Background: an optimization exercise with open tools, aiming at small area. Do not read the settings as production practice.
Only simulation tests tie the RTL to the original design; equivalence was not proved.
Not every run is shown, and edits may drop behaviour that the tests do not exercise.
Power is estimated from default activity; no workload was simulated.

<file path="config.mk">
export PLATFORM = sky130hd
export DESIGN_NAME = proc
export DESIGN_NICKNAME = proc
export VERILOG_FILES = /design/flow/design.v
export SDC_FILE = /design/flow/constraint.sdc
export NUM_CORES = 4
export LEC_CHECK = 0
export CAP_MARGIN = 20
export CORE_MARGIN = 2
export CORE_UTILIZATION = 40
export SLEW_MARGIN = 20
</file>
<file path="constraint.sdc">
create_clock -name core_clock -period 22.0 [get_ports {clk}]
set_input_delay 4.4000 -clock core_clock [delete_from_list [all_inputs] [get_ports {clk}]]
set_output_delay 4.4000 -clock core_clock [all_outputs]
set_load 0.01 [all_outputs]
</file>
<file path="design.v">
module alu (a, b, func, c_in, out, neg, zero, ovfl, c_out);
  input [31:0] a;
  input [31:0] b;
  input [3:0] func;
  input c_in;
  output reg c_out;
  output reg [31:0] out;
  output zero, neg, ovfl;
  wire [31:0] sum;
  wire [31:0] bn;
  wire unsigned_op, subtract, add_cout, sgn, unsgn;
  always @ (*) begin
  c_out = 1'b0;
  case(func)
    4'b0000,
    4'b0001,
    4'b0010,
    4'b0011: begin
      out = sum;
      c_out = add_cout;
    end
    4'b0100: begin
      c_out = 0;
      out = a & b;
    end
    4'b0101: begin
      c_out = 0;
      out = a | b;
    end
    4'b0110: begin
      c_out = 0;
      out = a ^ b;
    end
    4'b1010: begin
      {c_out,out} = a << b;
    end
    4'b1000: begin
      out = a >> b;
    end
    4'b1001: begin
      out = a >>> b;
    end
    4'b1011: begin
      out = {a[7:0],a[15:8],a[23:16],a[31:24]};
    end
    4'b1100: begin
      out = {{25{a[7]}}, a[6:0]};
    end
    4'b1101: begin
      out = {{17{a[15]}}, a[14:0]};
    end
    4'b1110: begin
      out = {24'b0, a[7:0]};
    end
    4'b1111: begin
      out = {16'b0, a[15:0]};
    end
    default: begin
      c_out = 0; out = a;
    end
  endcase
  end
  assign subtract = (func == 4'b0010) || (func == 4'b0011);
  assign unsigned_op = (func == 4'b0011) || (func == 4'b0001);
  assign bn = (subtract? ~b: b);
  assign {add_cout, sum} = a+bn+(subtract | c_in);
  assign zero = ~(|sum);
  assign sgn  = (sum[31]? (~a[31])&(~bn[31]): a[31]&bn[31] );
  assign unsgn = add_cout^subtract;
  assign ovfl = (unsigned_op ? unsgn : sgn);
  assign neg = (unsigned_op ? unsgn : sum[31]);
endmodule
module rf(a0, a1, write_reg, data_in, we,q0, q1, clk, rst);
  input [3:0] a0, a1, write_reg;
  input [31:0] data_in;
  output [31:0] q0, q1;
  input clk, rst, we;
  reg [31:0] r[0:14];
  always @ (posedge clk) begin
    if (rst) begin
      r[0] <= 31'b0;
      r[1] <= 31'b0;
      r[2] <= 31'b0;
      r[3] <= 31'b0;
      r[4] <= 31'b0;
      r[5] <= 31'b0;
      r[6] <= 31'b0;
      r[7] <= 31'b0;
      r[8] <= 31'b0;
      r[9] <= 31'b0;
      r[10] <= 31'b0;
      r[11] <= 31'b0;
      r[12] <= 31'b0;
      r[13] <= 31'b0;
      r[14] <= 31'b0;
    end else if (we && write_reg != 4'hf) begin
      r[write_reg] <= data_in;
    end
  end
  assign q0 = (a0 == 4'hf) ? 32'b0 : r[a0];
  assign q1 = (a1 == 4'hf) ? 32'b0 : r[a1];
endmodule
module conditional_branch(instruction_encoding, flags, taken) ;
  input [31:0] instruction_encoding;
  input [3:0] flags;
  output reg taken;
  wire n_flag = flags[3];
  wire z_flag = flags[2];
  wire c_flag = flags[1];
  wire v_flag = flags[0];
always @ (*)
  case (instruction_encoding[11:8])
    4'b0000: begin
      if (z_flag == 1'b1) begin  
        taken = 1;
      end else begin
        taken = 0;
      end
    end
    4'b0001: begin
      if (z_flag == 1'b0) begin  
        taken = 1;
      end else begin
        taken = 0;
      end
    end
    4'b0010: begin
      if (c_flag == 1'b1) begin  
        taken = 1;
      end else begin
        taken = 0;
      end
    end
    4'b0011: begin
      if (c_flag == 1'b0) begin  
        taken = 1;
      end else begin
        taken = 0;
      end
    end
    4'b0100: begin
      if (n_flag == 1'b1) begin  
        taken = 1;
      end else begin
        taken = 0;
      end
    end
    4'b0101: begin
      if (n_flag == 1'b0) begin  
        taken = 1;
      end else begin
        taken = 0;
      end
    end
    4'b0110: begin
      if (v_flag == 1'b1) begin  
        taken = 1;
      end else begin
        taken = 0;
      end
    end
    4'b0111: begin
      if (v_flag == 1'b0) begin  
        taken = 1;
      end else begin
        taken = 0;
      end
    end
    4'b1000: begin
      if ((c_flag == 1'b1) && (z_flag == 1'b0)) begin  
        taken = 1;
      end else begin
        taken = 0;
      end
    end
    4'b1001: begin
      if ((c_flag == 1'b0) || (z_flag == 1'b1)) begin  
        taken = 1;
      end else begin
        taken = 0;
      end
    end
    4'b1010: begin
      if (v_flag == n_flag) begin  
        taken = 1;
      end else begin
        taken = 0;
      end
    end
    4'b1011: begin
      if (v_flag != n_flag) begin  
        taken = 1;
      end else begin
        taken = 0;
      end
    end
    4'b1100: begin
      if ((z_flag == 1'b0) && (v_flag == n_flag)) begin  
        taken = 1;
      end else begin
        taken = 0;
      end
    end
    4'b1101: begin
      if ((z_flag == 1'b1) && (v_flag != n_flag)) begin  
        taken = 1;
      end else begin
        taken = 0;
      end
    end
    4'b1110: begin
        taken = 1;
    end
    4'b1111: begin
        taken = 1;
    end
    default: begin
        taken = 0;
    end
  endcase
endmodule
module push_fsm (clk, rst, active, register_list, base_register, dmem_write_enable, rf_read_0, rf_read_1, rf_write, rf_write_enable, alu_control, alu_input_0, alu_input_1, rf_data_in_select, dmem_byte_enable, done, push_pop, save_new_pc_from_dmem_out);
  parameter IDLE = 7'b0000001, INIT = 7'b0000010, SHIFT_PUSHLIST = 7'b0000100, DEC_SP = 7'b0001000, STOREREG = 7'b0010000,  DONE = 7'b0100000, INC_SP = 7'b1000000;
  input clk, rst, active, push_pop;
  input [15:0] register_list;
  input [3:0] base_register;
  output reg [3:0] rf_read_0, rf_read_1, rf_write;
  output reg [3:0] dmem_byte_enable;
  output reg [2:0] alu_control;
  output reg rf_write_enable, dmem_write_enable;
  output reg [31:0] alu_input_0, alu_input_1;
  output reg [1:0] rf_data_in_select;
  output reg done;
  output reg save_new_pc_from_dmem_out;
  reg [15:0] push_list, new_push_list;
  reg [3:0] reg_num, new_reg_num;
  reg [6:0] state, next_state;
  integer i;
  always @ (*) begin :FSM_COMBO
    case(state)
      IDLE: if(active == 1'b1) begin
              next_state = INIT;
            end else begin
              next_state = IDLE;
            end
      INIT: if (push_list == 16'b0) begin
              next_state = DONE;
            end else if (push_list[0] == 1'b0) begin
              next_state = SHIFT_PUSHLIST;
            end else if (push_list[0] == 1'b1 && push_pop ==1'b1) begin
              next_state = DEC_SP;
            end else begin
              next_state = STOREREG;
            end
      SHIFT_PUSHLIST: if (push_list == 16'b0) begin
                        next_state = DONE;
                      end else if (push_list[0] == 1'b0) begin
                        next_state = SHIFT_PUSHLIST;
                      end else if(push_list[0] == 1'b1 && push_pop == 1'b1) begin
                        next_state = DEC_SP;
                      end else begin
                        next_state = STOREREG;
                      end
      DEC_SP: next_state = STOREREG;
      INC_SP: next_state = SHIFT_PUSHLIST;
      STOREREG: if (push_pop == 1'b1) begin
                  next_state = SHIFT_PUSHLIST;
                end else begin
                  next_state = INC_SP;
                end
      DONE: next_state = IDLE;
      default: next_state = IDLE;
    endcase
  end
  always @ (posedge clk) begin: FSM_SEQ
    if(rst == 1'b1) begin
      state <= IDLE;
      push_list <= 16'b0;
    end else begin
      state <= next_state;
      push_list <= new_push_list;
      reg_num <= new_reg_num;
    end
  end
  always @ (*) begin : OUTPUT_LOGIC
    i = 0;
      case (state)
        IDLE: begin
          new_reg_num = push_pop ? -1 : 0;
          if (push_pop == 1'b1) begin
            new_push_list = register_list;
          end else begin
            for (i = 0; i < 16; i = i+1) begin
              new_push_list[i] = register_list[15-i];  
            end
          end
          dmem_byte_enable = 4'b0;
          rf_read_0 = 4'b0;
          rf_read_1 = 4'b0;
          rf_write = 4'b0;
          alu_control = 3'b0;
          rf_write_enable = 1'b0;
          dmem_write_enable = 1'b0;
          alu_input_0 = 32'b0;
          alu_input_1 = 32'b0;
          rf_data_in_select = 2'b0;
          done = 1'b0;
          save_new_pc_from_dmem_out = 1'b0;
        end
        INIT: begin
          new_reg_num = -1;
          new_push_list = register_list;
          dmem_byte_enable = 4'b0;
          rf_read_0 = 4'b0;
          rf_read_1 = 4'b0;
          rf_write = 4'b0;
          alu_control = 3'b0;
          rf_write_enable = 1'b0;
          dmem_write_enable = 1'b0;
          alu_input_0 = 32'b0;
          alu_input_1 = 32'b0;
          rf_data_in_select = 2'b0;
          done = 1'b0;
          save_new_pc_from_dmem_out = 1'b0;
        end
        SHIFT_PUSHLIST: begin
          new_reg_num = push_pop ? reg_num + 1 : reg_num - 1;
          new_push_list = {1'b0, push_list[15:1]};
          dmem_byte_enable = 4'b0;
          rf_read_0 = 4'b0;
          rf_read_1 = 4'b0;
          rf_write = 4'b0;
          alu_control = 3'b0;
          rf_write_enable = 1'b0;
          dmem_write_enable = 1'b0;
          alu_input_0 = 32'b0;
          alu_input_1 = 32'b0;
          rf_data_in_select = 2'b0;
          done = 1'b0;
          save_new_pc_from_dmem_out = 1'b0;
        end
        DEC_SP: begin
          new_reg_num = reg_num;
          new_push_list = push_list;
          dmem_byte_enable = 4'b0;
          rf_read_0 = base_register;
          rf_read_1 = 4'b0;
          rf_write = base_register;
          alu_control = 4'b0011;
          rf_write_enable = 1'b1;
          dmem_write_enable = 1'b0;
          alu_input_0 = 32'b0;
          alu_input_1 = 32'd4;
          rf_data_in_select = 2'b10;
          done = 1'b0;
          save_new_pc_from_dmem_out = 1'b0;
        end
        INC_SP: begin
          new_reg_num = reg_num;
          new_push_list = push_list;
          dmem_byte_enable = 4'b0;
          rf_read_0 = base_register;
          rf_read_1 = 4'b0;
          rf_write = base_register;
          alu_control = 4'b0001;
          rf_write_enable = 1'b1;
          dmem_write_enable = 1'b0;
          alu_input_0 = 32'b0;
          alu_input_1 = 32'd4;
          rf_data_in_select = 2'b10;
          done = 1'b0;
          save_new_pc_from_dmem_out = 1'b0;
        end
        STOREREG: begin
          new_reg_num = reg_num;
          new_push_list = push_list;
          dmem_byte_enable = 4'hf;
          rf_read_0 = base_register;
          rf_read_1 = reg_num;
          rf_write = push_pop ? 4'bx : reg_num;
          alu_control = 3'b0;
          rf_write_enable = ~push_pop ;  
          dmem_write_enable = push_pop;  
          alu_input_0 = 32'b0;
          alu_input_1 = 32'b0;
          rf_data_in_select = 2'b0;
          done = 1'b0;
          save_new_pc_from_dmem_out = (reg_num == 4'hf) & (push_pop == 1'b0) & (push_list != 0);
        end
        DONE: begin
          new_reg_num = reg_num;
          new_push_list = push_list;
          dmem_byte_enable = 4'b0;
          rf_read_0 = 4'b0;
          rf_read_1 = 4'b0;
          rf_write = 4'b0;
          alu_control = 3'b0;
          rf_write_enable = 1'b0;
          dmem_write_enable = 1'b0;
          alu_input_0 = 32'b0;
          alu_input_1 = 32'b0;
          rf_data_in_select = 2'b0;
          done = 1'b1;
          save_new_pc_from_dmem_out = 1'b0;
        end
        default: begin
          new_reg_num = -1;
          new_push_list = 16'b0;
          dmem_byte_enable = 4'b0;
          rf_read_0 = 4'b0;
          rf_read_1 = 4'b0;
          rf_write = 4'b0;
          alu_control = 3'b0;
          rf_write_enable = 1'b0;
          dmem_write_enable = 1'b0;
          alu_input_0 = 32'b0;
          alu_input_1 = 32'b0;
          rf_data_in_select = 2'b0;
          done = 1'b0;
          save_new_pc_from_dmem_out = 1'b0;
        end
      endcase
  end
endmodule
module control(clk, rst, instruction_encoding, rf_read_0, rf_read_1, rf_write, rf_write_enable, rf_data_in_select, alu_input_0, alu_input_1, alu_control, rf_out_0, rf_out_1, pc, new_pc_select, immediate, dmem_byte_enable, dmem_write_enable, dmem_create_dump, dmem_out_byte_select, force_stall_in_decode, flags, alu_carry_in, save_new_pc_from_dmem_out) ;
  input clk, rst;
  input [3:0] flags;
  input [31:0] instruction_encoding, rf_out_0, rf_out_1, pc;
  output reg [3:0] rf_read_0, rf_read_1, rf_write;
  output reg [3:0] alu_control;
  output reg rf_write_enable, dmem_write_enable, dmem_create_dump;
  output reg [31:0] alu_input_0, alu_input_1, immediate;
  output reg [2:0] new_pc_select;
  output reg [1:0] rf_data_in_select, dmem_out_byte_select;
  output reg [3:0] dmem_byte_enable;
  output reg force_stall_in_decode;
  output reg alu_carry_in;
  output save_new_pc_from_dmem_out;
  reg push_fsm_active, push_fsm_push_pop;
  reg [15:0] push_fsm_register_list;
  reg [3:0] push_fsm_base_register;
  wire push_fsm_dmem_write_enable, push_fsm_rf_write_enable, push_fsm_done, branch_taken;
  wire [3:0] push_fsm_rf_read_0, push_fsm_rf_read_1, push_fsm_rf_write;
  wire [2:0] push_fsm_alu_control;
  wire [31:0] push_fsm_alu_input_0, push_fsm_alu_input_1;
  wire [31:0] push_fsm_new_pc;
  wire [1:0] push_fsm_rf_data_in_select;
  wire [3:0] push_fsm_dmem_byte_enable;
push_fsm pfsm (.clk(clk), .rst(rst), .active(push_fsm_active),
               .register_list(push_fsm_register_list),
               .base_register(push_fsm_base_register),
               .dmem_write_enable(push_fsm_dmem_write_enable),
               .rf_read_0(push_fsm_rf_read_0),
               .rf_read_1(push_fsm_rf_read_1),
               .rf_write(push_fsm_rf_write),
               .rf_write_enable(push_fsm_rf_write_enable),
               .alu_control(push_fsm_alu_control),
               .alu_input_0(push_fsm_alu_input_0),
               .alu_input_1(push_fsm_alu_input_1),
               .rf_data_in_select(push_fsm_rf_data_in_select),
               .dmem_byte_enable(push_fsm_dmem_byte_enable),
               .done(push_fsm_done), 
               .push_pop(push_fsm_push_pop),
               .save_new_pc_from_dmem_out(save_new_pc_from_dmem_out));
conditional_branch branch_decision_logic(.instruction_encoding(instruction_encoding),
                                         .flags(flags), .taken(branch_taken)) ;
  always @ (*) begin
    rf_write = 4'b0;
    alu_control = 4'b0000;
    rf_write_enable = 1'b0;
    alu_input_1 = 32'b0;
    rf_data_in_select = 2'b0;
    casex(instruction_encoding)
      32'bxxxxxxxxxxxxxxxx011xxxxxxxxxxxxx: begin
        push_fsm_base_register = 4'b0;
        alu_carry_in = 1'b0;
        dmem_create_dump = 1'b0;
        push_fsm_register_list = 16'b0;
        push_fsm_active = 1'b0;
        force_stall_in_decode = 1'b0;
        dmem_write_enable = ~instruction_encoding[11];  
        new_pc_select = 3'b000;
        rf_read_0 = {1'b0, instruction_encoding[5:3]};
        rf_read_1 = {1'b0, instruction_encoding[2:0]};
        rf_write = {1'b0,instruction_encoding[2:0]};
        rf_write_enable = instruction_encoding[11];  
        alu_control = 4'b0000;
        alu_input_0 = rf_out_0;
        if(instruction_encoding[12] == 1'b0) begin
          alu_input_1 = {25'b0,instruction_encoding[10:6],2'b0};  
          dmem_byte_enable = 4'hf;
          dmem_out_byte_select = 2'b0;
        end else begin
          alu_input_1 = {27'b0,instruction_encoding[10:6]} & 32'hfffffffc;  
          dmem_byte_enable = (1<<instruction_encoding[7:6]);
          dmem_out_byte_select = instruction_encoding[7:6];
        end
        rf_data_in_select = 2'b0;
        immediate = 32'b0;
        push_fsm_push_pop = 1'b0;
      end
      32'bxxxxxxxxxxxxxxxx01001xxxxxxxxxxx: begin
        push_fsm_base_register = 4'b0;
        alu_carry_in = 1'b0;
        dmem_create_dump = 1'b0;
        push_fsm_register_list = 16'b0;
        push_fsm_active = 1'b0;
        force_stall_in_decode = 1'b0;
        dmem_out_byte_select = 2'b0;
        dmem_write_enable = 0;
        dmem_byte_enable = 4'hf;
        new_pc_select = 3'b000;
        rf_read_0 = 4'b0;
        rf_read_1 = 4'b0;
        rf_write = {1'b0,instruction_encoding[10:8]};
        rf_write_enable = 1;
        alu_control = 4'b0001;
        alu_input_0 = ((pc & 32'hfffffffc) + 32'h4);
        alu_input_1 = {22'b0,instruction_encoding[7:0],2'b0};
        rf_data_in_select = 2'b0;
        immediate = 32'b0;
        push_fsm_push_pop = 1'b0;
        end
      32'bxxxxxxxxxxxxxxxx1011010xxxxxxxxx: begin
        push_fsm_base_register = 4'd13;
        alu_carry_in = 1'b0;
        dmem_create_dump = 1'b0;
        push_fsm_register_list = {1'b0, instruction_encoding[8], 6'b0, instruction_encoding[7:0]};
        push_fsm_active = 1'b1;
        force_stall_in_decode = ~push_fsm_done;
        dmem_out_byte_select = 2'b0;
        dmem_write_enable = push_fsm_dmem_write_enable;
        dmem_byte_enable = push_fsm_dmem_byte_enable;
        new_pc_select = 3'b000;
        rf_read_0 = push_fsm_rf_read_0;
        rf_read_1 = push_fsm_rf_read_1;
        rf_write = push_fsm_rf_write;
        rf_write_enable = push_fsm_rf_write_enable;
        alu_control = push_fsm_alu_control;
        alu_input_0 = rf_out_0;
        alu_input_1 = push_fsm_alu_input_1;
        rf_data_in_select = push_fsm_rf_data_in_select;
        immediate = 32'b0;
        push_fsm_push_pop = 1'b1;
        end
      32'bxxxxxxxxxxxxxxxx1011110xxxxxxxxx: begin
        push_fsm_base_register = 4'd13;
        alu_carry_in = 1'b0;
        dmem_create_dump = 1'b0;
        push_fsm_register_list = {instruction_encoding[8], 7'b0, instruction_encoding[7:0]};
        push_fsm_active = 1'b1;
        force_stall_in_decode = ~push_fsm_done;
        dmem_out_byte_select = 2'b0;
        dmem_write_enable = push_fsm_dmem_write_enable;
        dmem_byte_enable = push_fsm_dmem_byte_enable;
        new_pc_select = instruction_encoding[8] ? 3'b110 :3'b000;
        rf_read_0 = push_fsm_rf_read_0;
        rf_read_1 = push_fsm_rf_read_1;
        rf_write = push_fsm_rf_write;
        rf_write_enable = push_fsm_rf_write_enable;
        alu_control = push_fsm_alu_control;
        alu_input_0 = rf_out_0;
        alu_input_1 = push_fsm_alu_input_1;
        rf_data_in_select = push_fsm_rf_data_in_select;
        immediate = 32'b0;
        push_fsm_push_pop = 1'b0;
        end
      32'bxxxxxxxxxxxxxxxx001xxxxxxxxxxxxx: begin
        push_fsm_base_register = 4'b0;
        alu_carry_in = 1'b0;
        dmem_create_dump = 1'b0;
        push_fsm_register_list = 16'b0;
        push_fsm_active = 1'b0;
        push_fsm_push_pop = 1'b0;
        force_stall_in_decode = 1'b0;
        dmem_out_byte_select = 2'b0;
        dmem_write_enable = 0;
        dmem_byte_enable = 4'b0;
        new_pc_select = 3'b000;
        rf_read_1 = {4'b0};
        rf_read_0 = {1'b0,instruction_encoding[10:8]};
        alu_input_0 = rf_out_0;
        immediate = {24'b0, instruction_encoding[7:0]};
        if (instruction_encoding[12:11] == 2'b00) begin  
          alu_input_1 = 32'b0;
          rf_data_in_select = 2'b11;  
          rf_write = {1'b0,instruction_encoding[10:8]};
          alu_control = 4'b0000;
          rf_write_enable = 1;
        end else if (instruction_encoding[12:11] == 2'b01) begin  
          alu_input_1 = immediate;
          rf_data_in_select = 2'b0;
          rf_write = {4'b0};
          alu_control = 4'b0010;
          rf_write_enable = 0;
        end else if (instruction_encoding[12:11] == 2'b10) begin  
          alu_input_1 = immediate;
          rf_data_in_select = 2'b10;
          rf_write = {1'b0,instruction_encoding[10:8]};
          alu_control = 4'b0000;
          rf_write_enable = 1;
        end else if (instruction_encoding[12:11] == 2'b11) begin  
          alu_input_1 = immediate;
          rf_data_in_select = 2'b10;
          rf_write = {1'b0,instruction_encoding[10:8]};
          alu_control = 4'b0010;
          rf_write_enable = 1;
        end
        end
      32'bxxxxxxxxxxxxxxxx000110xxxxxxxxxx: begin
        push_fsm_base_register = 4'b0;
        alu_carry_in = 1'b0;
        dmem_create_dump = 1'b0;
        push_fsm_register_list = 16'b0;
        push_fsm_active = 1'b0;
        push_fsm_push_pop = 1'b0;
        force_stall_in_decode = 1'b0;
        dmem_out_byte_select = 2'b0;
        dmem_write_enable = 0;
        dmem_byte_enable = 4'b0;
        new_pc_select = 3'b000;
        rf_write = {1'b0,instruction_encoding[2:0]};
        rf_read_1 = {1'b0,instruction_encoding[8:6]};
        rf_read_0 = {1'b0,instruction_encoding[5:3]};
        rf_write_enable = 1;
        alu_input_0 = rf_out_0;
        alu_input_1 = rf_out_1;
        rf_data_in_select = 2'b10;
        immediate = 32'b0;
        if (instruction_encoding[9] == 1'b0) begin  
          alu_control = 4'b0000;
        end else if (instruction_encoding[9] == 1'b1) begin  
          alu_control = 4'b0010;
        end
        end
      32'bxxxxxxxxxxxxxxxx1010xxxxxxxxxxxx: begin
        push_fsm_base_register = 4'b0;
        alu_carry_in = 1'b0;
        dmem_create_dump = 1'b0;
        push_fsm_register_list = 16'b0;
        push_fsm_active = 1'b0;
        push_fsm_push_pop = 1'b0;
        force_stall_in_decode = 1'b0;
        dmem_out_byte_select = 2'b0;
        dmem_write_enable = 0;
        dmem_byte_enable = 4'b0;
        new_pc_select = 3'b000;
        rf_write = {1'b0,instruction_encoding[10:8]};
        rf_read_1 = 4'b0;
        rf_read_0 = 13;
        rf_write_enable = 1;
        alu_input_0 = instruction_encoding[11] ? rf_out_0 : pc;
        alu_input_1 = {22'b0,instruction_encoding[7:0],2'b00};
        rf_data_in_select = 2'b10;
        immediate = 32'b0;
        alu_control = 4'b0000;
        end
      32'bxxxxxxxxxxxxxxxx1001xxxxxxxxxxxx: begin
        push_fsm_base_register = 4'b0;
        alu_carry_in = 1'b0;
        dmem_create_dump = 1'b0;
        push_fsm_register_list = 16'b0;
        push_fsm_active = 1'b0;
        push_fsm_push_pop = 1'b0;
        force_stall_in_decode = 1'b0;
        dmem_out_byte_select = 2'b0;
        dmem_write_enable = ~instruction_encoding[11];
        dmem_byte_enable = 4'hf;
        new_pc_select = 3'b000;
        rf_write = {1'b0,instruction_encoding[10:8]};
        rf_read_1 = {1'b0,instruction_encoding[10:8]};
        rf_read_0 = 13;  
        rf_write_enable = instruction_encoding[11];
        alu_input_0 = rf_out_0;
        alu_input_1 = {22'b0,instruction_encoding[7:0],2'b00};
        rf_data_in_select = 2'b00;
        immediate = 32'b0;
        alu_control = 4'b0001;
      end
      32'bxxxxxxxxxxxxxxxx000111xxxxxxxxxx: begin
        push_fsm_base_register = 4'b0;
        alu_carry_in = 1'b0;
        dmem_create_dump = 1'b0;
        push_fsm_register_list = 16'b0;
        push_fsm_active = 1'b0;
        push_fsm_push_pop = 1'b0;
        force_stall_in_decode = 1'b0;
        dmem_out_byte_select = 2'b0;
        dmem_write_enable = 0;
        dmem_byte_enable = 4'b0;
        new_pc_select = 3'b000;
        rf_write = {1'b0,instruction_encoding[2:0]};
        rf_read_1 = 4'b0;
        rf_read_0 = {1'b0,instruction_encoding[5:3]};
        rf_write_enable = 1;
        alu_input_0 = rf_out_0;
        alu_input_1 = { 29'b0, instruction_encoding[8:6]};
        rf_data_in_select = 2'b10;
        immediate = 32'b0;
        if (instruction_encoding[9] == 1'b0) begin  
          alu_control = 4'b0000;
        end else if (instruction_encoding[9] == 1'b1) begin  
          alu_control = 4'b0010;
        end
        end
      32'bxxxxxxxxxxxxxxxx000xxxxxxxxxxxxx: begin
        push_fsm_base_register = 4'b0;
        push_fsm_push_pop = 1'b0;
        alu_carry_in = 1'b0;
        if(instruction_encoding[12:11] == 2'b00) begin
          dmem_create_dump = 1'b0;
          push_fsm_register_list = 16'b0;
          push_fsm_active = 1'b0;
          force_stall_in_decode = 1'b0;
          dmem_out_byte_select = 2'b0;
          dmem_write_enable = 0;
          dmem_byte_enable = 4'b0;
          new_pc_select = 3'b000;
          rf_read_0 = {1'b0,instruction_encoding[5:3]};
          rf_read_1 = 4'b0;
          rf_write = {1'b0,instruction_encoding[2:0]};
          rf_write_enable = 1;
          alu_control = 4'b1010;
          alu_input_0 = rf_out_0;
          alu_input_1 = {27'b0,instruction_encoding[10:6]};
          rf_data_in_select = 2'b10;
          immediate = 32'b0;
        end else if (instruction_encoding[12:11] == 2'b01) begin
          dmem_create_dump = 1'b0;
          push_fsm_register_list = 16'b0;
          push_fsm_active = 1'b0;
          force_stall_in_decode = 1'b0;
          dmem_out_byte_select = 2'b0;
          dmem_write_enable = 0;
          dmem_byte_enable = 4'b0;
          new_pc_select = 3'b000;
          rf_read_0 = {1'b0,instruction_encoding[5:3]};
          rf_read_1 = 4'b0;
          rf_write = {1'b0,instruction_encoding[2:0]};
          rf_write_enable = 1;
          alu_control = 4'b1000;
          alu_input_0 = rf_out_0;
          alu_input_1 = {27'b0,instruction_encoding[10:6]};
          rf_data_in_select = 2'b10;
          immediate = 32'b0;
        end else if (instruction_encoding[12:11] == 2'b10) begin
          dmem_create_dump = 1'b0;
          push_fsm_register_list = 16'b0;
          push_fsm_active = 1'b0;
          force_stall_in_decode = 1'b0;
          dmem_out_byte_select = 2'b0;
          dmem_write_enable = 0;
          dmem_byte_enable = 4'b0;
          new_pc_select = 3'b000;
          rf_read_0 = {1'b0,instruction_encoding[5:3]};
          rf_read_1 = 4'b0;
          rf_write = {1'b0,instruction_encoding[2:0]};
          rf_write_enable = 1;
          alu_control = 4'b1001;
          alu_input_0 = rf_out_0;
          alu_input_1 = {27'b0,instruction_encoding[10:6]};
          rf_data_in_select = 2'b10;
          immediate = 32'b0;
        end else begin
          dmem_create_dump = 1'b0;
          push_fsm_register_list = 16'b0;
          push_fsm_active = 1'b0;
          force_stall_in_decode = 1'b0;
          dmem_out_byte_select = 2'b0;
          dmem_write_enable = 1'b0;
          dmem_byte_enable = 4'b0;
          new_pc_select = 3'b000;
          rf_read_0 = {1'b0,instruction_encoding[5:3]};
          rf_read_1 = 4'b0;
          rf_write = {1'b0,instruction_encoding[2:0]};
          rf_write_enable = 1'b0;
          alu_control = 4'b1001;
          alu_input_0 = 32'b0;
          alu_input_1 = 32'b0;
          rf_data_in_select = 2'b0;
          immediate = 32'b0;
        end
      end
      32'bxxxxxxxxxxxxxxxx010000xxxxxxxxxx: begin
        push_fsm_base_register = 4'b0;
        alu_carry_in = 1'b0;
        dmem_create_dump = 1'b0;
        push_fsm_register_list = 16'b0;
        push_fsm_active = 1'b0;
        push_fsm_push_pop = 1'b0;
        force_stall_in_decode = 1'b0;
        dmem_out_byte_select = 2'b0;
        dmem_write_enable = 1'b0;
        dmem_byte_enable = 4'b0;
        new_pc_select = 3'b000;
        rf_write = {1'b0,instruction_encoding[2:0]};
        rf_read_0 = {1'b0,instruction_encoding[2:0]};
        rf_read_1 = {1'b0,instruction_encoding[5:3]};
        rf_write_enable = 1'b1;
        alu_input_0 = rf_out_0;
        alu_input_1 = rf_out_1;
        rf_data_in_select = 2'b10;
        immediate = 32'b0;
        alu_control = 4'b0;
        if(instruction_encoding[9:6] == 4'b0000) begin
          alu_control = 4'b0100;
        end else if (instruction_encoding[9:6] == 4'b0001) begin
          alu_control = 4'b0110;
        end else if (instruction_encoding[9:6] == 4'b0010) begin
          alu_control = 4'b1010;
        end else if (instruction_encoding[9:6] == 4'b0011) begin
          alu_control = 4'b1000;
        end else if (instruction_encoding[9:6] == 4'b0100) begin
          alu_control = 4'b1001;
        end else if (instruction_encoding[9:6] == 4'b0101) begin
          alu_carry_in = flags[1];
          alu_control = 4'b0000;
        end else if (instruction_encoding[9:6] == 4'b0110) begin
        end else if (instruction_encoding[9:6] == 4'b0111) begin
        end else if (instruction_encoding[9:6] == 4'b1000) begin
        end else if (instruction_encoding[9:6] == 4'b1001) begin  
          alu_control = 4'b0010;
          alu_input_0 = 32'b0;
          alu_input_1 = rf_out_1;
        end else if (instruction_encoding[9:6] == 4'b1010) begin
          alu_control = 4'b0010;
          rf_write_enable = 1'b0;
        end else if (instruction_encoding[9:6] == 4'b1011) begin
        end else if (instruction_encoding[9:6] == 4'b1100) begin
          alu_control = 4'b0101;
        end else if (instruction_encoding[9:6] == 4'b1101) begin
        end else if (instruction_encoding[9:6] == 4'b1110) begin
        end else if (instruction_encoding[9:6] == 4'b1111) begin
        end
      end
      32'bxxxxxxxxxxxxxxxx01000111xxxxxxxx: begin
        push_fsm_base_register = 4'b0;
        push_fsm_push_pop = 1'b0;
        alu_carry_in = 1'b0;
        dmem_create_dump = 1'b0;
        push_fsm_register_list = 16'b0;
        push_fsm_active = 1'b0;
        force_stall_in_decode = 1'b0;
        dmem_out_byte_select = 2'b0;
        dmem_write_enable = 0;
        dmem_byte_enable = 4'b0;
        rf_read_0 = instruction_encoding[6:3];  
        rf_read_1 = 4'b0;
        rf_write = 4'b0;  
        rf_write_enable = 1'b0;
        alu_control = 4'b0;
        alu_input_0 = 32'b0;
        alu_input_1 = 32'b0;
        rf_data_in_select = 2'b11;
        immediate = (pc + 4) | 1 ;  
        new_pc_select = 3'b010;
      end
      32'bxxxxxxxxxxxxxxxx010001xxxxxxxxxx: begin
        push_fsm_base_register = 4'b0;
        alu_carry_in = 1'b0;
        dmem_create_dump = 1'b0;
        push_fsm_register_list = 16'b0;
        push_fsm_active = 1'b0;
        push_fsm_push_pop = 1'b0;
        force_stall_in_decode = 1'b0;
        dmem_out_byte_select = 2'b0;
        dmem_write_enable = 0;
        dmem_byte_enable = 4'b0;
        new_pc_select = 3'b000;
        rf_write = {instruction_encoding[7],instruction_encoding[2:0]};
        rf_read_0 = instruction_encoding[6:3];
        rf_read_1 = 4'b0;
        immediate = 32'b0;
        if (instruction_encoding[9:8] == 2'b10) begin  
          rf_write_enable = 1'b1;
          alu_control = 4'b0000;
          alu_input_0 = rf_out_0;
          alu_input_1 = rf_out_1;
          rf_data_in_select = 2'b01;
        end else if (instruction_encoding[9:8] == 2'b00) begin  
          rf_read_1 = {instruction_encoding[7],instruction_encoding[2:0]};
          rf_write_enable = 1'b1;
          alu_control = 4'b0000;
          alu_input_0 = rf_out_0;
          alu_input_1 = rf_out_1;
          rf_data_in_select = 2'b10;
        end else if (instruction_encoding[9:8] == 2'b01) begin  
          rf_read_1 = {instruction_encoding[7],instruction_encoding[2:0]};
          rf_write_enable = 1'b0;
          alu_control = 4'b0010;
          alu_input_0 = rf_out_0;
          alu_input_1 = rf_out_1;
          rf_data_in_select = 2'b0;
        end else begin
          rf_read_1 = 4'b0;
          rf_write_enable = 1'b0;
          alu_control = 4'b0010;
          alu_input_0 = 32'b0;
          alu_input_1 = 32'b0;
          rf_data_in_select = 2'b0;
        end
        end
      32'bxxxxxxxxxxxxxxxx10111010xxxxxxxx: begin
        push_fsm_base_register = 4'b0;
        alu_carry_in = 1'b0;
        dmem_create_dump = 1'b0;
        push_fsm_register_list = 16'b0;
        push_fsm_active = 1'b0;
        push_fsm_push_pop = 1'b0;
        force_stall_in_decode = 1'b0;
        dmem_out_byte_select = 2'b0;
        dmem_write_enable = 0;
        dmem_byte_enable = 4'h0;
        new_pc_select = 3'b000;
        rf_read_0 = {1'b0,instruction_encoding[5:3]};
        rf_read_1 = 4'b0;
        rf_write = {1'b0,instruction_encoding[2:0]};
        rf_write_enable = 1'b1;
        alu_control = 4'b1011;
        alu_input_0 = rf_out_0;
        alu_input_1 = 32'b0;
        rf_data_in_select = 2'b10;
        immediate = 32'b0;
      end
      32'bxxxxxxxxxxxxxxxx10110010xxxxxxxx: begin
        push_fsm_base_register = 4'b0;
        alu_carry_in = 1'b0;
        dmem_create_dump = 1'b0;
        push_fsm_register_list = 16'b0;
        push_fsm_active = 1'b0;
        push_fsm_push_pop = 1'b0;
        force_stall_in_decode = 1'b0;
        dmem_out_byte_select = 2'b0;
        dmem_write_enable = 0;
        dmem_byte_enable = 4'h0;
        new_pc_select = 3'b000;
        rf_read_0 = {1'b0,instruction_encoding[5:3]};
        rf_read_1 = 4'b0;
        rf_write = {1'b0,instruction_encoding[2:0]};
        rf_write_enable = 1'b1;
        alu_input_0 = rf_out_0;
        alu_input_1 = 32'b0;
        rf_data_in_select = 2'b10;
        immediate = 32'b0;
        if(instruction_encoding[7:6] == 2'b00) begin  
          alu_control = 4'b1101;
        end else if (instruction_encoding[7:6] == 2'b01) begin  
          alu_control = 4'b1100;
        end else if (instruction_encoding[7:6] == 2'b10) begin  
          alu_control = 4'b1111;
        end else if (instruction_encoding[7:6] == 2'b11) begin  
          alu_control = 4'b1110;
        end 
      end
      32'bxxxxxxxxxxxxxxxx10110000xxxxxxxx: begin
        push_fsm_base_register = 4'b0;
        alu_carry_in = 1'b0;
        dmem_create_dump = 1'b0;
        push_fsm_register_list = 16'b0;
        push_fsm_active = 1'b0;
        push_fsm_push_pop = 1'b0;
        force_stall_in_decode = 1'b0;
        dmem_out_byte_select = 2'b0;
        dmem_write_enable = 0;
        dmem_byte_enable = 4'b0;
        new_pc_select = 3'b000;
        rf_write = 4'd13;  
        rf_read_1 = 4'b0;
        rf_read_0 = 4'd13;
        rf_write_enable = 1;
        alu_input_0 = rf_out_0;
        alu_input_1 = {23'b0,instruction_encoding[6:0], 2'b0};
        rf_data_in_select = 2'b10;
        immediate = 32'b0;
        if (instruction_encoding[7] == 1'b1) begin  
          alu_control = 4'b0010;
        end else begin
          alu_control = 4'b0000;
        end
        end
      32'bxxxxxxxxxxxxxxxx1011111100100000: begin
        push_fsm_base_register = 4'b0;
        alu_carry_in = 1'b0;
        dmem_create_dump = 1'b1;
        push_fsm_register_list = 16'b0;
        push_fsm_active = 1'b0;
        push_fsm_push_pop = 1'b0;
        force_stall_in_decode = 1'b0;
        dmem_out_byte_select = 2'b0;
        dmem_write_enable = 0;
        dmem_byte_enable = 4'b0;
        new_pc_select = 3'b000;
        rf_read_0 = 4'b0000;
        rf_read_1 = 4'b0000;
        rf_write = 0000;
        rf_write_enable = 1'b0;
        alu_control = 4'b0000;
        alu_input_0 = rf_out_0;
        alu_input_1 = rf_out_1;
        rf_data_in_select = 2'b0;
        immediate = 32'b0;
        end
      32'bxxxxxxxxxxxxxxxx11100xxxxxxxxxxx: begin
        push_fsm_base_register = 4'b0;
        alu_carry_in = 1'b0;
        dmem_create_dump = 1'b0;
        push_fsm_register_list = 16'b0;
        push_fsm_active = 1'b0;
        push_fsm_push_pop = 1'b0;
        force_stall_in_decode = 1'b0;
        dmem_out_byte_select = 2'b0;
        dmem_write_enable = 0;
        dmem_byte_enable = 4'h0;
        new_pc_select = 3'b011;
        rf_read_0 = 4'b0;
        rf_read_1 = 4'b0;
        rf_write = 4'b0;
        rf_write_enable = 1'b0;
        alu_control = 4'b0000;
        alu_input_0 = 32'b0;
        alu_input_1 = 32'b0;
        rf_data_in_select = 2'b0;
        immediate = 32'b0;
      end
      32'bxxxxxxxxxxxxxxxx1101xxxxxxxxxxxx: begin
        push_fsm_base_register = 4'b0;
        alu_carry_in = 1'b0;
        dmem_create_dump = 1'b0;
        push_fsm_register_list = 16'b0;
        push_fsm_active = 1'b0;
        push_fsm_push_pop = 1'b0;
        force_stall_in_decode = 1'b0;
        dmem_out_byte_select = 2'b0;
        dmem_write_enable = 0;
        dmem_byte_enable = 4'h0;
        rf_read_0 = 4'b0;
        rf_read_1 = 4'b0;
        rf_write = 4'b0;
        rf_write_enable = 1'b0;
        alu_control = 4'b0000;
        alu_input_0 = 32'b0;
        alu_input_1 = 32'b0;
        rf_data_in_select = 2'b0;
        immediate = 32'b0;
        if(branch_taken == 1'b1) begin
          new_pc_select = 3'b100;
        end else begin
          new_pc_select = 3'b000;
        end
      end
      32'b11xxxxxxxxxxxxxx11110xxxxxxxxxxx: begin
        push_fsm_base_register = 4'b0;
        alu_carry_in = 1'b0;
        dmem_create_dump = 1'b0;
        push_fsm_register_list = 16'b0;
        push_fsm_active = 1'b0;
        push_fsm_push_pop = 1'b0;
        force_stall_in_decode = 1'b0;
        dmem_out_byte_select = 2'b0;
        dmem_write_enable = 0;
        dmem_byte_enable = 4'b0;
        rf_read_0 = 4'b0;
        rf_read_1 = 4'b0;
        rf_write = 4'd14;  
        rf_write_enable = 1'b1;
        alu_control = 4'b0;
        alu_input_0 = 32'b0;
        alu_input_1 = 32'b0;
        rf_data_in_select = 2'b11;
        immediate = (pc + 4) | 1 ;  
        new_pc_select = 3'b101;
        end
      default: begin
        push_fsm_base_register = 4'b0;
        alu_carry_in = 1'b0;
        dmem_create_dump = 1'b0;
        push_fsm_register_list = 16'b0;
        push_fsm_active = 1'b0;
        push_fsm_push_pop = 1'b0;
        force_stall_in_decode = 1'b0;
        dmem_out_byte_select = 2'b0;
        dmem_write_enable = 0;
        dmem_byte_enable = 4'b0;
        new_pc_select = 3'b000;
        rf_read_0 = 4'b0000;
        rf_read_1 = 4'b0000;
        rf_write = 4'b0000;
        rf_write_enable = 1'b0;
        alu_control = 4'b0000;
        alu_input_0 = rf_out_0;
        alu_input_1 = rf_out_1;
        rf_data_in_select = 2'b0;
        immediate = 32'b0;
        end
    endcase
  end
endmodule
module proc(clk, rst, imem_addr, imem_rdata, addr, data_out, dmem_be, dmem_we, dmem_rdata, io_en);
  input clk, rst;
  output wire [31:0] imem_addr;
  input  wire [31:0] imem_rdata;
  output wire [31:0] addr, data_out;
  output wire [3:0] dmem_be;
  output wire dmem_we;
  input  wire [31:0] dmem_rdata;
  output wire io_en;
  wire [31:0] instruction, dmem_out;
  wire [3:0] rf_read_0, rf_read_1, rf_write_reg;
  wire [31:0] rf_out_0, rf_out_1;
  wire rf_write_enable, alu_carry_in;
  wire [3:0] alu_ctrl;
  wire [31:0] alu_out, immediate;
  wire alu_c_out, alu_neg, alu_zero, alu_ovfl;
  wire [31:0] alu_input_0, alu_input_1;
  wire [1:0] rf_data_in_select;
  wire [3:0] newflags;
  wire [3:0] dmem_byte_enable;
  wire dmem_write_enable, dmem_create_dump;
  wire force_stall_in_decode;
  wire save_new_pc_from_dmem_out;
  reg [31:0] shifted_dmem_out;
  wire [1:0] dmem_out_byte_select;
  reg [31:0] new_pc;
  reg [31:0] new_pc_pop_register;
  wire [2:0] new_pc_select;
  reg [3:0] flags;  
  reg [31:0] pc;
  reg [31:0] rf_data_in;
  assign addr = alu_out;
  assign data_out = rf_out_1;
  assign io_en =  (|addr[31:24]) & dmem_write_enable;
  always @ (posedge clk) begin
    if(rst) begin
      pc <= 32'h0;
      new_pc_pop_register <= 32'b0;
      flags <= 0;
    end else if(force_stall_in_decode == 1'b0) begin
      pc <= new_pc;
      new_pc_pop_register <= save_new_pc_from_dmem_out ? shifted_dmem_out : new_pc_pop_register;
      flags <= newflags;
    end else begin
      pc <= pc;  
      new_pc_pop_register <= save_new_pc_from_dmem_out ? shifted_dmem_out : new_pc_pop_register;
    end
  end
  always @(*)
    case(new_pc_select)
    3'b000: begin
        new_pc = 2 + pc;
    end
    3'b001: begin
        new_pc = 4 + pc;
    end
    3'b010: begin
        new_pc = {rf_out_0[31:1] , 1'b0};  
    end
    3'b011: begin
        new_pc = pc + {{20{instruction[10]}}, instruction[10:0],1'b0} + 4;
    end
    3'b100: begin
        new_pc = pc + {{23{instruction[7]}}, instruction[7:0],1'b0} + 4;
    end
    3'b101: begin
        new_pc = 4 + pc + {{7{instruction[10]}}, instruction[10], ~(instruction[10] ^ instruction[29]),~(instruction[10] ^ instruction[27]), instruction[9:0], instruction[26:16], 1'b0};
    end
    3'b110: begin
        new_pc = {new_pc_pop_register[31:1], 1'b0};
    end
    default: begin
        new_pc = 32'b0;
    end
    endcase
  assign imem_addr = pc;
  assign instruction = imem_rdata;
  control decode_logic(.clk(clk),
                       .rst(rst),
                       .instruction_encoding(instruction),
                       .rf_read_0(rf_read_0),
                       .rf_read_1(rf_read_1),
                       .rf_write(rf_write_reg),
                       .rf_write_enable(rf_write_enable),
                       .rf_data_in_select(rf_data_in_select),
                       .alu_input_0(alu_input_0),
                       .alu_input_1(alu_input_1),
                       .alu_control(alu_ctrl),
                       .rf_out_0(rf_out_0),
                       .rf_out_1(rf_out_1),
                       .pc(pc),
                       .new_pc_select(new_pc_select),
                       .immediate(immediate),
                       .dmem_write_enable(dmem_write_enable),
                       .dmem_byte_enable(dmem_byte_enable),
                       .dmem_create_dump(dmem_create_dump),
                       .dmem_out_byte_select(dmem_out_byte_select),
                       .force_stall_in_decode(force_stall_in_decode),
                       .flags(flags), 
                       .alu_carry_in(alu_carry_in),
                       .save_new_pc_from_dmem_out(save_new_pc_from_dmem_out));
  rf register_file (.a0(rf_read_0), .a1(rf_read_1), .write_reg(rf_write_reg), .data_in(rf_data_in), .we(rf_write_enable), .q0(rf_out_0), .q1(rf_out_1), .clk(clk), .rst(rst));
  alu alu (.a(alu_input_0), .b(alu_input_1), .func(alu_ctrl), .c_in(alu_carry_in), .out(alu_out), .neg(alu_neg), .zero(alu_zero), .ovfl(alu_ovfl), .c_out(alu_c_out));
  assign newflags = {alu_neg, alu_zero, alu_c_out, alu_ovfl};
  assign dmem_out = dmem_rdata;
  assign dmem_be = dmem_byte_enable;
  assign dmem_we = dmem_write_enable;
  always @ (*)
    case(dmem_out_byte_select)
      2'b00: begin
        shifted_dmem_out = dmem_out;
      end
      2'b01: begin
        shifted_dmem_out = {8'b0, dmem_out[31:8]};
      end
      2'b10: begin
        shifted_dmem_out = {16'b0, dmem_out[31:16]};
      end
      2'b11: begin
        shifted_dmem_out = {24'b0,dmem_out[31:24]};
      end
      default: begin
        shifted_dmem_out = dmem_out;
      end
    endcase
  always @ (*)
    case(rf_data_in_select)
      2'b00: begin
        rf_data_in = shifted_dmem_out;
      end
      2'b01: begin
        rf_data_in = rf_out_0;
      end
      2'b10: begin
        rf_data_in = alu_out;
      end
      2'b11: begin
        rf_data_in = immediate;
      end
      default: begin
        rf_data_in = alu_out;
      end
    endcase
endmodule
</file>
<file path="run.sh">
#!/bin/bash
# synth_recipe.tcl (not shown) runs the flow's synth.tcl, then flattens the netlist and writes it again
# the make line also repeats each setting of config.mk as NAME=value (left out here)
make -C /OpenROAD-flow-scripts/flow DESIGN_CONFIG=/design/flow/config.mk WORK_HOME=/design/flow/orfs CLKGATE_MAP_FILE= SYNTH_SCRIPT=/design/flow/synth_recipe.tcl finish
</file>
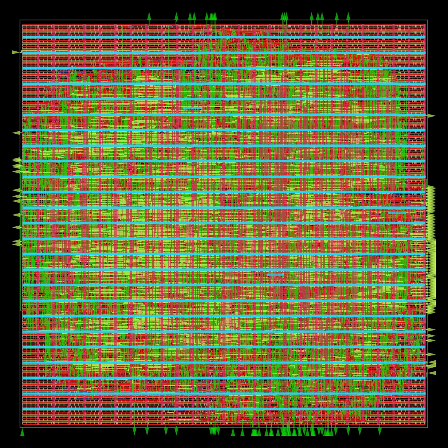
Run 1: top view of the die
number of cell rows: 129
total die area: 128000 um2
Post-Layout Cell Count: 7592
Core Util, Final: 45.1%
Design Area, Final: 55900 um2

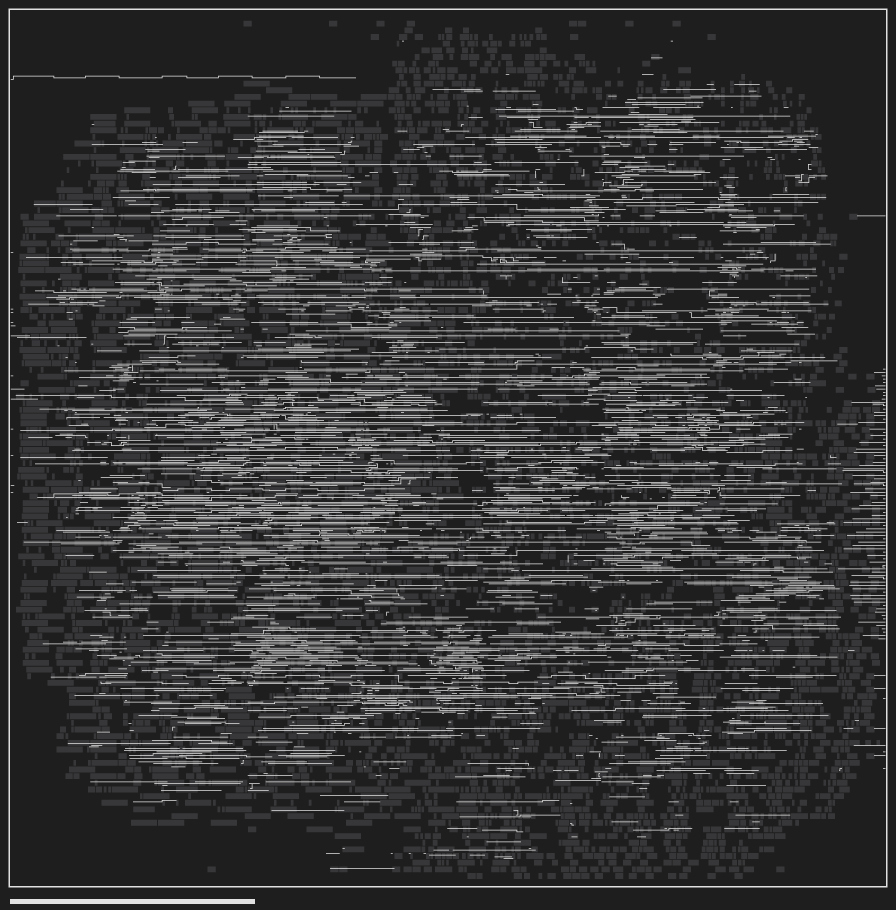
Run 1: metal 3
Bar = 100 um. Cells faint in the background.
share of all routed wire: 14%
longest straight run: 248 um
wire length on this layer: 36.5 mm
nets with wire on the layer: 1079

==> metrics.md, run 1 <==
| Metric | Value |
|---|---|
| DRC | `0` |
| Number of vias per cell | `7.01` |
| FF-to-FF path depth | `25` |
| Most frequent cells in the layout | `nor2_1, nand2_1, edfxtp_1` |
| Worst-path clk slew | `~50 ps` |
| Worst setup path end | `io_en` |
| 1st-iter DRT viols | `approximately 9400` |
| Largest regs | `register_file.r x480, pc x32, new_pc_pop_register x31` |
| WL/cell | `~36 um` |
| Post-synthesis sequential area ratio | `roughly a third` |
| Clk sink count | `roughly 570` |
| Critical-path top delay cell | `clkdlybuf4s50_1` |
| Port buffer count | `166` |
| Status | `finished clean` |
| CTS tree | `built` |
| H-Tree Depth | `3` |
| Worst rel slew slack | `9.32%` |
| Final period utilization | `between 90% and 100%` |
| Placer Congestion | `1.09` |
| Max reg flops | `480` |
| Cts hold-fix bufs | `0` |
| Grt ovf | `0` |
| RSZ-0062 raised after global routing | `no` |
| Share of the synthesized area in the top cell type | `29.0%` |
| Static Leak | `between 20 and 25 nW` |
| Most common cell after layout, fill and taps aside | `nor2_1` |
| Setup tns final | `0 ps` |
| Pwr Density | `82.0 nW/um2` |
| Die Y-Extent | `around 360 um` |
| Clock latency (worst-skew pair) | `roughly 700 ps` |
| Origin of the worst min-delay path | `new_pc_pop_register[30]$_SDFFE_PP0P_` |
| Clock root cell | `clkbuf_16` |
| Reg-to-reg startpoint | `decode_logic.pfsm.state[4]$_SDFF_PP0_` |
| Reg2reg end | `register_file.r[11][25]$_SDFFCE_PN0P_` |
| Clock Skew | `39.9 ps` |
| Slew @ Worst Pin | `between 1000 and 1500 ps` |
| Final Setup Violations | `0` |
| Cts repair resizes | `0` |
| Setup CP Type | `input pin to output port` |
| Crit Path Max Fanout | `slightly above 70` |
| Post-DP HPWL | `around 190 mm` |
| Most flop-heavy register | `register_file.r` |
| Final wirelength | `270 mm` |
| Syn Inst Count | `5902` |
| Peak supply drop | `0.0679 mV` |
| CTS Buf Count | `68` |
| Leading area contributor after synthesis | `edfxtp_1` |
| Critical path data required time | `approximately 18000 ps` |
| Mean post-synth cell area | `8.48 um2` |
| Slew Viols, Final | `0` |
| Initial antenna violation count | `11` |
| WP depth | `28` |
| Largest net degree at the start of global routing | `83` |
| Max clock buf depth | `3` |
| Cell area after placement | `53600 um2` |
| Layout area overhead | `11.6%` |
| Fmax | `roughly 49 MHz` |
| GR Util All Layers | `40.8%` |
| Vias | `~53000` |
| First-pass GRT wire length | `373 mm` |
| Initial Util | `40.4%` |
| Yosys Warn Count | `6` |
| Post-synthesis cell type count | `about 130` |
| Main synth FF type | `edfxtp_1` |
| Die width | `358 um` |
| Worst Setup SP | `imem_rdata[13]` |
| Max cap viols | `0` |
| CP startpoint kind | `input pin` |
| I/O pin total | `approximately 170` |
| Power Total | `4.58 mW` |
| Worst Hold Class | `flop to flop` |
| Post-synth EDFFs | `484` |
| Ranking of synthesized cells by area | `edfxtp_1, ha_1, nor2_1` |
| Core area | `124000 um2` |
| Worst Path Buf+Inv | `2` |
| Crit end category | `output port` |
| Vias in the first global route | `48379` |
| Top delay family on crit path | `compound AO/OA/AOI/OAI gates` |
| Detailed Routing Iterations Pass 1 | `7` |
| CP arrival | `15970 ps` |
| Hold Fails Final Rpt | `0` |
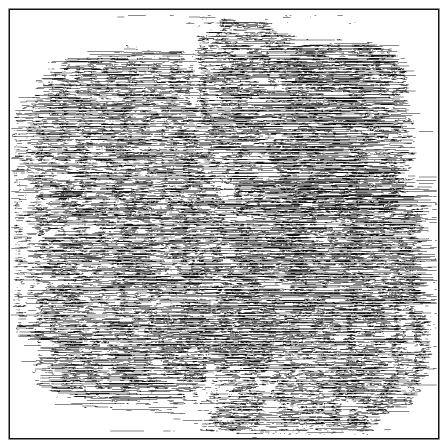
Run 1: M1 wires
nets with wire on the layer: 5873
share of all routed wire: 38%
longest straight run: 104 um

## run 1: cell type report
class / count / area, um2 / area share, %
multi-input combinational: 4649 / 31100 / 55.6
timing repair buffer: 415 / 3530 / 6.32
clock buffer: 96 / 1870 / 3.34
inverter: 190 / 713 / 1.28
clock inverter: 23 / 313 / 0.560
sequential: 574 / 16300 / 29.2
tap: 1637 / 2050 / 3.66
antenna: 8 / 20.0 / 0.0358
## run 1: worst min-delay path by stage
stage                                                      end  slack (ps)  cells after the start
after global placement    new_pc_pop_register[22]$_SDFFE_PP0P_         440                      2
after global routing      new_pc_pop_register[28]$_SDFFE_PP0P_         470                      2
after floorplan            new_pc_pop_register[8]$_SDFFE_PP0P_         430                      2
after detailed placement  new_pc_pop_register[27]$_SDFFE_PP0P_         440                      2
after CTS                 new_pc_pop_register[27]$_SDFFE_PP0P_         450                      2
final                     new_pc_pop_register[30]$_SDFFE_PP0P_         450                      2
## run 1: routing by layer
metal	track usage [%]	part of all wire [%]	vias up	wire (um)
met5	0	0.015	-	41
met4	27.1	8.2	6	22200
met3	12.2	14	951	36500
met2	58.5	41	4191	110000
met1	52.9	38	25806	101000
li1	-	-	22256	-
## run 1: where the power goes
| group | total, mW | internal [mW] | switching (mW) |
|---|---|---|---|
| registers | 1.26 | 1.23 | 0.0364 |
| clock network | 1.16 | 0.657 | 0.502 |
| logic | 2.16 | 0.635 | 1.52 |
## run 1: cell usage after synthesis (55+ instances only)
master and n:
a211oi_1 99, a21oi_1 368, a221oi_1 107, a22oi_1 75, and2_1 74, buf_2 118
clkbuf_1 263, dfxtp_1 90, edfxtp_1 484, ha_1 233, inv_1 181, mux2_2 55
mux2i_1 261, nand2_1 497, nand2b_1 62, nand3_1 181, nor2_1 744, nor3_1 202
nor4_1 55, o211ai_1 104, o21ai_0 346, o22ai_1 64, xnor2_1 114, xor2_1 79
## run 1: metrics by stage
stage,setup WS (ps),hold slack [ps]
global placement,2190,438
detailed placement,2210,445
CTS,2130,453
floorplan,5220,431
finish,1630,454
global route,1510,469
## run 1: tightest hold or removal path: stages, from the launching register on
cell and delay [ps]:
dfxtp_1 310, nand2_1 50, a21oi_1 50
## run 1: cell families after synthesis
logic type	after synthesis	share of synthesized area [%]
xor gates and xnor gates	193	3.38
adders and majority gates	238	6.02
DFF	574	32.6
and+or+nand+nor	2097	19.7
AOI/OAI and AO/OA	1778	24.9
buffers and inverters	679	6.25
muxes	343	7.18
Run 1, M4 wires:
Cells faint in the background.
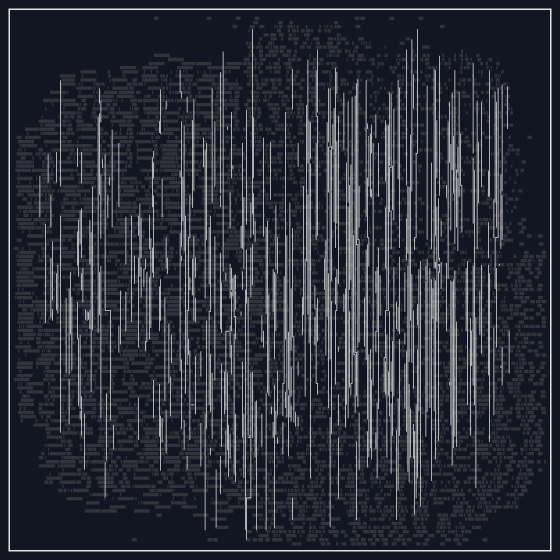

==> run 2: a larger rewrite; changed files in full <==
==> design.v <==
module proc(clk, rst, imem_addr, imem_rdata, addr, data_out, dmem_be, dmem_we, dmem_rdata, io_en);
  input clk, rst;
  output wire [31:0] imem_addr;
  input  wire [31:0] imem_rdata;
  output wire [31:0] addr, data_out;
  output wire [3:0] dmem_be;
  output wire dmem_we;
  input  wire [31:0] dmem_rdata;
  output wire io_en;
  wire [31:0] ins = imem_rdata;
  wire [15:0] h = ins[15:0];
  reg  [31:1] pc_q;
  wire [31:0] pc = {pc_q, 1'b0};
  reg  [31:1] pop_q;
  reg  [3:0]  flags;               
  reg  [2:0]  st;                  
  reg  [15:0] plist;
  reg  [3:0]  rnum;
  reg  [31:0] r [0:14];
  wire c_ldst  = h[15:13] == 3'b011;
  wire c_lit   = h[15:11] == 5'b01001;
  wire c_push  = h[15:9]  == 7'b1011010;
  wire c_pop   = h[15:9]  == 7'b1011110;
  wire c_imm8  = h[15:13] == 3'b001;
  wire c_asreg = h[15:10] == 6'b000110;
  wire c_adr   = h[15:12] == 4'b1010;
  wire c_ldsp  = h[15:12] == 4'b1001;
  wire c_asimm = h[15:10] == 6'b000111;
  wire c_shift = (h[15:13] == 3'b000) & ~(h[12] & h[11]);
  wire c_dp    = h[15:10] == 6'b010000;
  wire c_bx    = h[15:8]  == 8'b01000111;
  wire c_spec  = (h[15:10] == 6'b010001) & ~(h[9] & h[8]);
  wire c_rev   = h[15:8]  == 8'b10111010;
  wire c_ext   = h[15:8]  == 8'b10110010;
  wire c_adjsp = h[15:8]  == 8'b10110000;
  wire c_b     = h[15:11] == 5'b11100;
  wire c_bc    = h[15:12] == 4'b1101;
  wire c_bl    = (ins[31:30] == 2'b11) & (h[15:11] == 5'b11110);
  wire c_pp    = c_push | c_pop;
  wire c_br    = c_b | c_bc | c_bl | c_bx;
  wire [3:0] dop = h[9:6];
  wire dp_and = c_dp & (dop == 4'b0000);
  wire dp_eor = c_dp & (dop == 4'b0001);
  wire dp_lsl = c_dp & (dop == 4'b0010);
  wire dp_lsr = c_dp & ((dop == 4'b0011) | (dop == 4'b0100));
  wire dp_adc = c_dp & (dop == 4'b0101);
  wire dp_rsb = c_dp & (dop == 4'b1001);
  wire dp_cmp = c_dp & (dop == 4'b1010);
  wire dp_orr = c_dp & (dop == 4'b1100);
  wire dp_sum = c_dp & ~(dp_and | dp_eor | dp_lsl | dp_lsr | dp_orr);
  wire sh_lsl = c_shift & (h[12:11] == 2'b00);
  wire sh_lsr = c_shift & (h[12:11] != 2'b00);
  wire spec_mov = c_spec & (h[9:8] == 2'b10);
  wire spec_cmp = c_spec & (h[9:8] == 2'b01);
  wire imm8_mov = c_imm8 & (h[12:11] == 2'b00);
  localparam S_IDLE = 3'b000, S_INIT = 3'b001, S_SHIFT = 3'b010, S_DONE = 3'b011,
             S_STORE = 3'b100, S_DEC = 3'b110, S_INC = 3'b111;
  wire s_done  = st == S_DONE;
  wire s_store = st == S_STORE;
  wire s_decinc = st[2] & st[1];
  wire s_dec   = st == S_DEC;
  wire [15:0] rlist = c_push ? {1'b0, h[8], 6'b0, h[7:0]} :
                      c_pop  ? {h[8], 7'b0, h[7:0]} : 16'b0;
  wire [15:0] rlist_rev = c_pop ? {h[0], h[1], h[2], h[3], h[4], h[5], h[6], h[7], 7'b0, h[8]} : 16'b0;
  reg [2:0] st_n;
  always @(*) begin
    case (st)
      S_IDLE:  st_n = c_pp ? S_INIT : S_IDLE;
      S_INIT, S_SHIFT:
               st_n = (plist == 16'b0) ? S_DONE : ~plist[0] ? S_SHIFT : c_push ? S_DEC : S_STORE;
      S_DEC:   st_n = S_STORE;
      S_INC:   st_n = S_SHIFT;
      S_STORE: st_n = c_push ? S_SHIFT : S_INC;
      S_DONE:  st_n = S_IDLE;
      default: st_n = S_IDLE;
    endcase
  end
  always @(posedge clk) begin
    if (rst) begin
      st <= S_IDLE;
      plist <= 16'b0;
    end else begin
      st <= st_n;
      case (st)
        S_IDLE:  plist <= c_push ? rlist : rlist_rev;
        S_INIT:  plist <= rlist;
        S_SHIFT: plist <= {1'b0, plist[15:1]};
        default: plist <= plist;
      endcase
    end
  end
  always @(posedge clk) begin
    if (!rst) begin
      case (st)
        S_IDLE:  rnum <= c_push ? 4'hf : 4'h0;
        S_INIT:  rnum <= 4'hf;
        S_SHIFT: rnum <= c_push ? rnum + 4'h1 : rnum - 4'h1;
        default: rnum <= rnum;
      endcase
    end
  end
  wire save_pc = s_store & (rnum == 4'hf) & ~c_push & (plist != 16'b0);
  wire stall = c_pp & ~s_done;
  reg [3:0] ra, rb;
  always @(*) begin
    if (c_dp)                      ra = {1'b0, h[2:0]};
    else if (c_bx | c_spec)        ra = h[6:3];
    else if (c_imm8)               ra = {1'b0, h[10:8]};
    else if (c_adr | c_ldsp | c_adjsp | (c_pp & st[2])) ra = 4'd13;
    else if (c_ldst | c_asreg | c_asimm | c_shift | c_rev | c_ext) ra = {1'b0, h[5:3]};
    else                           ra = 4'd0;
  end
  always @(*) begin
    if (c_ldst)                    rb = {1'b0, h[2:0]};
    else if (c_asreg)              rb = {1'b0, h[8:6]};
    else if (c_dp)                 rb = {1'b0, h[5:3]};
    else if (c_spec & ~spec_mov)   rb = {h[7], h[2:0]};
    else if (c_ldsp)               rb = {1'b0, h[10:8]};
    else if (c_pp)                 rb = rnum;
    else                           rb = 4'd0;
  end
  wire [31:0] q0 = (ra == 4'hf) ? 32'b0 : r[ra];
  wire [31:0] q1 = (rb == 4'hf) ? 32'b0 : r[rb];
  wire [31:2] inc = pc[31:2] + 30'd1;
  wire [31:0] pc2 = pc[1] ? {inc, 2'b00} : {pc[31:2], 2'b10};
  wire a_pc  = c_adr & ~h[11];
  wire a_pc4 = c_lit | c_b | c_bc | c_bl;
  wire a_zero = dp_rsb | c_bx;
  wire [31:0] opa = a_pc  ? pc :
                    a_pc4 ? {inc, pc[1] & ~c_lit, 1'b0} :
                    a_zero ? 32'b0 : q0;
  wire b_reg = c_asreg | c_dp | c_spec | (~c_ldst & ~c_lit & ~c_pp & ~c_imm8 & ~c_adr & ~c_ldsp &
               ~c_asimm & ~c_shift & ~c_bx & ~c_rev & ~c_ext & ~c_adjsp & ~c_br);
  reg [31:0] bimm;
  always @(*) begin
    bimm = 32'b0;
    if (c_ldst)       bimm[6:2] = h[12] ? {2'b0, h[10:8]} : h[10:6];
    if (c_lit | c_adr | c_ldsp) bimm[9:2] = h[7:0];
    if (c_imm8 & ~imm8_mov) bimm[7:0] = h[7:0];
    if (c_asimm)      bimm[2:0] = h[8:6];
    if (c_shift)      bimm[4:0] = h[10:6];
    if (c_adjsp)      bimm[8:2] = h[6:0];
    if (c_pp & s_decinc) bimm[2] = 1'b1;
    if (c_b)          bimm = {{20{h[10]}}, h[10:0], 1'b0};
    if (c_bc)         bimm = {{23{h[7]}}, h[7:0], 1'b0};
    if (c_bl)         bimm = {{8{h[10]}}, ~(h[10] ^ ins[29]), ~(h[10] ^ ins[27]), h[9:0], ins[26:16], 1'b0};
  end
  wire [31:0] opb = b_reg ? q1 : bimm;
  wire sub = (c_imm8 & h[11]) | ((c_asreg | c_asimm) & h[9]) | dp_rsb | dp_cmp | spec_cmp |
             (c_adjsp & h[7]) | (c_pp & s_dec);
  wire cin = sub | (dp_adc & flags[1]);
  wire [31:0] bn = sub ? ~opb : opb;
  wire [32:0] sum33 = {1'b0, opa} + {1'b0, bn} + {32'b0, cin};
  wire [31:0] sum = sum33[31:0];
  wire cout = sum33[32];
  wire shl = sh_lsl | dp_lsl;
  wire shr = sh_lsr | dp_lsr;
  function [31:0] rev32(input [31:0] x);
    integer k;
    for (k = 0; k < 32; k = k + 1) rev32[k] = x[31-k];
  endfunction
  wire [31:0] shin = shr ? rev32(q0) : q0;
  wire [32:0] shz = (opb[31:6] != 26'b0) ? 33'b0 : ({1'b0, shin} << opb[5:0]);
  wire [31:0] sh_l = shz[31:0];
  wire [31:0] sh_r = rev32(shz[31:0]);
  wire sh_c = shz[32];
  wire t_sum = c_ldst | c_lit | c_imm8 | c_asreg | c_adr | c_ldsp | c_asimm | dp_sum | c_spec |
               c_adjsp | c_pp | ~(c_ldst | c_lit | c_pp | c_imm8 | c_asreg | c_adr | c_ldsp | c_asimm |
               c_shift | c_dp | c_bx | c_spec | c_rev | c_ext | c_adjsp | c_b | c_bc | c_bl);
  wire [31:0] extv = h[7] ? (h[6] ? {24'b0, q0[7:0]} : {16'b0, q0[15:0]})
                          : (h[6] ? {{24{q0[7]}}, q0[7:0]} : {{16{q0[15]}}, q0[15:0]});
  wire [31:0] alu_out = ({32{t_sum}} & sum) |
                        ({32{dp_and}} & (q0 & opb)) |
                        ({32{dp_orr}} & (q0 | opb)) |
                        ({32{dp_eor}} & (q0 ^ opb)) |
                        ({32{shl}} & sh_l) |
                        ({32{shr}} & sh_r) |
                        ({32{c_rev}} & {q0[7:0], q0[15:8], q0[23:16], q0[31:24]}) |
                        ({32{c_ext}} & extv);
  assign addr = alu_out;
  assign data_out = q1;
  assign dmem_we = ((c_ldst | c_ldsp) & ~h[11]) | (c_push & s_store);
  assign dmem_be = (c_ldst & h[12]) ? (4'b0001 << h[7:6]) : 4'hf;
  assign io_en = (|alu_out[31:24]) & dmem_we;
  wire [1:0] bsel = (c_ldst & h[12]) ? h[7:6] : 2'b00;
  wire [31:0] dmem_sh = dmem_rdata >> {bsel, 3'b000};
  wire w_dmem = c_ldst | c_lit | c_ldsp | (c_pp & ~s_decinc);
  wire w_imm8 = imm8_mov;
  wire w_lr   = c_bl;
  wire w_mov  = spec_mov;
  wire [31:0] wdata = w_dmem ? dmem_sh :
                      w_mov  ? q0 :
                      w_imm8 ? {24'b0, h[7:0]} :
                      w_lr   ? {inc, pc[1], 1'b1} : alu_out;
  reg [3:0] rw;
  always @(*) begin
    if (c_ldst | c_asreg | c_asimm | c_shift | c_dp | c_rev | c_ext) rw = {1'b0, h[2:0]};
    else if (c_spec)                    rw = {h[7], h[2:0]};
    else if (c_adjsp | c_pp & s_decinc) rw = 4'd13;
    else if (c_bl)                      rw = 4'd14;
    else if (c_pp)                      rw = rnum;
    else                                rw = {1'b0, h[10:8]};
  end
  wire we = (c_ldst & h[11]) | c_lit | (c_imm8 & (h[12:11] != 2'b01)) | c_asreg | c_adr |
            (c_ldsp & h[11]) | c_asimm | c_shift | (c_dp & ~dp_cmp) | (c_spec & ~spec_cmp) |
            c_rev | c_ext | c_adjsp | c_bl | (c_pp & (s_decinc | (s_store & ~c_push)));
  wire [31:0] wd = rst ? 32'b0 : wdata;
  genvar gi;
  generate for (gi = 0; gi < 15; gi = gi + 1) begin : RF
    wire en = rst | (we & (rw == gi));
    always @(posedge clk) if (en) r[gi] <= wd;
  end endgenerate
  wire uns = c_lit | c_ldsp;
  wire c_shcarry = shl;
  wire c_zero = shr | dp_and | dp_eor | dp_orr | c_rev | c_ext;
  wire ovf = sum[31] ? (~opa[31] & ~bn[31]) : (opa[31] & bn[31]);
  wire nf = c_br ? 1'b0 : uns ? cout : sum[31];
  wire zf = c_br ? 1'b1 : ~(|sum);
  wire cf = c_br ? 1'b0 : c_shcarry ? sh_c : c_zero ? 1'b0 : cout;
  wire vf = c_br ? 1'b0 : uns ? cout : ovf;
  wire fn = flags[3], fz = flags[2], fc = flags[1], fv = flags[0];
  reg taken;
  always @(*) begin
    case (h[11:8])
      4'h0: taken = fz;
      4'h1: taken = ~fz;
      4'h2: taken = fc;
      4'h3: taken = ~fc;
      4'h4: taken = fn;
      4'h5: taken = ~fn;
      4'h6: taken = fv;
      4'h7: taken = ~fv;
      4'h8: taken = fc & ~fz;
      4'h9: taken = ~fc | fz;
      4'ha: taken = fn == fv;
      4'hb: taken = fn != fv;
      4'hc: taken = ~fz & (fn == fv);
      4'hd: taken = fz & (fn != fv);
      default: taken = 1'b1;
    endcase
  end
  wire [31:0] npc = c_bx ? {q0[31:1], 1'b0} :
                    (c_b | c_bl | (c_bc & taken)) ? sum :
                    (c_pop & h[8]) ? {pop_q, 1'b0} : pc2;
  always @(posedge clk) begin
    if (rst) begin
      pc_q <= 31'b0;
      flags <= 4'b0;
    end else if (!stall) begin
      pc_q <= npc[31:1];
      flags <= {nf, zf, cf, vf};
    end
  end
  always @(posedge clk) begin
    if (rst) pop_q <= 31'b0;
    else if (save_pc) pop_q <= dmem_sh[31:1];
  end
  assign imem_addr = pc;
endmodule
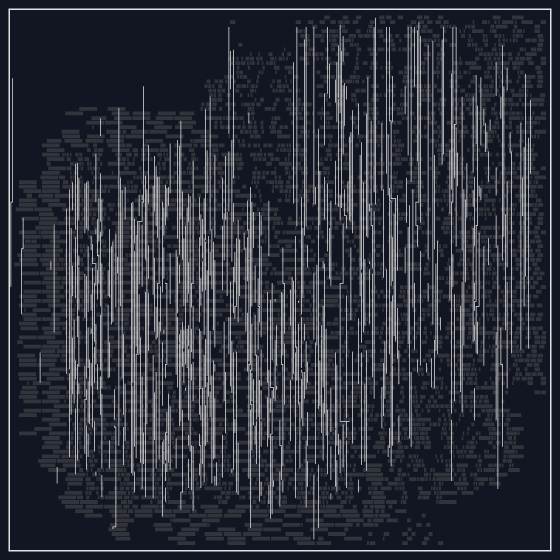
Run 2: M4 wires
Cells faint in the background.
share of all routed wire: 9.5%
main direction: vertical
wire length on this layer: 22.1 mm
nets with wire on the layer: 318
longest straight run: 201 um

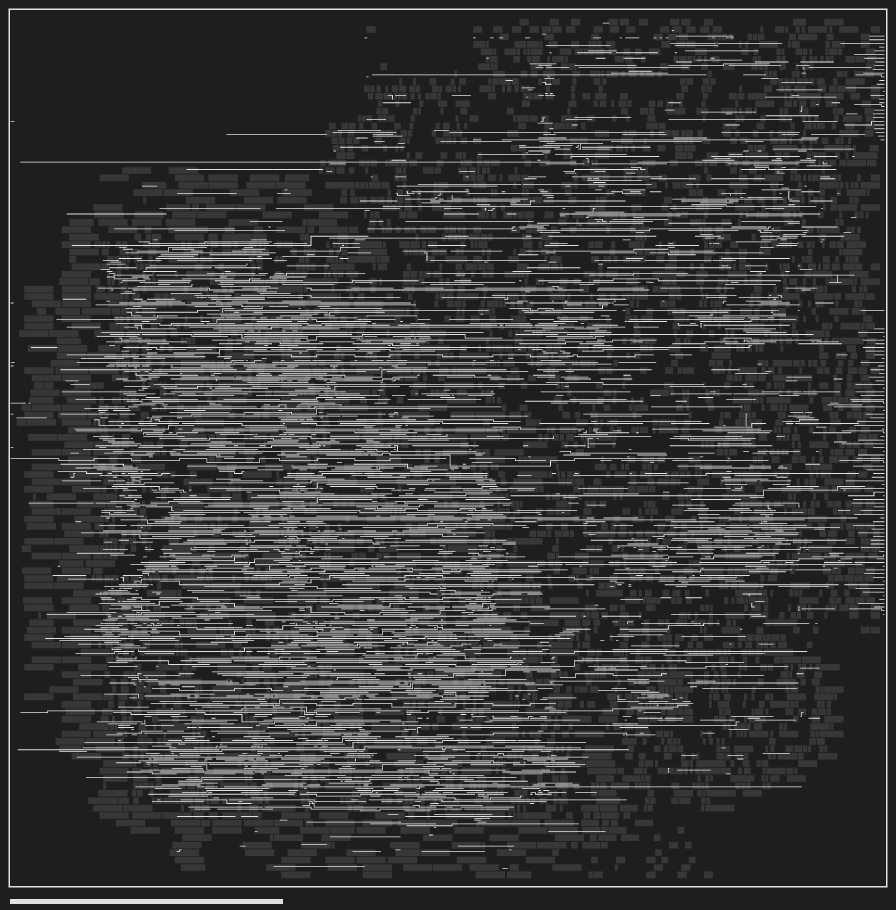
Run 2: metal 3
Bar = 100 um. Cells faint in the background.
wire length on this layer: 37.2 mm
nets with wire on the layer: 969
main direction: horizontal
share of all routed wire: 16%
longest straight run: 204 um

==> run 2 against run 1 <==
  * Fmax rose by 1.5%
  * Critical path depth fell by 1
  * Non-clock buffer count rose by 1
  * Clock power barely moved
  * Largest cell class unchanged
  * Largest power group unchanged
==> metrics.md, run 2 <==
| Metric | Value |
|---|---|
| Slew Viols, Final | `0` |
| DRC | `0` |
| I/O pin total | `168` |
| Worst Setup SP | `imem_rdata[14]` |
| Crit Path Max Fanout | `27` |
| Cell area after placement | `~44000 um2` |
| Fmax | `approximately 50 MHz` |
| H-Tree Depth | `3` |
| 1st-iter DRT viols | `9400` |
| Combinational power share | `45.6%` |
| CP startpoint kind | `input pin` |
| Share of synthesized registers carrying an async set or reset | `0%` |
| Post-DP HPWL | `160 mm` |
| Leading cell type by number of instances after synthesis | `edfxtp_1` |
| Main synth FF type | `edfxtp_1` |
| Crit end category | `output port` |
| Max cap viols | `0` |
| Core Util, Final | `46.5%` |
| Core area | `approximately 100000 um2` |
| Worst rel slew slack | `between 10% and 20%` |
| Final Setup Violations | `0` |
| Syn Inst Count | `around 4500` |
| Net Sw Frac | `43.9%` |
| Worst Hold Class | `flop to flop` |
| Post-synthesis cell type count | `119` |
| Detailed Routing Iterations Pass 1 | `7` |
| Layout area overhead | `15.4%` |
| WL/cell | `39.2 um` |
| Most frequent cells in the layout | `edfxtp_1, nand2_1, nor2_1` |
| GR Util All Layers | `43.5%` |
| Static Leak | `16.8 nW` |
| Critical-path top delay cell | `clkdlybuf4s50_1` |
| Hold Fails Final Rpt | `0` |
| Peak supply drop | `about 0.074 mV` |
| Worst Slack Setup Final | `1930 ps` |
| Number of vias per cell | `~7.4` |
| Top delay family on crit path | `compound AO/OA/AOI/OAI gates` |
| CP arrival | `15670 ps` |
| CTS Buf Count | `67` |
| Clock share of power | `22.2%` |
| Most common cell after layout, fill and taps aside | `edfxtp_1` |
| Final period utilization | `91.2%` |
| Max clock buf depth | `3` |
| Largest regs | `r x480, pc_q x31, pop_q x31` |
| Final wirelength | `232 mm` |
| Clk sink count | `569` |
| Mean post-synth cell area | `9.04 um2` |
| Initial Util | `40.3%` |
| Clock root cell | `clkbuf_16` |
| Slew @ Worst Pin | `1230 ps` |
| Leading area contributor after synthesis | `edfxtp_1` |
| Share of the synthesized area in the top cell type | `36.1%` |
| Most flop-heavy register | `r` |
| Switching power | `2.25 mW` |
| Vias in the first global route | `39903` |
| Yosys Warn Count | `2` |
| Design Area, Final | `46500 um2` |
| Ranking of synthesized cells by area | `edfxtp_1, a21oi_1, dfxtp_1` |
| Number of cell rows | `116` |
| Clock Skew | `33.6 ps` |
| Largest net degree at the start of global routing | `65` |
| CP most frequent cell | `buf_4` |
| Period minus WS final | `around 20000 ps` |
| Cts repair resizes | `0` |
| Most frequent cells after synthesis | `edfxtp_1, nand2_1, nor2_1` |
| Sequential power share | `32.3%` |
| Port buffer count | `165` |
| Power Total | `5.13 mW` |
| Internal | `2.88 mW` |
| First-pass GRT wire length | `~320 mm` |
| Vias | `44053` |
| Origin of the worst min-delay path | `pop_q[22]$_SDFFE_PP0P_` |
| Cell count after placement | `just under 6000` |
| Max reg flops | `480` |
| CTS tree | `built` |
| Initial antenna violation count | `14` |
| Post-synthesis sequential area ratio | `40.3%` |
| Cts hold-fix bufs | `0` |
| Post-synth EDFFs | `roughly 480` |
| Clock latency (worst-skew pair) | `670 ps` |
| Reg-to-reg startpoint | `st[2]$_SDFF_PP0_` |
| Hold WS | `461 ps` |
| Critical path data required time | `17600 ps` |
| Grt ovf | `0` |
| Worst-path clk slew | `60 ps` |
| Total die area | `103000 um2` |
| Pre-CTS WS | `~2400 ps` |
| Pwr Density | `110 nW/um2` |
| Setup CP Type | `input pin to output port` |
| Setup tns final | `0 ps` |
| Status | `finished clean` |
| Worst Path Buf+Inv | `6` |
| Die width | `between 300 and 400 um` |
| Placer Congestion | `1.07` |
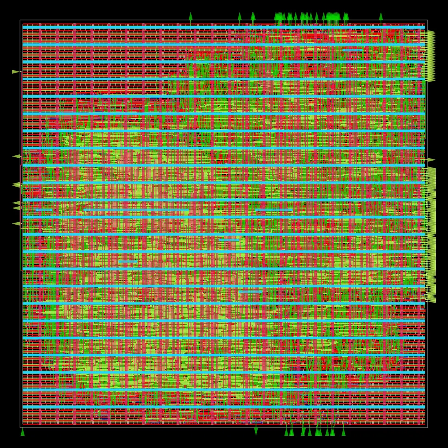
Run 2: top view of the die
Die Y-Extent: 321 um
Post-Layout Cell Count: 5917

run 2: cell types whose count changed after synthesis, sizes merged, moves of 58 or more:
cell,previous run,this run
nor2,749,379
mux2i,262,87
ha,233,99
nand2,503,387
nor3,210,117
o21ai,389,301
inv,187,104
clkbuf,263,205
run 2: cell type report:
type                       instances  area [um2]
fill                            9525       53500
multi-input combinational       3399       22500
sequential                       569       16200
timing repair buffer             416        3570
clock buffer                      78        1740
tap                             1298        1620
clock inverter                    40         415
inverter                         106         398
antenna                           11        27.5
run 2: final timing paths:
kind	slack (ps)	to	depth (start not counted)
max reg2reg	11540	r[11][31]$_DFFE_PP_	29
min reg2reg	460	pop_q[22]$_SDFFE_PP0P_	2
max	1930	io_en	27
min	460	pop_q[22]$_SDFFE_PP0P_	2
run 2: power by group through the flow:
stage	sequential, mW	clock [mW]	combinational, mW
after floorplan	1.60	0	1.14
after CTS	1.64	1.13	2.20
after global placement	1.66	0	2.19
final	1.66	1.14	2.34
after detailed placement	1.66	0	2.19
after global routing	1.67	1.18	2.37
run 2: tightest hold or removal path, delay by kind of cell (launching register included):
family,cells,cell delay [ps]
AO/OA/AOI/OAI,1,50
AND/OR/NAND/NOR,1,50
flip-flops,1,310
run 2: logic make-up after synthesis:
family | after synthesis | synth area share [%]
other | 1 | 0.00931
AO/OA/AOI/OAI | 1667 | 28.8
multiplexers | 131 | 3.53
adder cells (fa/ha/maj) | 102 | 3.22
buffers and inverters | 486 | 5.19
flip-flops | 569 | 40.3
XOR/XNOR | 98 | 2.13
AND/OR/NAND/NOR | 1400 | 16.8
run 2: per-layer routing:
| metal | GRT usage [%] | vias up | routed length [um] |
|---|---|---|---|
| met5 | 0 | - | 176 |
| met4 | 32.0 | 14 | 22100 |
| met3 | 18.7 | 1146 | 37200 |
| met2 | 60.6 | 4295 | 91000 |
| met1 | 53.3 | 21052 | 81700 |
| li1 | - | 17546 | - |
Run 2, M2 wires:
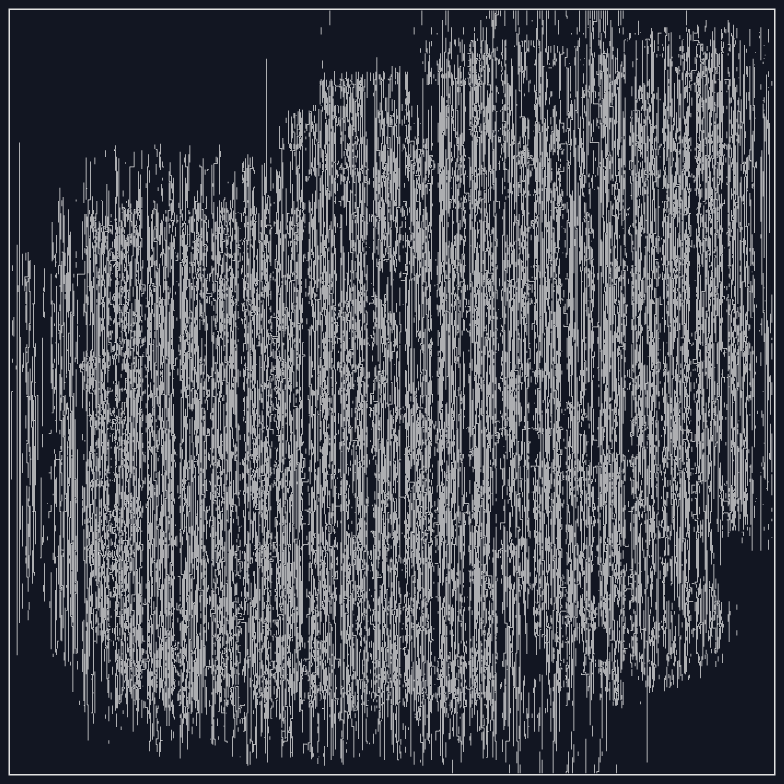

==> run 3, diff against run 2 <==
--- a/design.v
+++ b/design.v
@@ -120,6 +120,15 @@
     else                           rb = 4'd0;
   end
-  wire [31:0] q0 = (ra == 4'hf) ? 32'b0 : r[ra];
-  wire [31:0] q1 = (rb == 4'hf) ? 32'b0 : r[rb];
+  wire [479:0] rflat;
+  wire [14:0] sel0, sel1;
+  genvar gr;
+  generate for (gr = 0; gr < 15; gr = gr + 1) begin : RSEL
+    assign rflat[gr*32 +: 32] = r[gr];
+    assign sel0[gr] = ra == gr;
+    assign sel1[gr] = rb == gr;
+  end endgenerate
+  wire [31:0] q0, q1;
+  rf_rdport rp0 (.rr(rflat), .s(sel0), .q(q0));
+  rf_rdport rp1 (.rr(rflat), .s(sel1), .q(q1));
   wire [31:2] inc = pc[31:2] + 30'd1;
   wire [31:0] pc2 = pc[1] ? {inc, 2'b00} : {pc[31:2], 2'b10};
@@ -258,2 +267,26 @@
   assign imem_addr = pc;
 endmodule
+module rf_rdport(rr, s, q);
+  input [479:0] rr;
+  input [14:0] s;
+  output [31:0] q;
+  genvar j, k;
+  generate for (j = 0; j < 32; j = j + 1) begin : B
+    wire [4:0] y;
+    for (k = 0; k < 5; k = k + 1) begin : G
+      rf_aoi222 u (.a1(rr[(3*k)*32+j]), .a2(s[3*k]), .b1(rr[(3*k+1)*32+j]), .b2(s[3*k+1]),
+                   .c1(rr[(3*k+2)*32+j]), .c2(s[3*k+2]), .y(y[k]));
+    end
+    rf_nand5 n (.a(y[0]), .b(y[1]), .c(y[2]), .d(y[3]), .e(y[4]), .y(q[j]));
+  end endgenerate
+endmodule
+module rf_aoi222(a1, a2, b1, b2, c1, c2, y);
+  input a1, a2, b1, b2, c1, c2;
+  output y;
+  assign y = ~((a1 & a2) | (b1 & b2) | (c1 & c2));
+endmodule
+module rf_nand5(a, b, c, d, e, y);
+  input a, b, c, d, e;
+  output y;
+  assign y = ~(a & b & c & d & e);
+endmodule
--- a/config.mk
+++ b/config.mk
@@ -8,4 +8,5 @@
 export CAP_MARGIN = 20
 export CORE_MARGIN = 2
-export CORE_UTILIZATION = 40
+export CORE_UTILIZATION = 65
 export SLEW_MARGIN = 20
+export SYNTH_HIERARCHICAL = 1
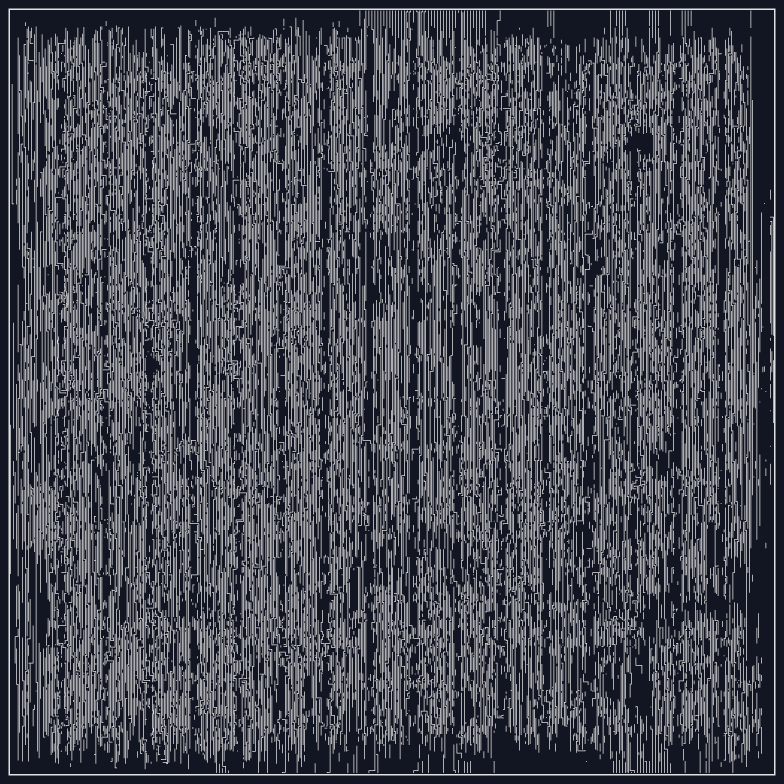
Run 3: M2 wires
wire length on this layer: 63.9 mm
share of all routed wire: 40%
main direction: vertical

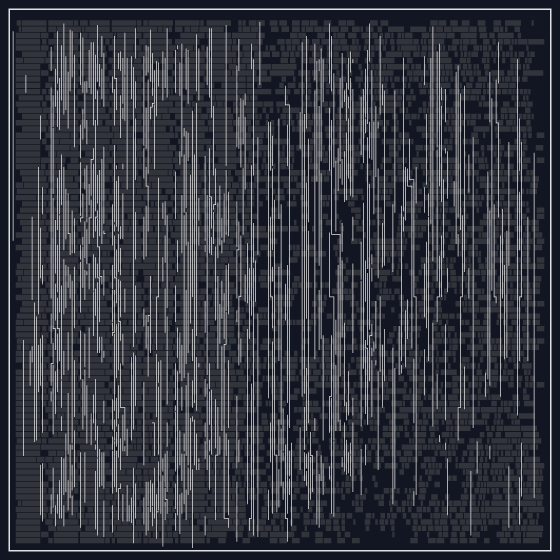
Run 3: M4 wires
Cells faint in the background.
share of all routed wire: 11%
nets with wire on the layer: 442

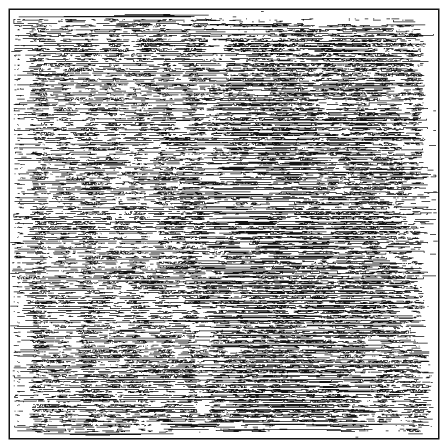
Run 3: M1 wires
final wirelength: 162 mm
global-route met1 utilization: 68.1%

==> run 3 against run 2 <==
  * Still clean on timing, DRC and antenna
  * Fmax increased by 1.2%
  * Critical path depth up 3
  * Sequential share of layout area rose by 6.0 points
  * Cell count down 28%
  * Global-route usage grew 13 points
  * Utilization up 29 points
==> metrics.md, run 3 <==
| Metric | Value |
|---|---|
| Most common cell after layout, fill and taps aside | `edfxtp_1` |
| Post-synth EDFFs | `~480` |
| Vias in the first global route | `34399` |
| Final Setup Violations | `0` |
| First-pass GRT wire length | `233 mm` |
| Share of synthesized registers carrying an async set or reset | `0%` |
| Number of cell rows | `84` |
| Worst-path clk slew | `approximately 60 ps` |
| Share of the synthesized area in the top cell type | `41.7%` |
| Mean post-synth cell area | `around 10 um2` |
| Most flop-heavy register | `r` |
| Critical-path top delay cell | `o31ai_1` |
| Synthesized flop and latch total | `569` |
| DRC | `0` |
| Total die area | `55500 um2` |
| CP startpoint kind | `input pin` |
| Crit end category | `output port` |
| Leading area contributor after synthesis | `edfxtp_1` |
| Core area | `52800 um2` |
| Placer Congestion | `1.13` |
| Yosys Warn Count | `8` |
| Post-synthesis sequential area ratio | `46.6%` |
| Fmax | `between 50 and 60 MHz` |
| Largest regs | `r x480, pc_q x31, pop_q x31` |
| Post-DP HPWL | `103 mm` |
| Detailed Routing Iterations Pass 1 | `21` |
| Core Util, Final | `roughly three quarters` |
| Die width | `236 um` |
| Leading cell type by number of instances after synthesis | `edfxtp_1` |
| Cts hold-fix bufs | `0` |
| Crit Path Max Fanout | `39` |
| Worst stage delay on the critical path | `850 ps` |
| Design Area, Final | `39700 um2` |
| Cell count after placement | `a little over 4000` |
| WL/cell | `between 30 and 40 um` |
| Peak supply drop | `0.130 mV` |
| Filler Cell Count | `3373` |
| Most frequent cells after synthesis | `edfxtp_1, a222oi_1, nor2_1` |
| Max reg flops | `480` |
| Max clock buf depth | `3` |
| Port buffer count | `approximately 170` |
| Final nets | `3674` |
| Pwr Density | `111 nW/um2` |
| Post-synthesis cell type count | `101` |
| Status | `finished clean` |
| Share of cells above drive strength 1 | `9.30%` |
| Slew @ Worst Pin | `approximately 1300 ps` |
| Largest net degree at the start of global routing | `91` |
| Worst rel slew slack | `16.1%` |
| CTS tree | `built` |
| Post CTS Setup Buffer Count | `0` |
| 1st-iter DRT viols | `about 11000` |
| Worst Hold Class | `flop to flop` |
| Vias | `36951` |
| Ranking of synthesized cells by area | `edfxtp_1, a222oi_1, dfxtp_1` |
| Clk sink count | `569` |
| Clock root cell | `clkbuf_16` |
| I/O pin total | `~170` |
| Period minus WS final | `19820 ps` |
| Routed Antenna Nets | `0` |
| Grt ovf | `0` |
| Max cap viols | `0` |
| Post-Layout Cell Count | `between 4000 and 5000` |
| Initial Util | `66.0%` |
| Slew Viols, Final | `0` |
| Cts repair resizes | `0` |
| GR Util All Layers | `56.4%` |
| Main synth FF type | `edfxtp_1` |
| Hold Fails Final Rpt | `0` |
| CP arrival | `between 15000 and 20000 ps` |
| Clock Skew | `~78 ps` |
| Critical path data required time | `17600 ps` |
| Initial antenna violation count | `7` |
| Pre-CTS WS | `3030 ps` |
| Static Leak | `roughly 15 nW` |
| Final period utilization | `around nine tenths` |
| RSZ-0062 raised after global routing | `no` |
| Layout area overhead | `13.9%` |
| Worst Slack Setup Final | `2180 ps` |
| Setup tns final | `0 ps` |
| Syn Inst Count | `3362` |
| CTS Buf Count | `55` |
| Cell area after placement | `37700 um2` |
| H-Tree Depth | `2` |
| Power Total | `4.42 mW` |
| Reg2Reg Setup Slack | `12320 ps` |
| Clock latency (worst-skew pair) | `a little under 700 ps` |
| Netlist Area Pre-Place | `34800 um2` |
| Die Y-Extent | `236 um` |
| Hold WS | `495 ps` |
| Most frequent cells in the layout | `edfxtp_1, a222oi_1, nor2_1` |
| Number of vias per cell | `8.71` |
| Setup CP Type | `input pin to output port` |
run 3: changes by cell type after synthesis, moves of 46 or more:
cell / previous run / this run
nor2_1: 376 / 315
a21oi_1: 356 / 253
a222oi_1: 12 / 320
a211oi_1: 141 / 88
nor3_1: 111 / 49
o21ai_0: 255 / 100
a31oi_1: 78 / 20
a221oi_1: 86 / 32
nand3_1: 193 / 139
mux2i_1: 87 / 162
clkbuf_1: 205 / 159
nand2_1: 381 / 178
buf_2: 117 / 24
run 3: path summary, 6_finish.rpt:
kind	cells past startpoint	endpoint	from
max	30	io_en	imem_rdata[12]
min	2	pop_q[26]$_SDFFE_PP0P_	pop_q[26]$_SDFFE_PP0P_
max reg2reg	25	r[6][30]$_DFFE_PP_	st[2]$_SDFF_PP0_
min reg2reg	2	pop_q[26]$_SDFFE_PP0P_	pop_q[26]$_SDFFE_PP0P_
run 3: final cells by class:
class | instances | area, um2 | share of cell area (%)
sequential | 569 | 16200 | 40.9
antenna | 6 | 15.0 | 0.0378
clock buffer | 68 | 1430 | 3.59
tap | 688 | 861 | 2.17
multi-input combinational | 2475 | 17700 | 44.5
inverter | 101 | 382 | 0.962
timing repair buffer | 304 | 2710 | 6.82
clock inverter | 32 | 402 | 1.01
run 3: where the power goes:
part	total (mW)	switching, mW	internal, mW
Sequential	1.64	0.174	1.47
Combinational	1.78	1.21	0.568
Clock	0.996	0.459	0.536
run 3: layer usage:
layer	vias to the layer above	part of all wire [%]	global-route usage [%]
met5	-	0.038	0.519
met4	6	11	41.4
met2	4724	40	78.9
li1	14074	-	-
met1	16745	31	68.1
met3	1402	19	25.9
run 3: kinds of logic after synthesis:
kind of cell,share of synthesized area [%]
and+or+nand+nor,12.9
DFF,46.6
muxes,5.07
buffers and inverters,3.68
adders and majority gates,3.73
xor gates and xnor gates,2.31
other,0.0108
AOI/OAI and AO/OA,25.6
run 3: critical path, delay by kind of cell:
| family | cells | cell delay [ps] |
|---|---|---|
| XOR/XNOR | 2 | 380 |
| AND/OR/NAND/NOR | 10 | 3110 |
| adder cells (fa/ha/maj) | 2 | 1080 |
| buffers and inverters | 5 | 2040 |
| AO/OA/AOI/OAI | 11 | 4340 |
run 3: Yosys stat by module (local to each module, per instance), excerpt:
module,copies in the design,flip-flops and latches,area [um2]
proc,1,569,30900
rf_aoi222,320,0,10.0
rf_nand5,64,0,11.3
Run 3, cell placement:
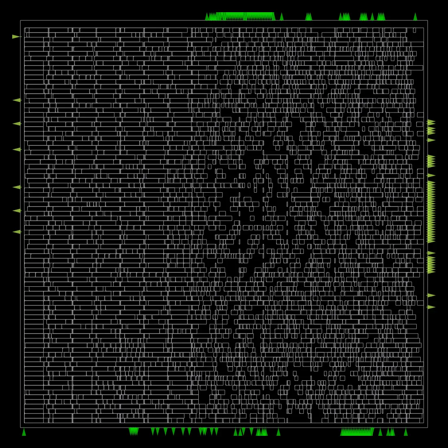

==> run 4, diff against run 3 <==
--- a/design.v
+++ b/design.v
@@ -131,12 +131,23 @@
   rf_rdport rp0 (.rr(rflat), .s(sel0), .q(q0));
   rf_rdport rp1 (.rr(rflat), .s(sel1), .q(q1));
-  wire [31:2] inc = pc[31:2] + 30'd1;
-  wire [31:0] pc2 = pc[1] ? {inc, 2'b00} : {pc[31:2], 2'b10};
+  wire [31:2] inc;
+  wire [32:2] icy;
+  assign icy[2] = 1'b1;
+  genvar gc;
+  generate for (gc = 2; gc < 32; gc = gc + 1) begin : INC
+    assign inc[gc] = pc[gc] ^ icy[gc];
+    assign icy[gc+1] = pc[gc] & icy[gc];
+  end endgenerate
   wire a_pc  = c_adr & ~h[11];
-  wire a_pc4 = c_lit | c_b | c_bc | c_bl;
-  wire a_zero = dp_rsb | c_bx;
-  wire [31:0] opa = a_pc  ? pc :
-                    a_pc4 ? {inc, pc[1] & ~c_lit, 1'b0} :
-                    a_zero ? 32'b0 : q0;
+  wire a_inc = c_lit | c_b | c_bc | c_bl;
+  wire a_q0  = ~(a_pc | a_inc | dp_rsb | c_bx);
+  wire a_p1  = c_b | c_bc | c_bl;
+  wire [31:0] opa;
+  aor #(3) uopa1 (.d({q0[1], pc[1], pc[1]}), .s({a_q0, a_pc, a_p1}), .y(opa[1]));
+  aor #(1) uopa0 (.d(q0[0]), .s(a_q0), .y(opa[0]));
+  genvar ga;
+  generate for (ga = 2; ga < 32; ga = ga + 1) begin : OPA
+    aor #(3) u (.d({q0[ga], pc[ga], inc[ga]}), .s({a_q0, a_pc, a_inc}), .y(opa[ga]));
+  end endgenerate
   wire b_reg = c_asreg | c_dp | c_spec | (~c_ldst & ~c_lit & ~c_pp & ~c_imm8 & ~c_adr & ~c_ldsp &
                ~c_asimm & ~c_shift & ~c_bx & ~c_rev & ~c_ext & ~c_adjsp & ~c_br);
@@ -163,4 +174,6 @@
   wire [31:0] sum = sum33[31:0];
   wire cout = sum33[32];
+  wire [31:0] pg = opa ^ bn;
+  wire [31:0] gg = opa & bn;
   wire shl = sh_lsl | dp_lsl;
   wire shr = sh_lsr | dp_lsr;
@@ -171,20 +184,28 @@
   wire [31:0] shin = shr ? rev32(q0) : q0;
   wire [32:0] shz = (opb[31:6] != 26'b0) ? 33'b0 : ({1'b0, shin} << opb[5:0]);
-  wire [31:0] sh_l = shz[31:0];
-  wire [31:0] sh_r = rev32(shz[31:0]);
   wire sh_c = shz[32];
   wire t_sum = c_ldst | c_lit | c_imm8 | c_asreg | c_adr | c_ldsp | c_asimm | dp_sum | c_spec |
                c_adjsp | c_pp | ~(c_ldst | c_lit | c_pp | c_imm8 | c_asreg | c_adr | c_ldsp | c_asimm |
                c_shift | c_dp | c_bx | c_spec | c_rev | c_ext | c_adjsp | c_b | c_bc | c_bl);
-  wire [31:0] extv = h[7] ? (h[6] ? {24'b0, q0[7:0]} : {16'b0, q0[15:0]})
-                          : (h[6] ? {{24{q0[7]}}, q0[7:0]} : {{16{q0[15]}}, q0[15:0]});
-  wire [31:0] alu_out = ({32{t_sum}} & sum) |
-                        ({32{dp_and}} & (q0 & opb)) |
-                        ({32{dp_orr}} & (q0 | opb)) |
-                        ({32{dp_eor}} & (q0 ^ opb)) |
-                        ({32{shl}} & sh_l) |
-                        ({32{shr}} & sh_r) |
-                        ({32{c_rev}} & {q0[7:0], q0[15:8], q0[23:16], q0[31:24]}) |
-                        ({32{c_ext}} & extv);
+  wire t_g = dp_and | dp_orr;
+  wire t_p = dp_eor | dp_orr;
+  wire e_lo  = c_ext;                        
+  wire e_mid = c_ext & ~h[6];                
+  wire e_b   = c_ext & ~h[7] & h[6];         
+  wire e_h   = c_ext & ~h[7] & ~h[6];        
+  wire [31:0] alu_out;
+  genvar gb;
+  generate for (gb = 0; gb < 32; gb = gb + 1) begin : AO
+    if (gb < 8) begin : L
+      aor #(7) u (.d({sum[gb], gg[gb], pg[gb], shz[gb], shz[31-gb], q0[31-(gb/8)*8-7+(gb%8)], q0[gb]}),
+                  .s({t_sum, t_g, t_p, shl, shr, c_rev, e_lo}), .y(alu_out[gb]));
+    end else if (gb < 16) begin : M
+      aor #(8) u (.d({sum[gb], gg[gb], pg[gb], shz[gb], shz[31-gb], q0[31-(gb/8)*8-7+(gb%8)], q0[gb], q0[7]}),
+                  .s({t_sum, t_g, t_p, shl, shr, c_rev, e_mid, e_b}), .y(alu_out[gb]));
+    end else begin : H
+      aor #(8) u (.d({sum[gb], gg[gb], pg[gb], shz[gb], shz[31-gb], q0[31-(gb/8)*8-7+(gb%8)], q0[7], q0[15]}),
+                  .s({t_sum, t_g, t_p, shl, shr, c_rev, e_b, e_h}), .y(alu_out[gb]));
+    end
+  end endgenerate
   assign addr = alu_out;
   assign data_out = q1;
@@ -193,13 +214,34 @@
   assign io_en = (|alu_out[31:24]) & dmem_we;
   wire [1:0] bsel = (c_ldst & h[12]) ? h[7:6] : 2'b00;
-  wire [31:0] dmem_sh = dmem_rdata >> {bsel, 3'b000};
-  wire w_dmem = c_ldst | c_lit | c_ldsp | (c_pp & ~s_decinc);
-  wire w_imm8 = imm8_mov;
-  wire w_lr   = c_bl;
-  wire w_mov  = spec_mov;
-  wire [31:0] wdata = w_dmem ? dmem_sh :
-                      w_mov  ? q0 :
-                      w_imm8 ? {24'b0, h[7:0]} :
-                      w_lr   ? {inc, pc[1], 1'b1} : alu_out;
+  wire [3:0] bs = {4{~rst}} & {bsel == 2'd3, bsel == 2'd2, bsel == 2'd1, bsel == 2'd0};
+  wire [31:0] dsh;
+  genvar gd;
+  generate for (gd = 0; gd < 32; gd = gd + 1) begin : DS
+    if (gd < 8) begin : B0
+      aor #(4) u (.d({dmem_rdata[gd+24], dmem_rdata[gd+16], dmem_rdata[gd+8], dmem_rdata[gd]}), .s(bs), .y(dsh[gd]));
+    end else if (gd < 16) begin : B1
+      aor #(3) u (.d({dmem_rdata[gd+16], dmem_rdata[gd+8], dmem_rdata[gd]}), .s(bs[2:0]), .y(dsh[gd]));
+    end else if (gd < 24) begin : B2
+      aor #(2) u (.d({dmem_rdata[gd+8], dmem_rdata[gd]}), .s(bs[1:0]), .y(dsh[gd]));
+    end else begin : B3
+      aor #(1) u (.d(dmem_rdata[gd]), .s(bs[0]), .y(dsh[gd]));
+    end
+  end endgenerate
+  wire nr = ~rst;
+  wire w_dmem = nr & (c_ldst | c_lit | c_ldsp | (c_pp & ~s_decinc));
+  wire w_mov  = nr & spec_mov;
+  wire w_imm8 = nr & imm8_mov;
+  wire w_lr   = nr & c_bl;
+  wire w_alu  = nr & ~(c_ldst | c_lit | c_ldsp | (c_pp & ~s_decinc) | spec_mov | imm8_mov | c_bl);
+  wire [31:0] lr = {inc, pc[1], 1'b1};
+  wire [31:0] wd;
+  genvar gw;
+  generate for (gw = 0; gw < 32; gw = gw + 1) begin : WD
+    if (gw < 8) begin : L
+      aor #(5) u (.d({alu_out[gw], dsh[gw], q0[gw], h[gw], lr[gw]}), .s({w_alu, w_dmem, w_mov, w_imm8, w_lr}), .y(wd[gw]));
+    end else begin : H
+      aor #(4) u (.d({alu_out[gw], dsh[gw], q0[gw], lr[gw]}), .s({w_alu, w_dmem, w_mov, w_lr}), .y(wd[gw]));
+    end
+  end endgenerate
   reg [3:0] rw;
   always @(*) begin
@@ -214,5 +256,4 @@
             (c_ldsp & h[11]) | c_asimm | c_shift | (c_dp & ~dp_cmp) | (c_spec & ~spec_cmp) |
             c_rev | c_ext | c_adjsp | c_bl | (c_pp & (s_decinc | (s_store & ~c_push)));
-  wire [31:0] wd = rst ? 32'b0 : wdata;
   genvar gi;
   generate for (gi = 0; gi < 15; gi = gi + 1) begin : RF
@@ -249,19 +290,24 @@
     endcase
   end
-  wire [31:0] npc = c_bx ? {q0[31:1], 1'b0} :
-                    (c_b | c_bl | (c_bc & taken)) ? sum :
-                    (c_pop & h[8]) ? {pop_q, 1'b0} : pc2;
+  wire n_bx  = nr & c_bx;
+  wire n_br  = nr & (c_b | c_bl | (c_bc & taken));
+  wire n_pop = nr & c_pop & h[8];
+  wire n_seq = nr & ~(c_bx | c_b | c_bl | (c_bc & taken) | (c_pop & h[8]));
+  wire n_inc = n_seq & pc[1];
+  wire n_pc  = n_seq & ~pc[1];
+  wire [31:1] npc;
+  aor #(4) unpc1 (.d({q0[1], sum[1], pop_q[1], 1'b1}), .s({n_bx, n_br, n_pop, n_pc}), .y(npc[1]));
+  genvar gp;
+  generate for (gp = 2; gp < 32; gp = gp + 1) begin : NP
+    aor #(5) u (.d({q0[gp], sum[gp], pop_q[gp], inc[gp], pc[gp]}), .s({n_bx, n_br, n_pop, n_inc, n_pc}), .y(npc[gp]));
+  end endgenerate
   always @(posedge clk) begin
-    if (rst) begin
-      pc_q <= 31'b0;
-      flags <= 4'b0;
-    end else if (!stall) begin
-      pc_q <= npc[31:1];
-      flags <= {nf, zf, cf, vf};
+    if (rst | ~stall) begin
+      pc_q <= npc;
+      flags <= {nf, zf, cf, vf} & {4{nr}};
     end
   end
   always @(posedge clk) begin
-    if (rst) pop_q <= 31'b0;
-    else if (save_pc) pop_q <= dmem_sh[31:1];
+    if (rst | save_pc) pop_q <= dsh[31:1];
   end
   assign imem_addr = pc;
@@ -291,2 +337,46 @@
   assign y = ~(a & b & c & d & e);
 endmodule
+module aor #(parameter N = 3) (d, s, y);
+  input [N-1:0] d, s;
+  output y;
+  localparam N3 = N / 3;
+  localparam R = N % 3;
+  localparam G = N3 + R;
+  genvar k;
+  generate
+    if (N == 1) begin : A1
+      g_and2 u (.a(d[0]), .b(s[0]), .y(y));
+    end else if (N == 2) begin : A2
+      g_ao22 u (.a1(d[0]), .a2(s[0]), .b1(d[1]), .b2(s[1]), .y(y));
+    end else begin : AN
+      wire [G-1:0] gy;
+      for (k = 0; k < N3; k = k + 1) begin : T
+        rf_aoi222 u (.a1(d[3*k]), .a2(s[3*k]), .b1(d[3*k+1]), .b2(s[3*k+1]), .c1(d[3*k+2]), .c2(s[3*k+2]), .y(gy[k]));
+      end
+      for (k = 0; k < R; k = k + 1) begin : P
+        g_nand2 u (.a(d[3*N3+k]), .b(s[3*N3+k]), .y(gy[N3+k]));
+      end
+      g_nandn #(G) un (.a(gy), .y(y));
+    end
+  endgenerate
+endmodule
+module g_and2(a, b, y);
+  input a, b;
+  output y;
+  assign y = a & b;
+endmodule
+module g_ao22(a1, a2, b1, b2, y);
+  input a1, a2, b1, b2;
+  output y;
+  assign y = (a1 & a2) | (b1 & b2);
+endmodule
+module g_nand2(a, b, y);
+  input a, b;
+  output y;
+  assign y = ~(a & b);
+endmodule
+module g_nandn #(parameter G = 2) (a, y);
+  input [G-1:0] a;
+  output y;
+  assign y = ~(&a);
+endmodule
==> flow/run.sh (new file) <==
#!/bin/bash
# The standard ORFS layout, with the port buffers made from a small buffer cell
# instead of the default delay-buffer choice. Everything else is the standard flow.
set -euo pipefail
bash standard.sh BUFFER_PORTS_ARGS="-buffer_cell sky130_fd_sc_hd__buf_1" finish > standard_flow.log 2>&1
==> standard.sh (new file) <==
#!/bin/bash
# synth_recipe.tcl (not shown) runs the flow's synth.tcl, then flattens the netlist and writes it again
# the make line also repeats each setting of config.mk as NAME=value (left out here)
make -C /OpenROAD-flow-scripts/flow DESIGN_CONFIG=/design/flow/config.mk WORK_HOME=/design/flow/orfs CLKGATE_MAP_FILE= SYNTH_SCRIPT=/design/flow/synth_recipe.tcl "${@:-finish}"
--- a/config.mk
+++ b/config.mk
@@ -8,5 +8,5 @@
 export CAP_MARGIN = 20
 export CORE_MARGIN = 2
-export CORE_UTILIZATION = 65
+export CORE_UTILIZATION = 50
 export SLEW_MARGIN = 20
 export SYNTH_HIERARCHICAL = 1
removed: run.sh
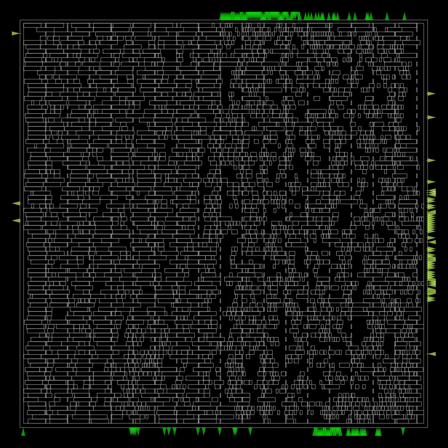
Run 4: cell placement
seq_cells: 569
core area: 64000 um2
Filler Cell Count: 5459
Seq area share: 46.2%
number of cell rows: 93

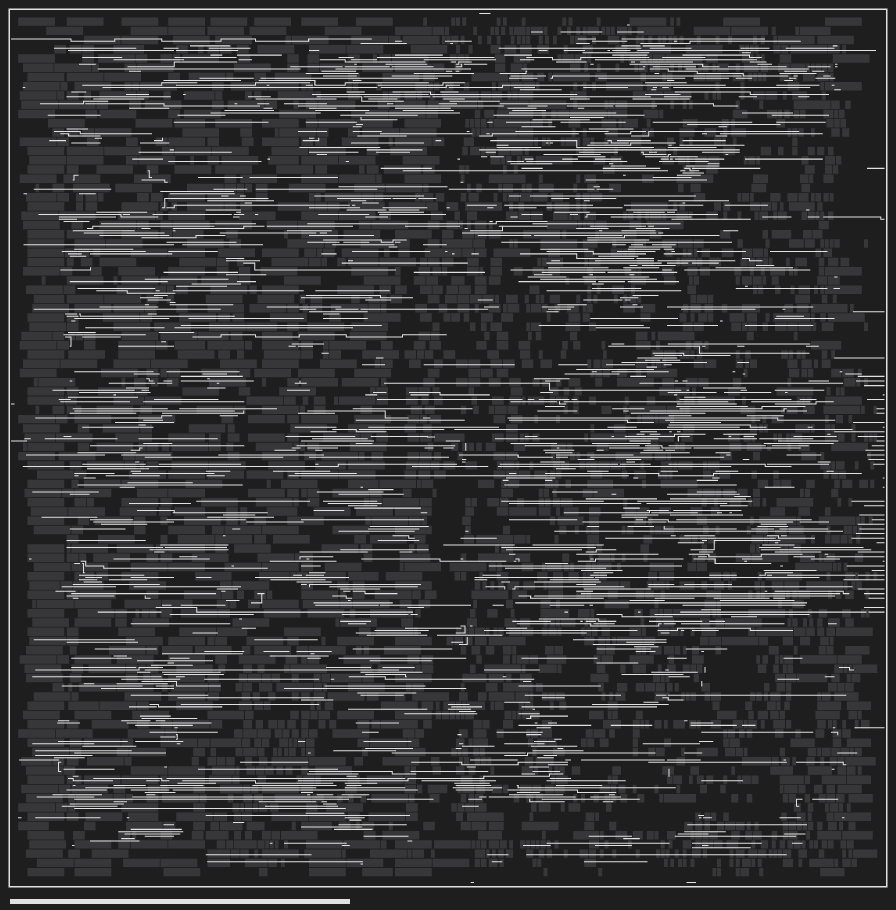
Run 4: metal 3
Bar = 100 um. Cells faint in the background.
main direction: horizontal
wire length on this layer: 20.8 mm
nets with wire on the layer: 673
longest straight run: 117 um
share of all routed wire: 15%

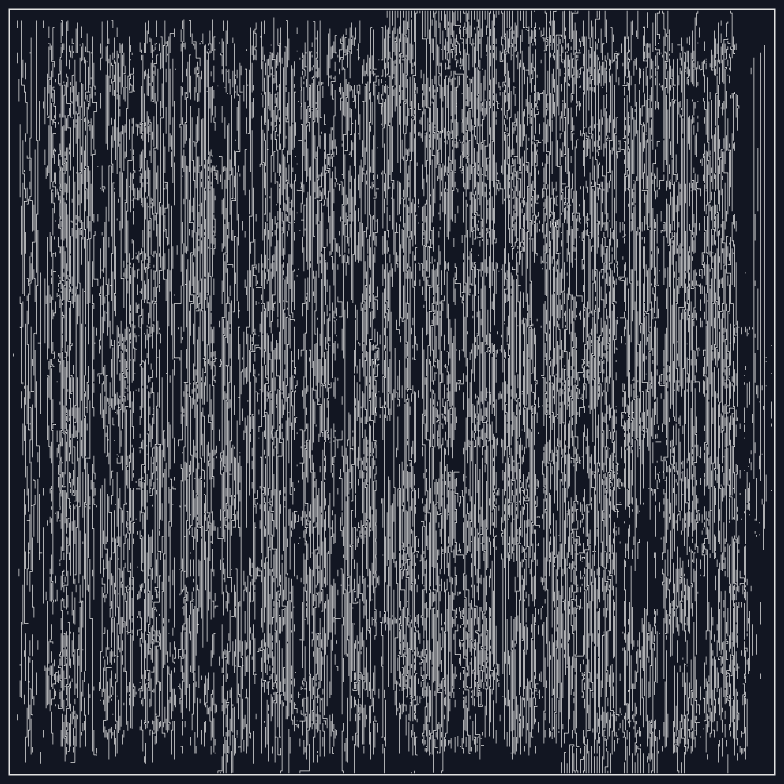
Run 4: M2 wires
met2 Usage GRT: 61.7%
final wirelength: 142 mm

==> run 4 against run 3 <==
  * Still clean on timing, DRC and antenna
  * Power fell by 6.6%
  * Sequential power about the same
  * Sequential cell count unchanged
  * Clock skew decreased by 15 ps
  * Global-route usage fell by 15 points
  * Sequential share of layout area up 5.2 points
  * Area after synthesis is 7.6% lower
  * Clock power about the same
  * Non-clock buffer count down 28
  * Combinational power is 17% lower
  * Synthesized cell count decreased by 19%
  * Critical endpoint unchanged
==> metrics.md, run 4 <==
| Metric | Value |
|---|---|
| Number of vias per cell | `between 7 and 8` |
| Share of cells above drive strength 1 | `10.3%` |
| Worst Hold Class | `flop to flop` |
| Post-Layout Cell Count | `3889` |
| Post-synth EDFFs | `550` |
| Multi-input logic area | `15000 um2` |
| Setup tns final | `0 ps` |
| Placer Congestion | `around 1` |
| Reg2Reg Setup Slack | `11950 ps` |
| GR Util All Layers | `41.1%` |
| Largest net degree at the start of global routing | `55` |
| Pre-CTS WS | `4790 ps` |
| Post-synthesis cell type count | `between 100 and 150` |
| Pwr Density | `113 nW/um2` |
| Port buffer count | `165` |
| Hold Crit Depth | `2` |
| Cts hold-fix bufs | `0` |
| Most common cell after layout, fill and taps aside | `edfxtp_1` |
| Initial Util | `50.3%` |
| Cell count after placement | `between 3000 and 4000` |
| Share of the synthesized area in the top cell type | `51.3%` |
| Largest regs | `r x480, pc_q x31, pop_q x31` |
| Cell area after placement | `34700 um2` |
| Core Util, Final | `57.2%` |
| Vias in the first global route | `28457` |
| I/O pin total | `168` |
| Grt ovf | `0` |
| FF-to-FF path depth | `39` |
| RSZ-0062 raised after global routing | `no` |
| Most frequent cells in the layout | `edfxtp_1, a222oi_1, nand2_1` |
| Design Area, Final | `36600 um2` |
| Max cap viols | `0` |
| Status | `finished clean` |
| WL/cell | `36.5 um` |
| Max clock buf depth | `3` |
| Post-synthesis sequential area ratio | `between 50% and 60%` |
| Max reg flops | `between 400 and 500` |
| Final period utilization | `80.0%` |
| Routed Antenna Nets | `0` |
| Cts repair resizes | `0` |
| First-pass GRT wire length | `200 mm` |
| CP most frequent cell | `nand3_1` |
| Die Y-Extent | `around 260 um` |
| Yosys Warn Count | `8` |
| Clock root cell | `clkbuf_16` |
| Hold Fails Final Rpt | `0` |
| Reg2reg end | `r[1][30]$_DFFE_PP_` |
| Slew @ Worst Pin | `between 1000 and 1500 ps` |
| Worst stage delay on the critical path | `530 ps` |
| H-Tree Depth | `2` |
| Worst rel slew slack | `15.9%` |
| Clock Skew | `62.7 ps` |
| Power Total | `between 4 and 5 mW` |
| Reg-to-reg startpoint | `pc_q[2]$_DFFE_PP_` |
| Netlist Area Pre-Place | `between 30000 and 40000 um2` |
| Most frequent cells after synthesis | `edfxtp_1, a222oi_1, nand2_1` |
| CP arrival | `13200 ps` |
| Synthesized flop and latch total | `around 570` |
| DRC | `0` |
| Initial antenna violation count | `5` |
| Syn Inst Count | `2739` |
| Critical-path top delay cell | `o311ai_0` |
| Final nets | `3118` |
| Main synth FF type | `edfxtp_1` |
| Setup CP Type | `input pin to output port` |
| Ranking of synthesized cells by area | `edfxtp_1, a222oi_1, nand2_1` |
| CTS tree | `built` |
| Fmax | `56.8 MHz` |
| 1st-iter DRT viols | `8034` |
[run 4: cell types whose count changed after synthesis, moves of 58 or more]
cell | before | now
a21oi_1 | 253 | 116
edfxtp_1 | 484 | 550
nand2_1 | 178 | 308
a211oi_1 | 88 | 30
a222oi_1 | 320 | 500
dfxtp_1 | 85 | 19
nor2_1 | 315 | 127
clkbuf_1 | 159 | 45
[run 4: metal layers]
| metal | vias to the layer above | track usage, % | routed length, um |
|---|---|---|---|
| li1 | 12416 | - | - |
| met1 | 14903 | 56.4 | 51500 |
| met2 | 2666 | 61.7 | 62400 |
| met3 | 376 | 9.95 | 20800 |
| met4 | 4 | 19.0 | 7380 |
| met5 | - | 0 | 26 |
[run 4: worst max-delay path, delay by kind of cell]
family                     cells  cell delay (ps)
AOI/OAI and AO/OA             11             3100
and+or+nand+nor               14             3090
buffers and inverters          5             1330
adders and majority gates      2              970
xor gates and xnor gates       1              250
[run 4: final cells by class]
class / count / area share [%]
Multi-Input combinational cell: 2013 / 41.0
Inverter: 67 / 0.687
Timing Repair Buffer: 276 / 3.97
Clock buffer: 75 / 4.20
Antenna cell: 3 / 0.0205
Clock inverter: 31 / 1.03
Sequential cell: 569 / 46.2
Tap cell: 855 / 2.92
[run 4: power breakdown]
| part | switching, mW | leakage (nW) | total [mW] | internal [mW] |
|---|---|---|---|---|
| Combinational | 1.07 | 6.54 | 1.48 | 0.410 |
| Sequential | 0.128 | 5.88 | 1.64 | 1.52 |
| Clock | 0.439 | 0.926 | 1.00 | 0.565 |
[run 4: worst max-delay path by stage]
stage | from | end | slack [ps]
3_3_place_gp | imem_rdata[14] | io_en | 4820
5_1_grt | imem_rdata[14] | addr[16] | 4180
2_1_floorplan | imem_rdata[12] | io_en | 5860
3_5_place_dp | imem_rdata[14] | io_en | 4790
6_report | imem_rdata[14] | io_en | 4400
4_1_cts | imem_rdata[14] | io_en | 4770
[run 4: kinds of logic after synthesis]
family / share of synthesized area [%]
adder cells (fa/ha/maj): 2.64
multiplexers: 3.83
buffers and inverters: 2.18
AND/OR/NAND/NOR: 13.5
XOR/XNOR: 1.88
other: 0.0233
flip-flops: 52.5
AO/OA/AOI/OAI: 23.5
[run 4: per-module statistics from Yosys, one instance, submodules excluded, a selection]
module	cells inside	area, um2
rf_aoi222	1	10.0
proc	1793	25100
g_ao22	1	8.76
g_nand2	1	3.75
rf_nand5	2	11.3
g_and2	1	6.26
Run 4, M1 wires:
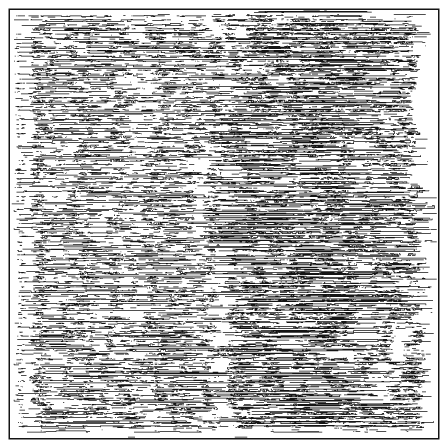

==> run 5, diff against run 4 <==
==> flow/run.sh (replaced) <==
#!/bin/bash
# The standard ORFS layout, with the port buffers made from a small buffer cell
# instead of the default delay-buffer choice. Everything else is the standard flow.
set -euo pipefail
bash standard.sh BUFFER_PORTS_ARGS="-buffer_cell sky130_fd_sc_hd__buf_2" finish > standard_flow.log 2>&1
--- a/config.mk
+++ b/config.mk
@@ -9,4 +9,7 @@
 export CORE_MARGIN = 2
 export CORE_UTILIZATION = 50
+export CTS_BUF_LIST = sky130_fd_sc_hd__clkbuf_16
+export CTS_CLUSTER_DIAMETER = 60
+export CTS_CLUSTER_SIZE = 24
 export SLEW_MARGIN = 20
 export SYNTH_HIERARCHICAL = 1
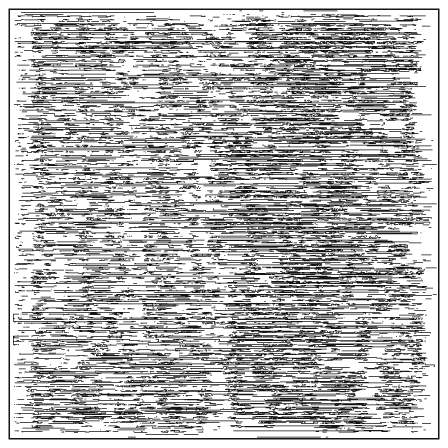
Run 5: M1 wires
final wirelength: 141 mm
global-route met1 utilization: 54.9%
Vias: 30276

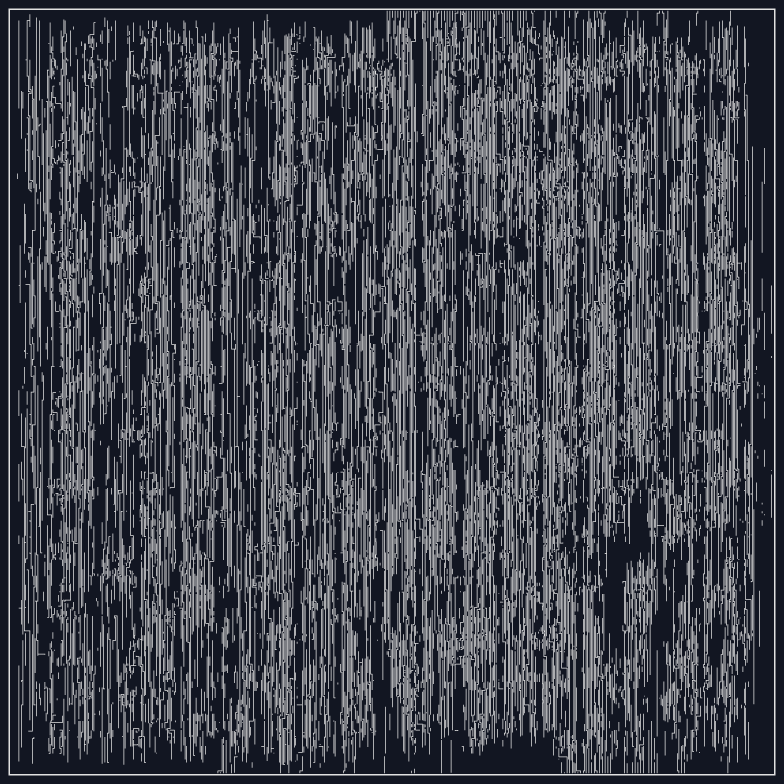
Run 5: M2 wires
main direction: vertical
nets with wire on the layer: 2738
longest straight run: 147 um

==> run 5 against run 4 <==
  * Power is 3.5% lower
  * Via count shrank 0.29%
  * Global-route usage is 0.32 points lower
  * Cell count shrank 1.1%
  * Register-to-register slack better by 60 ps
  * Count of clock-buffer cells in the layout decreased by 31
  * Synthesized cell count stayed put
  * Clock power down 15%
  * First-iteration DRC count fell by 0.32%
  * Non-clock buffer count decreased by 15
  * Wire length is 0.43% lower
  * Critical path type unchanged
==> metrics.md, run 5 <==
| Metric | Value |
|---|---|
| Leading area contributor after synthesis | `edfxtp_1` |
| CTS Buf Count | `44` |
| Netlist Area Pre-Place | `32200 um2` |
| Multi-input logic area | `15000 um2` |
| Core Util, Final | `56.7%` |
| Post-synthesis cell type count | `102` |
| Yosys Warn Count | `8` |
| Die width | `258 um` |
| Non-clk buf share | `under 10%` |
| Final period utilization | `~80%` |
| Clk cell area share | `4.12%` |
| Clock root cell | `clkbuf_16` |
| Final Setup Violations | `0` |
| Filler Cell Count | `5482` |
| Non-clk invs | `67` |
| Detailed Routing Iterations Pass 1 | `19` |
| Status | `finished clean` |
| Cts repair resizes | `0` |
| CTS tree | `built` |
| Post-synthesis sequential area ratio | `between 50% and 60%` |
| Antenna diode count | `2` |
| Clock latency (worst-skew pair) | `around 650 ps` |
| FF-to-FF path depth | `39` |
| Slew Viols, Final | `0` |
| Leading cell type by number of instances after synthesis | `edfxtp_1` |
| Max reg flops | `480` |
| Origin of the worst min-delay path | `plist[15]$_SDFFE_PP0N_` |
| Most frequent cells after synthesis | `edfxtp_1, a222oi_1, nand2_1` |
| Grt ovf | `0` |
| Max clock buf depth | `3` |
| Post CTS Setup Buffer Count | `0` |
| GR Util All Layers | `40.8%` |
| Static Leak | `13.6 nW` |
| Post-Synth Adder-Cell Area | `2.64%` |
| Crit Path Max Fanout | `32` |
| Initial Util | `50.3%` |
| Hold Fails Final Rpt | `0` |
| Mux cell area share after synthesis | `under 10%` |
| Number of vias per cell | `7.87` |
| Largest family of logic cells by synthesized area | `compound AO/OA/AOI/OAI gates` |
| Layout area overhead | `12.7%` |
| Clock Skew | `62.8 ps` |
| CP startpoint kind | `input pin` |
| Bufs w/o clock | `261` |
| Placer Congestion | `1.01` |
| Reg-to-reg startpoint | `pc_q[3]$_DFFE_PP_` |
| # Taps | `between 800 and 900` |
| RSZ-0062 raised after global routing | `no` |
| CP arrival | `13280 ps` |
| Share of synthesized registers carrying an async set or reset | `0%` |
| Crit end category | `output port` |
| Cts hold-fix bufs | `0` |
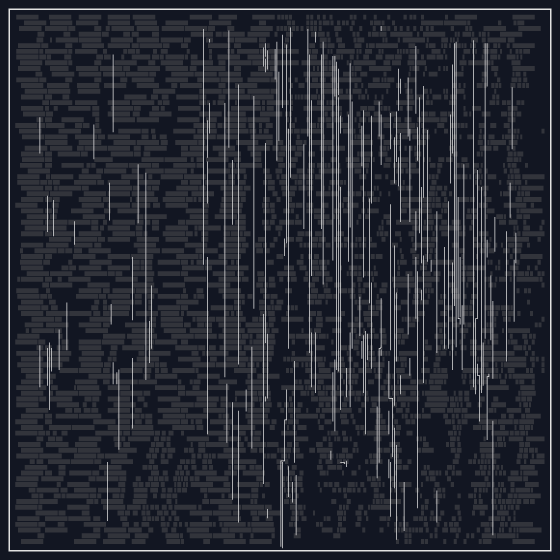
Run 5: M4 wires
Cells faint in the background.
wire length on this layer: 7160 um
nets with wire on the layer: 134
longest straight run: 165 um
share of all routed wire: 5.1%
main direction: vertical

[run 5: cell counts after synthesis]
Identical to the previous run, type by type.
[run 5: logic make-up (layout without fill, tap and decap cells)]
group / Yosys count / in the layout
multiplexers: 121 / 121
flip-flops: 569 / 569
other: 2 / 5
AND/OR/NAND/NOR: 867 / 867
adder cells (fa/ha/maj): 66 / 66
AO/OA/AOI/OAI: 887 / 887
buffers and inverters: 158 / 406
XOR/XNOR: 69 / 69
[run 5: worst max-delay path by stage]
stage | start | end | cells after the start
6_report | imem_rdata[13] | io_en | 28
5_1_grt | imem_rdata[13] | io_en | 30
4_1_cts | imem_rdata[8] | io_en | 29
3_5_place_dp | imem_rdata[8] | io_en | 29
3_3_place_gp | imem_rdata[8] | io_en | 29
2_1_floorplan | imem_rdata[12] | io_en | 27
[run 5: power breakdown]
part	leakage [nW]	total, mW	switching (mW)	internal, mW
clock	0.721	0.850	0.445	0.404
sequential	5.88	1.64	0.128	1.51
combinational	7.00	1.50	1.07	0.426
[run 5: critical path: stages]
cell      delay [ps]
buf_2            420
nand2b_1         530
nor4_1           190
or4_1            470
nand2b_1         210
a21o_1           210
a221oi_2         500
a311o_1          450
nor2_2            60
buf_4            290
a222oi_1         350
and3_1           300
nand3_1          390
and2_1           360
fa_1             480
fa_1             480
a211oi_1         440
o21ai_0          370
nand3_1          180
a21oi_1          130
o311ai_0         710
nand2_1          160
xnor2_1          210
nand2_1           90
nand4_1          190
nor4_1           350
a21boi_0         150
buf_2            160
[run 5: routing by layer]
layer	GRT usage, %	up-vias	wire length [um]
met5	0	-	0
met4	18.1	0	7160
met3	11.2	371	20900
met2	61.8	2727	62400
met1	54.9	14843	51100
li1	-	12335	-
[run 5: stage by stage]
stage | hold WS, ps | cell area, um2 | total power, mW | instances
2_1_floorplan | 456 | 32200 | 2.45 | 2740
3_3_place_gp | 486 | 34800 | 3.05 | 3764
3_5_place_dp | 489 | 34800 | 3.08 | 3765
4_1_cts | 500 | 36300 | 3.91 | 3843
5_1_grt | 529 | 36300 | 4.10 | 3843
6_report | 508 | 36300 | 3.99 | 3845
[run 5: Yosys stat by module (local to each module, per instance), excerpt]
module	times used	cell area, um2	flops+latches
proc	1	25100	569
rf_nand5	64	11.3	0
rf_aoi222	494	10.0	0
g_ao22	8	8.76	0
g_and2	9	6.26	0
g_nand2	165	3.75	0
Run 5, cell placement:
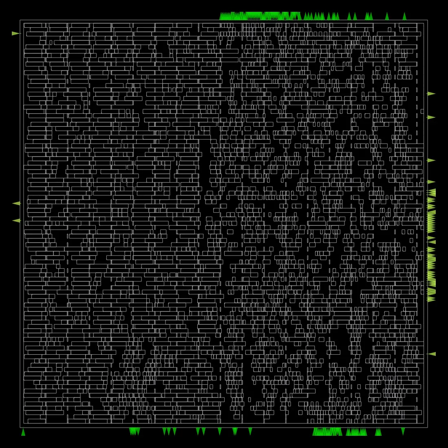

## Run 6: files that changed since run 5, shown whole
==> design.v <==
module proc(clk, rst, imem_addr, imem_rdata, addr, data_out, dmem_be, dmem_we, dmem_rdata, io_en);
  input clk, rst;
  output wire [31:0] imem_addr;
  input  wire [31:0] imem_rdata;
  output wire [31:0] addr, data_out;
  output wire [3:0] dmem_be;
  output wire dmem_we;
  input  wire [31:0] dmem_rdata;
  output wire io_en;
  wire [31:0] ins = imem_rdata;
  wire [15:0] h = ins[15:0];
  reg  [31:1] pc_q;
  wire [31:0] pc = {pc_q, 1'b0};
  reg  [31:1] pop_q;
  reg  [3:0]  flags;               
  reg  [2:0]  st;                  
  reg  [15:0] plist;
  reg  [3:0]  rnum;
  reg  [31:0] r [0:14];
  wire c_ldst  = h[15:13] == 3'b011;
  wire c_lit   = h[15:11] == 5'b01001;
  wire c_push  = h[15:9]  == 7'b1011010;
  wire c_pop   = h[15:9]  == 7'b1011110;
  wire c_imm8  = h[15:13] == 3'b001;
  wire c_asreg = h[15:10] == 6'b000110;
  wire c_adr   = h[15:12] == 4'b1010;
  wire c_ldsp  = h[15:12] == 4'b1001;
  wire c_asimm = h[15:10] == 6'b000111;
  wire c_shift = (h[15:13] == 3'b000) & ~(h[12] & h[11]);
  wire c_dp    = h[15:10] == 6'b010000;
  wire c_bx    = h[15:8]  == 8'b01000111;
  wire c_spec  = (h[15:10] == 6'b010001) & ~(h[9] & h[8]);
  wire c_rev   = h[15:8]  == 8'b10111010;
  wire c_ext   = h[15:8]  == 8'b10110010;
  wire c_adjsp = h[15:8]  == 8'b10110000;
  wire c_b     = h[15:11] == 5'b11100;
  wire c_bc    = h[15:12] == 4'b1101;
  wire c_bl    = (ins[31:30] == 2'b11) & (h[15:11] == 5'b11110);
  wire c_pp    = c_push | c_pop;
  wire c_br    = c_b | c_bc | c_bl | c_bx;
  wire [3:0] dop = h[9:6];
  wire dp_and = c_dp & (dop == 4'b0000);
  wire dp_eor = c_dp & (dop == 4'b0001);
  wire dp_lsl = c_dp & (dop == 4'b0010);
  wire dp_lsr = c_dp & ((dop == 4'b0011) | (dop == 4'b0100));
  wire dp_adc = c_dp & (dop == 4'b0101);
  wire dp_rsb = c_dp & (dop == 4'b1001);
  wire dp_cmp = c_dp & (dop == 4'b1010);
  wire dp_orr = c_dp & (dop == 4'b1100);
  wire dp_sum = c_dp & ~(dp_and | dp_eor | dp_lsl | dp_lsr | dp_orr);
  wire sh_lsl = c_shift & (h[12:11] == 2'b00);
  wire sh_lsr = c_shift & (h[12:11] != 2'b00);
  wire spec_mov = c_spec & (h[9:8] == 2'b10);
  wire spec_cmp = c_spec & (h[9:8] == 2'b01);
  wire imm8_mov = c_imm8 & (h[12:11] == 2'b00);
  localparam S_IDLE = 3'b000, S_INIT = 3'b001, S_SHIFT = 3'b010, S_DONE = 3'b011,
             S_STORE = 3'b100, S_DEC = 3'b110, S_INC = 3'b111;
  wire s_done  = st == S_DONE;
  wire s_store = st == S_STORE;
  wire s_decinc = st[2] & st[1];
  wire s_dec   = st == S_DEC;
  wire [15:0] rlist = c_push ? {1'b0, h[8], 6'b0, h[7:0]} :
                      c_pop  ? {h[8], 7'b0, h[7:0]} : 16'b0;
  wire [15:0] rlist_rev = c_pop ? {h[0], h[1], h[2], h[3], h[4], h[5], h[6], h[7], 7'b0, h[8]} : 16'b0;
  reg [2:0] st_n;
  always @(*) begin
    case (st)
      S_IDLE:  st_n = c_pp ? S_INIT : S_IDLE;
      S_INIT, S_SHIFT:
               st_n = (plist == 16'b0) ? S_DONE : ~plist[0] ? S_SHIFT : c_push ? S_DEC : S_STORE;
      S_DEC:   st_n = S_STORE;
      S_INC:   st_n = S_SHIFT;
      S_STORE: st_n = c_push ? S_SHIFT : S_INC;
      S_DONE:  st_n = S_IDLE;
      default: st_n = S_IDLE;
    endcase
  end
  always @(posedge clk) begin
    if (rst) begin
      st <= S_IDLE;
      plist <= 16'b0;
    end else begin
      st <= st_n;
      case (st)
        S_IDLE:  plist <= c_push ? rlist : rlist_rev;
        S_INIT:  plist <= rlist;
        S_SHIFT: plist <= {1'b0, plist[15:1]};
        default: plist <= plist;
      endcase
    end
  end
  always @(posedge clk) begin
    if (!rst) begin
      case (st)
        S_IDLE:  rnum <= c_push ? 4'hf : 4'h0;
        S_INIT:  rnum <= 4'hf;
        S_SHIFT: rnum <= c_push ? rnum + 4'h1 : rnum - 4'h1;
        default: rnum <= rnum;
      endcase
    end
  end
  wire save_pc = s_store & (rnum == 4'hf) & ~c_push & (plist != 16'b0);
  wire stall = c_pp & ~s_done;
  reg [3:0] ra, rb;
  always @(*) begin
    if (c_dp)                      ra = {1'b0, h[2:0]};
    else if (c_bx | c_spec)        ra = h[6:3];
    else if (c_imm8)               ra = {1'b0, h[10:8]};
    else if (c_adr | c_ldsp | c_adjsp | (c_pp & st[2])) ra = 4'd13;
    else if (c_ldst | c_asreg | c_asimm | c_shift | c_rev | c_ext) ra = {1'b0, h[5:3]};
    else                           ra = 4'd0;
  end
  always @(*) begin
    if (c_ldst)                    rb = {1'b0, h[2:0]};
    else if (c_asreg)              rb = {1'b0, h[8:6]};
    else if (c_dp)                 rb = {1'b0, h[5:3]};
    else if (c_spec & ~spec_mov)   rb = {h[7], h[2:0]};
    else if (c_ldsp)               rb = {1'b0, h[10:8]};
    else if (c_pp)                 rb = rnum;
    else                           rb = 4'd0;
  end
  wire [479:0] rflat;
  wire [14:0] sel0, sel1;
  genvar gr;
  generate for (gr = 0; gr < 15; gr = gr + 1) begin : RSEL
    assign rflat[gr*32 +: 32] = r[gr];
    assign sel0[gr] = ra == gr;
    assign sel1[gr] = rb == gr;
  end endgenerate
  wire [31:0] q0, q1;
  rf_rdport rp0 (.rr(rflat), .s(sel0), .q(q0));
  rf_rdport rp1 (.rr(rflat), .s(sel1), .q(q1));
  wire [31:2] inc;
  inc30 uinc (.a(pc[31:2]), .y(inc));
  wire a_pc  = c_adr & ~h[11];
  wire a_inc = c_lit | c_b | c_bc | c_bl;
  wire a_q0  = ~(a_pc | a_inc | dp_rsb);       
  wire a_p1  = c_b | c_bc | c_bl;
  wire [31:0] opa;
  aor #(3) uopa1 (.d({q0[1], pc[1], pc[1]}), .s({a_q0, a_pc, a_p1}), .y(opa[1]));
  aor #(1) uopa0 (.d(q0[0]), .s(a_q0), .y(opa[0]));
  genvar ga;
  generate for (ga = 2; ga < 32; ga = ga + 1) begin : OPA
    aor #(3) u (.d({q0[ga], pc[ga], inc[ga]}), .s({a_q0, a_pc, a_inc}), .y(opa[ga]));
  end endgenerate
  wire b_reg = c_asreg | c_dp | c_spec | (~c_ldst & ~c_lit & ~c_pp & ~c_imm8 & ~c_adr & ~c_ldsp &
               ~c_asimm & ~c_shift & ~c_bx & ~c_rev & ~c_ext & ~c_adjsp & ~c_br);
  reg [31:0] bimm;
  always @(*) begin
    bimm = 32'b0;
    if (c_ldst)       bimm[6:2] = h[12] ? {2'b0, h[10:8]} : h[10:6];
    if (c_lit | c_adr | c_ldsp) bimm[9:2] = h[7:0];
    if (c_imm8 & ~imm8_mov) bimm[7:0] = h[7:0];
    if (c_asimm)      bimm[2:0] = h[8:6];
    if (c_shift)      bimm[4:0] = h[10:6];
    if (c_adjsp)      bimm[8:2] = h[6:0];
    if (c_pp & s_decinc) bimm[2] = 1'b1;
    if (c_b)          bimm = {{20{h[10]}}, h[10:0], 1'b0};
    if (c_bc)         bimm = {{23{h[7]}}, h[7:0], 1'b0};
    if (c_bl)         bimm = {{8{h[10]}}, ~(h[10] ^ ins[29]), ~(h[10] ^ ins[27]), h[9:0], ins[26:16], 1'b0};
  end
  wire [31:0] opb = b_reg ? q1 : bimm;
  wire sub = (c_imm8 & h[11]) | ((c_asreg | c_asimm) & h[9]) | dp_rsb | dp_cmp | spec_cmp |
             (c_adjsp & h[7]) | (c_pp & s_dec);
  wire cin = sub | (dp_adc & flags[1]);
  wire [31:0] bn = sub ? ~opb : opb;
  wire [31:0] sum, pg, gg;
  wire cout;
  padd uadd (.a(opa), .b(bn), .c(cin), .s(sum), .co(cout), .p(pg), .g(gg));
  wire shl = sh_lsl | dp_lsl;
  wire shr = sh_lsr | dp_lsr;
  wire [32:0] shz;                                  
  shl33 ushl (.q(q0), .rev(shr), .b(opb[4:0]), .z(shz));
  wire sh_big = opb[31:6] != 26'b0;
  wire sh_ok  = ~sh_big & ~opb[5];                  
  wire sh_c = ~sh_big & (opb[5] ? shz[0] : shz[32]);
  wire t_sum = c_ldst | c_lit | c_imm8 | c_asreg | c_adr | c_ldsp | c_asimm | dp_sum | c_spec |
               c_adjsp | c_pp | ~(c_ldst | c_lit | c_pp | c_imm8 | c_asreg | c_adr | c_ldsp | c_asimm |
               c_shift | c_dp | c_bx | c_spec | c_rev | c_ext | c_adjsp | c_b | c_bc | c_bl);
  wire t_shl = shl & sh_ok;
  wire t_shr = shr & sh_ok;
  wire t_g = dp_and | dp_orr;
  wire t_p = dp_eor | dp_orr;
  wire e_lo  = c_ext;                        
  wire e_mid = c_ext & ~h[6];                
  wire e_b   = c_ext & ~h[7] & h[6];         
  wire e_h   = c_ext & ~h[7] & ~h[6];        
  wire [31:0] alu_out;
  genvar gb;
  generate for (gb = 0; gb < 32; gb = gb + 1) begin : AO
    if (gb < 8) begin : L
      aor #(7) u (.d({sum[gb], gg[gb], pg[gb], shz[gb], shz[31-gb], q0[31-(gb/8)*8-7+(gb%8)], q0[gb]}),
                  .s({t_sum, t_g, t_p, t_shl, t_shr, c_rev, e_lo}), .y(alu_out[gb]));
    end else if (gb < 16) begin : M
      aor #(8) u (.d({sum[gb], gg[gb], pg[gb], shz[gb], shz[31-gb], q0[31-(gb/8)*8-7+(gb%8)], q0[gb], q0[7]}),
                  .s({t_sum, t_g, t_p, t_shl, t_shr, c_rev, e_mid, e_b}), .y(alu_out[gb]));
    end else begin : H
      aor #(8) u (.d({sum[gb], gg[gb], pg[gb], shz[gb], shz[31-gb], q0[31-(gb/8)*8-7+(gb%8)], q0[7], q0[15]}),
                  .s({t_sum, t_g, t_p, t_shl, t_shr, c_rev, e_b, e_h}), .y(alu_out[gb]));
    end
  end endgenerate
  assign addr = alu_out;
  assign data_out = q1;
  assign dmem_we = ((c_ldst | c_ldsp) & ~h[11]) | (c_push & s_store);
  assign dmem_be = (c_ldst & h[12]) ? (4'b0001 << h[7:6]) : 4'hf;
  assign io_en = (|alu_out[31:24]) & dmem_we;
  wire [1:0] bsel = (c_ldst & h[12]) ? h[7:6] : 2'b00;
  wire [3:0] bs = {4{~rst}} & {bsel == 2'd3, bsel == 2'd2, bsel == 2'd1, bsel == 2'd0};
  wire [31:0] dsh;
  genvar gd;
  generate for (gd = 0; gd < 32; gd = gd + 1) begin : DS
    if (gd < 8) begin : B0
      aor #(4) u (.d({dmem_rdata[gd+24], dmem_rdata[gd+16], dmem_rdata[gd+8], dmem_rdata[gd]}), .s(bs), .y(dsh[gd]));
    end else if (gd < 16) begin : B1
      aor #(3) u (.d({dmem_rdata[gd+16], dmem_rdata[gd+8], dmem_rdata[gd]}), .s(bs[2:0]), .y(dsh[gd]));
    end else if (gd < 24) begin : B2
      aor #(2) u (.d({dmem_rdata[gd+8], dmem_rdata[gd]}), .s(bs[1:0]), .y(dsh[gd]));
    end else begin : B3
      aor #(1) u (.d(dmem_rdata[gd]), .s(bs[0]), .y(dsh[gd]));
    end
  end endgenerate
  wire nr = ~rst;
  wire w_dmem = nr & (c_ldst | c_lit | c_ldsp | (c_pp & ~s_decinc));
  wire w_mov  = nr & spec_mov;
  wire w_imm8 = nr & imm8_mov;
  wire w_lr   = nr & c_bl;
  wire w_alu  = nr & ~(c_ldst | c_lit | c_ldsp | (c_pp & ~s_decinc) | spec_mov | imm8_mov | c_bl);
  wire [31:0] lr = {inc, pc[1], 1'b1};
  wire [31:0] wd;
  genvar gw;
  generate for (gw = 0; gw < 32; gw = gw + 1) begin : WD
    if (gw < 8) begin : L
      aor #(5) u (.d({alu_out[gw], dsh[gw], q0[gw], h[gw], lr[gw]}), .s({w_alu, w_dmem, w_mov, w_imm8, w_lr}), .y(wd[gw]));
    end else begin : H
      aor #(4) u (.d({alu_out[gw], dsh[gw], q0[gw], lr[gw]}), .s({w_alu, w_dmem, w_mov, w_lr}), .y(wd[gw]));
    end
  end endgenerate
  reg [3:0] rw;
  always @(*) begin
    if (c_ldst | c_asreg | c_asimm | c_shift | c_dp | c_rev | c_ext) rw = {1'b0, h[2:0]};
    else if (c_spec)                    rw = {h[7], h[2:0]};
    else if (c_adjsp | c_pp & s_decinc) rw = 4'd13;
    else if (c_bl)                      rw = 4'd14;
    else if (c_pp)                      rw = rnum;
    else                                rw = {1'b0, h[10:8]};
  end
  wire we = (c_ldst & h[11]) | c_lit | (c_imm8 & (h[12:11] != 2'b01)) | c_asreg | c_adr |
            (c_ldsp & h[11]) | c_asimm | c_shift | (c_dp & ~dp_cmp) | (c_spec & ~spec_cmp) |
            c_rev | c_ext | c_adjsp | c_bl | (c_pp & (s_decinc | (s_store & ~c_push)));
  genvar gi;
  generate for (gi = 0; gi < 15; gi = gi + 1) begin : RF
    wire en = rst | (we & (rw == gi));
    always @(posedge clk) if (en) r[gi] <= wd;
  end endgenerate
  wire uns = c_lit | c_ldsp;
  wire c_shcarry = shl;
  wire c_zero = shr | dp_and | dp_eor | dp_orr | c_rev | c_ext;
  wire ovf = sum[31] ? (~opa[31] & ~bn[31]) : (opa[31] & bn[31]);
  wire nf = c_br ? 1'b0 : uns ? cout : sum[31];
  wire zf = c_br ? 1'b1 : ~(|sum);
  wire cf = c_br ? 1'b0 : c_shcarry ? sh_c : c_zero ? 1'b0 : cout;
  wire vf = c_br ? 1'b0 : uns ? cout : ovf;
  wire fn = flags[3], fz = flags[2], fc = flags[1], fv = flags[0];
  reg taken;
  always @(*) begin
    case (h[11:8])
      4'h0: taken = fz;
      4'h1: taken = ~fz;
      4'h2: taken = fc;
      4'h3: taken = ~fc;
      4'h4: taken = fn;
      4'h5: taken = ~fn;
      4'h6: taken = fv;
      4'h7: taken = ~fv;
      4'h8: taken = fc & ~fz;
      4'h9: taken = ~fc | fz;
      4'ha: taken = fn == fv;
      4'hb: taken = fn != fv;
      4'hc: taken = ~fz & (fn == fv);
      4'hd: taken = fz & (fn != fv);
      default: taken = 1'b1;
    endcase
  end
  wire n_br  = nr & (c_bx | c_b | c_bl | (c_bc & taken));
  wire n_pop = nr & c_pop & h[8];
  wire n_seq = nr & ~(c_bx | c_b | c_bl | (c_bc & taken) | (c_pop & h[8]));
  wire n_inc = n_seq & pc[1];
  wire n_pc  = n_seq & ~pc[1];
  wire [31:1] npc;
  aor #(3) unpc1 (.d({sum[1], pop_q[1], 1'b1}), .s({n_br, n_pop, n_pc}), .y(npc[1]));
  genvar gp;
  generate for (gp = 2; gp < 32; gp = gp + 1) begin : NP
    aor #(4) u (.d({sum[gp], pop_q[gp], inc[gp], pc[gp]}), .s({n_br, n_pop, n_inc, n_pc}), .y(npc[gp]));
  end endgenerate
  always @(posedge clk) begin
    if (rst | ~stall) begin
      pc_q <= npc;
      flags <= {nf, zf, cf, vf} & {4{nr}};
    end
  end
  always @(posedge clk) begin
    if (rst | save_pc) pop_q <= dsh[31:1];
  end
  assign imem_addr = pc;
endmodule
module rf_rdport(rr, s, q);
  input [479:0] rr;
  input [14:0] s;
  output [31:0] q;
  genvar j, k;
  generate for (j = 0; j < 32; j = j + 1) begin : B
    wire [4:0] y;
    for (k = 0; k < 5; k = k + 1) begin : G
      rf_aoi222 u (.a1(rr[(3*k)*32+j]), .a2(s[3*k]), .b1(rr[(3*k+1)*32+j]), .b2(s[3*k+1]),
                   .c1(rr[(3*k+2)*32+j]), .c2(s[3*k+2]), .y(y[k]));
    end
    rf_nand5 n (.a(y[0]), .b(y[1]), .c(y[2]), .d(y[3]), .e(y[4]), .y(q[j]));
  end endgenerate
endmodule
module rf_aoi222(a1, a2, b1, b2, c1, c2, y);
  input a1, a2, b1, b2, c1, c2;
  output y;
  assign y = ~((a1 & a2) | (b1 & b2) | (c1 & c2));
endmodule
module rf_nand5(a, b, c, d, e, y);
  input a, b, c, d, e;
  output y;
  assign y = ~(a & b & c & d & e);
endmodule
module aor #(parameter N = 3) (d, s, y);
  input [N-1:0] d, s;
  output y;
  localparam N3 = N / 3;
  localparam R = N % 3;
  localparam G = N3 + R;
  genvar k;
  generate
    if (N == 1) begin : A1
      g_and2 u (.a(d[0]), .b(s[0]), .y(y));
    end else if (N == 2) begin : A2
      g_ao22 u (.a1(d[0]), .a2(s[0]), .b1(d[1]), .b2(s[1]), .y(y));
    end else begin : AN
      wire [G-1:0] gy;
      for (k = 0; k < N3; k = k + 1) begin : T
        rf_aoi222 u (.a1(d[3*k]), .a2(s[3*k]), .b1(d[3*k+1]), .b2(s[3*k+1]), .c1(d[3*k+2]), .c2(s[3*k+2]), .y(gy[k]));
      end
      for (k = 0; k < R; k = k + 1) begin : P
        g_nand2 u (.a(d[3*N3+k]), .b(s[3*N3+k]), .y(gy[N3+k]));
      end
      g_nandn #(G) un (.a(gy), .y(y));
    end
  endgenerate
endmodule
module g_and2(a, b, y);
  input a, b;
  output y;
  assign y = a & b;
endmodule
module g_ao22(a1, a2, b1, b2, y);
  input a1, a2, b1, b2;
  output y;
  assign y = (a1 & a2) | (b1 & b2);
endmodule
module g_nand2(a, b, y);
  input a, b;
  output y;
  assign y = ~(a & b);
endmodule
module g_nandn #(parameter G = 2) (a, y);
  input [G-1:0] a;
  output y;
  assign y = ~(&a);
endmodule
module inc30(a, y);
  input [29:0] a;
  output [29:0] y;
  wire [30:0] c;
  assign c[0] = 1'b1;
  genvar i;
  generate for (i = 0; i < 30; i = i + 1) begin : H
    assign y[i] = a[i] ^ c[i];
    assign c[i+1] = a[i] & c[i];
  end endgenerate
endmodule
module padd(a, b, c, s, co, p, g);
  input [31:0] a, b;
  input c;
  output [31:0] s, p, g;
  output co;
  assign p = a ^ b;
  assign g = a & b;
  wire G0_0 = g[0] | (p[0] & c);
  wire G1_1 = g[1];
  wire P1_1 = p[1];
  wire G2_2 = g[2];
  wire P2_2 = p[2];
  wire G3_3 = g[3];
  wire P3_3 = p[3];
  wire G4_4 = g[4];
  wire P4_4 = p[4];
  wire G5_5 = g[5];
  wire P5_5 = p[5];
  wire G6_6 = g[6];
  wire P6_6 = p[6];
  wire G7_7 = g[7];
  wire P7_7 = p[7];
  wire G8_8 = g[8];
  wire P8_8 = p[8];
  wire G9_9 = g[9];
  wire P9_9 = p[9];
  wire G10_10 = g[10];
  wire P10_10 = p[10];
  wire G11_11 = g[11];
  wire P11_11 = p[11];
  wire G12_12 = g[12];
  wire P12_12 = p[12];
  wire G13_13 = g[13];
  wire P13_13 = p[13];
  wire G14_14 = g[14];
  wire P14_14 = p[14];
  wire G15_15 = g[15];
  wire P15_15 = p[15];
  wire G16_16 = g[16];
  wire P16_16 = p[16];
  wire G17_17 = g[17];
  wire P17_17 = p[17];
  wire G18_18 = g[18];
  wire P18_18 = p[18];
  wire G19_19 = g[19];
  wire P19_19 = p[19];
  wire G20_20 = g[20];
  wire P20_20 = p[20];
  wire G21_21 = g[21];
  wire P21_21 = p[21];
  wire G22_22 = g[22];
  wire P22_22 = p[22];
  wire G23_23 = g[23];
  wire P23_23 = p[23];
  wire G24_24 = g[24];
  wire P24_24 = p[24];
  wire G25_25 = g[25];
  wire P25_25 = p[25];
  wire G26_26 = g[26];
  wire P26_26 = p[26];
  wire G27_27 = g[27];
  wire P27_27 = p[27];
  wire G28_28 = g[28];
  wire P28_28 = p[28];
  wire G29_29 = g[29];
  wire P29_29 = p[29];
  wire G30_30 = g[30];
  wire P30_30 = p[30];
  wire G31_31 = g[31];
  wire P31_31 = p[31];
  wire G1_0 = G1_1 | (P1_1 & G0_0);
  wire G3_2 = G3_3 | (P3_3 & G2_2);
  wire P3_2 = P3_3 & P2_2;
  wire G5_4 = G5_5 | (P5_5 & G4_4);
  wire P5_4 = P5_5 & P4_4;
  wire G7_6 = G7_7 | (P7_7 & G6_6);
  wire P7_6 = P7_7 & P6_6;
  wire G9_8 = G9_9 | (P9_9 & G8_8);
  wire P9_8 = P9_9 & P8_8;
  wire G11_10 = G11_11 | (P11_11 & G10_10);
  wire P11_10 = P11_11 & P10_10;
  wire G13_12 = G13_13 | (P13_13 & G12_12);
  wire P13_12 = P13_13 & P12_12;
  wire G15_14 = G15_15 | (P15_15 & G14_14);
  wire P15_14 = P15_15 & P14_14;
  wire G17_16 = G17_17 | (P17_17 & G16_16);
  wire P17_16 = P17_17 & P16_16;
  wire G19_18 = G19_19 | (P19_19 & G18_18);
  wire P19_18 = P19_19 & P18_18;
  wire G21_20 = G21_21 | (P21_21 & G20_20);
  wire P21_20 = P21_21 & P20_20;
  wire G23_22 = G23_23 | (P23_23 & G22_22);
  wire P23_22 = P23_23 & P22_22;
  wire G25_24 = G25_25 | (P25_25 & G24_24);
  wire P25_24 = P25_25 & P24_24;
  wire G27_26 = G27_27 | (P27_27 & G26_26);
  wire P27_26 = P27_27 & P26_26;
  wire G29_28 = G29_29 | (P29_29 & G28_28);
  wire P29_28 = P29_29 & P28_28;
  wire G31_30 = G31_31 | (P31_31 & G30_30);
  wire P31_30 = P31_31 & P30_30;
  wire G2_0 = G2_2 | (P2_2 & G1_0);
  wire G3_0 = G3_2 | (P3_2 & G1_0);
  wire G6_4 = G6_6 | (P6_6 & G5_4);
  wire P6_4 = P6_6 & P5_4;
  wire G7_4 = G7_6 | (P7_6 & G5_4);
  wire P7_4 = P7_6 & P5_4;
  wire G10_8 = G10_10 | (P10_10 & G9_8);
  wire P10_8 = P10_10 & P9_8;
  wire G11_8 = G11_10 | (P11_10 & G9_8);
  wire P11_8 = P11_10 & P9_8;
  wire G14_12 = G14_14 | (P14_14 & G13_12);
  wire P14_12 = P14_14 & P13_12;
  wire G15_12 = G15_14 | (P15_14 & G13_12);
  wire P15_12 = P15_14 & P13_12;
  wire G18_16 = G18_18 | (P18_18 & G17_16);
  wire P18_16 = P18_18 & P17_16;
  wire G19_16 = G19_18 | (P19_18 & G17_16);
  wire P19_16 = P19_18 & P17_16;
  wire G22_20 = G22_22 | (P22_22 & G21_20);
  wire P22_20 = P22_22 & P21_20;
  wire G23_20 = G23_22 | (P23_22 & G21_20);
  wire P23_20 = P23_22 & P21_20;
  wire G26_24 = G26_26 | (P26_26 & G25_24);
  wire P26_24 = P26_26 & P25_24;
  wire G27_24 = G27_26 | (P27_26 & G25_24);
  wire P27_24 = P27_26 & P25_24;
  wire G30_28 = G30_30 | (P30_30 & G29_28);
  wire P30_28 = P30_30 & P29_28;
  wire G31_28 = G31_30 | (P31_30 & G29_28);
  wire P31_28 = P31_30 & P29_28;
  wire G4_0 = G4_4 | (P4_4 & G3_0);
  wire G5_0 = G5_4 | (P5_4 & G3_0);
  wire G6_0 = G6_4 | (P6_4 & G3_0);
  wire G7_0 = G7_4 | (P7_4 & G3_0);
  wire G12_8 = G12_12 | (P12_12 & G11_8);
  wire P12_8 = P12_12 & P11_8;
  wire G13_8 = G13_12 | (P13_12 & G11_8);
  wire P13_8 = P13_12 & P11_8;
  wire G14_8 = G14_12 | (P14_12 & G11_8);
  wire P14_8 = P14_12 & P11_8;
  wire G15_8 = G15_12 | (P15_12 & G11_8);
  wire P15_8 = P15_12 & P11_8;
  wire G20_16 = G20_20 | (P20_20 & G19_16);
  wire P20_16 = P20_20 & P19_16;
  wire G21_16 = G21_20 | (P21_20 & G19_16);
  wire P21_16 = P21_20 & P19_16;
  wire G22_16 = G22_20 | (P22_20 & G19_16);
  wire P22_16 = P22_20 & P19_16;
  wire G23_16 = G23_20 | (P23_20 & G19_16);
  wire P23_16 = P23_20 & P19_16;
  wire G28_24 = G28_28 | (P28_28 & G27_24);
  wire P28_24 = P28_28 & P27_24;
  wire G29_24 = G29_28 | (P29_28 & G27_24);
  wire P29_24 = P29_28 & P27_24;
  wire G30_24 = G30_28 | (P30_28 & G27_24);
  wire P30_24 = P30_28 & P27_24;
  wire G31_24 = G31_28 | (P31_28 & G27_24);
  wire P31_24 = P31_28 & P27_24;
  wire G8_0 = G8_8 | (P8_8 & G7_0);
  wire G9_0 = G9_8 | (P9_8 & G7_0);
  wire G10_0 = G10_8 | (P10_8 & G7_0);
  wire G11_0 = G11_8 | (P11_8 & G7_0);
  wire G12_0 = G12_8 | (P12_8 & G7_0);
  wire G13_0 = G13_8 | (P13_8 & G7_0);
  wire G14_0 = G14_8 | (P14_8 & G7_0);
  wire G15_0 = G15_8 | (P15_8 & G7_0);
  wire G24_16 = G24_24 | (P24_24 & G23_16);
  wire P24_16 = P24_24 & P23_16;
  wire G25_16 = G25_24 | (P25_24 & G23_16);
  wire P25_16 = P25_24 & P23_16;
  wire G26_16 = G26_24 | (P26_24 & G23_16);
  wire P26_16 = P26_24 & P23_16;
  wire G27_16 = G27_24 | (P27_24 & G23_16);
  wire P27_16 = P27_24 & P23_16;
  wire G28_16 = G28_24 | (P28_24 & G23_16);
  wire P28_16 = P28_24 & P23_16;
  wire G29_16 = G29_24 | (P29_24 & G23_16);
  wire P29_16 = P29_24 & P23_16;
  wire G30_16 = G30_24 | (P30_24 & G23_16);
  wire P30_16 = P30_24 & P23_16;
  wire G31_16 = G31_24 | (P31_24 & G23_16);
  wire P31_16 = P31_24 & P23_16;
  wire G16_0 = G16_16 | (P16_16 & G15_0);
  wire G17_0 = G17_16 | (P17_16 & G15_0);
  wire G18_0 = G18_16 | (P18_16 & G15_0);
  wire G19_0 = G19_16 | (P19_16 & G15_0);
  wire G20_0 = G20_16 | (P20_16 & G15_0);
  wire G21_0 = G21_16 | (P21_16 & G15_0);
  wire G22_0 = G22_16 | (P22_16 & G15_0);
  wire G23_0 = G23_16 | (P23_16 & G15_0);
  wire G24_0 = G24_16 | (P24_16 & G15_0);
  wire G25_0 = G25_16 | (P25_16 & G15_0);
  wire G26_0 = G26_16 | (P26_16 & G15_0);
  wire G27_0 = G27_16 | (P27_16 & G15_0);
  wire G28_0 = G28_16 | (P28_16 & G15_0);
  wire G29_0 = G29_16 | (P29_16 & G15_0);
  wire G30_0 = G30_16 | (P30_16 & G15_0);
  wire G31_0 = G31_16 | (P31_16 & G15_0);
  assign s[0] = p[0] ^ c;
  assign s[1] = p[1] ^ G0_0;
  assign s[2] = p[2] ^ G1_0;
  assign s[3] = p[3] ^ G2_0;
  assign s[4] = p[4] ^ G3_0;
  assign s[5] = p[5] ^ G4_0;
  assign s[6] = p[6] ^ G5_0;
  assign s[7] = p[7] ^ G6_0;
  assign s[8] = p[8] ^ G7_0;
  assign s[9] = p[9] ^ G8_0;
  assign s[10] = p[10] ^ G9_0;
  assign s[11] = p[11] ^ G10_0;
  assign s[12] = p[12] ^ G11_0;
  assign s[13] = p[13] ^ G12_0;
  assign s[14] = p[14] ^ G13_0;
  assign s[15] = p[15] ^ G14_0;
  assign s[16] = p[16] ^ G15_0;
  assign s[17] = p[17] ^ G16_0;
  assign s[18] = p[18] ^ G17_0;
  assign s[19] = p[19] ^ G18_0;
  assign s[20] = p[20] ^ G19_0;
  assign s[21] = p[21] ^ G20_0;
  assign s[22] = p[22] ^ G21_0;
  assign s[23] = p[23] ^ G22_0;
  assign s[24] = p[24] ^ G23_0;
  assign s[25] = p[25] ^ G24_0;
  assign s[26] = p[26] ^ G25_0;
  assign s[27] = p[27] ^ G26_0;
  assign s[28] = p[28] ^ G27_0;
  assign s[29] = p[29] ^ G28_0;
  assign s[30] = p[30] ^ G29_0;
  assign s[31] = p[31] ^ G30_0;
  assign co = G31_0;
endmodule
module shl33(q, rev, b, z);
  input [31:0] q;
  input rev;
  input [4:0] b;
  output [32:0] z;
  wire [4:0] nb = ~b;
  wire [31:0] t0;   
  g_mux2i m0_0 (.a0(q[0]), .a1(q[31]), .s(rev), .y(t0[0]));
  g_mux2i m0_1 (.a0(q[1]), .a1(q[30]), .s(rev), .y(t0[1]));
  g_mux2i m0_2 (.a0(q[2]), .a1(q[29]), .s(rev), .y(t0[2]));
  g_mux2i m0_3 (.a0(q[3]), .a1(q[28]), .s(rev), .y(t0[3]));
  g_mux2i m0_4 (.a0(q[4]), .a1(q[27]), .s(rev), .y(t0[4]));
  g_mux2i m0_5 (.a0(q[5]), .a1(q[26]), .s(rev), .y(t0[5]));
  g_mux2i m0_6 (.a0(q[6]), .a1(q[25]), .s(rev), .y(t0[6]));
  g_mux2i m0_7 (.a0(q[7]), .a1(q[24]), .s(rev), .y(t0[7]));
  g_mux2i m0_8 (.a0(q[8]), .a1(q[23]), .s(rev), .y(t0[8]));
  g_mux2i m0_9 (.a0(q[9]), .a1(q[22]), .s(rev), .y(t0[9]));
  g_mux2i m0_10 (.a0(q[10]), .a1(q[21]), .s(rev), .y(t0[10]));
  g_mux2i m0_11 (.a0(q[11]), .a1(q[20]), .s(rev), .y(t0[11]));
  g_mux2i m0_12 (.a0(q[12]), .a1(q[19]), .s(rev), .y(t0[12]));
  g_mux2i m0_13 (.a0(q[13]), .a1(q[18]), .s(rev), .y(t0[13]));
  g_mux2i m0_14 (.a0(q[14]), .a1(q[17]), .s(rev), .y(t0[14]));
  g_mux2i m0_15 (.a0(q[15]), .a1(q[16]), .s(rev), .y(t0[15]));
  g_mux2i m0_16 (.a0(q[16]), .a1(q[15]), .s(rev), .y(t0[16]));
  g_mux2i m0_17 (.a0(q[17]), .a1(q[14]), .s(rev), .y(t0[17]));
  g_mux2i m0_18 (.a0(q[18]), .a1(q[13]), .s(rev), .y(t0[18]));
  g_mux2i m0_19 (.a0(q[19]), .a1(q[12]), .s(rev), .y(t0[19]));
  g_mux2i m0_20 (.a0(q[20]), .a1(q[11]), .s(rev), .y(t0[20]));
  g_mux2i m0_21 (.a0(q[21]), .a1(q[10]), .s(rev), .y(t0[21]));
  g_mux2i m0_22 (.a0(q[22]), .a1(q[9]), .s(rev), .y(t0[22]));
  g_mux2i m0_23 (.a0(q[23]), .a1(q[8]), .s(rev), .y(t0[23]));
  g_mux2i m0_24 (.a0(q[24]), .a1(q[7]), .s(rev), .y(t0[24]));
  g_mux2i m0_25 (.a0(q[25]), .a1(q[6]), .s(rev), .y(t0[25]));
  g_mux2i m0_26 (.a0(q[26]), .a1(q[5]), .s(rev), .y(t0[26]));
  g_mux2i m0_27 (.a0(q[27]), .a1(q[4]), .s(rev), .y(t0[27]));
  g_mux2i m0_28 (.a0(q[28]), .a1(q[3]), .s(rev), .y(t0[28]));
  g_mux2i m0_29 (.a0(q[29]), .a1(q[2]), .s(rev), .y(t0[29]));
  g_mux2i m0_30 (.a0(q[30]), .a1(q[1]), .s(rev), .y(t0[30]));
  g_mux2i m0_31 (.a0(q[31]), .a1(q[0]), .s(rev), .y(t0[31]));
  wire [32:0] t1;   
  g_nor2 s0_0 (.a(b[0]), .b(t0[0]), .y(t1[0]));
  g_mux2i s0_1 (.a0(t0[1]), .a1(t0[0]), .s(b[0]), .y(t1[1]));
  g_mux2i s0_2 (.a0(t0[2]), .a1(t0[1]), .s(b[0]), .y(t1[2]));
  g_mux2i s0_3 (.a0(t0[3]), .a1(t0[2]), .s(b[0]), .y(t1[3]));
  g_mux2i s0_4 (.a0(t0[4]), .a1(t0[3]), .s(b[0]), .y(t1[4]));
  g_mux2i s0_5 (.a0(t0[5]), .a1(t0[4]), .s(b[0]), .y(t1[5]));
  g_mux2i s0_6 (.a0(t0[6]), .a1(t0[5]), .s(b[0]), .y(t1[6]));
  g_mux2i s0_7 (.a0(t0[7]), .a1(t0[6]), .s(b[0]), .y(t1[7]));
  g_mux2i s0_8 (.a0(t0[8]), .a1(t0[7]), .s(b[0]), .y(t1[8]));
  g_mux2i s0_9 (.a0(t0[9]), .a1(t0[8]), .s(b[0]), .y(t1[9]));
  g_mux2i s0_10 (.a0(t0[10]), .a1(t0[9]), .s(b[0]), .y(t1[10]));
  g_mux2i s0_11 (.a0(t0[11]), .a1(t0[10]), .s(b[0]), .y(t1[11]));
  g_mux2i s0_12 (.a0(t0[12]), .a1(t0[11]), .s(b[0]), .y(t1[12]));
  g_mux2i s0_13 (.a0(t0[13]), .a1(t0[12]), .s(b[0]), .y(t1[13]));
  g_mux2i s0_14 (.a0(t0[14]), .a1(t0[13]), .s(b[0]), .y(t1[14]));
  g_mux2i s0_15 (.a0(t0[15]), .a1(t0[14]), .s(b[0]), .y(t1[15]));
  g_mux2i s0_16 (.a0(t0[16]), .a1(t0[15]), .s(b[0]), .y(t1[16]));
  g_mux2i s0_17 (.a0(t0[17]), .a1(t0[16]), .s(b[0]), .y(t1[17]));
  g_mux2i s0_18 (.a0(t0[18]), .a1(t0[17]), .s(b[0]), .y(t1[18]));
  g_mux2i s0_19 (.a0(t0[19]), .a1(t0[18]), .s(b[0]), .y(t1[19]));
  g_mux2i s0_20 (.a0(t0[20]), .a1(t0[19]), .s(b[0]), .y(t1[20]));
  g_mux2i s0_21 (.a0(t0[21]), .a1(t0[20]), .s(b[0]), .y(t1[21]));
  g_mux2i s0_22 (.a0(t0[22]), .a1(t0[21]), .s(b[0]), .y(t1[22]));
  g_mux2i s0_23 (.a0(t0[23]), .a1(t0[22]), .s(b[0]), .y(t1[23]));
  g_mux2i s0_24 (.a0(t0[24]), .a1(t0[23]), .s(b[0]), .y(t1[24]));
  g_mux2i s0_25 (.a0(t0[25]), .a1(t0[24]), .s(b[0]), .y(t1[25]));
  g_mux2i s0_26 (.a0(t0[26]), .a1(t0[25]), .s(b[0]), .y(t1[26]));
  g_mux2i s0_27 (.a0(t0[27]), .a1(t0[26]), .s(b[0]), .y(t1[27]));
  g_mux2i s0_28 (.a0(t0[28]), .a1(t0[27]), .s(b[0]), .y(t1[28]));
  g_mux2i s0_29 (.a0(t0[29]), .a1(t0[28]), .s(b[0]), .y(t1[29]));
  g_mux2i s0_30 (.a0(t0[30]), .a1(t0[29]), .s(b[0]), .y(t1[30]));
  g_mux2i s0_31 (.a0(t0[31]), .a1(t0[30]), .s(b[0]), .y(t1[31]));
  g_nor2 s0_32 (.a(nb[0]), .b(t0[31]), .y(t1[32]));
  wire [32:0] t2;   
  g_nand2 s1_0 (.a(nb[1]), .b(t1[0]), .y(t2[0]));
  g_nand2 s1_1 (.a(nb[1]), .b(t1[1]), .y(t2[1]));
  g_mux2i s1_2 (.a0(t1[2]), .a1(t1[0]), .s(b[1]), .y(t2[2]));
  g_mux2i s1_3 (.a0(t1[3]), .a1(t1[1]), .s(b[1]), .y(t2[3]));
  g_mux2i s1_4 (.a0(t1[4]), .a1(t1[2]), .s(b[1]), .y(t2[4]));
  g_mux2i s1_5 (.a0(t1[5]), .a1(t1[3]), .s(b[1]), .y(t2[5]));
  g_mux2i s1_6 (.a0(t1[6]), .a1(t1[4]), .s(b[1]), .y(t2[6]));
  g_mux2i s1_7 (.a0(t1[7]), .a1(t1[5]), .s(b[1]), .y(t2[7]));
  g_mux2i s1_8 (.a0(t1[8]), .a1(t1[6]), .s(b[1]), .y(t2[8]));
  g_mux2i s1_9 (.a0(t1[9]), .a1(t1[7]), .s(b[1]), .y(t2[9]));
  g_mux2i s1_10 (.a0(t1[10]), .a1(t1[8]), .s(b[1]), .y(t2[10]));
  g_mux2i s1_11 (.a0(t1[11]), .a1(t1[9]), .s(b[1]), .y(t2[11]));
  g_mux2i s1_12 (.a0(t1[12]), .a1(t1[10]), .s(b[1]), .y(t2[12]));
  g_mux2i s1_13 (.a0(t1[13]), .a1(t1[11]), .s(b[1]), .y(t2[13]));
  g_mux2i s1_14 (.a0(t1[14]), .a1(t1[12]), .s(b[1]), .y(t2[14]));
  g_mux2i s1_15 (.a0(t1[15]), .a1(t1[13]), .s(b[1]), .y(t2[15]));
  g_mux2i s1_16 (.a0(t1[16]), .a1(t1[14]), .s(b[1]), .y(t2[16]));
  g_mux2i s1_17 (.a0(t1[17]), .a1(t1[15]), .s(b[1]), .y(t2[17]));
  g_mux2i s1_18 (.a0(t1[18]), .a1(t1[16]), .s(b[1]), .y(t2[18]));
  g_mux2i s1_19 (.a0(t1[19]), .a1(t1[17]), .s(b[1]), .y(t2[19]));
  g_mux2i s1_20 (.a0(t1[20]), .a1(t1[18]), .s(b[1]), .y(t2[20]));
  g_mux2i s1_21 (.a0(t1[21]), .a1(t1[19]), .s(b[1]), .y(t2[21]));
  g_mux2i s1_22 (.a0(t1[22]), .a1(t1[20]), .s(b[1]), .y(t2[22]));
  g_mux2i s1_23 (.a0(t1[23]), .a1(t1[21]), .s(b[1]), .y(t2[23]));
  g_mux2i s1_24 (.a0(t1[24]), .a1(t1[22]), .s(b[1]), .y(t2[24]));
  g_mux2i s1_25 (.a0(t1[25]), .a1(t1[23]), .s(b[1]), .y(t2[25]));
  g_mux2i s1_26 (.a0(t1[26]), .a1(t1[24]), .s(b[1]), .y(t2[26]));
  g_mux2i s1_27 (.a0(t1[27]), .a1(t1[25]), .s(b[1]), .y(t2[27]));
  g_mux2i s1_28 (.a0(t1[28]), .a1(t1[26]), .s(b[1]), .y(t2[28]));
  g_mux2i s1_29 (.a0(t1[29]), .a1(t1[27]), .s(b[1]), .y(t2[29]));
  g_mux2i s1_30 (.a0(t1[30]), .a1(t1[28]), .s(b[1]), .y(t2[30]));
  g_mux2i s1_31 (.a0(t1[31]), .a1(t1[29]), .s(b[1]), .y(t2[31]));
  g_mux2i s1_32 (.a0(t1[32]), .a1(t1[30]), .s(b[1]), .y(t2[32]));
  wire [32:0] t3;   
  g_nor2 s2_0 (.a(b[2]), .b(t2[0]), .y(t3[0]));
  g_nor2 s2_1 (.a(b[2]), .b(t2[1]), .y(t3[1]));
  g_nor2 s2_2 (.a(b[2]), .b(t2[2]), .y(t3[2]));
  g_nor2 s2_3 (.a(b[2]), .b(t2[3]), .y(t3[3]));
  g_mux2i s2_4 (.a0(t2[4]), .a1(t2[0]), .s(b[2]), .y(t3[4]));
  g_mux2i s2_5 (.a0(t2[5]), .a1(t2[1]), .s(b[2]), .y(t3[5]));
  g_mux2i s2_6 (.a0(t2[6]), .a1(t2[2]), .s(b[2]), .y(t3[6]));
  g_mux2i s2_7 (.a0(t2[7]), .a1(t2[3]), .s(b[2]), .y(t3[7]));
  g_mux2i s2_8 (.a0(t2[8]), .a1(t2[4]), .s(b[2]), .y(t3[8]));
  g_mux2i s2_9 (.a0(t2[9]), .a1(t2[5]), .s(b[2]), .y(t3[9]));
  g_mux2i s2_10 (.a0(t2[10]), .a1(t2[6]), .s(b[2]), .y(t3[10]));
  g_mux2i s2_11 (.a0(t2[11]), .a1(t2[7]), .s(b[2]), .y(t3[11]));
  g_mux2i s2_12 (.a0(t2[12]), .a1(t2[8]), .s(b[2]), .y(t3[12]));
  g_mux2i s2_13 (.a0(t2[13]), .a1(t2[9]), .s(b[2]), .y(t3[13]));
  g_mux2i s2_14 (.a0(t2[14]), .a1(t2[10]), .s(b[2]), .y(t3[14]));
  g_mux2i s2_15 (.a0(t2[15]), .a1(t2[11]), .s(b[2]), .y(t3[15]));
  g_mux2i s2_16 (.a0(t2[16]), .a1(t2[12]), .s(b[2]), .y(t3[16]));
  g_mux2i s2_17 (.a0(t2[17]), .a1(t2[13]), .s(b[2]), .y(t3[17]));
  g_mux2i s2_18 (.a0(t2[18]), .a1(t2[14]), .s(b[2]), .y(t3[18]));
  g_mux2i s2_19 (.a0(t2[19]), .a1(t2[15]), .s(b[2]), .y(t3[19]));
  g_mux2i s2_20 (.a0(t2[20]), .a1(t2[16]), .s(b[2]), .y(t3[20]));
  g_mux2i s2_21 (.a0(t2[21]), .a1(t2[17]), .s(b[2]), .y(t3[21]));
  g_mux2i s2_22 (.a0(t2[22]), .a1(t2[18]), .s(b[2]), .y(t3[22]));
  g_mux2i s2_23 (.a0(t2[23]), .a1(t2[19]), .s(b[2]), .y(t3[23]));
  g_mux2i s2_24 (.a0(t2[24]), .a1(t2[20]), .s(b[2]), .y(t3[24]));
  g_mux2i s2_25 (.a0(t2[25]), .a1(t2[21]), .s(b[2]), .y(t3[25]));
  g_mux2i s2_26 (.a0(t2[26]), .a1(t2[22]), .s(b[2]), .y(t3[26]));
  g_mux2i s2_27 (.a0(t2[27]), .a1(t2[23]), .s(b[2]), .y(t3[27]));
  g_mux2i s2_28 (.a0(t2[28]), .a1(t2[24]), .s(b[2]), .y(t3[28]));
  g_mux2i s2_29 (.a0(t2[29]), .a1(t2[25]), .s(b[2]), .y(t3[29]));
  g_mux2i s2_30 (.a0(t2[30]), .a1(t2[26]), .s(b[2]), .y(t3[30]));
  g_mux2i s2_31 (.a0(t2[31]), .a1(t2[27]), .s(b[2]), .y(t3[31]));
  g_mux2i s2_32 (.a0(t2[32]), .a1(t2[28]), .s(b[2]), .y(t3[32]));
  wire [32:0] t4;   
  g_nand2 s3_0 (.a(nb[3]), .b(t3[0]), .y(t4[0]));
  g_nand2 s3_1 (.a(nb[3]), .b(t3[1]), .y(t4[1]));
  g_nand2 s3_2 (.a(nb[3]), .b(t3[2]), .y(t4[2]));
  g_nand2 s3_3 (.a(nb[3]), .b(t3[3]), .y(t4[3]));
  g_nand2 s3_4 (.a(nb[3]), .b(t3[4]), .y(t4[4]));
  g_nand2 s3_5 (.a(nb[3]), .b(t3[5]), .y(t4[5]));
  g_nand2 s3_6 (.a(nb[3]), .b(t3[6]), .y(t4[6]));
  g_nand2 s3_7 (.a(nb[3]), .b(t3[7]), .y(t4[7]));
  g_mux2i s3_8 (.a0(t3[8]), .a1(t3[0]), .s(b[3]), .y(t4[8]));
  g_mux2i s3_9 (.a0(t3[9]), .a1(t3[1]), .s(b[3]), .y(t4[9]));
  g_mux2i s3_10 (.a0(t3[10]), .a1(t3[2]), .s(b[3]), .y(t4[10]));
  g_mux2i s3_11 (.a0(t3[11]), .a1(t3[3]), .s(b[3]), .y(t4[11]));
  g_mux2i s3_12 (.a0(t3[12]), .a1(t3[4]), .s(b[3]), .y(t4[12]));
  g_mux2i s3_13 (.a0(t3[13]), .a1(t3[5]), .s(b[3]), .y(t4[13]));
  g_mux2i s3_14 (.a0(t3[14]), .a1(t3[6]), .s(b[3]), .y(t4[14]));
  g_mux2i s3_15 (.a0(t3[15]), .a1(t3[7]), .s(b[3]), .y(t4[15]));
  g_mux2i s3_16 (.a0(t3[16]), .a1(t3[8]), .s(b[3]), .y(t4[16]));
  g_mux2i s3_17 (.a0(t3[17]), .a1(t3[9]), .s(b[3]), .y(t4[17]));
  g_mux2i s3_18 (.a0(t3[18]), .a1(t3[10]), .s(b[3]), .y(t4[18]));
  g_mux2i s3_19 (.a0(t3[19]), .a1(t3[11]), .s(b[3]), .y(t4[19]));
  g_mux2i s3_20 (.a0(t3[20]), .a1(t3[12]), .s(b[3]), .y(t4[20]));
  g_mux2i s3_21 (.a0(t3[21]), .a1(t3[13]), .s(b[3]), .y(t4[21]));
  g_mux2i s3_22 (.a0(t3[22]), .a1(t3[14]), .s(b[3]), .y(t4[22]));
  g_mux2i s3_23 (.a0(t3[23]), .a1(t3[15]), .s(b[3]), .y(t4[23]));
  g_mux2i s3_24 (.a0(t3[24]), .a1(t3[16]), .s(b[3]), .y(t4[24]));
  g_mux2i s3_25 (.a0(t3[25]), .a1(t3[17]), .s(b[3]), .y(t4[25]));
  g_mux2i s3_26 (.a0(t3[26]), .a1(t3[18]), .s(b[3]), .y(t4[26]));
  g_mux2i s3_27 (.a0(t3[27]), .a1(t3[19]), .s(b[3]), .y(t4[27]));
  g_mux2i s3_28 (.a0(t3[28]), .a1(t3[20]), .s(b[3]), .y(t4[28]));
  g_mux2i s3_29 (.a0(t3[29]), .a1(t3[21]), .s(b[3]), .y(t4[29]));
  g_mux2i s3_30 (.a0(t3[30]), .a1(t3[22]), .s(b[3]), .y(t4[30]));
  g_mux2i s3_31 (.a0(t3[31]), .a1(t3[23]), .s(b[3]), .y(t4[31]));
  g_mux2i s3_32 (.a0(t3[32]), .a1(t3[24]), .s(b[3]), .y(t4[32]));
  wire [32:0] t5;   
  g_nor2 s4_0 (.a(b[4]), .b(t4[0]), .y(t5[0]));
  g_nor2 s4_1 (.a(b[4]), .b(t4[1]), .y(t5[1]));
  g_nor2 s4_2 (.a(b[4]), .b(t4[2]), .y(t5[2]));
  g_nor2 s4_3 (.a(b[4]), .b(t4[3]), .y(t5[3]));
  g_nor2 s4_4 (.a(b[4]), .b(t4[4]), .y(t5[4]));
  g_nor2 s4_5 (.a(b[4]), .b(t4[5]), .y(t5[5]));
  g_nor2 s4_6 (.a(b[4]), .b(t4[6]), .y(t5[6]));
  g_nor2 s4_7 (.a(b[4]), .b(t4[7]), .y(t5[7]));
  g_nor2 s4_8 (.a(b[4]), .b(t4[8]), .y(t5[8]));
  g_nor2 s4_9 (.a(b[4]), .b(t4[9]), .y(t5[9]));
  g_nor2 s4_10 (.a(b[4]), .b(t4[10]), .y(t5[10]));
  g_nor2 s4_11 (.a(b[4]), .b(t4[11]), .y(t5[11]));
  g_nor2 s4_12 (.a(b[4]), .b(t4[12]), .y(t5[12]));
  g_nor2 s4_13 (.a(b[4]), .b(t4[13]), .y(t5[13]));
  g_nor2 s4_14 (.a(b[4]), .b(t4[14]), .y(t5[14]));
  g_nor2 s4_15 (.a(b[4]), .b(t4[15]), .y(t5[15]));
  g_mux2i s4_16 (.a0(t4[16]), .a1(t4[0]), .s(b[4]), .y(t5[16]));
  g_mux2i s4_17 (.a0(t4[17]), .a1(t4[1]), .s(b[4]), .y(t5[17]));
  g_mux2i s4_18 (.a0(t4[18]), .a1(t4[2]), .s(b[4]), .y(t5[18]));
  g_mux2i s4_19 (.a0(t4[19]), .a1(t4[3]), .s(b[4]), .y(t5[19]));
  g_mux2i s4_20 (.a0(t4[20]), .a1(t4[4]), .s(b[4]), .y(t5[20]));
  g_mux2i s4_21 (.a0(t4[21]), .a1(t4[5]), .s(b[4]), .y(t5[21]));
  g_mux2i s4_22 (.a0(t4[22]), .a1(t4[6]), .s(b[4]), .y(t5[22]));
  g_mux2i s4_23 (.a0(t4[23]), .a1(t4[7]), .s(b[4]), .y(t5[23]));
  g_mux2i s4_24 (.a0(t4[24]), .a1(t4[8]), .s(b[4]), .y(t5[24]));
  g_mux2i s4_25 (.a0(t4[25]), .a1(t4[9]), .s(b[4]), .y(t5[25]));
  g_mux2i s4_26 (.a0(t4[26]), .a1(t4[10]), .s(b[4]), .y(t5[26]));
  g_mux2i s4_27 (.a0(t4[27]), .a1(t4[11]), .s(b[4]), .y(t5[27]));
  g_mux2i s4_28 (.a0(t4[28]), .a1(t4[12]), .s(b[4]), .y(t5[28]));
  g_mux2i s4_29 (.a0(t4[29]), .a1(t4[13]), .s(b[4]), .y(t5[29]));
  g_mux2i s4_30 (.a0(t4[30]), .a1(t4[14]), .s(b[4]), .y(t5[30]));
  g_mux2i s4_31 (.a0(t4[31]), .a1(t4[15]), .s(b[4]), .y(t5[31]));
  g_mux2i s4_32 (.a0(t4[32]), .a1(t4[16]), .s(b[4]), .y(t5[32]));
  assign z = t5;
endmodule
module g_mux2i(a0, a1, s, y);
  input a0, a1, s;
  output y;
  assign y = ~(s ? a1 : a0);
endmodule
module g_nor2(a, b, y);
  input a, b;
  output y;
  assign y = ~(a | b);
endmodule
==> flow/run.sh <==
#!/bin/bash
# The standard ORFS layout with two changes: the port buffers use a small buffer cell
# (sky130_fd_sc_hd__buf_2) instead of the default delay-buffer choice, and clock tree synthesis
# runs without dummy loads (same clock buffer list and clustering as config.mk).
set -euo pipefail
CTS="-sink_clustering_enable -repair_clock_nets -dont_use_dummy_load"
CTS="$CTS -buf_list sky130_fd_sc_hd__clkbuf_16 -sink_clustering_size 24 -sink_clustering_max_diameter 60"
bash standard.sh BUFFER_PORTS_ARGS="-buffer_cell sky130_fd_sc_hd__buf_2" CTS_ARGS="$CTS" finish > standard_flow.log 2>&1
==> config.mk <==
export PLATFORM = sky130hd
export DESIGN_NAME = proc
export DESIGN_NICKNAME = proc
export VERILOG_FILES = /design/flow/design.v
export SDC_FILE = /design/flow/constraint.sdc
export NUM_CORES = 4
export LEC_CHECK = 0
export CAP_MARGIN = 20
export CORE_MARGIN = 2
export CORE_UTILIZATION = 45
export CTS_BUF_LIST = sky130_fd_sc_hd__clkbuf_16
export CTS_CLUSTER_DIAMETER = 60
export CTS_CLUSTER_SIZE = 24
export SLEW_MARGIN = 20
export SYNTH_HIERARCHICAL = 1
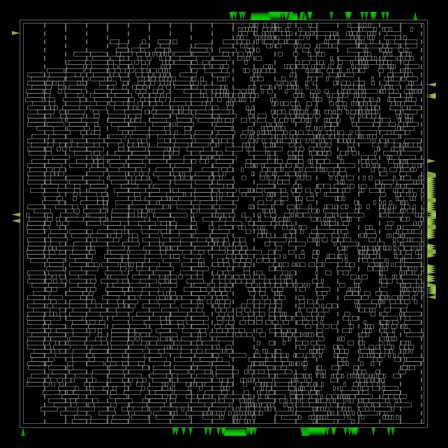
Run 6: cell placement
Filler Cell Count: 6227
Core Util, Final: 51.1%
core area: 69700 um2

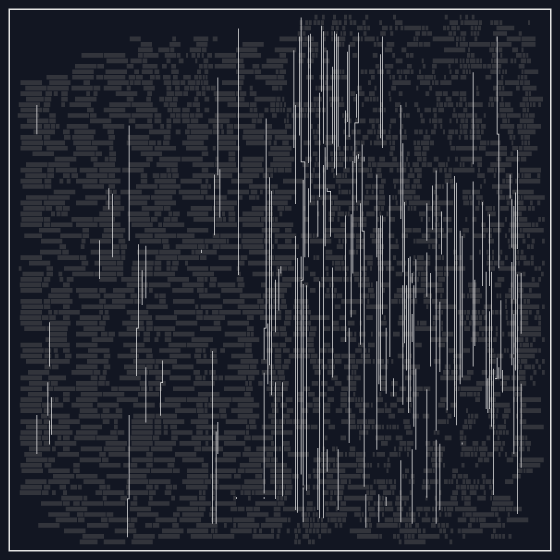
Run 6: M4 wires
Cells faint in the background.
final wirelength: 139 mm
Vias: 28409

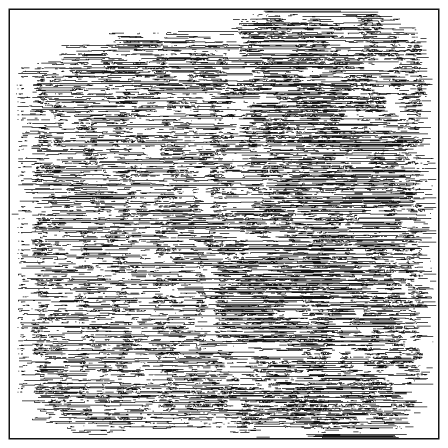
Run 6: M1 wires
wire length on this layer: 52.4 mm
share of all routed wire: 38%
nets with wire on the layer: 2802
longest straight run: 182 um
main direction: horizontal

==> run 6 against run 5 <==
  * Die area increased by 8.7%
  * Fmax is 5.0% higher
  * Non-clock buffer count down 9
  * Cell area fell by 2.0%
  * Worst setup slack gained 840 ps
  * First-iteration DRC count fell by 10%
  * Utilization fell by 5.6 points
  * Count of clock-buffer cells in the layout up 3
  * Sequential share of layout area up 0.93 points
  * Sequential power is essentially flat
  * Wire length fell by 1.6%
  * Largest power group unchanged
==> metrics.md, run 6 <==
| Metric | Value |
|---|---|
| Detailed Routing Iterations Pass 1 | `14` |
| Leading area contributor after synthesis | `edfxtp_1` |
| CTS Buf Count | `47` |
| Share of cells above drive strength 1 | `14.6%` |
| Final nets | `2946` |
| Syn Inst Count | `approximately 2600` |
| Layout area overhead | `12.8%` |
| Worst Slack Setup Final | `5160 ps` |
| Die width | `269 um` |
| Clock latency (worst-skew pair) | `about 650 ps` |
| Final Setup Violations | `0` |
| Clock share of power | `roughly 20%` |
| Most common cell after layout, fill and taps aside | `edfxtp_1` |
| Sequential power share | `43.1%` |
| Cts hold-fix bufs | `0` |
| Leading cell type by number of instances after synthesis | `edfxtp_1` |
| Status | `finished clean` |
| Cts repair resizes | `0` |
| CTS tree | `built` |
| Cell count after placement | `3701` |
| Post-synth EDFFs | `550` |
| Post-Layout Cell Count | `3749` |
| Setup CP Type | `input pin to output port` |
| Internal | `about 2.3 mW` |
| Placer Congestion | `1.02` |
| Hold WS | `514 ps` |
| Netlist Area Pre-Place | `roughly 32000 um2` |
| Number of vias per cell | `7.58` |
| Critical-path top delay cell | `a221o_2` |
| Period minus WS final | `roughly 17000 ps` |
| Post CTS Setup Buffer Count | `0` |
| Peak supply drop | `0.0782 mV` |
| I/O pin total | `168` |
| Most frequent cells in the layout | `edfxtp_1, a222oi_1, nand2_1` |
| Switching power | `between 1 and 1.5 mW` |
| GR Layer Usage met3 | `7.98%` |
| Pwr Density | `105 nW/um2` |
| Max clock buf depth | `3` |
| Most frequent cells after synthesis | `edfxtp_1, a222oi_1, nand2_1` |
| Mean post-synth cell area | `12.3 um2` |
| Crit end category | `output port` |
| Clk sink count | `569` |
| Max reg flops | `480` |
| Final period utilization | `76.5%` |
| Initial antenna violation count | `6` |
| Design Area, Final | `between 30000 and 40000 um2` |
| Port buffer count | `165` |
| GR Util All Layers | `a little under two fifths` |
| Clock Skew | `between 90 and 100 ps` |
| Power Total | `3.73 mW` |
| Pre-CTS WS | `5110 ps` |
| Setup tns final | `0 ps` |
| Critical path data required time | `17600 ps` |
| 1st-iter DRT viols | `7172` |
| Ranking of synthesized cells by area | `edfxtp_1, a222oi_1, mux2i_1` |
| First-pass GRT wire length | `193 mm` |
| Post-synthesis sequential area ratio | `between 50% and 60%` |
| Synthesized flop and latch total | `569` |
| Clock root cell | `clkbuf_16` |
| Cell area after placement | `34400 um2` |
| Most flop-heavy register | `r` |
| Initial Util | `45.3%` |
| Met2 Usage GRT | `56.8%` |
| Fmax | `59.4 MHz` |
| Combinational power share | `about 37%` |
| Crit Path Max Fanout | `34` |
| GRT Max-Usage Layer | `met2` |
| Grt ovf | `0` |
| Number of cell rows | `97` |
| Routed Antenna Nets | `0` |
| RSZ-0062 raised after global routing | `no` |
| Worst Hold Class | `flop to flop` |
| H-Tree Depth | `2` |
| CP arrival | `12440 ps` |
| Largest net degree at the start of global routing | `39` |
| Worst rel slew slack | `23.9%` |
| WL/cell | `~37 um` |
| CP startpoint kind | `input pin` |
| Share of synthesized registers carrying an async set or reset | `0%` |
| Die Y-Extent | `269 um` |
| Net Sw Frac | `roughly two fifths` |
| Antenna diode count | `0` |
| DRC | `0` |
| Worst stage delay on the critical path | `about 900 ps` |
| Post-synthesis cell type count | `100` |
| Post-DP HPWL | `91.4 mm` |
| Vias in the first global route | `26200` |
| Slew Viols, Final | `0` |
| Main synth FF type | `edfxtp_1` |
| Largest regs | `r x480, pc_q x31, pop_q x31` |
| Hold Fails Final Rpt | `0` |
| Yosys Warn Count | `8` |
| Global-route met1 utilization | `50.9%` |
| Slew @ Worst Pin | `1140 ps` |
| Total die area | `72200 um2` |
| Max cap viols | `0` |
| Worst-path clk slew | `50 ps` |
| Share of the synthesized area in the top cell type | `52.4%` |
| Static Leak | `13.1 nW` |
## run 6: Yosys stat by module (local to each module, per instance), excerpt
module,flip-flops and latches,cell area (um2)
rf_nand5,0,11.3
g_nor2,0,3.75
g_and2,0,6.26
g_nand2,0,3.75
inc30,0,363
shl33,0,11.3
proc,569,21000
## run 6: routing by layer
layer / up-vias / wire length [um]
met4: 4 / 7490
met2: 2187 / 61200
met1: 14134 / 52400
li1: 11753 / -
met5: - / 23
met3: 331 / 18100
## run 6: final timing paths
check                              start  depth (start not counted)  slack, ps                     end
setup / recovery          imem_rdata[11]                         27       5160                   io_en
hold / removal    plist[11]$_SDFFE_PP0N_                          2        510  plist[11]$_SDFFE_PP0N_
setup reg to reg       pc_q[2]$_DFFE_PP_                         38      12420     r[14][31]$_DFFE_PP_
hold reg to reg   plist[11]$_SDFFE_PP0N_                          2        510  plist[11]$_SDFFE_PP0N_
## run 6: kinds of logic (layout without fill, tap and decap cells)
| logic type | after synthesis | after routing | share of synthesized area, % |
|---|---|---|---|
| and+or+nand+nor | 784 | 784 | 12.1 |
| AOI/OAI and AO/OA | 772 | 772 | 22.0 |
| DFF | 569 | 569 | 53.6 |
| muxes | 176 | 176 | 5.59 |
| buffers and inverters | 140 | 374 | 2.03 |
| adders and majority gates | 69 | 69 | 2.90 |
| xor gates and xnor gates | 62 | 62 | 1.75 |
| other | 2 | 3 | 0.0238 |
## run 6: layout make-up
type	count	area, um2	share of cell area, %
sequential	569	16900	47.5
multi-input combinational	1866	14500	40.9
timing repair buffer	252	1500	4.23
clock buffer	47	1180	3.31
tap	940	1180	3.31
inverter	75	282	0.792
## run 6: worst max-delay path, delay by kind of cell
kind            cells  cell delay, ps
fa+ha+maj           1             410
simple gates        9            2180
xor+xnor            2             390
compound gates     11            3510
buf+inv             4            1500
## run 6: power by group through the flow
stage | clock network (mW) | registers (mW) | logic [mW]
floorplan | 0 | 1.59 | 0.752
global placement | 0 | 1.61 | 1.30
detailed placement | 0 | 1.62 | 1.31
CTS | 0.752 | 1.60 | 1.32
global route | 0.788 | 1.63 | 1.43
finish | 0.747 | 1.61 | 1.37
Run 6, metal 3:
Bar = 100 um. Cells faint in the background.
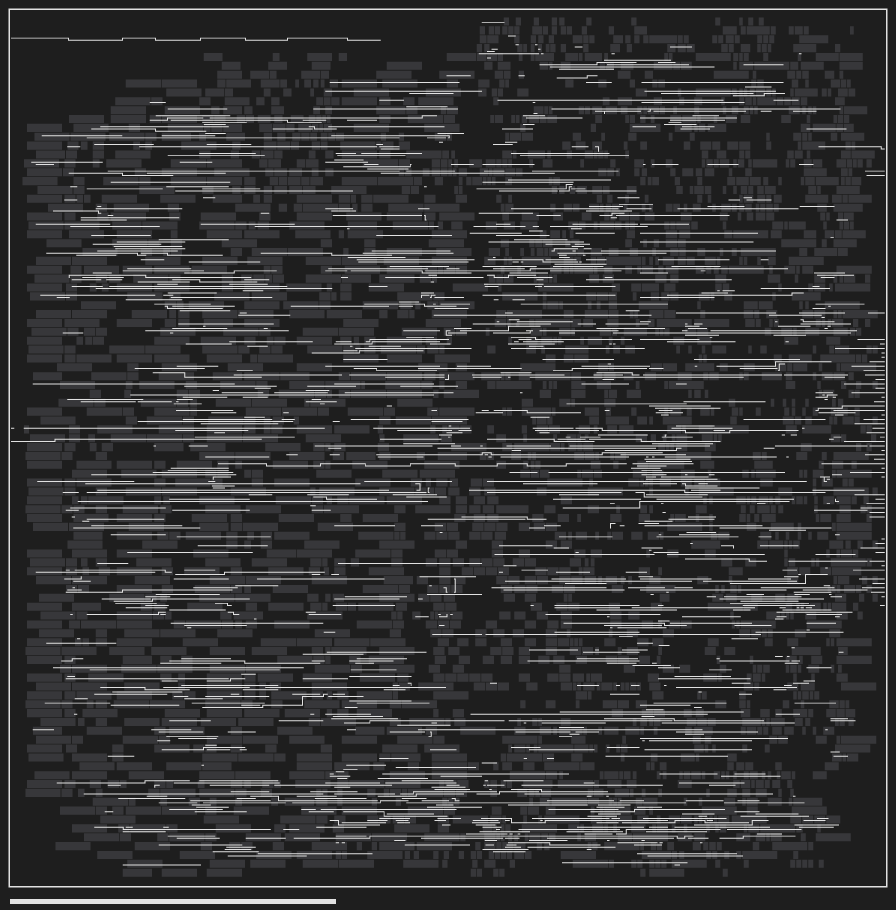

==> run 7, diff against run 6 <==
==> flow/run.sh (replaced) <==
#!/bin/bash
# The standard ORFS layout with two changes: the port buffers use a small buffer cell
# (sky130_fd_sc_hd__buf_1) instead of the default delay-buffer choice, and clock tree synthesis
# runs without dummy loads (same clock buffer list and clustering as config.mk).
set -euo pipefail
CTS="-sink_clustering_enable -repair_clock_nets -dont_use_dummy_load"
CTS="$CTS -buf_list sky130_fd_sc_hd__clkbuf_16 -sink_clustering_size 24 -sink_clustering_max_diameter 60"
bash standard.sh BUFFER_PORTS_ARGS="-buffer_cell sky130_fd_sc_hd__buf_1" CTS_ARGS="$CTS" finish > standard_flow.log 2>&1
--- a/config.mk
+++ b/config.mk
@@ -6,5 +6,5 @@
 export NUM_CORES = 4
 export LEC_CHECK = 0
-export CAP_MARGIN = 20
+export CAP_MARGIN = 10
 export CORE_MARGIN = 2
 export CORE_UTILIZATION = 45
@@ -12,4 +12,4 @@
 export CTS_CLUSTER_DIAMETER = 60
 export CTS_CLUSTER_SIZE = 24
-export SLEW_MARGIN = 20
+export SLEW_MARGIN = 10
 export SYNTH_HIERARCHICAL = 1
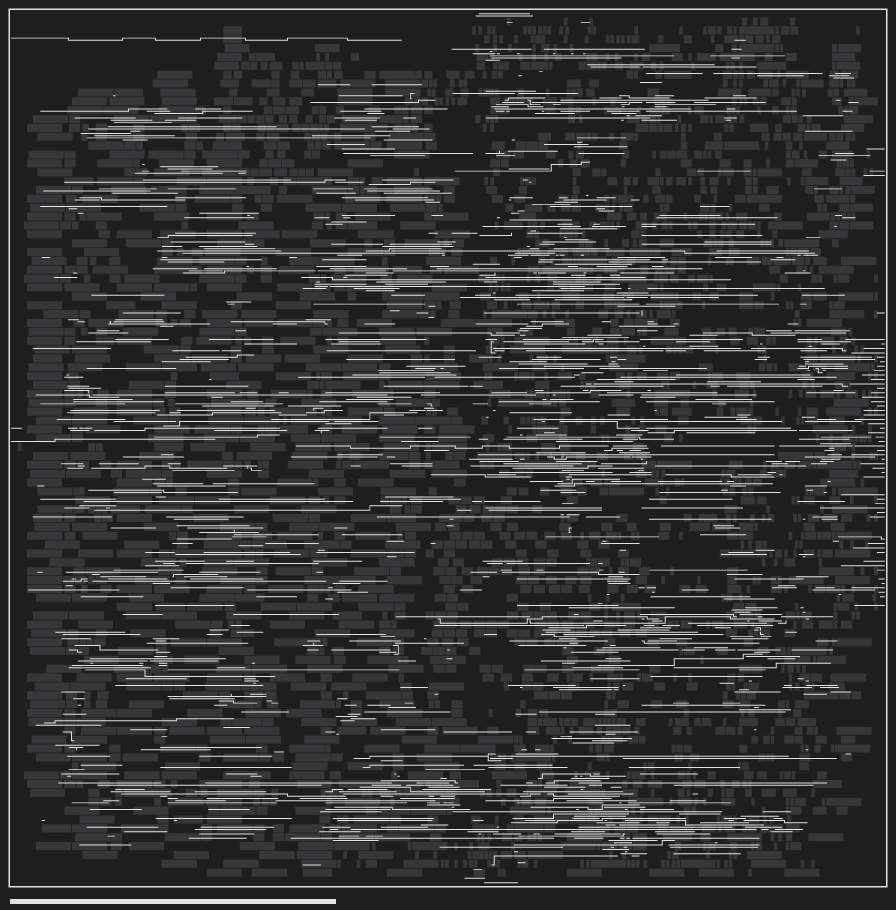
Run 7: metal 3
Bar = 100 um. Cells faint in the background.
final wirelength: 139 mm
GR Layer Usage met3: 8.64%

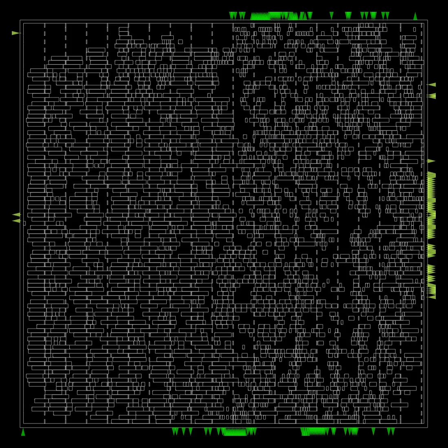
Run 7: cell placement
Core Util, Final: 50.9%
number of cell rows: 97
Filler Cell Count: 6239
Post-Layout Cell Count: 3766

==> run 7 against run 6 <==
  * Combinational power about the same
  * Still clean on timing, DRC and antenna
  * Cell area is 0.34% lower
  * Non-clock buffer count grew 15
  * Sequential power is essentially flat
  * Via count is 0.65% higher
  * Critical path depth increased by 2
  * Critical path type unchanged
  * Sequential share of layout area grew 0.16 points
  * Largest power group unchanged
  * Area after synthesis did not move
  * Clock skew down 12 ps
==> metrics.md, run 7 <==
| Metric | Value |
|---|---|
| Final period utilization | `approximately four fifths` |
| Worst Path Buf+Inv | `4` |
| Post-DP HPWL | `91.4 mm` |
| Hold WS | `512 ps` |
| Final Setup Violations | `0` |
| Max clock buf depth | `3` |
| Hold Fails Final Rpt | `0` |
| Mean post-synth cell area | `12.3 um2` |
| Clock root cell | `clkbuf_16` |
| WL/cell | `36.9 um` |
| Worst Setup SP | `imem_rdata[11]` |
| Post-synthesis cell type count | `100` |
| CTS tree | `built` |
| First-pass GRT wire length | `between 150 and 200 mm` |
| Clock Skew | `between 80 and 90 ps` |
| Port buffer count | `between 150 and 200` |
| Mux cell area share after synthesis | `5.59%` |
| CTS Buf Count | `47` |
| Pre-CTS WS | `about 4900 ps` |
| Post-synthesis sequential area ratio | `~54%` |
| Largest regs | `r x480, pc_q x31, pop_q x31` |
| Post CTS Setup Buffer Count | `0` |
| I/O pin total | `between 150 and 200` |
| Status | `finished clean` |
| Crit Path Max Fanout | `33` |
| Worst-path clk slew | `60 ps` |
| Largest family of logic cells by synthesized area | `compound AO/OA/AOI/OAI gates` |
| Reg2Reg Setup Slack | `12150 ps` |
| Critical path data required time | `about 18000 ps` |
| Detailed Routing Iterations Pass 1 | `14` |
| CP startpoint kind | `input pin` |
| Grt ovf | `0` |
| Worst stage delay on the critical path | `840 ps` |
| Worst Hold Class | `flop to flop` |
| Clock latency (worst-skew pair) | `approximately 640 ps` |
| 1st-iter DRT viols | `between 6000 and 7000` |
| Most common cell after layout, fill and taps aside | `edfxtp_1` |
| Total die area | `roughly 72000 um2` |
| Yosys Warn Count | `8` |
| CP most frequent cell | `nand2_1` |
| Reg-to-reg startpoint | `pc_q[2]$_DFFE_PP_` |
| Share of cells above drive strength 1 | `9.31%` |
| Share of the synthesized area in the top cell type | `52.4%` |
| Slew Viols, Final | `0` |
| Die width | `269 um` |
| Vias in the first global route | `26191` |
| FF-to-FF path depth | `37` |
| Cts repair resizes | `0` |
| Pwr Density | `approximately 100 nW/um2` |
| Setup tns final | `0 ps` |
| Simple-Gate Fraction of Synth Area | `12.1%` |
| Cell count after placement | `roughly 3700` |
| Most frequent cells after synthesis | `edfxtp_1, a222oi_1, nand2_1` |
| Die Y-Extent | `269 um` |
| Clk sink count | `569` |
| Layout area overhead | `12.4%` |
| Reg2reg end | `r[6][31]$_DFFE_PP_` |
| Share of synthesized registers carrying an async set or reset | `0%` |
| Worst rel slew slack | `roughly a tenth` |
| Ranking of synthesized cells by area | `edfxtp_1, a222oi_1, mux2i_1` |
| Initial Util | `45.3%` |
| Setup CP Type | `input pin to output port` |
| Static Leak | `about 13 nW` |
| Hold Path End | `plist[13]$_SDFFE_PP0N_` |
| Design Area, Final | `35400 um2` |
| Core area | `approximately 70000 um2` |
| Period minus WS final | `17340 ps` |
| Most flop-heavy register | `r` |
| Critical-path top delay cell | `nand3_2` |
| GR Util All Layers | `a little under two fifths` |
| Cts hold-fix bufs | `0` |
| Hold Crit Depth | `2` |
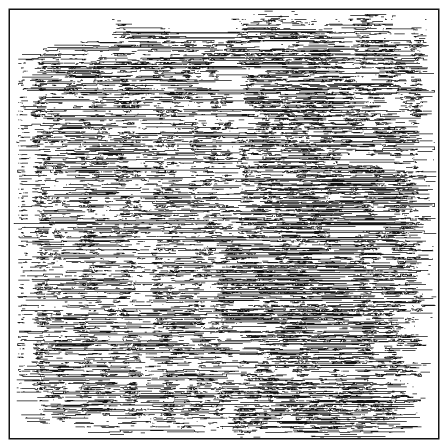
Run 7: M1 wires
share of all routed wire: 38%
longest straight run: 127 um
nets with wire on the layer: 2824

==> run 7: modules after synthesis, one instance, submodules excluded, excerpt <==
module,cells inside,cell area (um2)
g_nand2,1,3.75
g_and2,1,6.26
rf_nand5,2,11.3
rf_aoi222,1,10.0
inc30,30,363
g_mux2i,1,10.0
g_nor2,1,3.75
g_ao22,1,8.76
proc,1255,21000
padd,174,1430
shl33,3,11.3
==> run 7: cell families (layout without fill, tap and decap cells) <==
logic type / Yosys count / count (layout)
AOI/OAI and AO/OA: 772 / 772
adders and majority gates: 69 / 69
buffers and inverters: 140 / 389
DFF: 569 / 569
other: 2 / 5
xor gates and xnor gates: 62 / 62
and+or+nand+nor: 784 / 784
muxes: 176 / 176
==> run 7: layer usage <==
layer / GRT usage [%] / vias to the layer above / part of all wire, %
met4: 17.5 / 4 / 5.3
met1: 51.1 / 14160 / 38
li1: - / 11793 / -
met3: 8.64 / 335 / 13
met2: 55.4 / 2303 / 44
met5: 0.338 / - / 0.022
==> run 7: power by group <==
part / total [mW] / internal, mW / switching [mW] / leakage (nW)
clock network: 0.746 / 0.374 / 0.372 / 0.579
registers: 1.61 / 1.49 / 0.119 / 5.89
logic: 1.35 / 0.372 / 0.979 / 6.18
==> run 7: worst max-delay path by stage <==
stage	endpoint	slack [ps]	depth (start not counted)
detailed placement	io_en	4930	29
global route	io_en	4180	29
CTS	io_en	4880	29
global placement	io_en	4860	29
finish	io_en	4660	29
floorplan	io_en	5450	27
==> run 7: tightest hold or removal path, stage by stage (launching register included) <==
cell	delay (ps)
dfxtp_1	320
nor2_1	100
nor3_1	50
==> run 7: final cells by class <==
type / instances / area [um2] / share of cell area (%)
Antenna cell: 2 / 5.00 / 0.0141
Inverter: 75 / 282 / 0.794
Sequential cell: 569 / 16900 / 47.7
Timing Repair Buffer: 267 / 1390 / 3.92
Clock buffer: 47 / 1180 / 3.32
Multi-Input combinational cell: 1866 / 14500 / 41.0
Tap cell: 940 / 1180 / 3.32
Run 7, M4 wires:
Cells faint in the background.
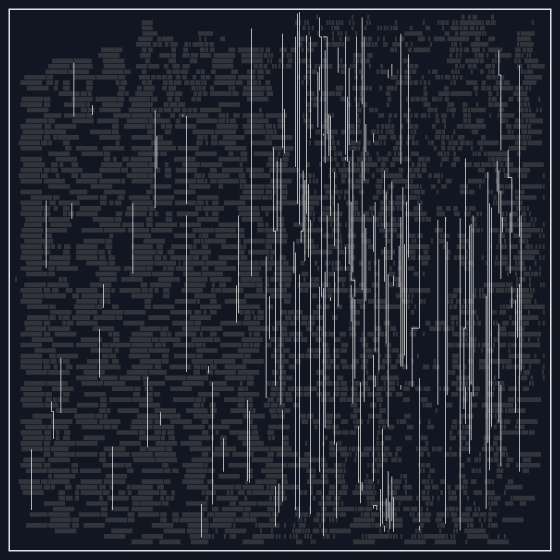

==> run 8, diff against run 7 <==
--- a/design.v
+++ b/design.v
@@ -52,4 +52,7 @@
   wire sh_lsr = c_shift & (h[12:11] != 2'b00);
   wire spec_mov = c_spec & (h[9:8] == 2'b10);
+  wire a_pc  = c_adr & ~h[11];                   
+  wire a_inc = c_lit | c_b | c_bc | c_bl;        
+  wire a_p1  = c_b | c_bc | c_bl;                
   wire spec_cmp = c_spec & (h[9:8] == 2'b01);
   wire imm8_mov = c_imm8 & (h[12:11] == 2'b00);
@@ -104,5 +107,6 @@
   reg [3:0] ra, rb;
   always @(*) begin
-    if (c_dp)                      ra = {1'b0, h[2:0]};
+    if (dp_rsb | a_pc | a_inc)     ra = 4'hf;       
+    else if (c_dp)                 ra = {1'b0, h[2:0]};
     else if (c_bx | c_spec)        ra = h[6:3];
     else if (c_imm8)               ra = {1'b0, h[10:8]};
@@ -129,19 +133,10 @@
   end endgenerate
   wire [31:0] q0, q1;
-  rf_rdport rp0 (.rr(rflat), .s(sel0), .q(q0));
   rf_rdport rp1 (.rr(rflat), .s(sel1), .q(q1));
   wire [31:2] inc;
   inc30 uinc (.a(pc[31:2]), .y(inc));
-  wire a_pc  = c_adr & ~h[11];
-  wire a_inc = c_lit | c_b | c_bc | c_bl;
-  wire a_q0  = ~(a_pc | a_inc | dp_rsb);       
-  wire a_p1  = c_b | c_bc | c_bl;
-  wire [31:0] opa;
-  aor #(3) uopa1 (.d({q0[1], pc[1], pc[1]}), .s({a_q0, a_pc, a_p1}), .y(opa[1]));
-  aor #(1) uopa0 (.d(q0[0]), .s(a_q0), .y(opa[0]));
-  genvar ga;
-  generate for (ga = 2; ga < 32; ga = ga + 1) begin : OPA
-    aor #(3) u (.d({q0[ga], pc[ga], inc[ga]}), .s({a_q0, a_pc, a_inc}), .y(opa[ga]));
-  end endgenerate
+  rf_rdport_a rp0 (.rr(rflat), .s(sel0), .xa(a_pc), .da(pc[31:1]), .xb(a_inc), .db(inc),
+                   .xc(a_p1), .q(q0));
+  wire [31:0] opa = q0;
   wire b_reg = c_asreg | c_dp | c_spec | (~c_ldst & ~c_lit & ~c_pp & ~c_imm8 & ~c_adr & ~c_ldsp &
                ~c_asimm & ~c_shift & ~c_bx & ~c_rev & ~c_ext & ~c_adjsp & ~c_br);
@@ -837,2 +832,37 @@
   assign y = ~(a | b);
 endmodule
+module rf_rdport_a(rr, s, xa, da, xb, db, xc, q);
+  input [479:0] rr;
+  input [14:0] s;
+  input xa, xb, xc;
+  input [31:1] da;
+  input [31:2] db;
+  output [31:0] q;
+  wire xac = xa | xc;
+  genvar j, k;
+  generate for (j = 0; j < 32; j = j + 1) begin : B
+    wire [4:0] y;
+    for (k = 0; k < 5; k = k + 1) begin : G
+      rf_aoi222 u (.a1(rr[(3*k)*32+j]), .a2(s[3*k]), .b1(rr[(3*k+1)*32+j]), .b2(s[3*k+1]),
+                   .c1(rr[(3*k+2)*32+j]), .c2(s[3*k+2]), .y(y[k]));
+    end
+    if (j == 0) begin : N0
+      rf_nand5 n (.a(y[0]), .b(y[1]), .c(y[2]), .d(y[3]), .e(y[4]), .y(q[j]));
+    end else if (j == 1) begin : N1
+      rf_nand5o1 n (.a(y[0]), .b(y[1]), .c(y[2]), .d(y[3]), .e(y[4]), .f1(xac), .f2(da[1]), .y(q[j]));
+    end else begin : N2
+      rf_nand5o2 n (.a(y[0]), .b(y[1]), .c(y[2]), .d(y[3]), .e(y[4]), .f1(xa), .f2(da[j]),
+                    .g1(xb), .g2(db[j]), .y(q[j]));
+    end
+  end endgenerate
+endmodule
+module rf_nand5o1(a, b, c, d, e, f1, f2, y);
+  input a, b, c, d, e, f1, f2;
+  output y;
+  assign y = ~(a & b & c & d & e) | (f1 & f2);
+endmodule
+module rf_nand5o2(a, b, c, d, e, f1, f2, g1, g2, y);
+  input a, b, c, d, e, f1, f2, g1, g2;
+  output y;
+  assign y = ~(a & b & c & d & e) | (f1 & f2) | (g1 & g2);
+endmodule
--- a/flow/run.sh
+++ b/flow/run.sh
@@ -5,4 +5,4 @@
 set -euo pipefail
 CTS="-sink_clustering_enable -repair_clock_nets -dont_use_dummy_load"
-CTS="$CTS -buf_list sky130_fd_sc_hd__clkbuf_16 -sink_clustering_size 24 -sink_clustering_max_diameter 60"
+CTS="$CTS -buf_list sky130_fd_sc_hd__clkbuf_16 -sink_clustering_size 24 -sink_clustering_max_diameter 80"
 bash standard.sh BUFFER_PORTS_ARGS="-buffer_cell sky130_fd_sc_hd__buf_1" CTS_ARGS="$CTS" finish > standard_flow.log 2>&1
--- a/config.mk
+++ b/config.mk
@@ -10,5 +10,5 @@
 export CORE_UTILIZATION = 45
 export CTS_BUF_LIST = sky130_fd_sc_hd__clkbuf_16
-export CTS_CLUSTER_DIAMETER = 60
+export CTS_CLUSTER_DIAMETER = 80
 export CTS_CLUSTER_SIZE = 24
 export SLEW_MARGIN = 10
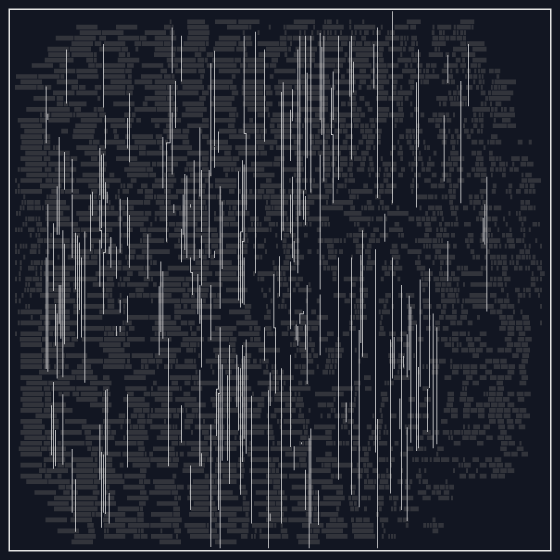
Run 8: M4 wires
Cells faint in the background.
wire length on this layer: 7850 um
main direction: vertical

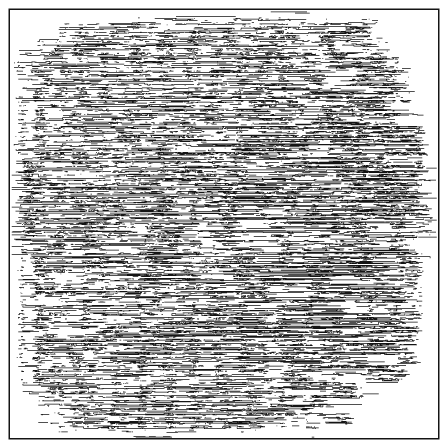
Run 8: M1 wires
share of all routed wire: 36%
nets with wire on the layer: 2772
wire length on this layer: 51.8 mm
longest straight run: 77.3 um

==> run 8 against run 7 <==
  * Power rose by 8.4%
  * Cell count fell by 0.45%
  * Combinational power rose by 26%
  * Sequential power rose by 6%
  * First-iteration DRC count rose by 24%
  * Fmax fell by 1.9%
  * Non-clock buffer count rose by 8
  * Critical endpoint unchanged
  * Largest cell class unchanged
==> metrics.md, run 8 <==
| Metric | Value |
|---|---|
| Status | `finished clean` |
| Fmax | `56.6 MHz` |
| Vias in the first global route | `27281` |
| DRC | `0` |
| Detailed Routing Iterations Pass 1 | `14` |
| Mean post-synth cell area | `12.2 um2` |
| GRT Max-Usage Layer | `met2` |
| CTS Buf Count | `34` |
| Most frequent cells after synthesis | `edfxtp_1, a222oi_1, nand2_1` |
| Combinational power share | `42.2%` |
| 1st-iter DRT viols | `7965` |
| Net Sw Frac | `43.3%` |
| Period minus WS final | `17670 ps` |
| Pre-CTS WS | `4710 ps` |
| Clock share of power | `between 10% and 20%` |
| I/O pin total | `approximately 170` |
| Cell count after placement | `3710` |
| Yosys Warn Count | `8` |
| Hold Fails Final Rpt | `0` |
| Worst Slack Setup Final | `4330 ps` |
| Met3 routed WL | `22.8 mm` |
| Clock latency (worst-skew pair) | `a little over 600 ps` |
| Grt ovf | `0` |
| Critical path data required time | `17600 ps` |
| Number of cell rows | `96` |
| Crit end category | `output port` |
| Hold Crit Depth | `2` |
| Switching power | `1.74 mW` |
| Placer Congestion | `roughly 1` |
| Max clock buf depth | `3` |
| Hold WS | `519 ps` |
| Max reg flops | `480` |
| Final Setup Violations | `0` |
| Worst-path clk slew | `60 ps` |
| Leading area contributor after synthesis | `edfxtp_1` |
| Final period utilization | `80.3%` |
| Netlist Area Pre-Place | `31400 um2` |
| Post-DP HPWL | `94.5 mm` |
| Port buffer count | `between 150 and 200` |
| Pwr Density | `114 nW/um2` |
| Setup tns final | `0 ps` |
| Global-route met1 utilization | `52.3%` |
| Max cap viols | `0` |
| Ranking of synthesized cells by area | `edfxtp_1, a222oi_1, mux2i_1` |
| Post-synthesis cell type count | `100` |
| Worst rel slew slack | `approximately 15%` |
| Leading cell type by number of instances after synthesis | `edfxtp_1` |
| Post CTS Setup Buffer Count | `0` |
| Met2 Usage GRT | `57.6%` |
| Syn Inst Count | `~2600` |
| Clk sink count | `569` |
| Post-synthesis sequential area ratio | `53.7%` |
| Vias | `29072` |
| Crit Path Max Fanout | `34` |
| Clock root cell | `clkbuf_16` |
| Die width | `around 270 um` |
| Sequential power share | `42.2%` |
| Largest regs | `r x480, pc_q x31, pop_q x31` |
| Layout area overhead | `11.7%` |
| CP arrival | `13270 ps` |
| Filler Cell Count | `just over 6000` |
| Design Area, Final | `about 35000 um2` |
| Setup CP Type | `input pin to output port` |
| Peak supply drop | `0.0761 mV` |
| Synthesized flop and latch total | `569` |
| Number of vias per cell | `7.75` |
| Post-Layout Cell Count | `3749` |
| Core area | `about 69000 um2` |
| Largest net degree at the start of global routing | `38` |
| WL/cell | `approximately 38 um` |
| Share of cells above drive strength 1 | `8.82%` |
| Top routing layer in use | `met5` |
| Internal | `2.28 mW` |
| GR Util All Layers | `38.9%` |
| Most flop-heavy register | `r` |
| Main synth FF type | `edfxtp_1` |
| Met1 WL | `51.8 mm` |
| RSZ-0062 raised after global routing | `no` |
| GR Layer Usage met3 | `11.8%` |
| Share of synthesized registers carrying an async set or reset | `0%` |
| Share of the synthesized area in the top cell type | `52.5%` |
| H-Tree Depth | `2` |
| Total die area | `72000 um2` |
| Most common cell after layout, fill and taps aside | `edfxtp_1` |
| Slew Viols, Final | `0` |
| Met2 routed WL | `61.3 mm` |
| Die Y-Extent | `between 200 and 300 um` |
| Slew @ Worst Pin | `1260 ps` |
| Cts hold-fix bufs | `0` |
| CTS tree | `built` |
| Final wirelength | `around 140 mm` |
| Cell area after placement | `34300 um2` |
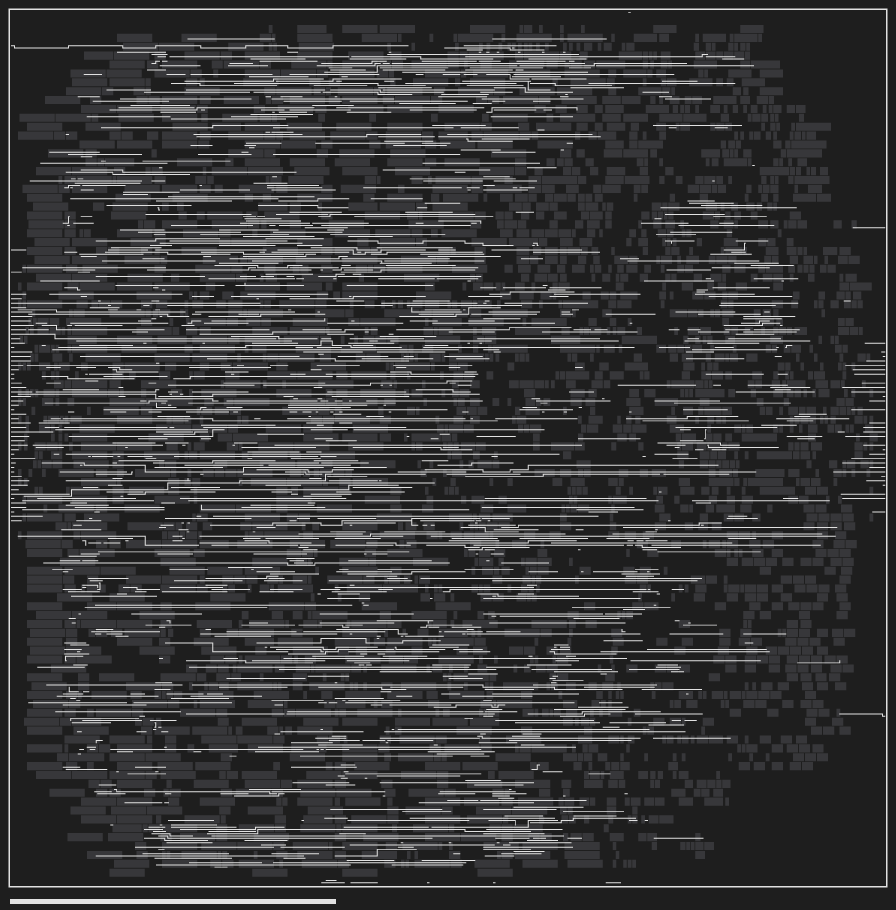
Run 8: metal 3
Bar = 100 um. Cells faint in the background.
share of all routed wire: 16%
main direction: horizontal
wire length on this layer: 22.8 mm

run 8: power by group through the flow:
stage | clock network, mW | registers [mW] | logic (mW)
2_1_floorplan | 0 | 1.67 | 0.905
3_3_place_gp | 0 | 1.69 | 1.60
3_5_place_dp | 0 | 1.71 | 1.62
4_1_cts | 0.624 | 1.69 | 1.62
5_1_grt | 0.663 | 1.72 | 1.75
6_report | 0.624 | 1.70 | 1.70
run 8: final timing paths:
kind                                            start                    end  slack (ps)
worst min register to register  plist[6]$_SDFFE_PP0N_  plist[6]$_SDFFE_PP0N_         520
worst min-delay path            plist[6]$_SDFFE_PP0N_  plist[6]$_SDFFE_PP0N_         520
worst max register to register      pc_q[3]$_DFFE_PP_     r[14][0]$_DFFE_PP_       11350
worst max-delay path                   imem_rdata[12]                  io_en        4330
run 8: Yosys stat by module (local to each module, per instance), a selection:
module / flops+latches / times used / cells inside / area [um2]
inc30: 0 / 1 / 30 / 363
rf_nand5o1: 0 / 1 / 3 / 16.3
rf_aoi222: 0 / 463 / 1 / 10.0
g_ao22: 0 / 8 / 1 / 8.76
rf_rdport_a: 0 / 1 / 1 / 6.26
g_nand2: 0 / 144 / 1 / 3.75
run 8: area by class of cell:
cell class                 count  area, um2  share of cell area (%)
antenna                        5       12.5                  0.0356
clock buffer                  34        851                    2.42
inverter                      41        154                   0.438
multi-input combinational   1894      14600                    41.6
sequential                   569      16900                    48.1
tap                          931       1160                    3.32
timing repair buffer         275       1450                    4.12
run 8: kinds of logic after synthesis:
group / Yosys count / share of synthesized area [%]
simple gates: 808 / 12.4
other cells: 2 / 0.0239
flops: 569 / 53.7
buf+inv: 106 / 1.48
compound gates: 775 / 22.1
mux: 175 / 5.59
fa+ha+maj: 70 / 2.95
xor+xnor: 63 / 1.78
run 8: critical path, cell delays in order:
cell,delay (ps)
buf_1,70
buf_4,340
nand4b_2,310
nor2_1,630
nand2_1,210
a21boi_0,240
or2_2,460
nor2_4,100
buf_4,560
a222oi_1,220
and3_1,270
nand3_1,270
a221o_2,910
xor2_1,300
ha_1,430
a211oi_2,90
o21ai_2,300
o211a_4,230
a21oi_4,100
o41ai_2,630
o41ai_2,120
xnor2_1,140
buf_4,190
nand2_1,70
nand4_1,390
nor4_1,770
a211oi_1,260
buf_1,190
Run 8, M2 wires:
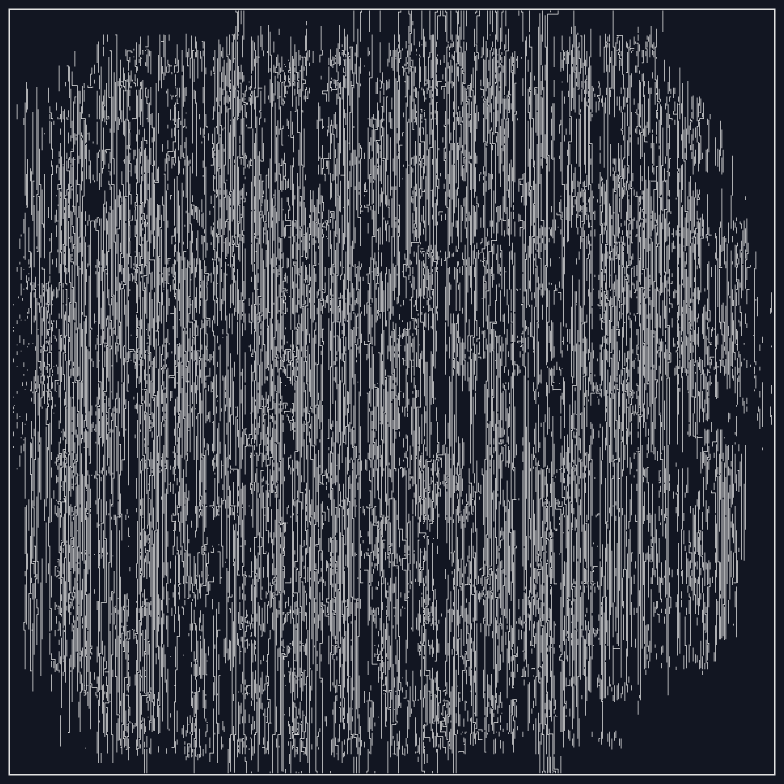

==> run 9, diff against run 8 <==
--- a/design.v
+++ b/design.v
@@ -80,16 +80,14 @@
   end
   always @(posedge clk) begin
-    if (rst) begin
-      st <= S_IDLE;
-      plist <= 16'b0;
-    end else begin
-      st <= st_n;
-      case (st)
-        S_IDLE:  plist <= c_push ? rlist : rlist_rev;
-        S_INIT:  plist <= rlist;
-        S_SHIFT: plist <= {1'b0, plist[15:1]};
-        default: plist <= plist;
-      endcase
-    end
+    if (rst) st <= S_IDLE;
+    else     st <= st_n;
+  end
+  always @(posedge clk) begin
+    case (st)
+      S_IDLE:  plist <= c_push ? rlist : rlist_rev;
+      S_INIT:  plist <= rlist;
+      S_SHIFT: plist <= {1'b0, plist[15:1]};
+      default: plist <= plist;
+    endcase
   end
   always @(posedge clk) begin
@@ -479,102 +477,56 @@
   wire G31_30 = G31_31 | (P31_31 & G30_30);
   wire P31_30 = P31_31 & P30_30;
-  wire G2_0 = G2_2 | (P2_2 & G1_0);
   wire G3_0 = G3_2 | (P3_2 & G1_0);
-  wire G6_4 = G6_6 | (P6_6 & G5_4);
-  wire P6_4 = P6_6 & P5_4;
   wire G7_4 = G7_6 | (P7_6 & G5_4);
   wire P7_4 = P7_6 & P5_4;
-  wire G10_8 = G10_10 | (P10_10 & G9_8);
-  wire P10_8 = P10_10 & P9_8;
   wire G11_8 = G11_10 | (P11_10 & G9_8);
   wire P11_8 = P11_10 & P9_8;
-  wire G14_12 = G14_14 | (P14_14 & G13_12);
-  wire P14_12 = P14_14 & P13_12;
   wire G15_12 = G15_14 | (P15_14 & G13_12);
   wire P15_12 = P15_14 & P13_12;
-  wire G18_16 = G18_18 | (P18_18 & G17_16);
-  wire P18_16 = P18_18 & P17_16;
   wire G19_16 = G19_18 | (P19_18 & G17_16);
   wire P19_16 = P19_18 & P17_16;
-  wire G22_20 = G22_22 | (P22_22 & G21_20);
-  wire P22_20 = P22_22 & P21_20;
   wire G23_20 = G23_22 | (P23_22 & G21_20);
   wire P23_20 = P23_22 & P21_20;
-  wire G26_24 = G26_26 | (P26_26 & G25_24);
-  wire P26_24 = P26_26 & P25_24;
   wire G27_24 = G27_26 | (P27_26 & G25_24);
   wire P27_24 = P27_26 & P25_24;
-  wire G30_28 = G30_30 | (P30_30 & G29_28);
-  wire P30_28 = P30_30 & P29_28;
   wire G31_28 = G31_30 | (P31_30 & G29_28);
   wire P31_28 = P31_30 & P29_28;
-  wire G4_0 = G4_4 | (P4_4 & G3_0);
-  wire G5_0 = G5_4 | (P5_4 & G3_0);
-  wire G6_0 = G6_4 | (P6_4 & G3_0);
   wire G7_0 = G7_4 | (P7_4 & G3_0);
-  wire G12_8 = G12_12 | (P12_12 & G11_8);
-  wire P12_8 = P12_12 & P11_8;
-  wire G13_8 = G13_12 | (P13_12 & G11_8);
-  wire P13_8 = P13_12 & P11_8;
-  wire G14_8 = G14_12 | (P14_12 & G11_8);
-  wire P14_8 = P14_12 & P11_8;
   wire G15_8 = G15_12 | (P15_12 & G11_8);
   wire P15_8 = P15_12 & P11_8;
-  wire G20_16 = G20_20 | (P20_20 & G19_16);
-  wire P20_16 = P20_20 & P19_16;
-  wire G21_16 = G21_20 | (P21_20 & G19_16);
-  wire P21_16 = P21_20 & P19_16;
-  wire G22_16 = G22_20 | (P22_20 & G19_16);
-  wire P22_16 = P22_20 & P19_16;
   wire G23_16 = G23_20 | (P23_20 & G19_16);
   wire P23_16 = P23_20 & P19_16;
-  wire G28_24 = G28_28 | (P28_28 & G27_24);
-  wire P28_24 = P28_28 & P27_24;
-  wire G29_24 = G29_28 | (P29_28 & G27_24);
-  wire P29_24 = P29_28 & P27_24;
-  wire G30_24 = G30_28 | (P30_28 & G27_24);
-  wire P30_24 = P30_28 & P27_24;
   wire G31_24 = G31_28 | (P31_28 & G27_24);
   wire P31_24 = P31_28 & P27_24;
-  wire G8_0 = G8_8 | (P8_8 & G7_0);
-  wire G9_0 = G9_8 | (P9_8 & G7_0);
-  wire G10_0 = G10_8 | (P10_8 & G7_0);
-  wire G11_0 = G11_8 | (P11_8 & G7_0);
-  wire G12_0 = G12_8 | (P12_8 & G7_0);
-  wire G13_0 = G13_8 | (P13_8 & G7_0);
-  wire G14_0 = G14_8 | (P14_8 & G7_0);
   wire G15_0 = G15_8 | (P15_8 & G7_0);
-  wire G24_16 = G24_24 | (P24_24 & G23_16);
-  wire P24_16 = P24_24 & P23_16;
-  wire G25_16 = G25_24 | (P25_24 & G23_16);
-  wire P25_16 = P25_24 & P23_16;
-  wire G26_16 = G26_24 | (P26_24 & G23_16);
-  wire P26_16 = P26_24 & P23_16;
-  wire G27_16 = G27_24 | (P27_24 & G23_16);
-  wire P27_16 = P27_24 & P23_16;
-  wire G28_16 = G28_24 | (P28_24 & G23_16);
-  wire P28_16 = P28_24 & P23_16;
-  wire G29_16 = G29_24 | (P29_24 & G23_16);
-  wire P29_16 = P29_24 & P23_16;
-  wire G30_16 = G30_24 | (P30_24 & G23_16);
-  wire P30_16 = P30_24 & P23_16;
   wire G31_16 = G31_24 | (P31_24 & G23_16);
   wire P31_16 = P31_24 & P23_16;
-  wire G16_0 = G16_16 | (P16_16 & G15_0);
-  wire G17_0 = G17_16 | (P17_16 & G15_0);
-  wire G18_0 = G18_16 | (P18_16 & G15_0);
-  wire G19_0 = G19_16 | (P19_16 & G15_0);
-  wire G20_0 = G20_16 | (P20_16 & G15_0);
-  wire G21_0 = G21_16 | (P21_16 & G15_0);
-  wire G22_0 = G22_16 | (P22_16 & G15_0);
-  wire G23_0 = G23_16 | (P23_16 & G15_0);
-  wire G24_0 = G24_16 | (P24_16 & G15_0);
-  wire G25_0 = G25_16 | (P25_16 & G15_0);
-  wire G26_0 = G26_16 | (P26_16 & G15_0);
-  wire G27_0 = G27_16 | (P27_16 & G15_0);
-  wire G28_0 = G28_16 | (P28_16 & G15_0);
-  wire G29_0 = G29_16 | (P29_16 & G15_0);
-  wire G30_0 = G30_16 | (P30_16 & G15_0);
   wire G31_0 = G31_16 | (P31_16 & G15_0);
+  wire G23_0 = G23_16 | (P23_16 & G15_0);
+  wire G11_0 = G11_8 | (P11_8 & G7_0);
+  wire G19_0 = G19_16 | (P19_16 & G15_0);
+  wire G27_0 = G27_24 | (P27_24 & G23_0);
+  wire G5_0 = G5_4 | (P5_4 & G3_0);
+  wire G9_0 = G9_8 | (P9_8 & G7_0);
+  wire G13_0 = G13_12 | (P13_12 & G11_0);
+  wire G17_0 = G17_16 | (P17_16 & G15_0);
+  wire G21_0 = G21_20 | (P21_20 & G19_0);
+  wire G25_0 = G25_24 | (P25_24 & G23_0);
+  wire G29_0 = G29_28 | (P29_28 & G27_0);
+  wire G2_0 = G2_2 | (P2_2 & G1_0);
+  wire G4_0 = G4_4 | (P4_4 & G3_0);
+  wire G6_0 = G6_6 | (P6_6 & G5_0);
+  wire G8_0 = G8_8 | (P8_8 & G7_0);
+  wire G10_0 = G10_10 | (P10_10 & G9_0);
+  wire G12_0 = G12_12 | (P12_12 & G11_0);
+  wire G14_0 = G14_14 | (P14_14 & G13_0);
+  wire G16_0 = G16_16 | (P16_16 & G15_0);
+  wire G18_0 = G18_18 | (P18_18 & G17_0);
+  wire G20_0 = G20_20 | (P20_20 & G19_0);
+  wire G22_0 = G22_22 | (P22_22 & G21_0);
+  wire G24_0 = G24_24 | (P24_24 & G23_0);
+  wire G26_0 = G26_26 | (P26_26 & G25_0);
+  wire G28_0 = G28_28 | (P28_28 & G27_0);
+  wire G30_0 = G30_30 | (P30_30 & G29_0);
   assign s[0] = p[0] ^ c;
   assign s[1] = p[1] ^ G0_0;
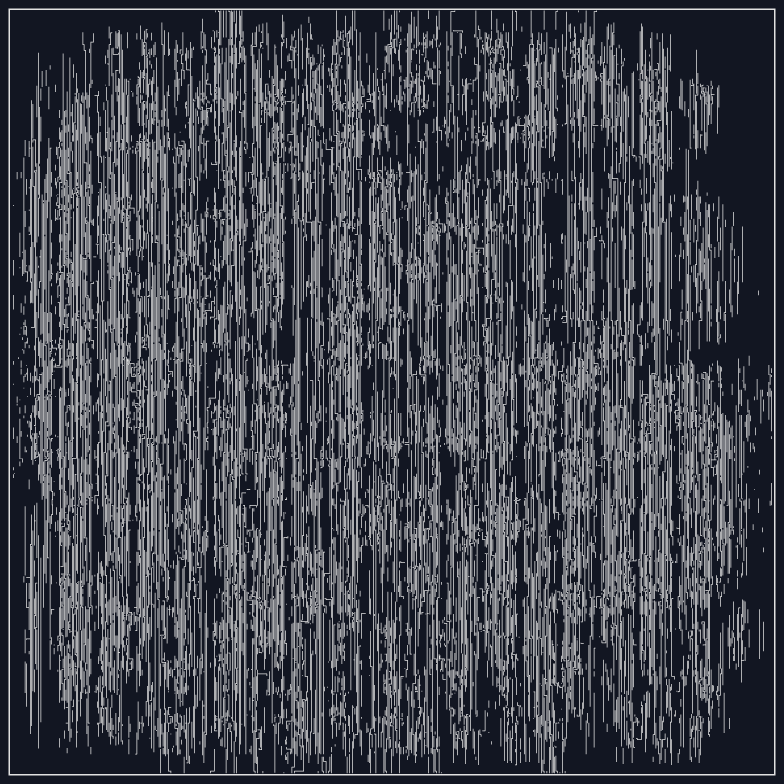
Run 9: M2 wires
nets with wire on the layer: 2553
share of all routed wire: 41%
longest straight run: 131 um

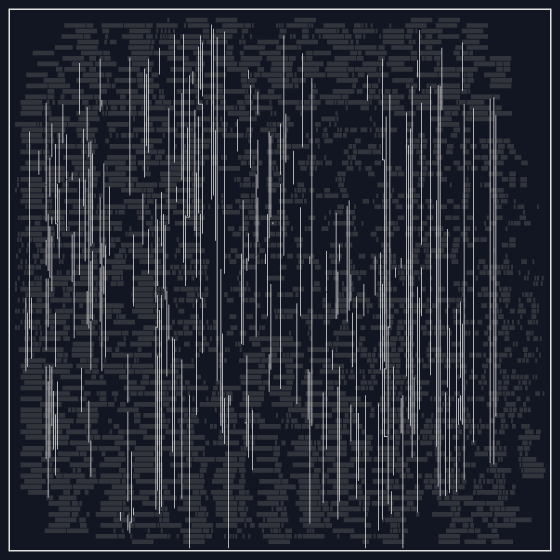
Run 9: M4 wires
Cells faint in the background.
main direction: vertical
longest straight run: 203 um
share of all routed wire: 7.0%
nets with wire on the layer: 125

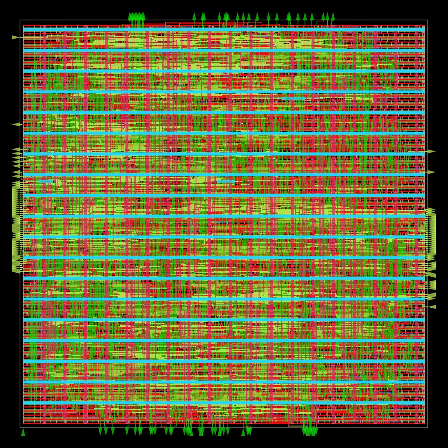
Run 9: top view of the die
Die Y-Extent: 267 um
Post-Layout Cell Count: 3635
Design Area, Final: 34700 um2
final wirelength: 153 mm

==> run 9 against run 8 <==
  * Still clean
  * Die area down 0.64%
  * Worst setup slack got worse by 720 ps
  * Register-to-register slack got worse by 40 ps
  * Fmax down 3.9%
  * Area after synthesis down 0.65%
  * Wire length grew 6.6%
  * Hold slack better by 28 ps
  * First-iteration DRC count decreased by 7.3%
  * Critical path type unchanged
  * Largest cell class unchanged
  * Highest routed layer unchanged
==> metrics.md, run 9 <==
| Metric | Value |
|---|---|
| CP startpoint kind | `input pin` |
| H-Tree Depth | `2` |
| Cts hold-fix bufs | `0` |
| Placer Congestion | `1.09` |
| Peak supply drop | `0.0640 mV` |
| Initial antenna violation count | `6` |
| Share of synthesized registers carrying an async set or reset | `0%` |
| Mean post-synth cell area | `~13 um2` |
| Yosys Warn Count | `8` |
| Main synth FF type | `edfxtp_1` |
| 1st-iter DRT viols | `roughly 7400` |
| CP arrival | `13990 ps` |
| First-pass GRT wire length | `between 200 and 250 mm` |
| Multi-input logic area | `roughly 14000 um2` |
| Max clock buf depth | `3` |
| Post-synthesis sequential area ratio | `54.6%` |
| Leading area contributor after synthesis | `edfxtp_1` |
| GR Util All Layers | `41.7%` |
| Slew Viols, Final | `0` |
| Non-clk invs | `43` |
| Number of vias per cell | `roughly 8.0` |
| Routed Antenna Nets | `0` |
| Synthesized flop and latch total | `569` |
| Seq area share | `49.1%` |
| Core area | `68700 um2` |
| Vias in the first global route | `around 27000` |
| Share of cells above drive strength 1 | `under 10%` |
| Most frequent cells in the layout | `edfxtp_1, a222oi_1, nand2_1` |
| Post-DP HPWL | `between 90 and 100 mm` |
| Clock Skew | `between 90 and 100 ps` |
| RSZ-0062 raised after global routing | `no` |
| Pre-CTS WS | `4080 ps` |
| Fmax | `approximately 54 MHz` |
| Netlist Area Pre-Place | `31200 um2` |
| Leading cell type by number of instances after synthesis | `edfxtp_1` |
| Seq. cell area | `17100 um2` |
| Final nets | `2852` |
| Most common cell after layout, fill and taps aside | `edfxtp_1` |
| Worst Slack Setup Final | `3610 ps` |
| Die width | `about 270 um` |
| CTS Buf Count | `35` |
| CTS tree | `built` |
| Filler Cell Count | `6164` |
| Crit end category | `output port` |
| Biggest Area Class | `sequential cells` |
| Final period utilization | `83.6%` |
| Crit Path Max Fanout | `34` |
| Vias | `28949` |
| Bufs w/o clock | `254` |
| Post-synth EDFFs | `about 570` |
| Critical path data required time | `17600 ps` |
| Clkbuf count | `35` |
| Clk cell area share | `between 2 and 3%` |
| Most flop-heavy register | `r` |
| Detailed Routing Iterations Pass 1 | `14` |
| Worst-path clk slew | `approximately 100 ps` |
| Largest net degree at the start of global routing | `38` |
| Clock latency (worst-skew pair) | `600 ps` |
| Pwr Density | `110 nW/um2` |
| Non-clk buf share | `3.71%` |
| Port buffer count | `165` |
| Grt ovf | `0` |
| Seq_cells | `569` |
| Status | `finished clean` |
| Cell count after placement | `3600` |
| Most frequent cells after synthesis | `edfxtp_1, a222oi_1, nand2_1` |
-- run 9: cell families (layout without fill, tap and decap cells) --
logic type,after synthesis,count (layout),synth area share (%)
simple gates,741,741,11.5
mux,178,178,5.72
compound gates,742,742,21.5
other cells,2,3,0.0240
xor+xnor,59,59,1.65
flops,569,569,54.6
buf+inv,99,332,1.29
fa+ha+maj,80,80,3.64
-- run 9: critical path, stage by stage --
cell and delay, ps:
buf_1 70, buf_4 310, nand4b_2 300, nor2_1 750
nand2_1 230, o211ai_1 150, a221o_1 230, nand2b_1 270
nor2b_4 650, buf_4 590, a222oi_1 200, nand3_1 340
a221o_2 940, xor2_1 310, ha_1 420, a211oi_2 260
o21ai_2 140, o2111ai_2 310, o211ai_1 280, o21ai_0 530
a21boi_0 230, fa_1 420, xor2_1 580, nand2_1 110
nand4_1 220, nor4_1 80, a21boi_0 410, buf_1 210
-- run 9: routing by layer --
layer | global-route usage [%] | vias up | wire, um
met2 | 59.2 | 2869 | 62800
li1 | - | 11364 | -
met5 | 0 | - | 31
met3 | 13.5 | 486 | 24000
met1 | 55.3 | 14224 | 55700
met4 | 25.3 | 6 | 10800
-- run 9: final timing paths --
path,start,endpoint,slack (ps),cells after the start
worst min register to register,pop_q[1]$_DFFE_PP_,pc_q[1]$_DFFE_PP_,550,2
worst min-delay path,pop_q[1]$_DFFE_PP_,pc_q[1]$_DFFE_PP_,550,2
worst max register to register,pc_q[2]$_DFFE_PP_,r[7][2]$_DFFE_PP_,11310,39
worst max-delay path,imem_rdata[12],io_en,3610,28
-- run 9: metrics by stage --
stage	cell area, um2	power [mW]
after floorplan	31200	2.46
after global placement	33900	3.10
after detailed placement	33900	3.12
after CTS	34700	3.73
after global routing	34700	3.91
final	34700	3.81
-- run 9: Yosys stat by module, one instance, submodules excluded, a selection --
module,cells inside,flops+latches
rf_nand5,2,0
g_nor2,1,0
g_nand2,1,0
shl33,3,0
rf_nand5o2,4,0
padd,145,0
rf_nand5o1,3,0
proc,1181,569
rf_rdport_a,1,0
rf_aoi222,1,0
g_ao22,1,0
g_and2,1,0
g_mux2i,1,0
-- run 9: power breakdown --
part / total, mW / internal [mW] / switching (mW)
clock: 0.631 / 0.284 / 0.347
sequential: 1.67 / 1.54 / 0.132
combinational: 1.51 / 0.399 / 1.11
total: 3.81 / 2.22 / 1.59
Run 9, metal 3:
Bar = 100 um. Cells faint in the background.
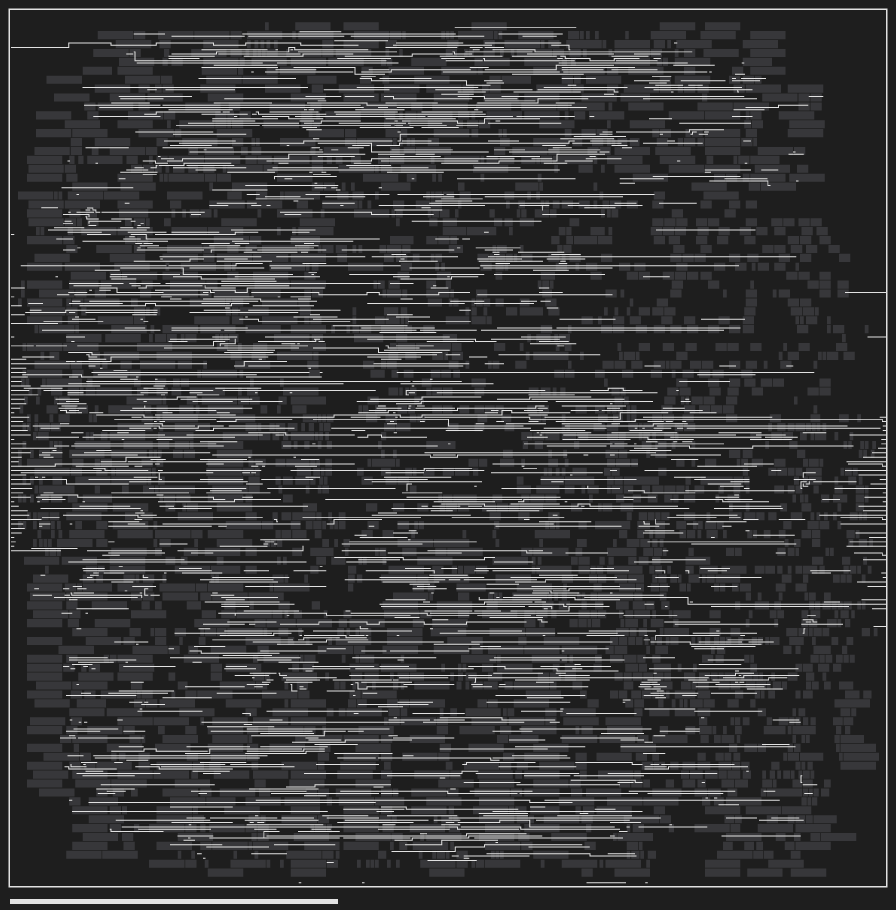

==> run 10, diff against run 9 <==
--- a/flow/run.sh
+++ b/flow/run.sh
@@ -5,4 +5,4 @@
 set -euo pipefail
 CTS="-sink_clustering_enable -repair_clock_nets -dont_use_dummy_load"
-CTS="$CTS -buf_list sky130_fd_sc_hd__clkbuf_16 -sink_clustering_size 24 -sink_clustering_max_diameter 80"
+CTS="$CTS -buf_list sky130_fd_sc_hd__clkbuf_16 -sink_clustering_size 28 -sink_clustering_max_diameter 100"
 bash standard.sh BUFFER_PORTS_ARGS="-buffer_cell sky130_fd_sc_hd__buf_1" CTS_ARGS="$CTS" finish > standard_flow.log 2>&1
--- a/config.mk
+++ b/config.mk
@@ -10,6 +10,6 @@
 export CORE_UTILIZATION = 45
 export CTS_BUF_LIST = sky130_fd_sc_hd__clkbuf_16
-export CTS_CLUSTER_DIAMETER = 80
-export CTS_CLUSTER_SIZE = 24
+export CTS_CLUSTER_DIAMETER = 100
+export CTS_CLUSTER_SIZE = 28
 export SLEW_MARGIN = 10
 export SYNTH_HIERARCHICAL = 1
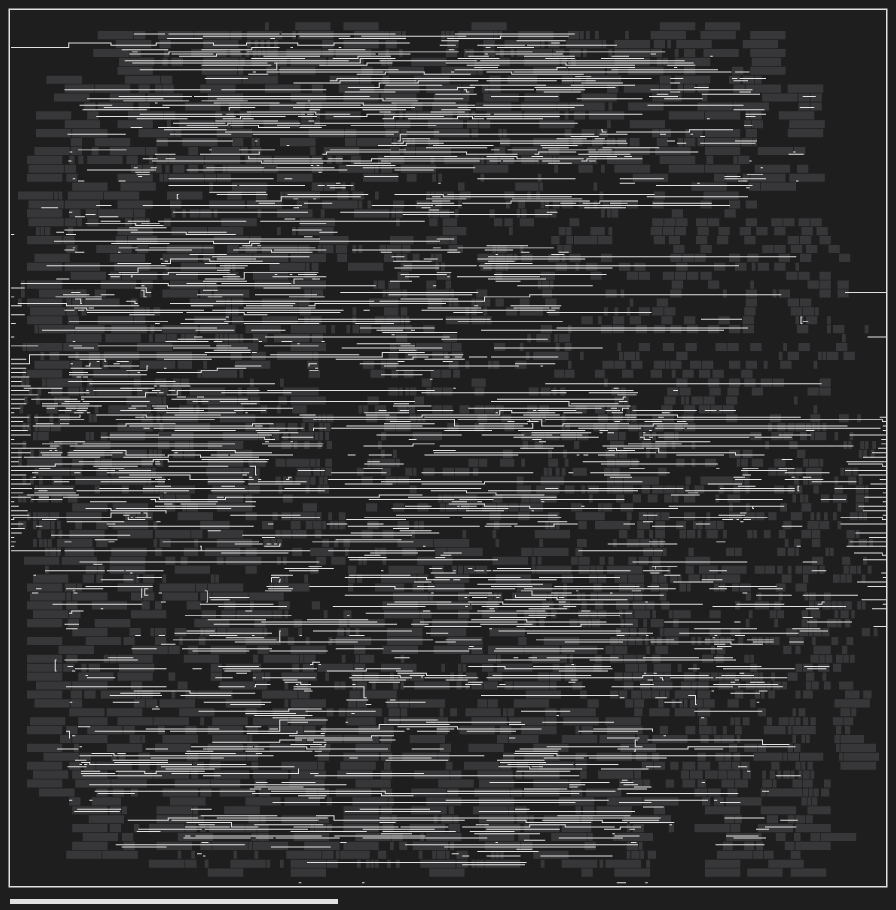
Run 10: metal 3
Bar = 100 um. Cells faint in the background.
final wirelength: 153 mm
Vias: 28928

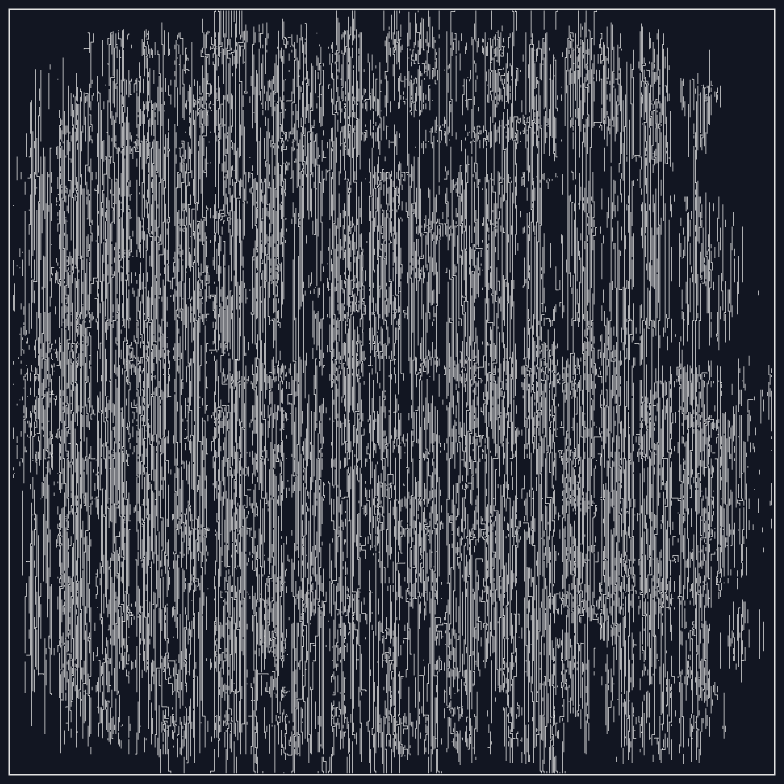
Run 10: M2 wires
longest straight run: 166 um
share of all routed wire: 41%

==> run 10 against run 9 <==
  * Critical path type unchanged
  * Still clean on timing, DRC and antenna
  * Global-route usage shrank 0.14 points
  * Clock skew decreased by 53 ps
  * Cell count down 0.22%
  * Largest power group unchanged
==> metrics.md, run 10 <==
| Metric | Value |
|---|---|
| Max cap viols | `0` |
| Initial antenna violation count | `3` |
| Post-DP HPWL | `slightly below 100 mm` |
| Reg2Reg Setup Slack | `11300 ps` |
| Clock root cell | `clkbuf_16` |
| Synthesized flop and latch total | `569` |
| Sequential power share | `45.0%` |
| Share of synthesized registers carrying an async set or reset | `0%` |
| Max clock buf depth | `3` |
| Mean post-synth cell area | `12.6 um2` |
| Multi-input logic area | `14200 um2` |
| Total die area | `71500 um2` |
| Vias in the first global route | `27081` |
| Crit end category | `output port` |
| H-Tree Depth | `1` |
| Seq. cell area | `17100 um2` |
| Cts repair resizes | `0` |
| Static Leak | `12.3 nW` |
| CP arrival | `13860 ps` |
| Status | `finished clean` |
| Slew @ Worst Pin | `1120 ps` |
| Detailed Routing Iterations Pass 1 | `13` |
| Switching power | `about 1.6 mW` |
| Fmax | `54.7 MHz` |
| Post-synth EDFFs | `566` |
| I/O pin total | `168` |
| Power Total | `3.70 mW` |
| Post CTS Setup Buffer Count | `0` |
| Most common cell after layout, fill and taps aside | `edfxtp_1` |
| Most frequent cells in the layout | `edfxtp_1, a222oi_1, nand2_1` |
| Max reg flops | `480` |
| WL/cell | `42.2 um` |
| Layout area overhead | `10.5%` |
| Largest regs | `r x480, pc_q x31, pop_q x31` |
| Final nets | `2843` |
| Largest net degree at the start of global routing | `38` |
| GR Util All Layers | `41.5%` |
| Share of cells above drive strength 1 | `8.20%` |
| CTS Buf Count | `25` |
| Main synth FF type | `edfxtp_1` |
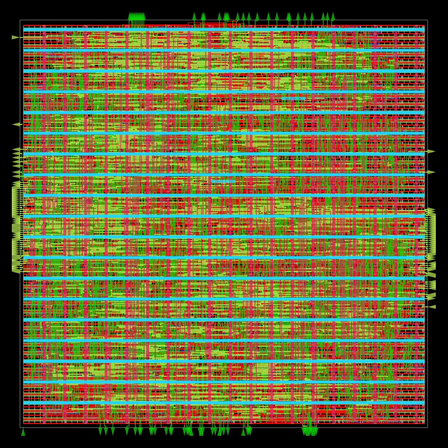
Run 10: top view of the die
Post-Layout Cell Count: 3627
number of cell rows: 96
die width: 267 um

run 10: changes by cell type in the layout (fill, tap and decap cells not counted):
cell	delta
clkbuf_16	-10
buf_2	+1
diode_2	+1
run 10: area by class of cell:
class	instances	share of cell area, %
well taps	931	3.38
inverters	43	0.468
repair buffers	255	3.75
flip-flops and latches	569	49.4
multi-input cells	1803	41.2
clock buffers	25	1.81
diodes	1	0.00725
run 10: cells by family after synthesis:
family	Yosys count	share of synthesized area (%)
AOI/OAI and AO/OA	742	21.5
and+or+nand+nor	741	11.5
DFF	569	54.6
muxes	178	5.72
buffers and inverters	99	1.29
adders and majority gates	80	3.64
xor gates and xnor gates	59	1.65
other	2	0.0240
run 10: worst paths after layout:
check,startpoint,depth (start not counted),to
max,imem_rdata[12],28,io_en
min,pop_q[1]$_DFFE_PP_,2,pc_q[1]$_DFFE_PP_
max reg2reg,pc_q[2]$_DFFE_PP_,39,r[3][2]$_DFFE_PP_
min reg2reg,pop_q[1]$_DFFE_PP_,2,pc_q[1]$_DFFE_PP_
run 10: power by group through the flow:
stage | clock [mW] | sequential, mW | combinational [mW]
CTS | 0.531 | 1.66 | 1.45
detailed placement | 0 | 1.68 | 1.44
finish | 0.530 | 1.67 | 1.51
floorplan | 0 | 1.64 | 0.818
global placement | 0 | 1.66 | 1.43
global route | 0.563 | 1.69 | 1.56
run 10: worst max-delay path: stages:
cell	delay [ps]
buf_1	70
buf_4	310
nand4b_2	300
nor2_1	710
nand2_1	220
o211ai_1	140
a221o_1	230
nand2b_1	270
nor2b_4	650
buf_4	580
a222oi_1	210
nand3_1	330
a221o_2	930
xor2_1	310
ha_1	420
a211oi_2	260
o21ai_2	150
o2111ai_2	310
o211ai_1	300
o21ai_0	530
a21boi_0	230
fa_1	420
xor2_1	560
nand2_1	110
nand4_1	220
nor4_1	80
a21boi_0	390
buf_1	200
run 10: routing by layer:
layer	part of all wire (%)	up-vias	wire, um
met1	36	14307	55900
met4	7.4	4	11400
met2	41	2787	62600
met3	15	496	23200
li1	-	11334	-
met5	0.018	-	27
run 10: metrics by stage:
stage,utilization [%],setup WS [ps],instances,cell area (um2)
detailed placement,49.3,4080,3600,33900
floorplan,-,5680,2471,31200
finish,50.2,3740,3627,34500
global route,50.2,3540,3626,34500
CTS,50.2,4050,3625,34500
global placement,49.3,4170,3600,33900
Run 10, M4 wires:
Cells faint in the background.
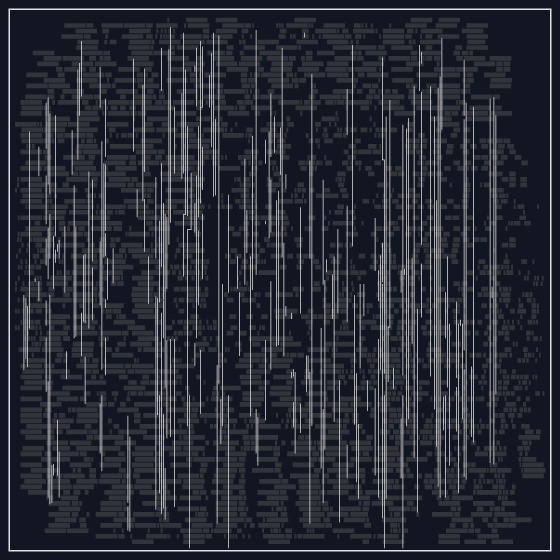

==> run 11, diff against run 10 <==
--- a/config.mk
+++ b/config.mk
@@ -8,5 +8,5 @@
 export CAP_MARGIN = 10
 export CORE_MARGIN = 2
-export CORE_UTILIZATION = 45
+export CORE_UTILIZATION = 52
 export CTS_BUF_LIST = sky130_fd_sc_hd__clkbuf_16
 export CTS_CLUSTER_DIAMETER = 100
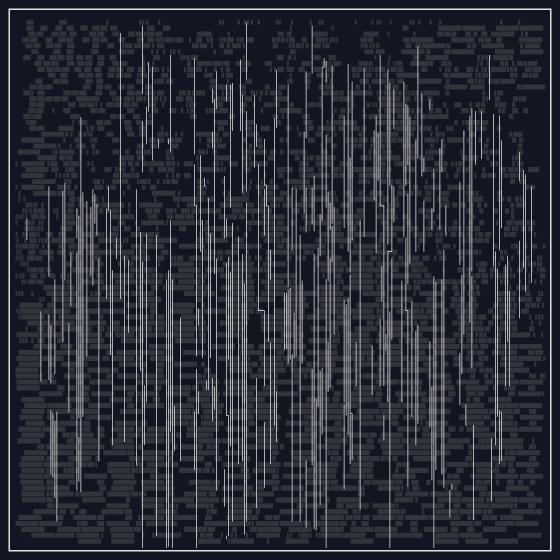
Run 11: M4 wires
Cells faint in the background.
wire length on this layer: 11500 um
longest straight run: 173 um
main direction: vertical
share of all routed wire: 8.0%

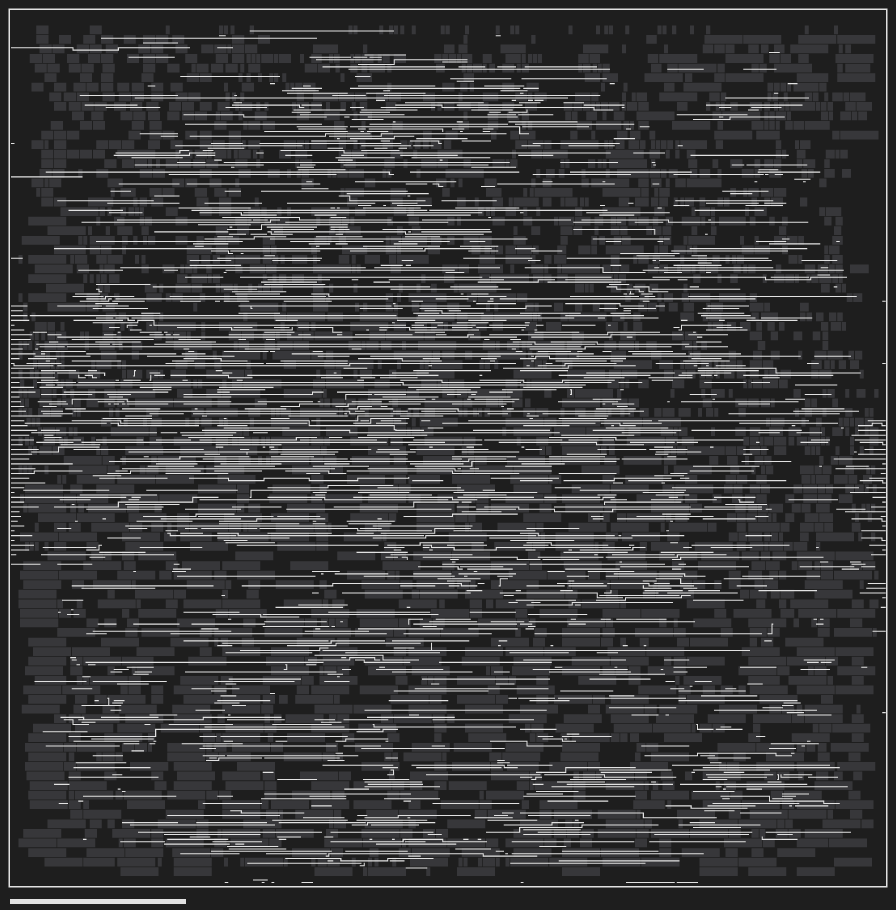
Run 11: metal 3
Bar = 50 um. Cells faint in the background.
final wirelength: 144 mm
GR Layer Usage met3: 12.8%
Vias: 28866

==> run 11 against run 10 <==
  * Fmax is 0.23% higher
  * Synthesized cell count stayed put
  * Sequential cell count unchanged
  * Utilization rose by 7.8 points
  * Critical path type unchanged
  * Largest power group unchanged
==> metrics.md, run 11 <==
| Metric | Value |
|---|---|
| Max cap viols | `0` |
| Initial Util | `52.7%` |
| Most flop-heavy register | `r` |
| Hold Fails Final Rpt | `0` |
| GR Util All Layers | `44.7%` |
| H-Tree Depth | `1` |
| 1st-iter DRT viols | `7647` |
| CP startpoint kind | `input pin` |
| Yosys Warn Count | `8` |
| Post-synthesis cell type count | `90` |
| Pwr Density | `109 nW/um2` |
| Leading area contributor after synthesis | `edfxtp_1` |
| Peak supply drop | `slightly above 0.07 mV` |
| Share of synthesized registers carrying an async set or reset | `0%` |
| Worst-path clk slew | `110 ps` |
| Post CTS Setup Buffer Count | `0` |
| Setup tns final | `0 ps` |
| RSZ-0062 raised after global routing | `no` |
| Initial antenna violation count | `10` |
| Worst stage delay on the critical path | `750 ps` |
| Share of cells above drive strength 1 | `8.47%` |
| Total die area | `62000 um2` |
| Worst Hold Class | `flop to flop` |
| Port buffer count | `165` |
| Hold WS | `550 ps` |
| Grt ovf | `0` |
| Crit end category | `output port` |
| Met2 Usage GRT | `about two thirds` |
| Most frequent cells after synthesis | `edfxtp_1, a222oi_1, nand2_1` |
| Clock latency (worst-skew pair) | `660 ps` |
| Max reg flops | `480` |
| CP arrival | `13820 ps` |
| Static Leak | `12.4 nW` |
| Post-synthesis sequential area ratio | `54.6%` |
| Placer Congestion | `a little over 1` |
| Vias in the first global route | `26687` |
| Global-route met1 utilization | `58.7%` |
| I/O pin total | `168` |
| Ranking of synthesized cells by area | `edfxtp_1, a222oi_1, mux2i_1` |
| Largest net degree at the start of global routing | `38` |
| Slew @ Worst Pin | `1230 ps` |
| Synthesized flop and latch total | `between 500 and 600` |
| Final nets | `roughly 2900` |
| Clk sink count | `569` |
| Power Total | `3.73 mW` |
| CTS Buf Count | `26` |
| Post-DP HPWL | `95.7 mm` |
| Netlist Area Pre-Place | `31200 um2` |
| Clock root cell | `clkbuf_16` |
| Fmax | `54.9 MHz` |
| Critical-path top delay cell | `nor2_1` |
| Routed Antenna Nets | `0` |
| Final period utilization | `82.8%` |
| CTS tree | `built` |
| Most common cell after layout, fill and taps aside | `edfxtp_1` |
| Detailed Routing Iterations Pass 1 | `15` |
| Cts hold-fix bufs | `0` |
| Core Util, Final | `58.0%` |
| CP most frequent cell | `fa_1` |
| Mean post-synth cell area | `12.6 um2` |
| Number of vias per cell | `8.28` |
| Status | `finished clean` |
| Leading cell type by number of instances after synthesis | `edfxtp_1` |
| Slew Viols, Final | `0` |
| Worst rel slew slack | `18.0%` |
| Syn Inst Count | `2470` |
| Die Y-Extent | `~250 um` |
| Most frequent cells in the layout | `edfxtp_1, a222oi_1, nand2_1` |
| Main synth FF type | `edfxtp_1` |
| Die width | `249 um` |
| DRC | `0` |
| Final Setup Violations | `0` |
| GRT Max-Usage Layer | `met2` |
| Clock Skew | `between 100 and 150 ps` |
| Filler Cell Count | `roughly 4900` |
| Cts repair resizes | `0` |
| Largest regs | `r x480, pc_q x31, pop_q x31` |
| Post-synth EDFFs | `approximately 570` |
| Setup CP Type | `input pin to output port` |
| Share of the synthesized area in the top cell type | `54.4%` |
| First-pass GRT wire length | `199 mm` |
| Crit Path Max Fanout | `34` |
| WL/cell | `41.3 um` |
| Max clock buf depth | `3` |
| Period minus WS final | `18220 ps` |
| Layout area overhead | `10.0%` |
| Critical path data required time | `17600 ps` |
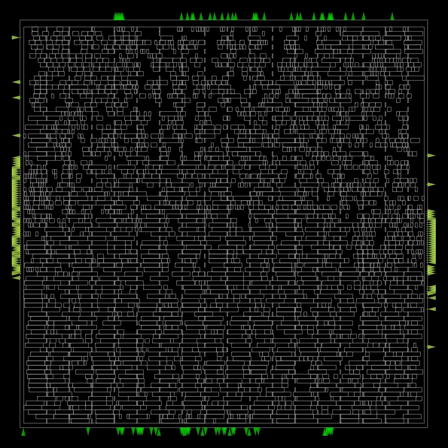
Run 11: cell placement
Seq area share: 49.6%
# Taps: 773
number of cell rows: 89
core area: 59200 um2

## run 11: cell counts after synthesis
No cell type changed its count.
## run 11: cell type report
type	instances	area [um2]	share of cell area (%)
Sequential cell	569	17100	49.6
Multi-Input combinational cell	1803	14100	41.2
Timing Repair Buffer	262	1350	3.93
Tap cell	773	967	2.82
Clock buffer	26	651	1.89
Inverter	43	161	0.470
Antenna cell	9	22.5	0.0656
## run 11: modules after synthesis (local to each module, per instance), a selection
module | flops+latches | area [um2]
rf_rdport_a | 0 | 6.26
proc | 569 | 20900
rf_nand5o1 | 0 | 16.3
g_and2 | 0 | 6.26
inc30 | 0 | 363
g_nor2 | 0 | 3.75
g_ao22 | 0 | 8.76
## run 11: through the flow
stage | instance area, um2 | instances | setup slack (ps)
after floorplan | 31200 | 2471 | 5680
after global placement | 33700 | 3450 | 4190
after detailed placement | 33700 | 3450 | 4080
after CTS | 34300 | 3476 | 4040
after global routing | 34300 | 3481 | 3420
final | 34400 | 3485 | 3780
## run 11: critical path, delay by kind of cell
kind	cells	cell delay, ps
AO/OA/AOI/OAI	12	4040
AND/OR/NAND/NOR	8	2320
buffers and inverters	6	1170
adder cells (fa/ha/maj)	3	1020
XOR/XNOR	2	780
## run 11: per-layer routing
metal	wire, um	part of all wire, %
met3	23400	16
met5	34	0.024
met2	59900	42
met1	49200	34
met4	11500	8.0
## run 11: cell families (layout without fill, tap and decap cells)
kind of cell               Yosys count  after routing  synth area share [%]
AOI/OAI and AO/OA                  742            742                  21.5
xor gates and xnor gates            59             59                  1.65
DFF                                569            569                  54.6
adders and majority gates           80             80                  3.64
muxes                              178            178                  5.72
and+or+nand+nor                    741            741                  11.5
other                                2             12                0.0240
buffers and inverters               99            331                  1.29
## run 11: path summary, 6_finish.rpt
kind / startpoint / to / slack, ps / cells after the start
worst min-delay path: pop_q[1]$_DFFE_PP_ / pc_q[1]$_DFFE_PP_ / 550 / 2
worst max-delay path: imem_rdata[12] / io_en / 3780 / 31
worst max register to register: pc_q[2]$_DFFE_PP_ / r[12][1]$_DFFE_PP_ / 10870 / 41
worst min register to register: pop_q[1]$_DFFE_PP_ / pc_q[1]$_DFFE_PP_ / 550 / 2
## run 11: power breakdown
| group | switching (mW) | internal, mW |
|---|---|---|
| registers | 0.130 | 1.54 |
| logic | 1.13 | 0.401 |
| clock network | 0.331 | 0.211 |

==> afterwards: timing with drivers on the ports <==
The results above use ideal ports. As a check the final layouts listed here were re-extracted and re-timed, cells and wires unchanged. Step 1 assumes that a clkbuf_16 drives the clock port and a buf_2 every other input. Step 2 adds t to the input delays and takes it off the output delays; t is the mean of the earliest and latest rising clock arrival at the registers after step 1. Input paths then give back, and output paths get back, about the clock's delay inside the block. a / b / c = ideal ports / drivers / drivers and shift; a / b = the first two.
run	shift t [ns]	slack for setup (ns)	hold WS [ns]	latest minus earliest clock arrival (ns)
run 1	0.736	1.632 / 1.580 / 1.580	0.454 / 0.454 / 0.454	0.040 / 0.040
run 2	0.732	1.933 / 1.884 / 1.884	0.461 / 0.461 / 0.461	0.033 / 0.034
run 3	0.707	2.178 / 2.149 / 2.149	0.495 / 0.495 / 0.495	0.078 / 0.078
run 4	0.721	4.399 / 4.372 / 4.372	0.506 / 0.506 / 0.506	0.063 / 0.062
run 5	0.692	4.323 / 4.301 / 4.301	0.508 / 0.508 / 0.508	0.062 / 0.063
run 6	0.666	5.160 / 5.131 / 5.131	0.514 / 0.514 / 0.514	0.093 / 0.094
run 7	0.664	4.662 / 4.640 / 4.640	0.512 / 0.512 / 0.512	0.082 / 0.081
run 8	0.629	4.333 / 4.307 / 4.307	0.519 / 0.519 / 0.519	0.092 / 0.092
run 9	0.619	3.615 / 3.586 / 3.586	0.547 / 0.547 / 0.547	0.097 / 0.098
run 10	0.665	3.735 / 3.707 / 3.707	0.555 / 0.555 / 0.555	0.045 / 0.045
run 11	0.679	3.778 / 3.745 / 3.745	0.550 / 0.550 / 0.550	0.110 / 0.109
After both steps every run listed still meets setup and hold. For run 1, which loses most, drivers alone change the setup slack by -0.052 ns; drivers and shift together by -0.052 ns.
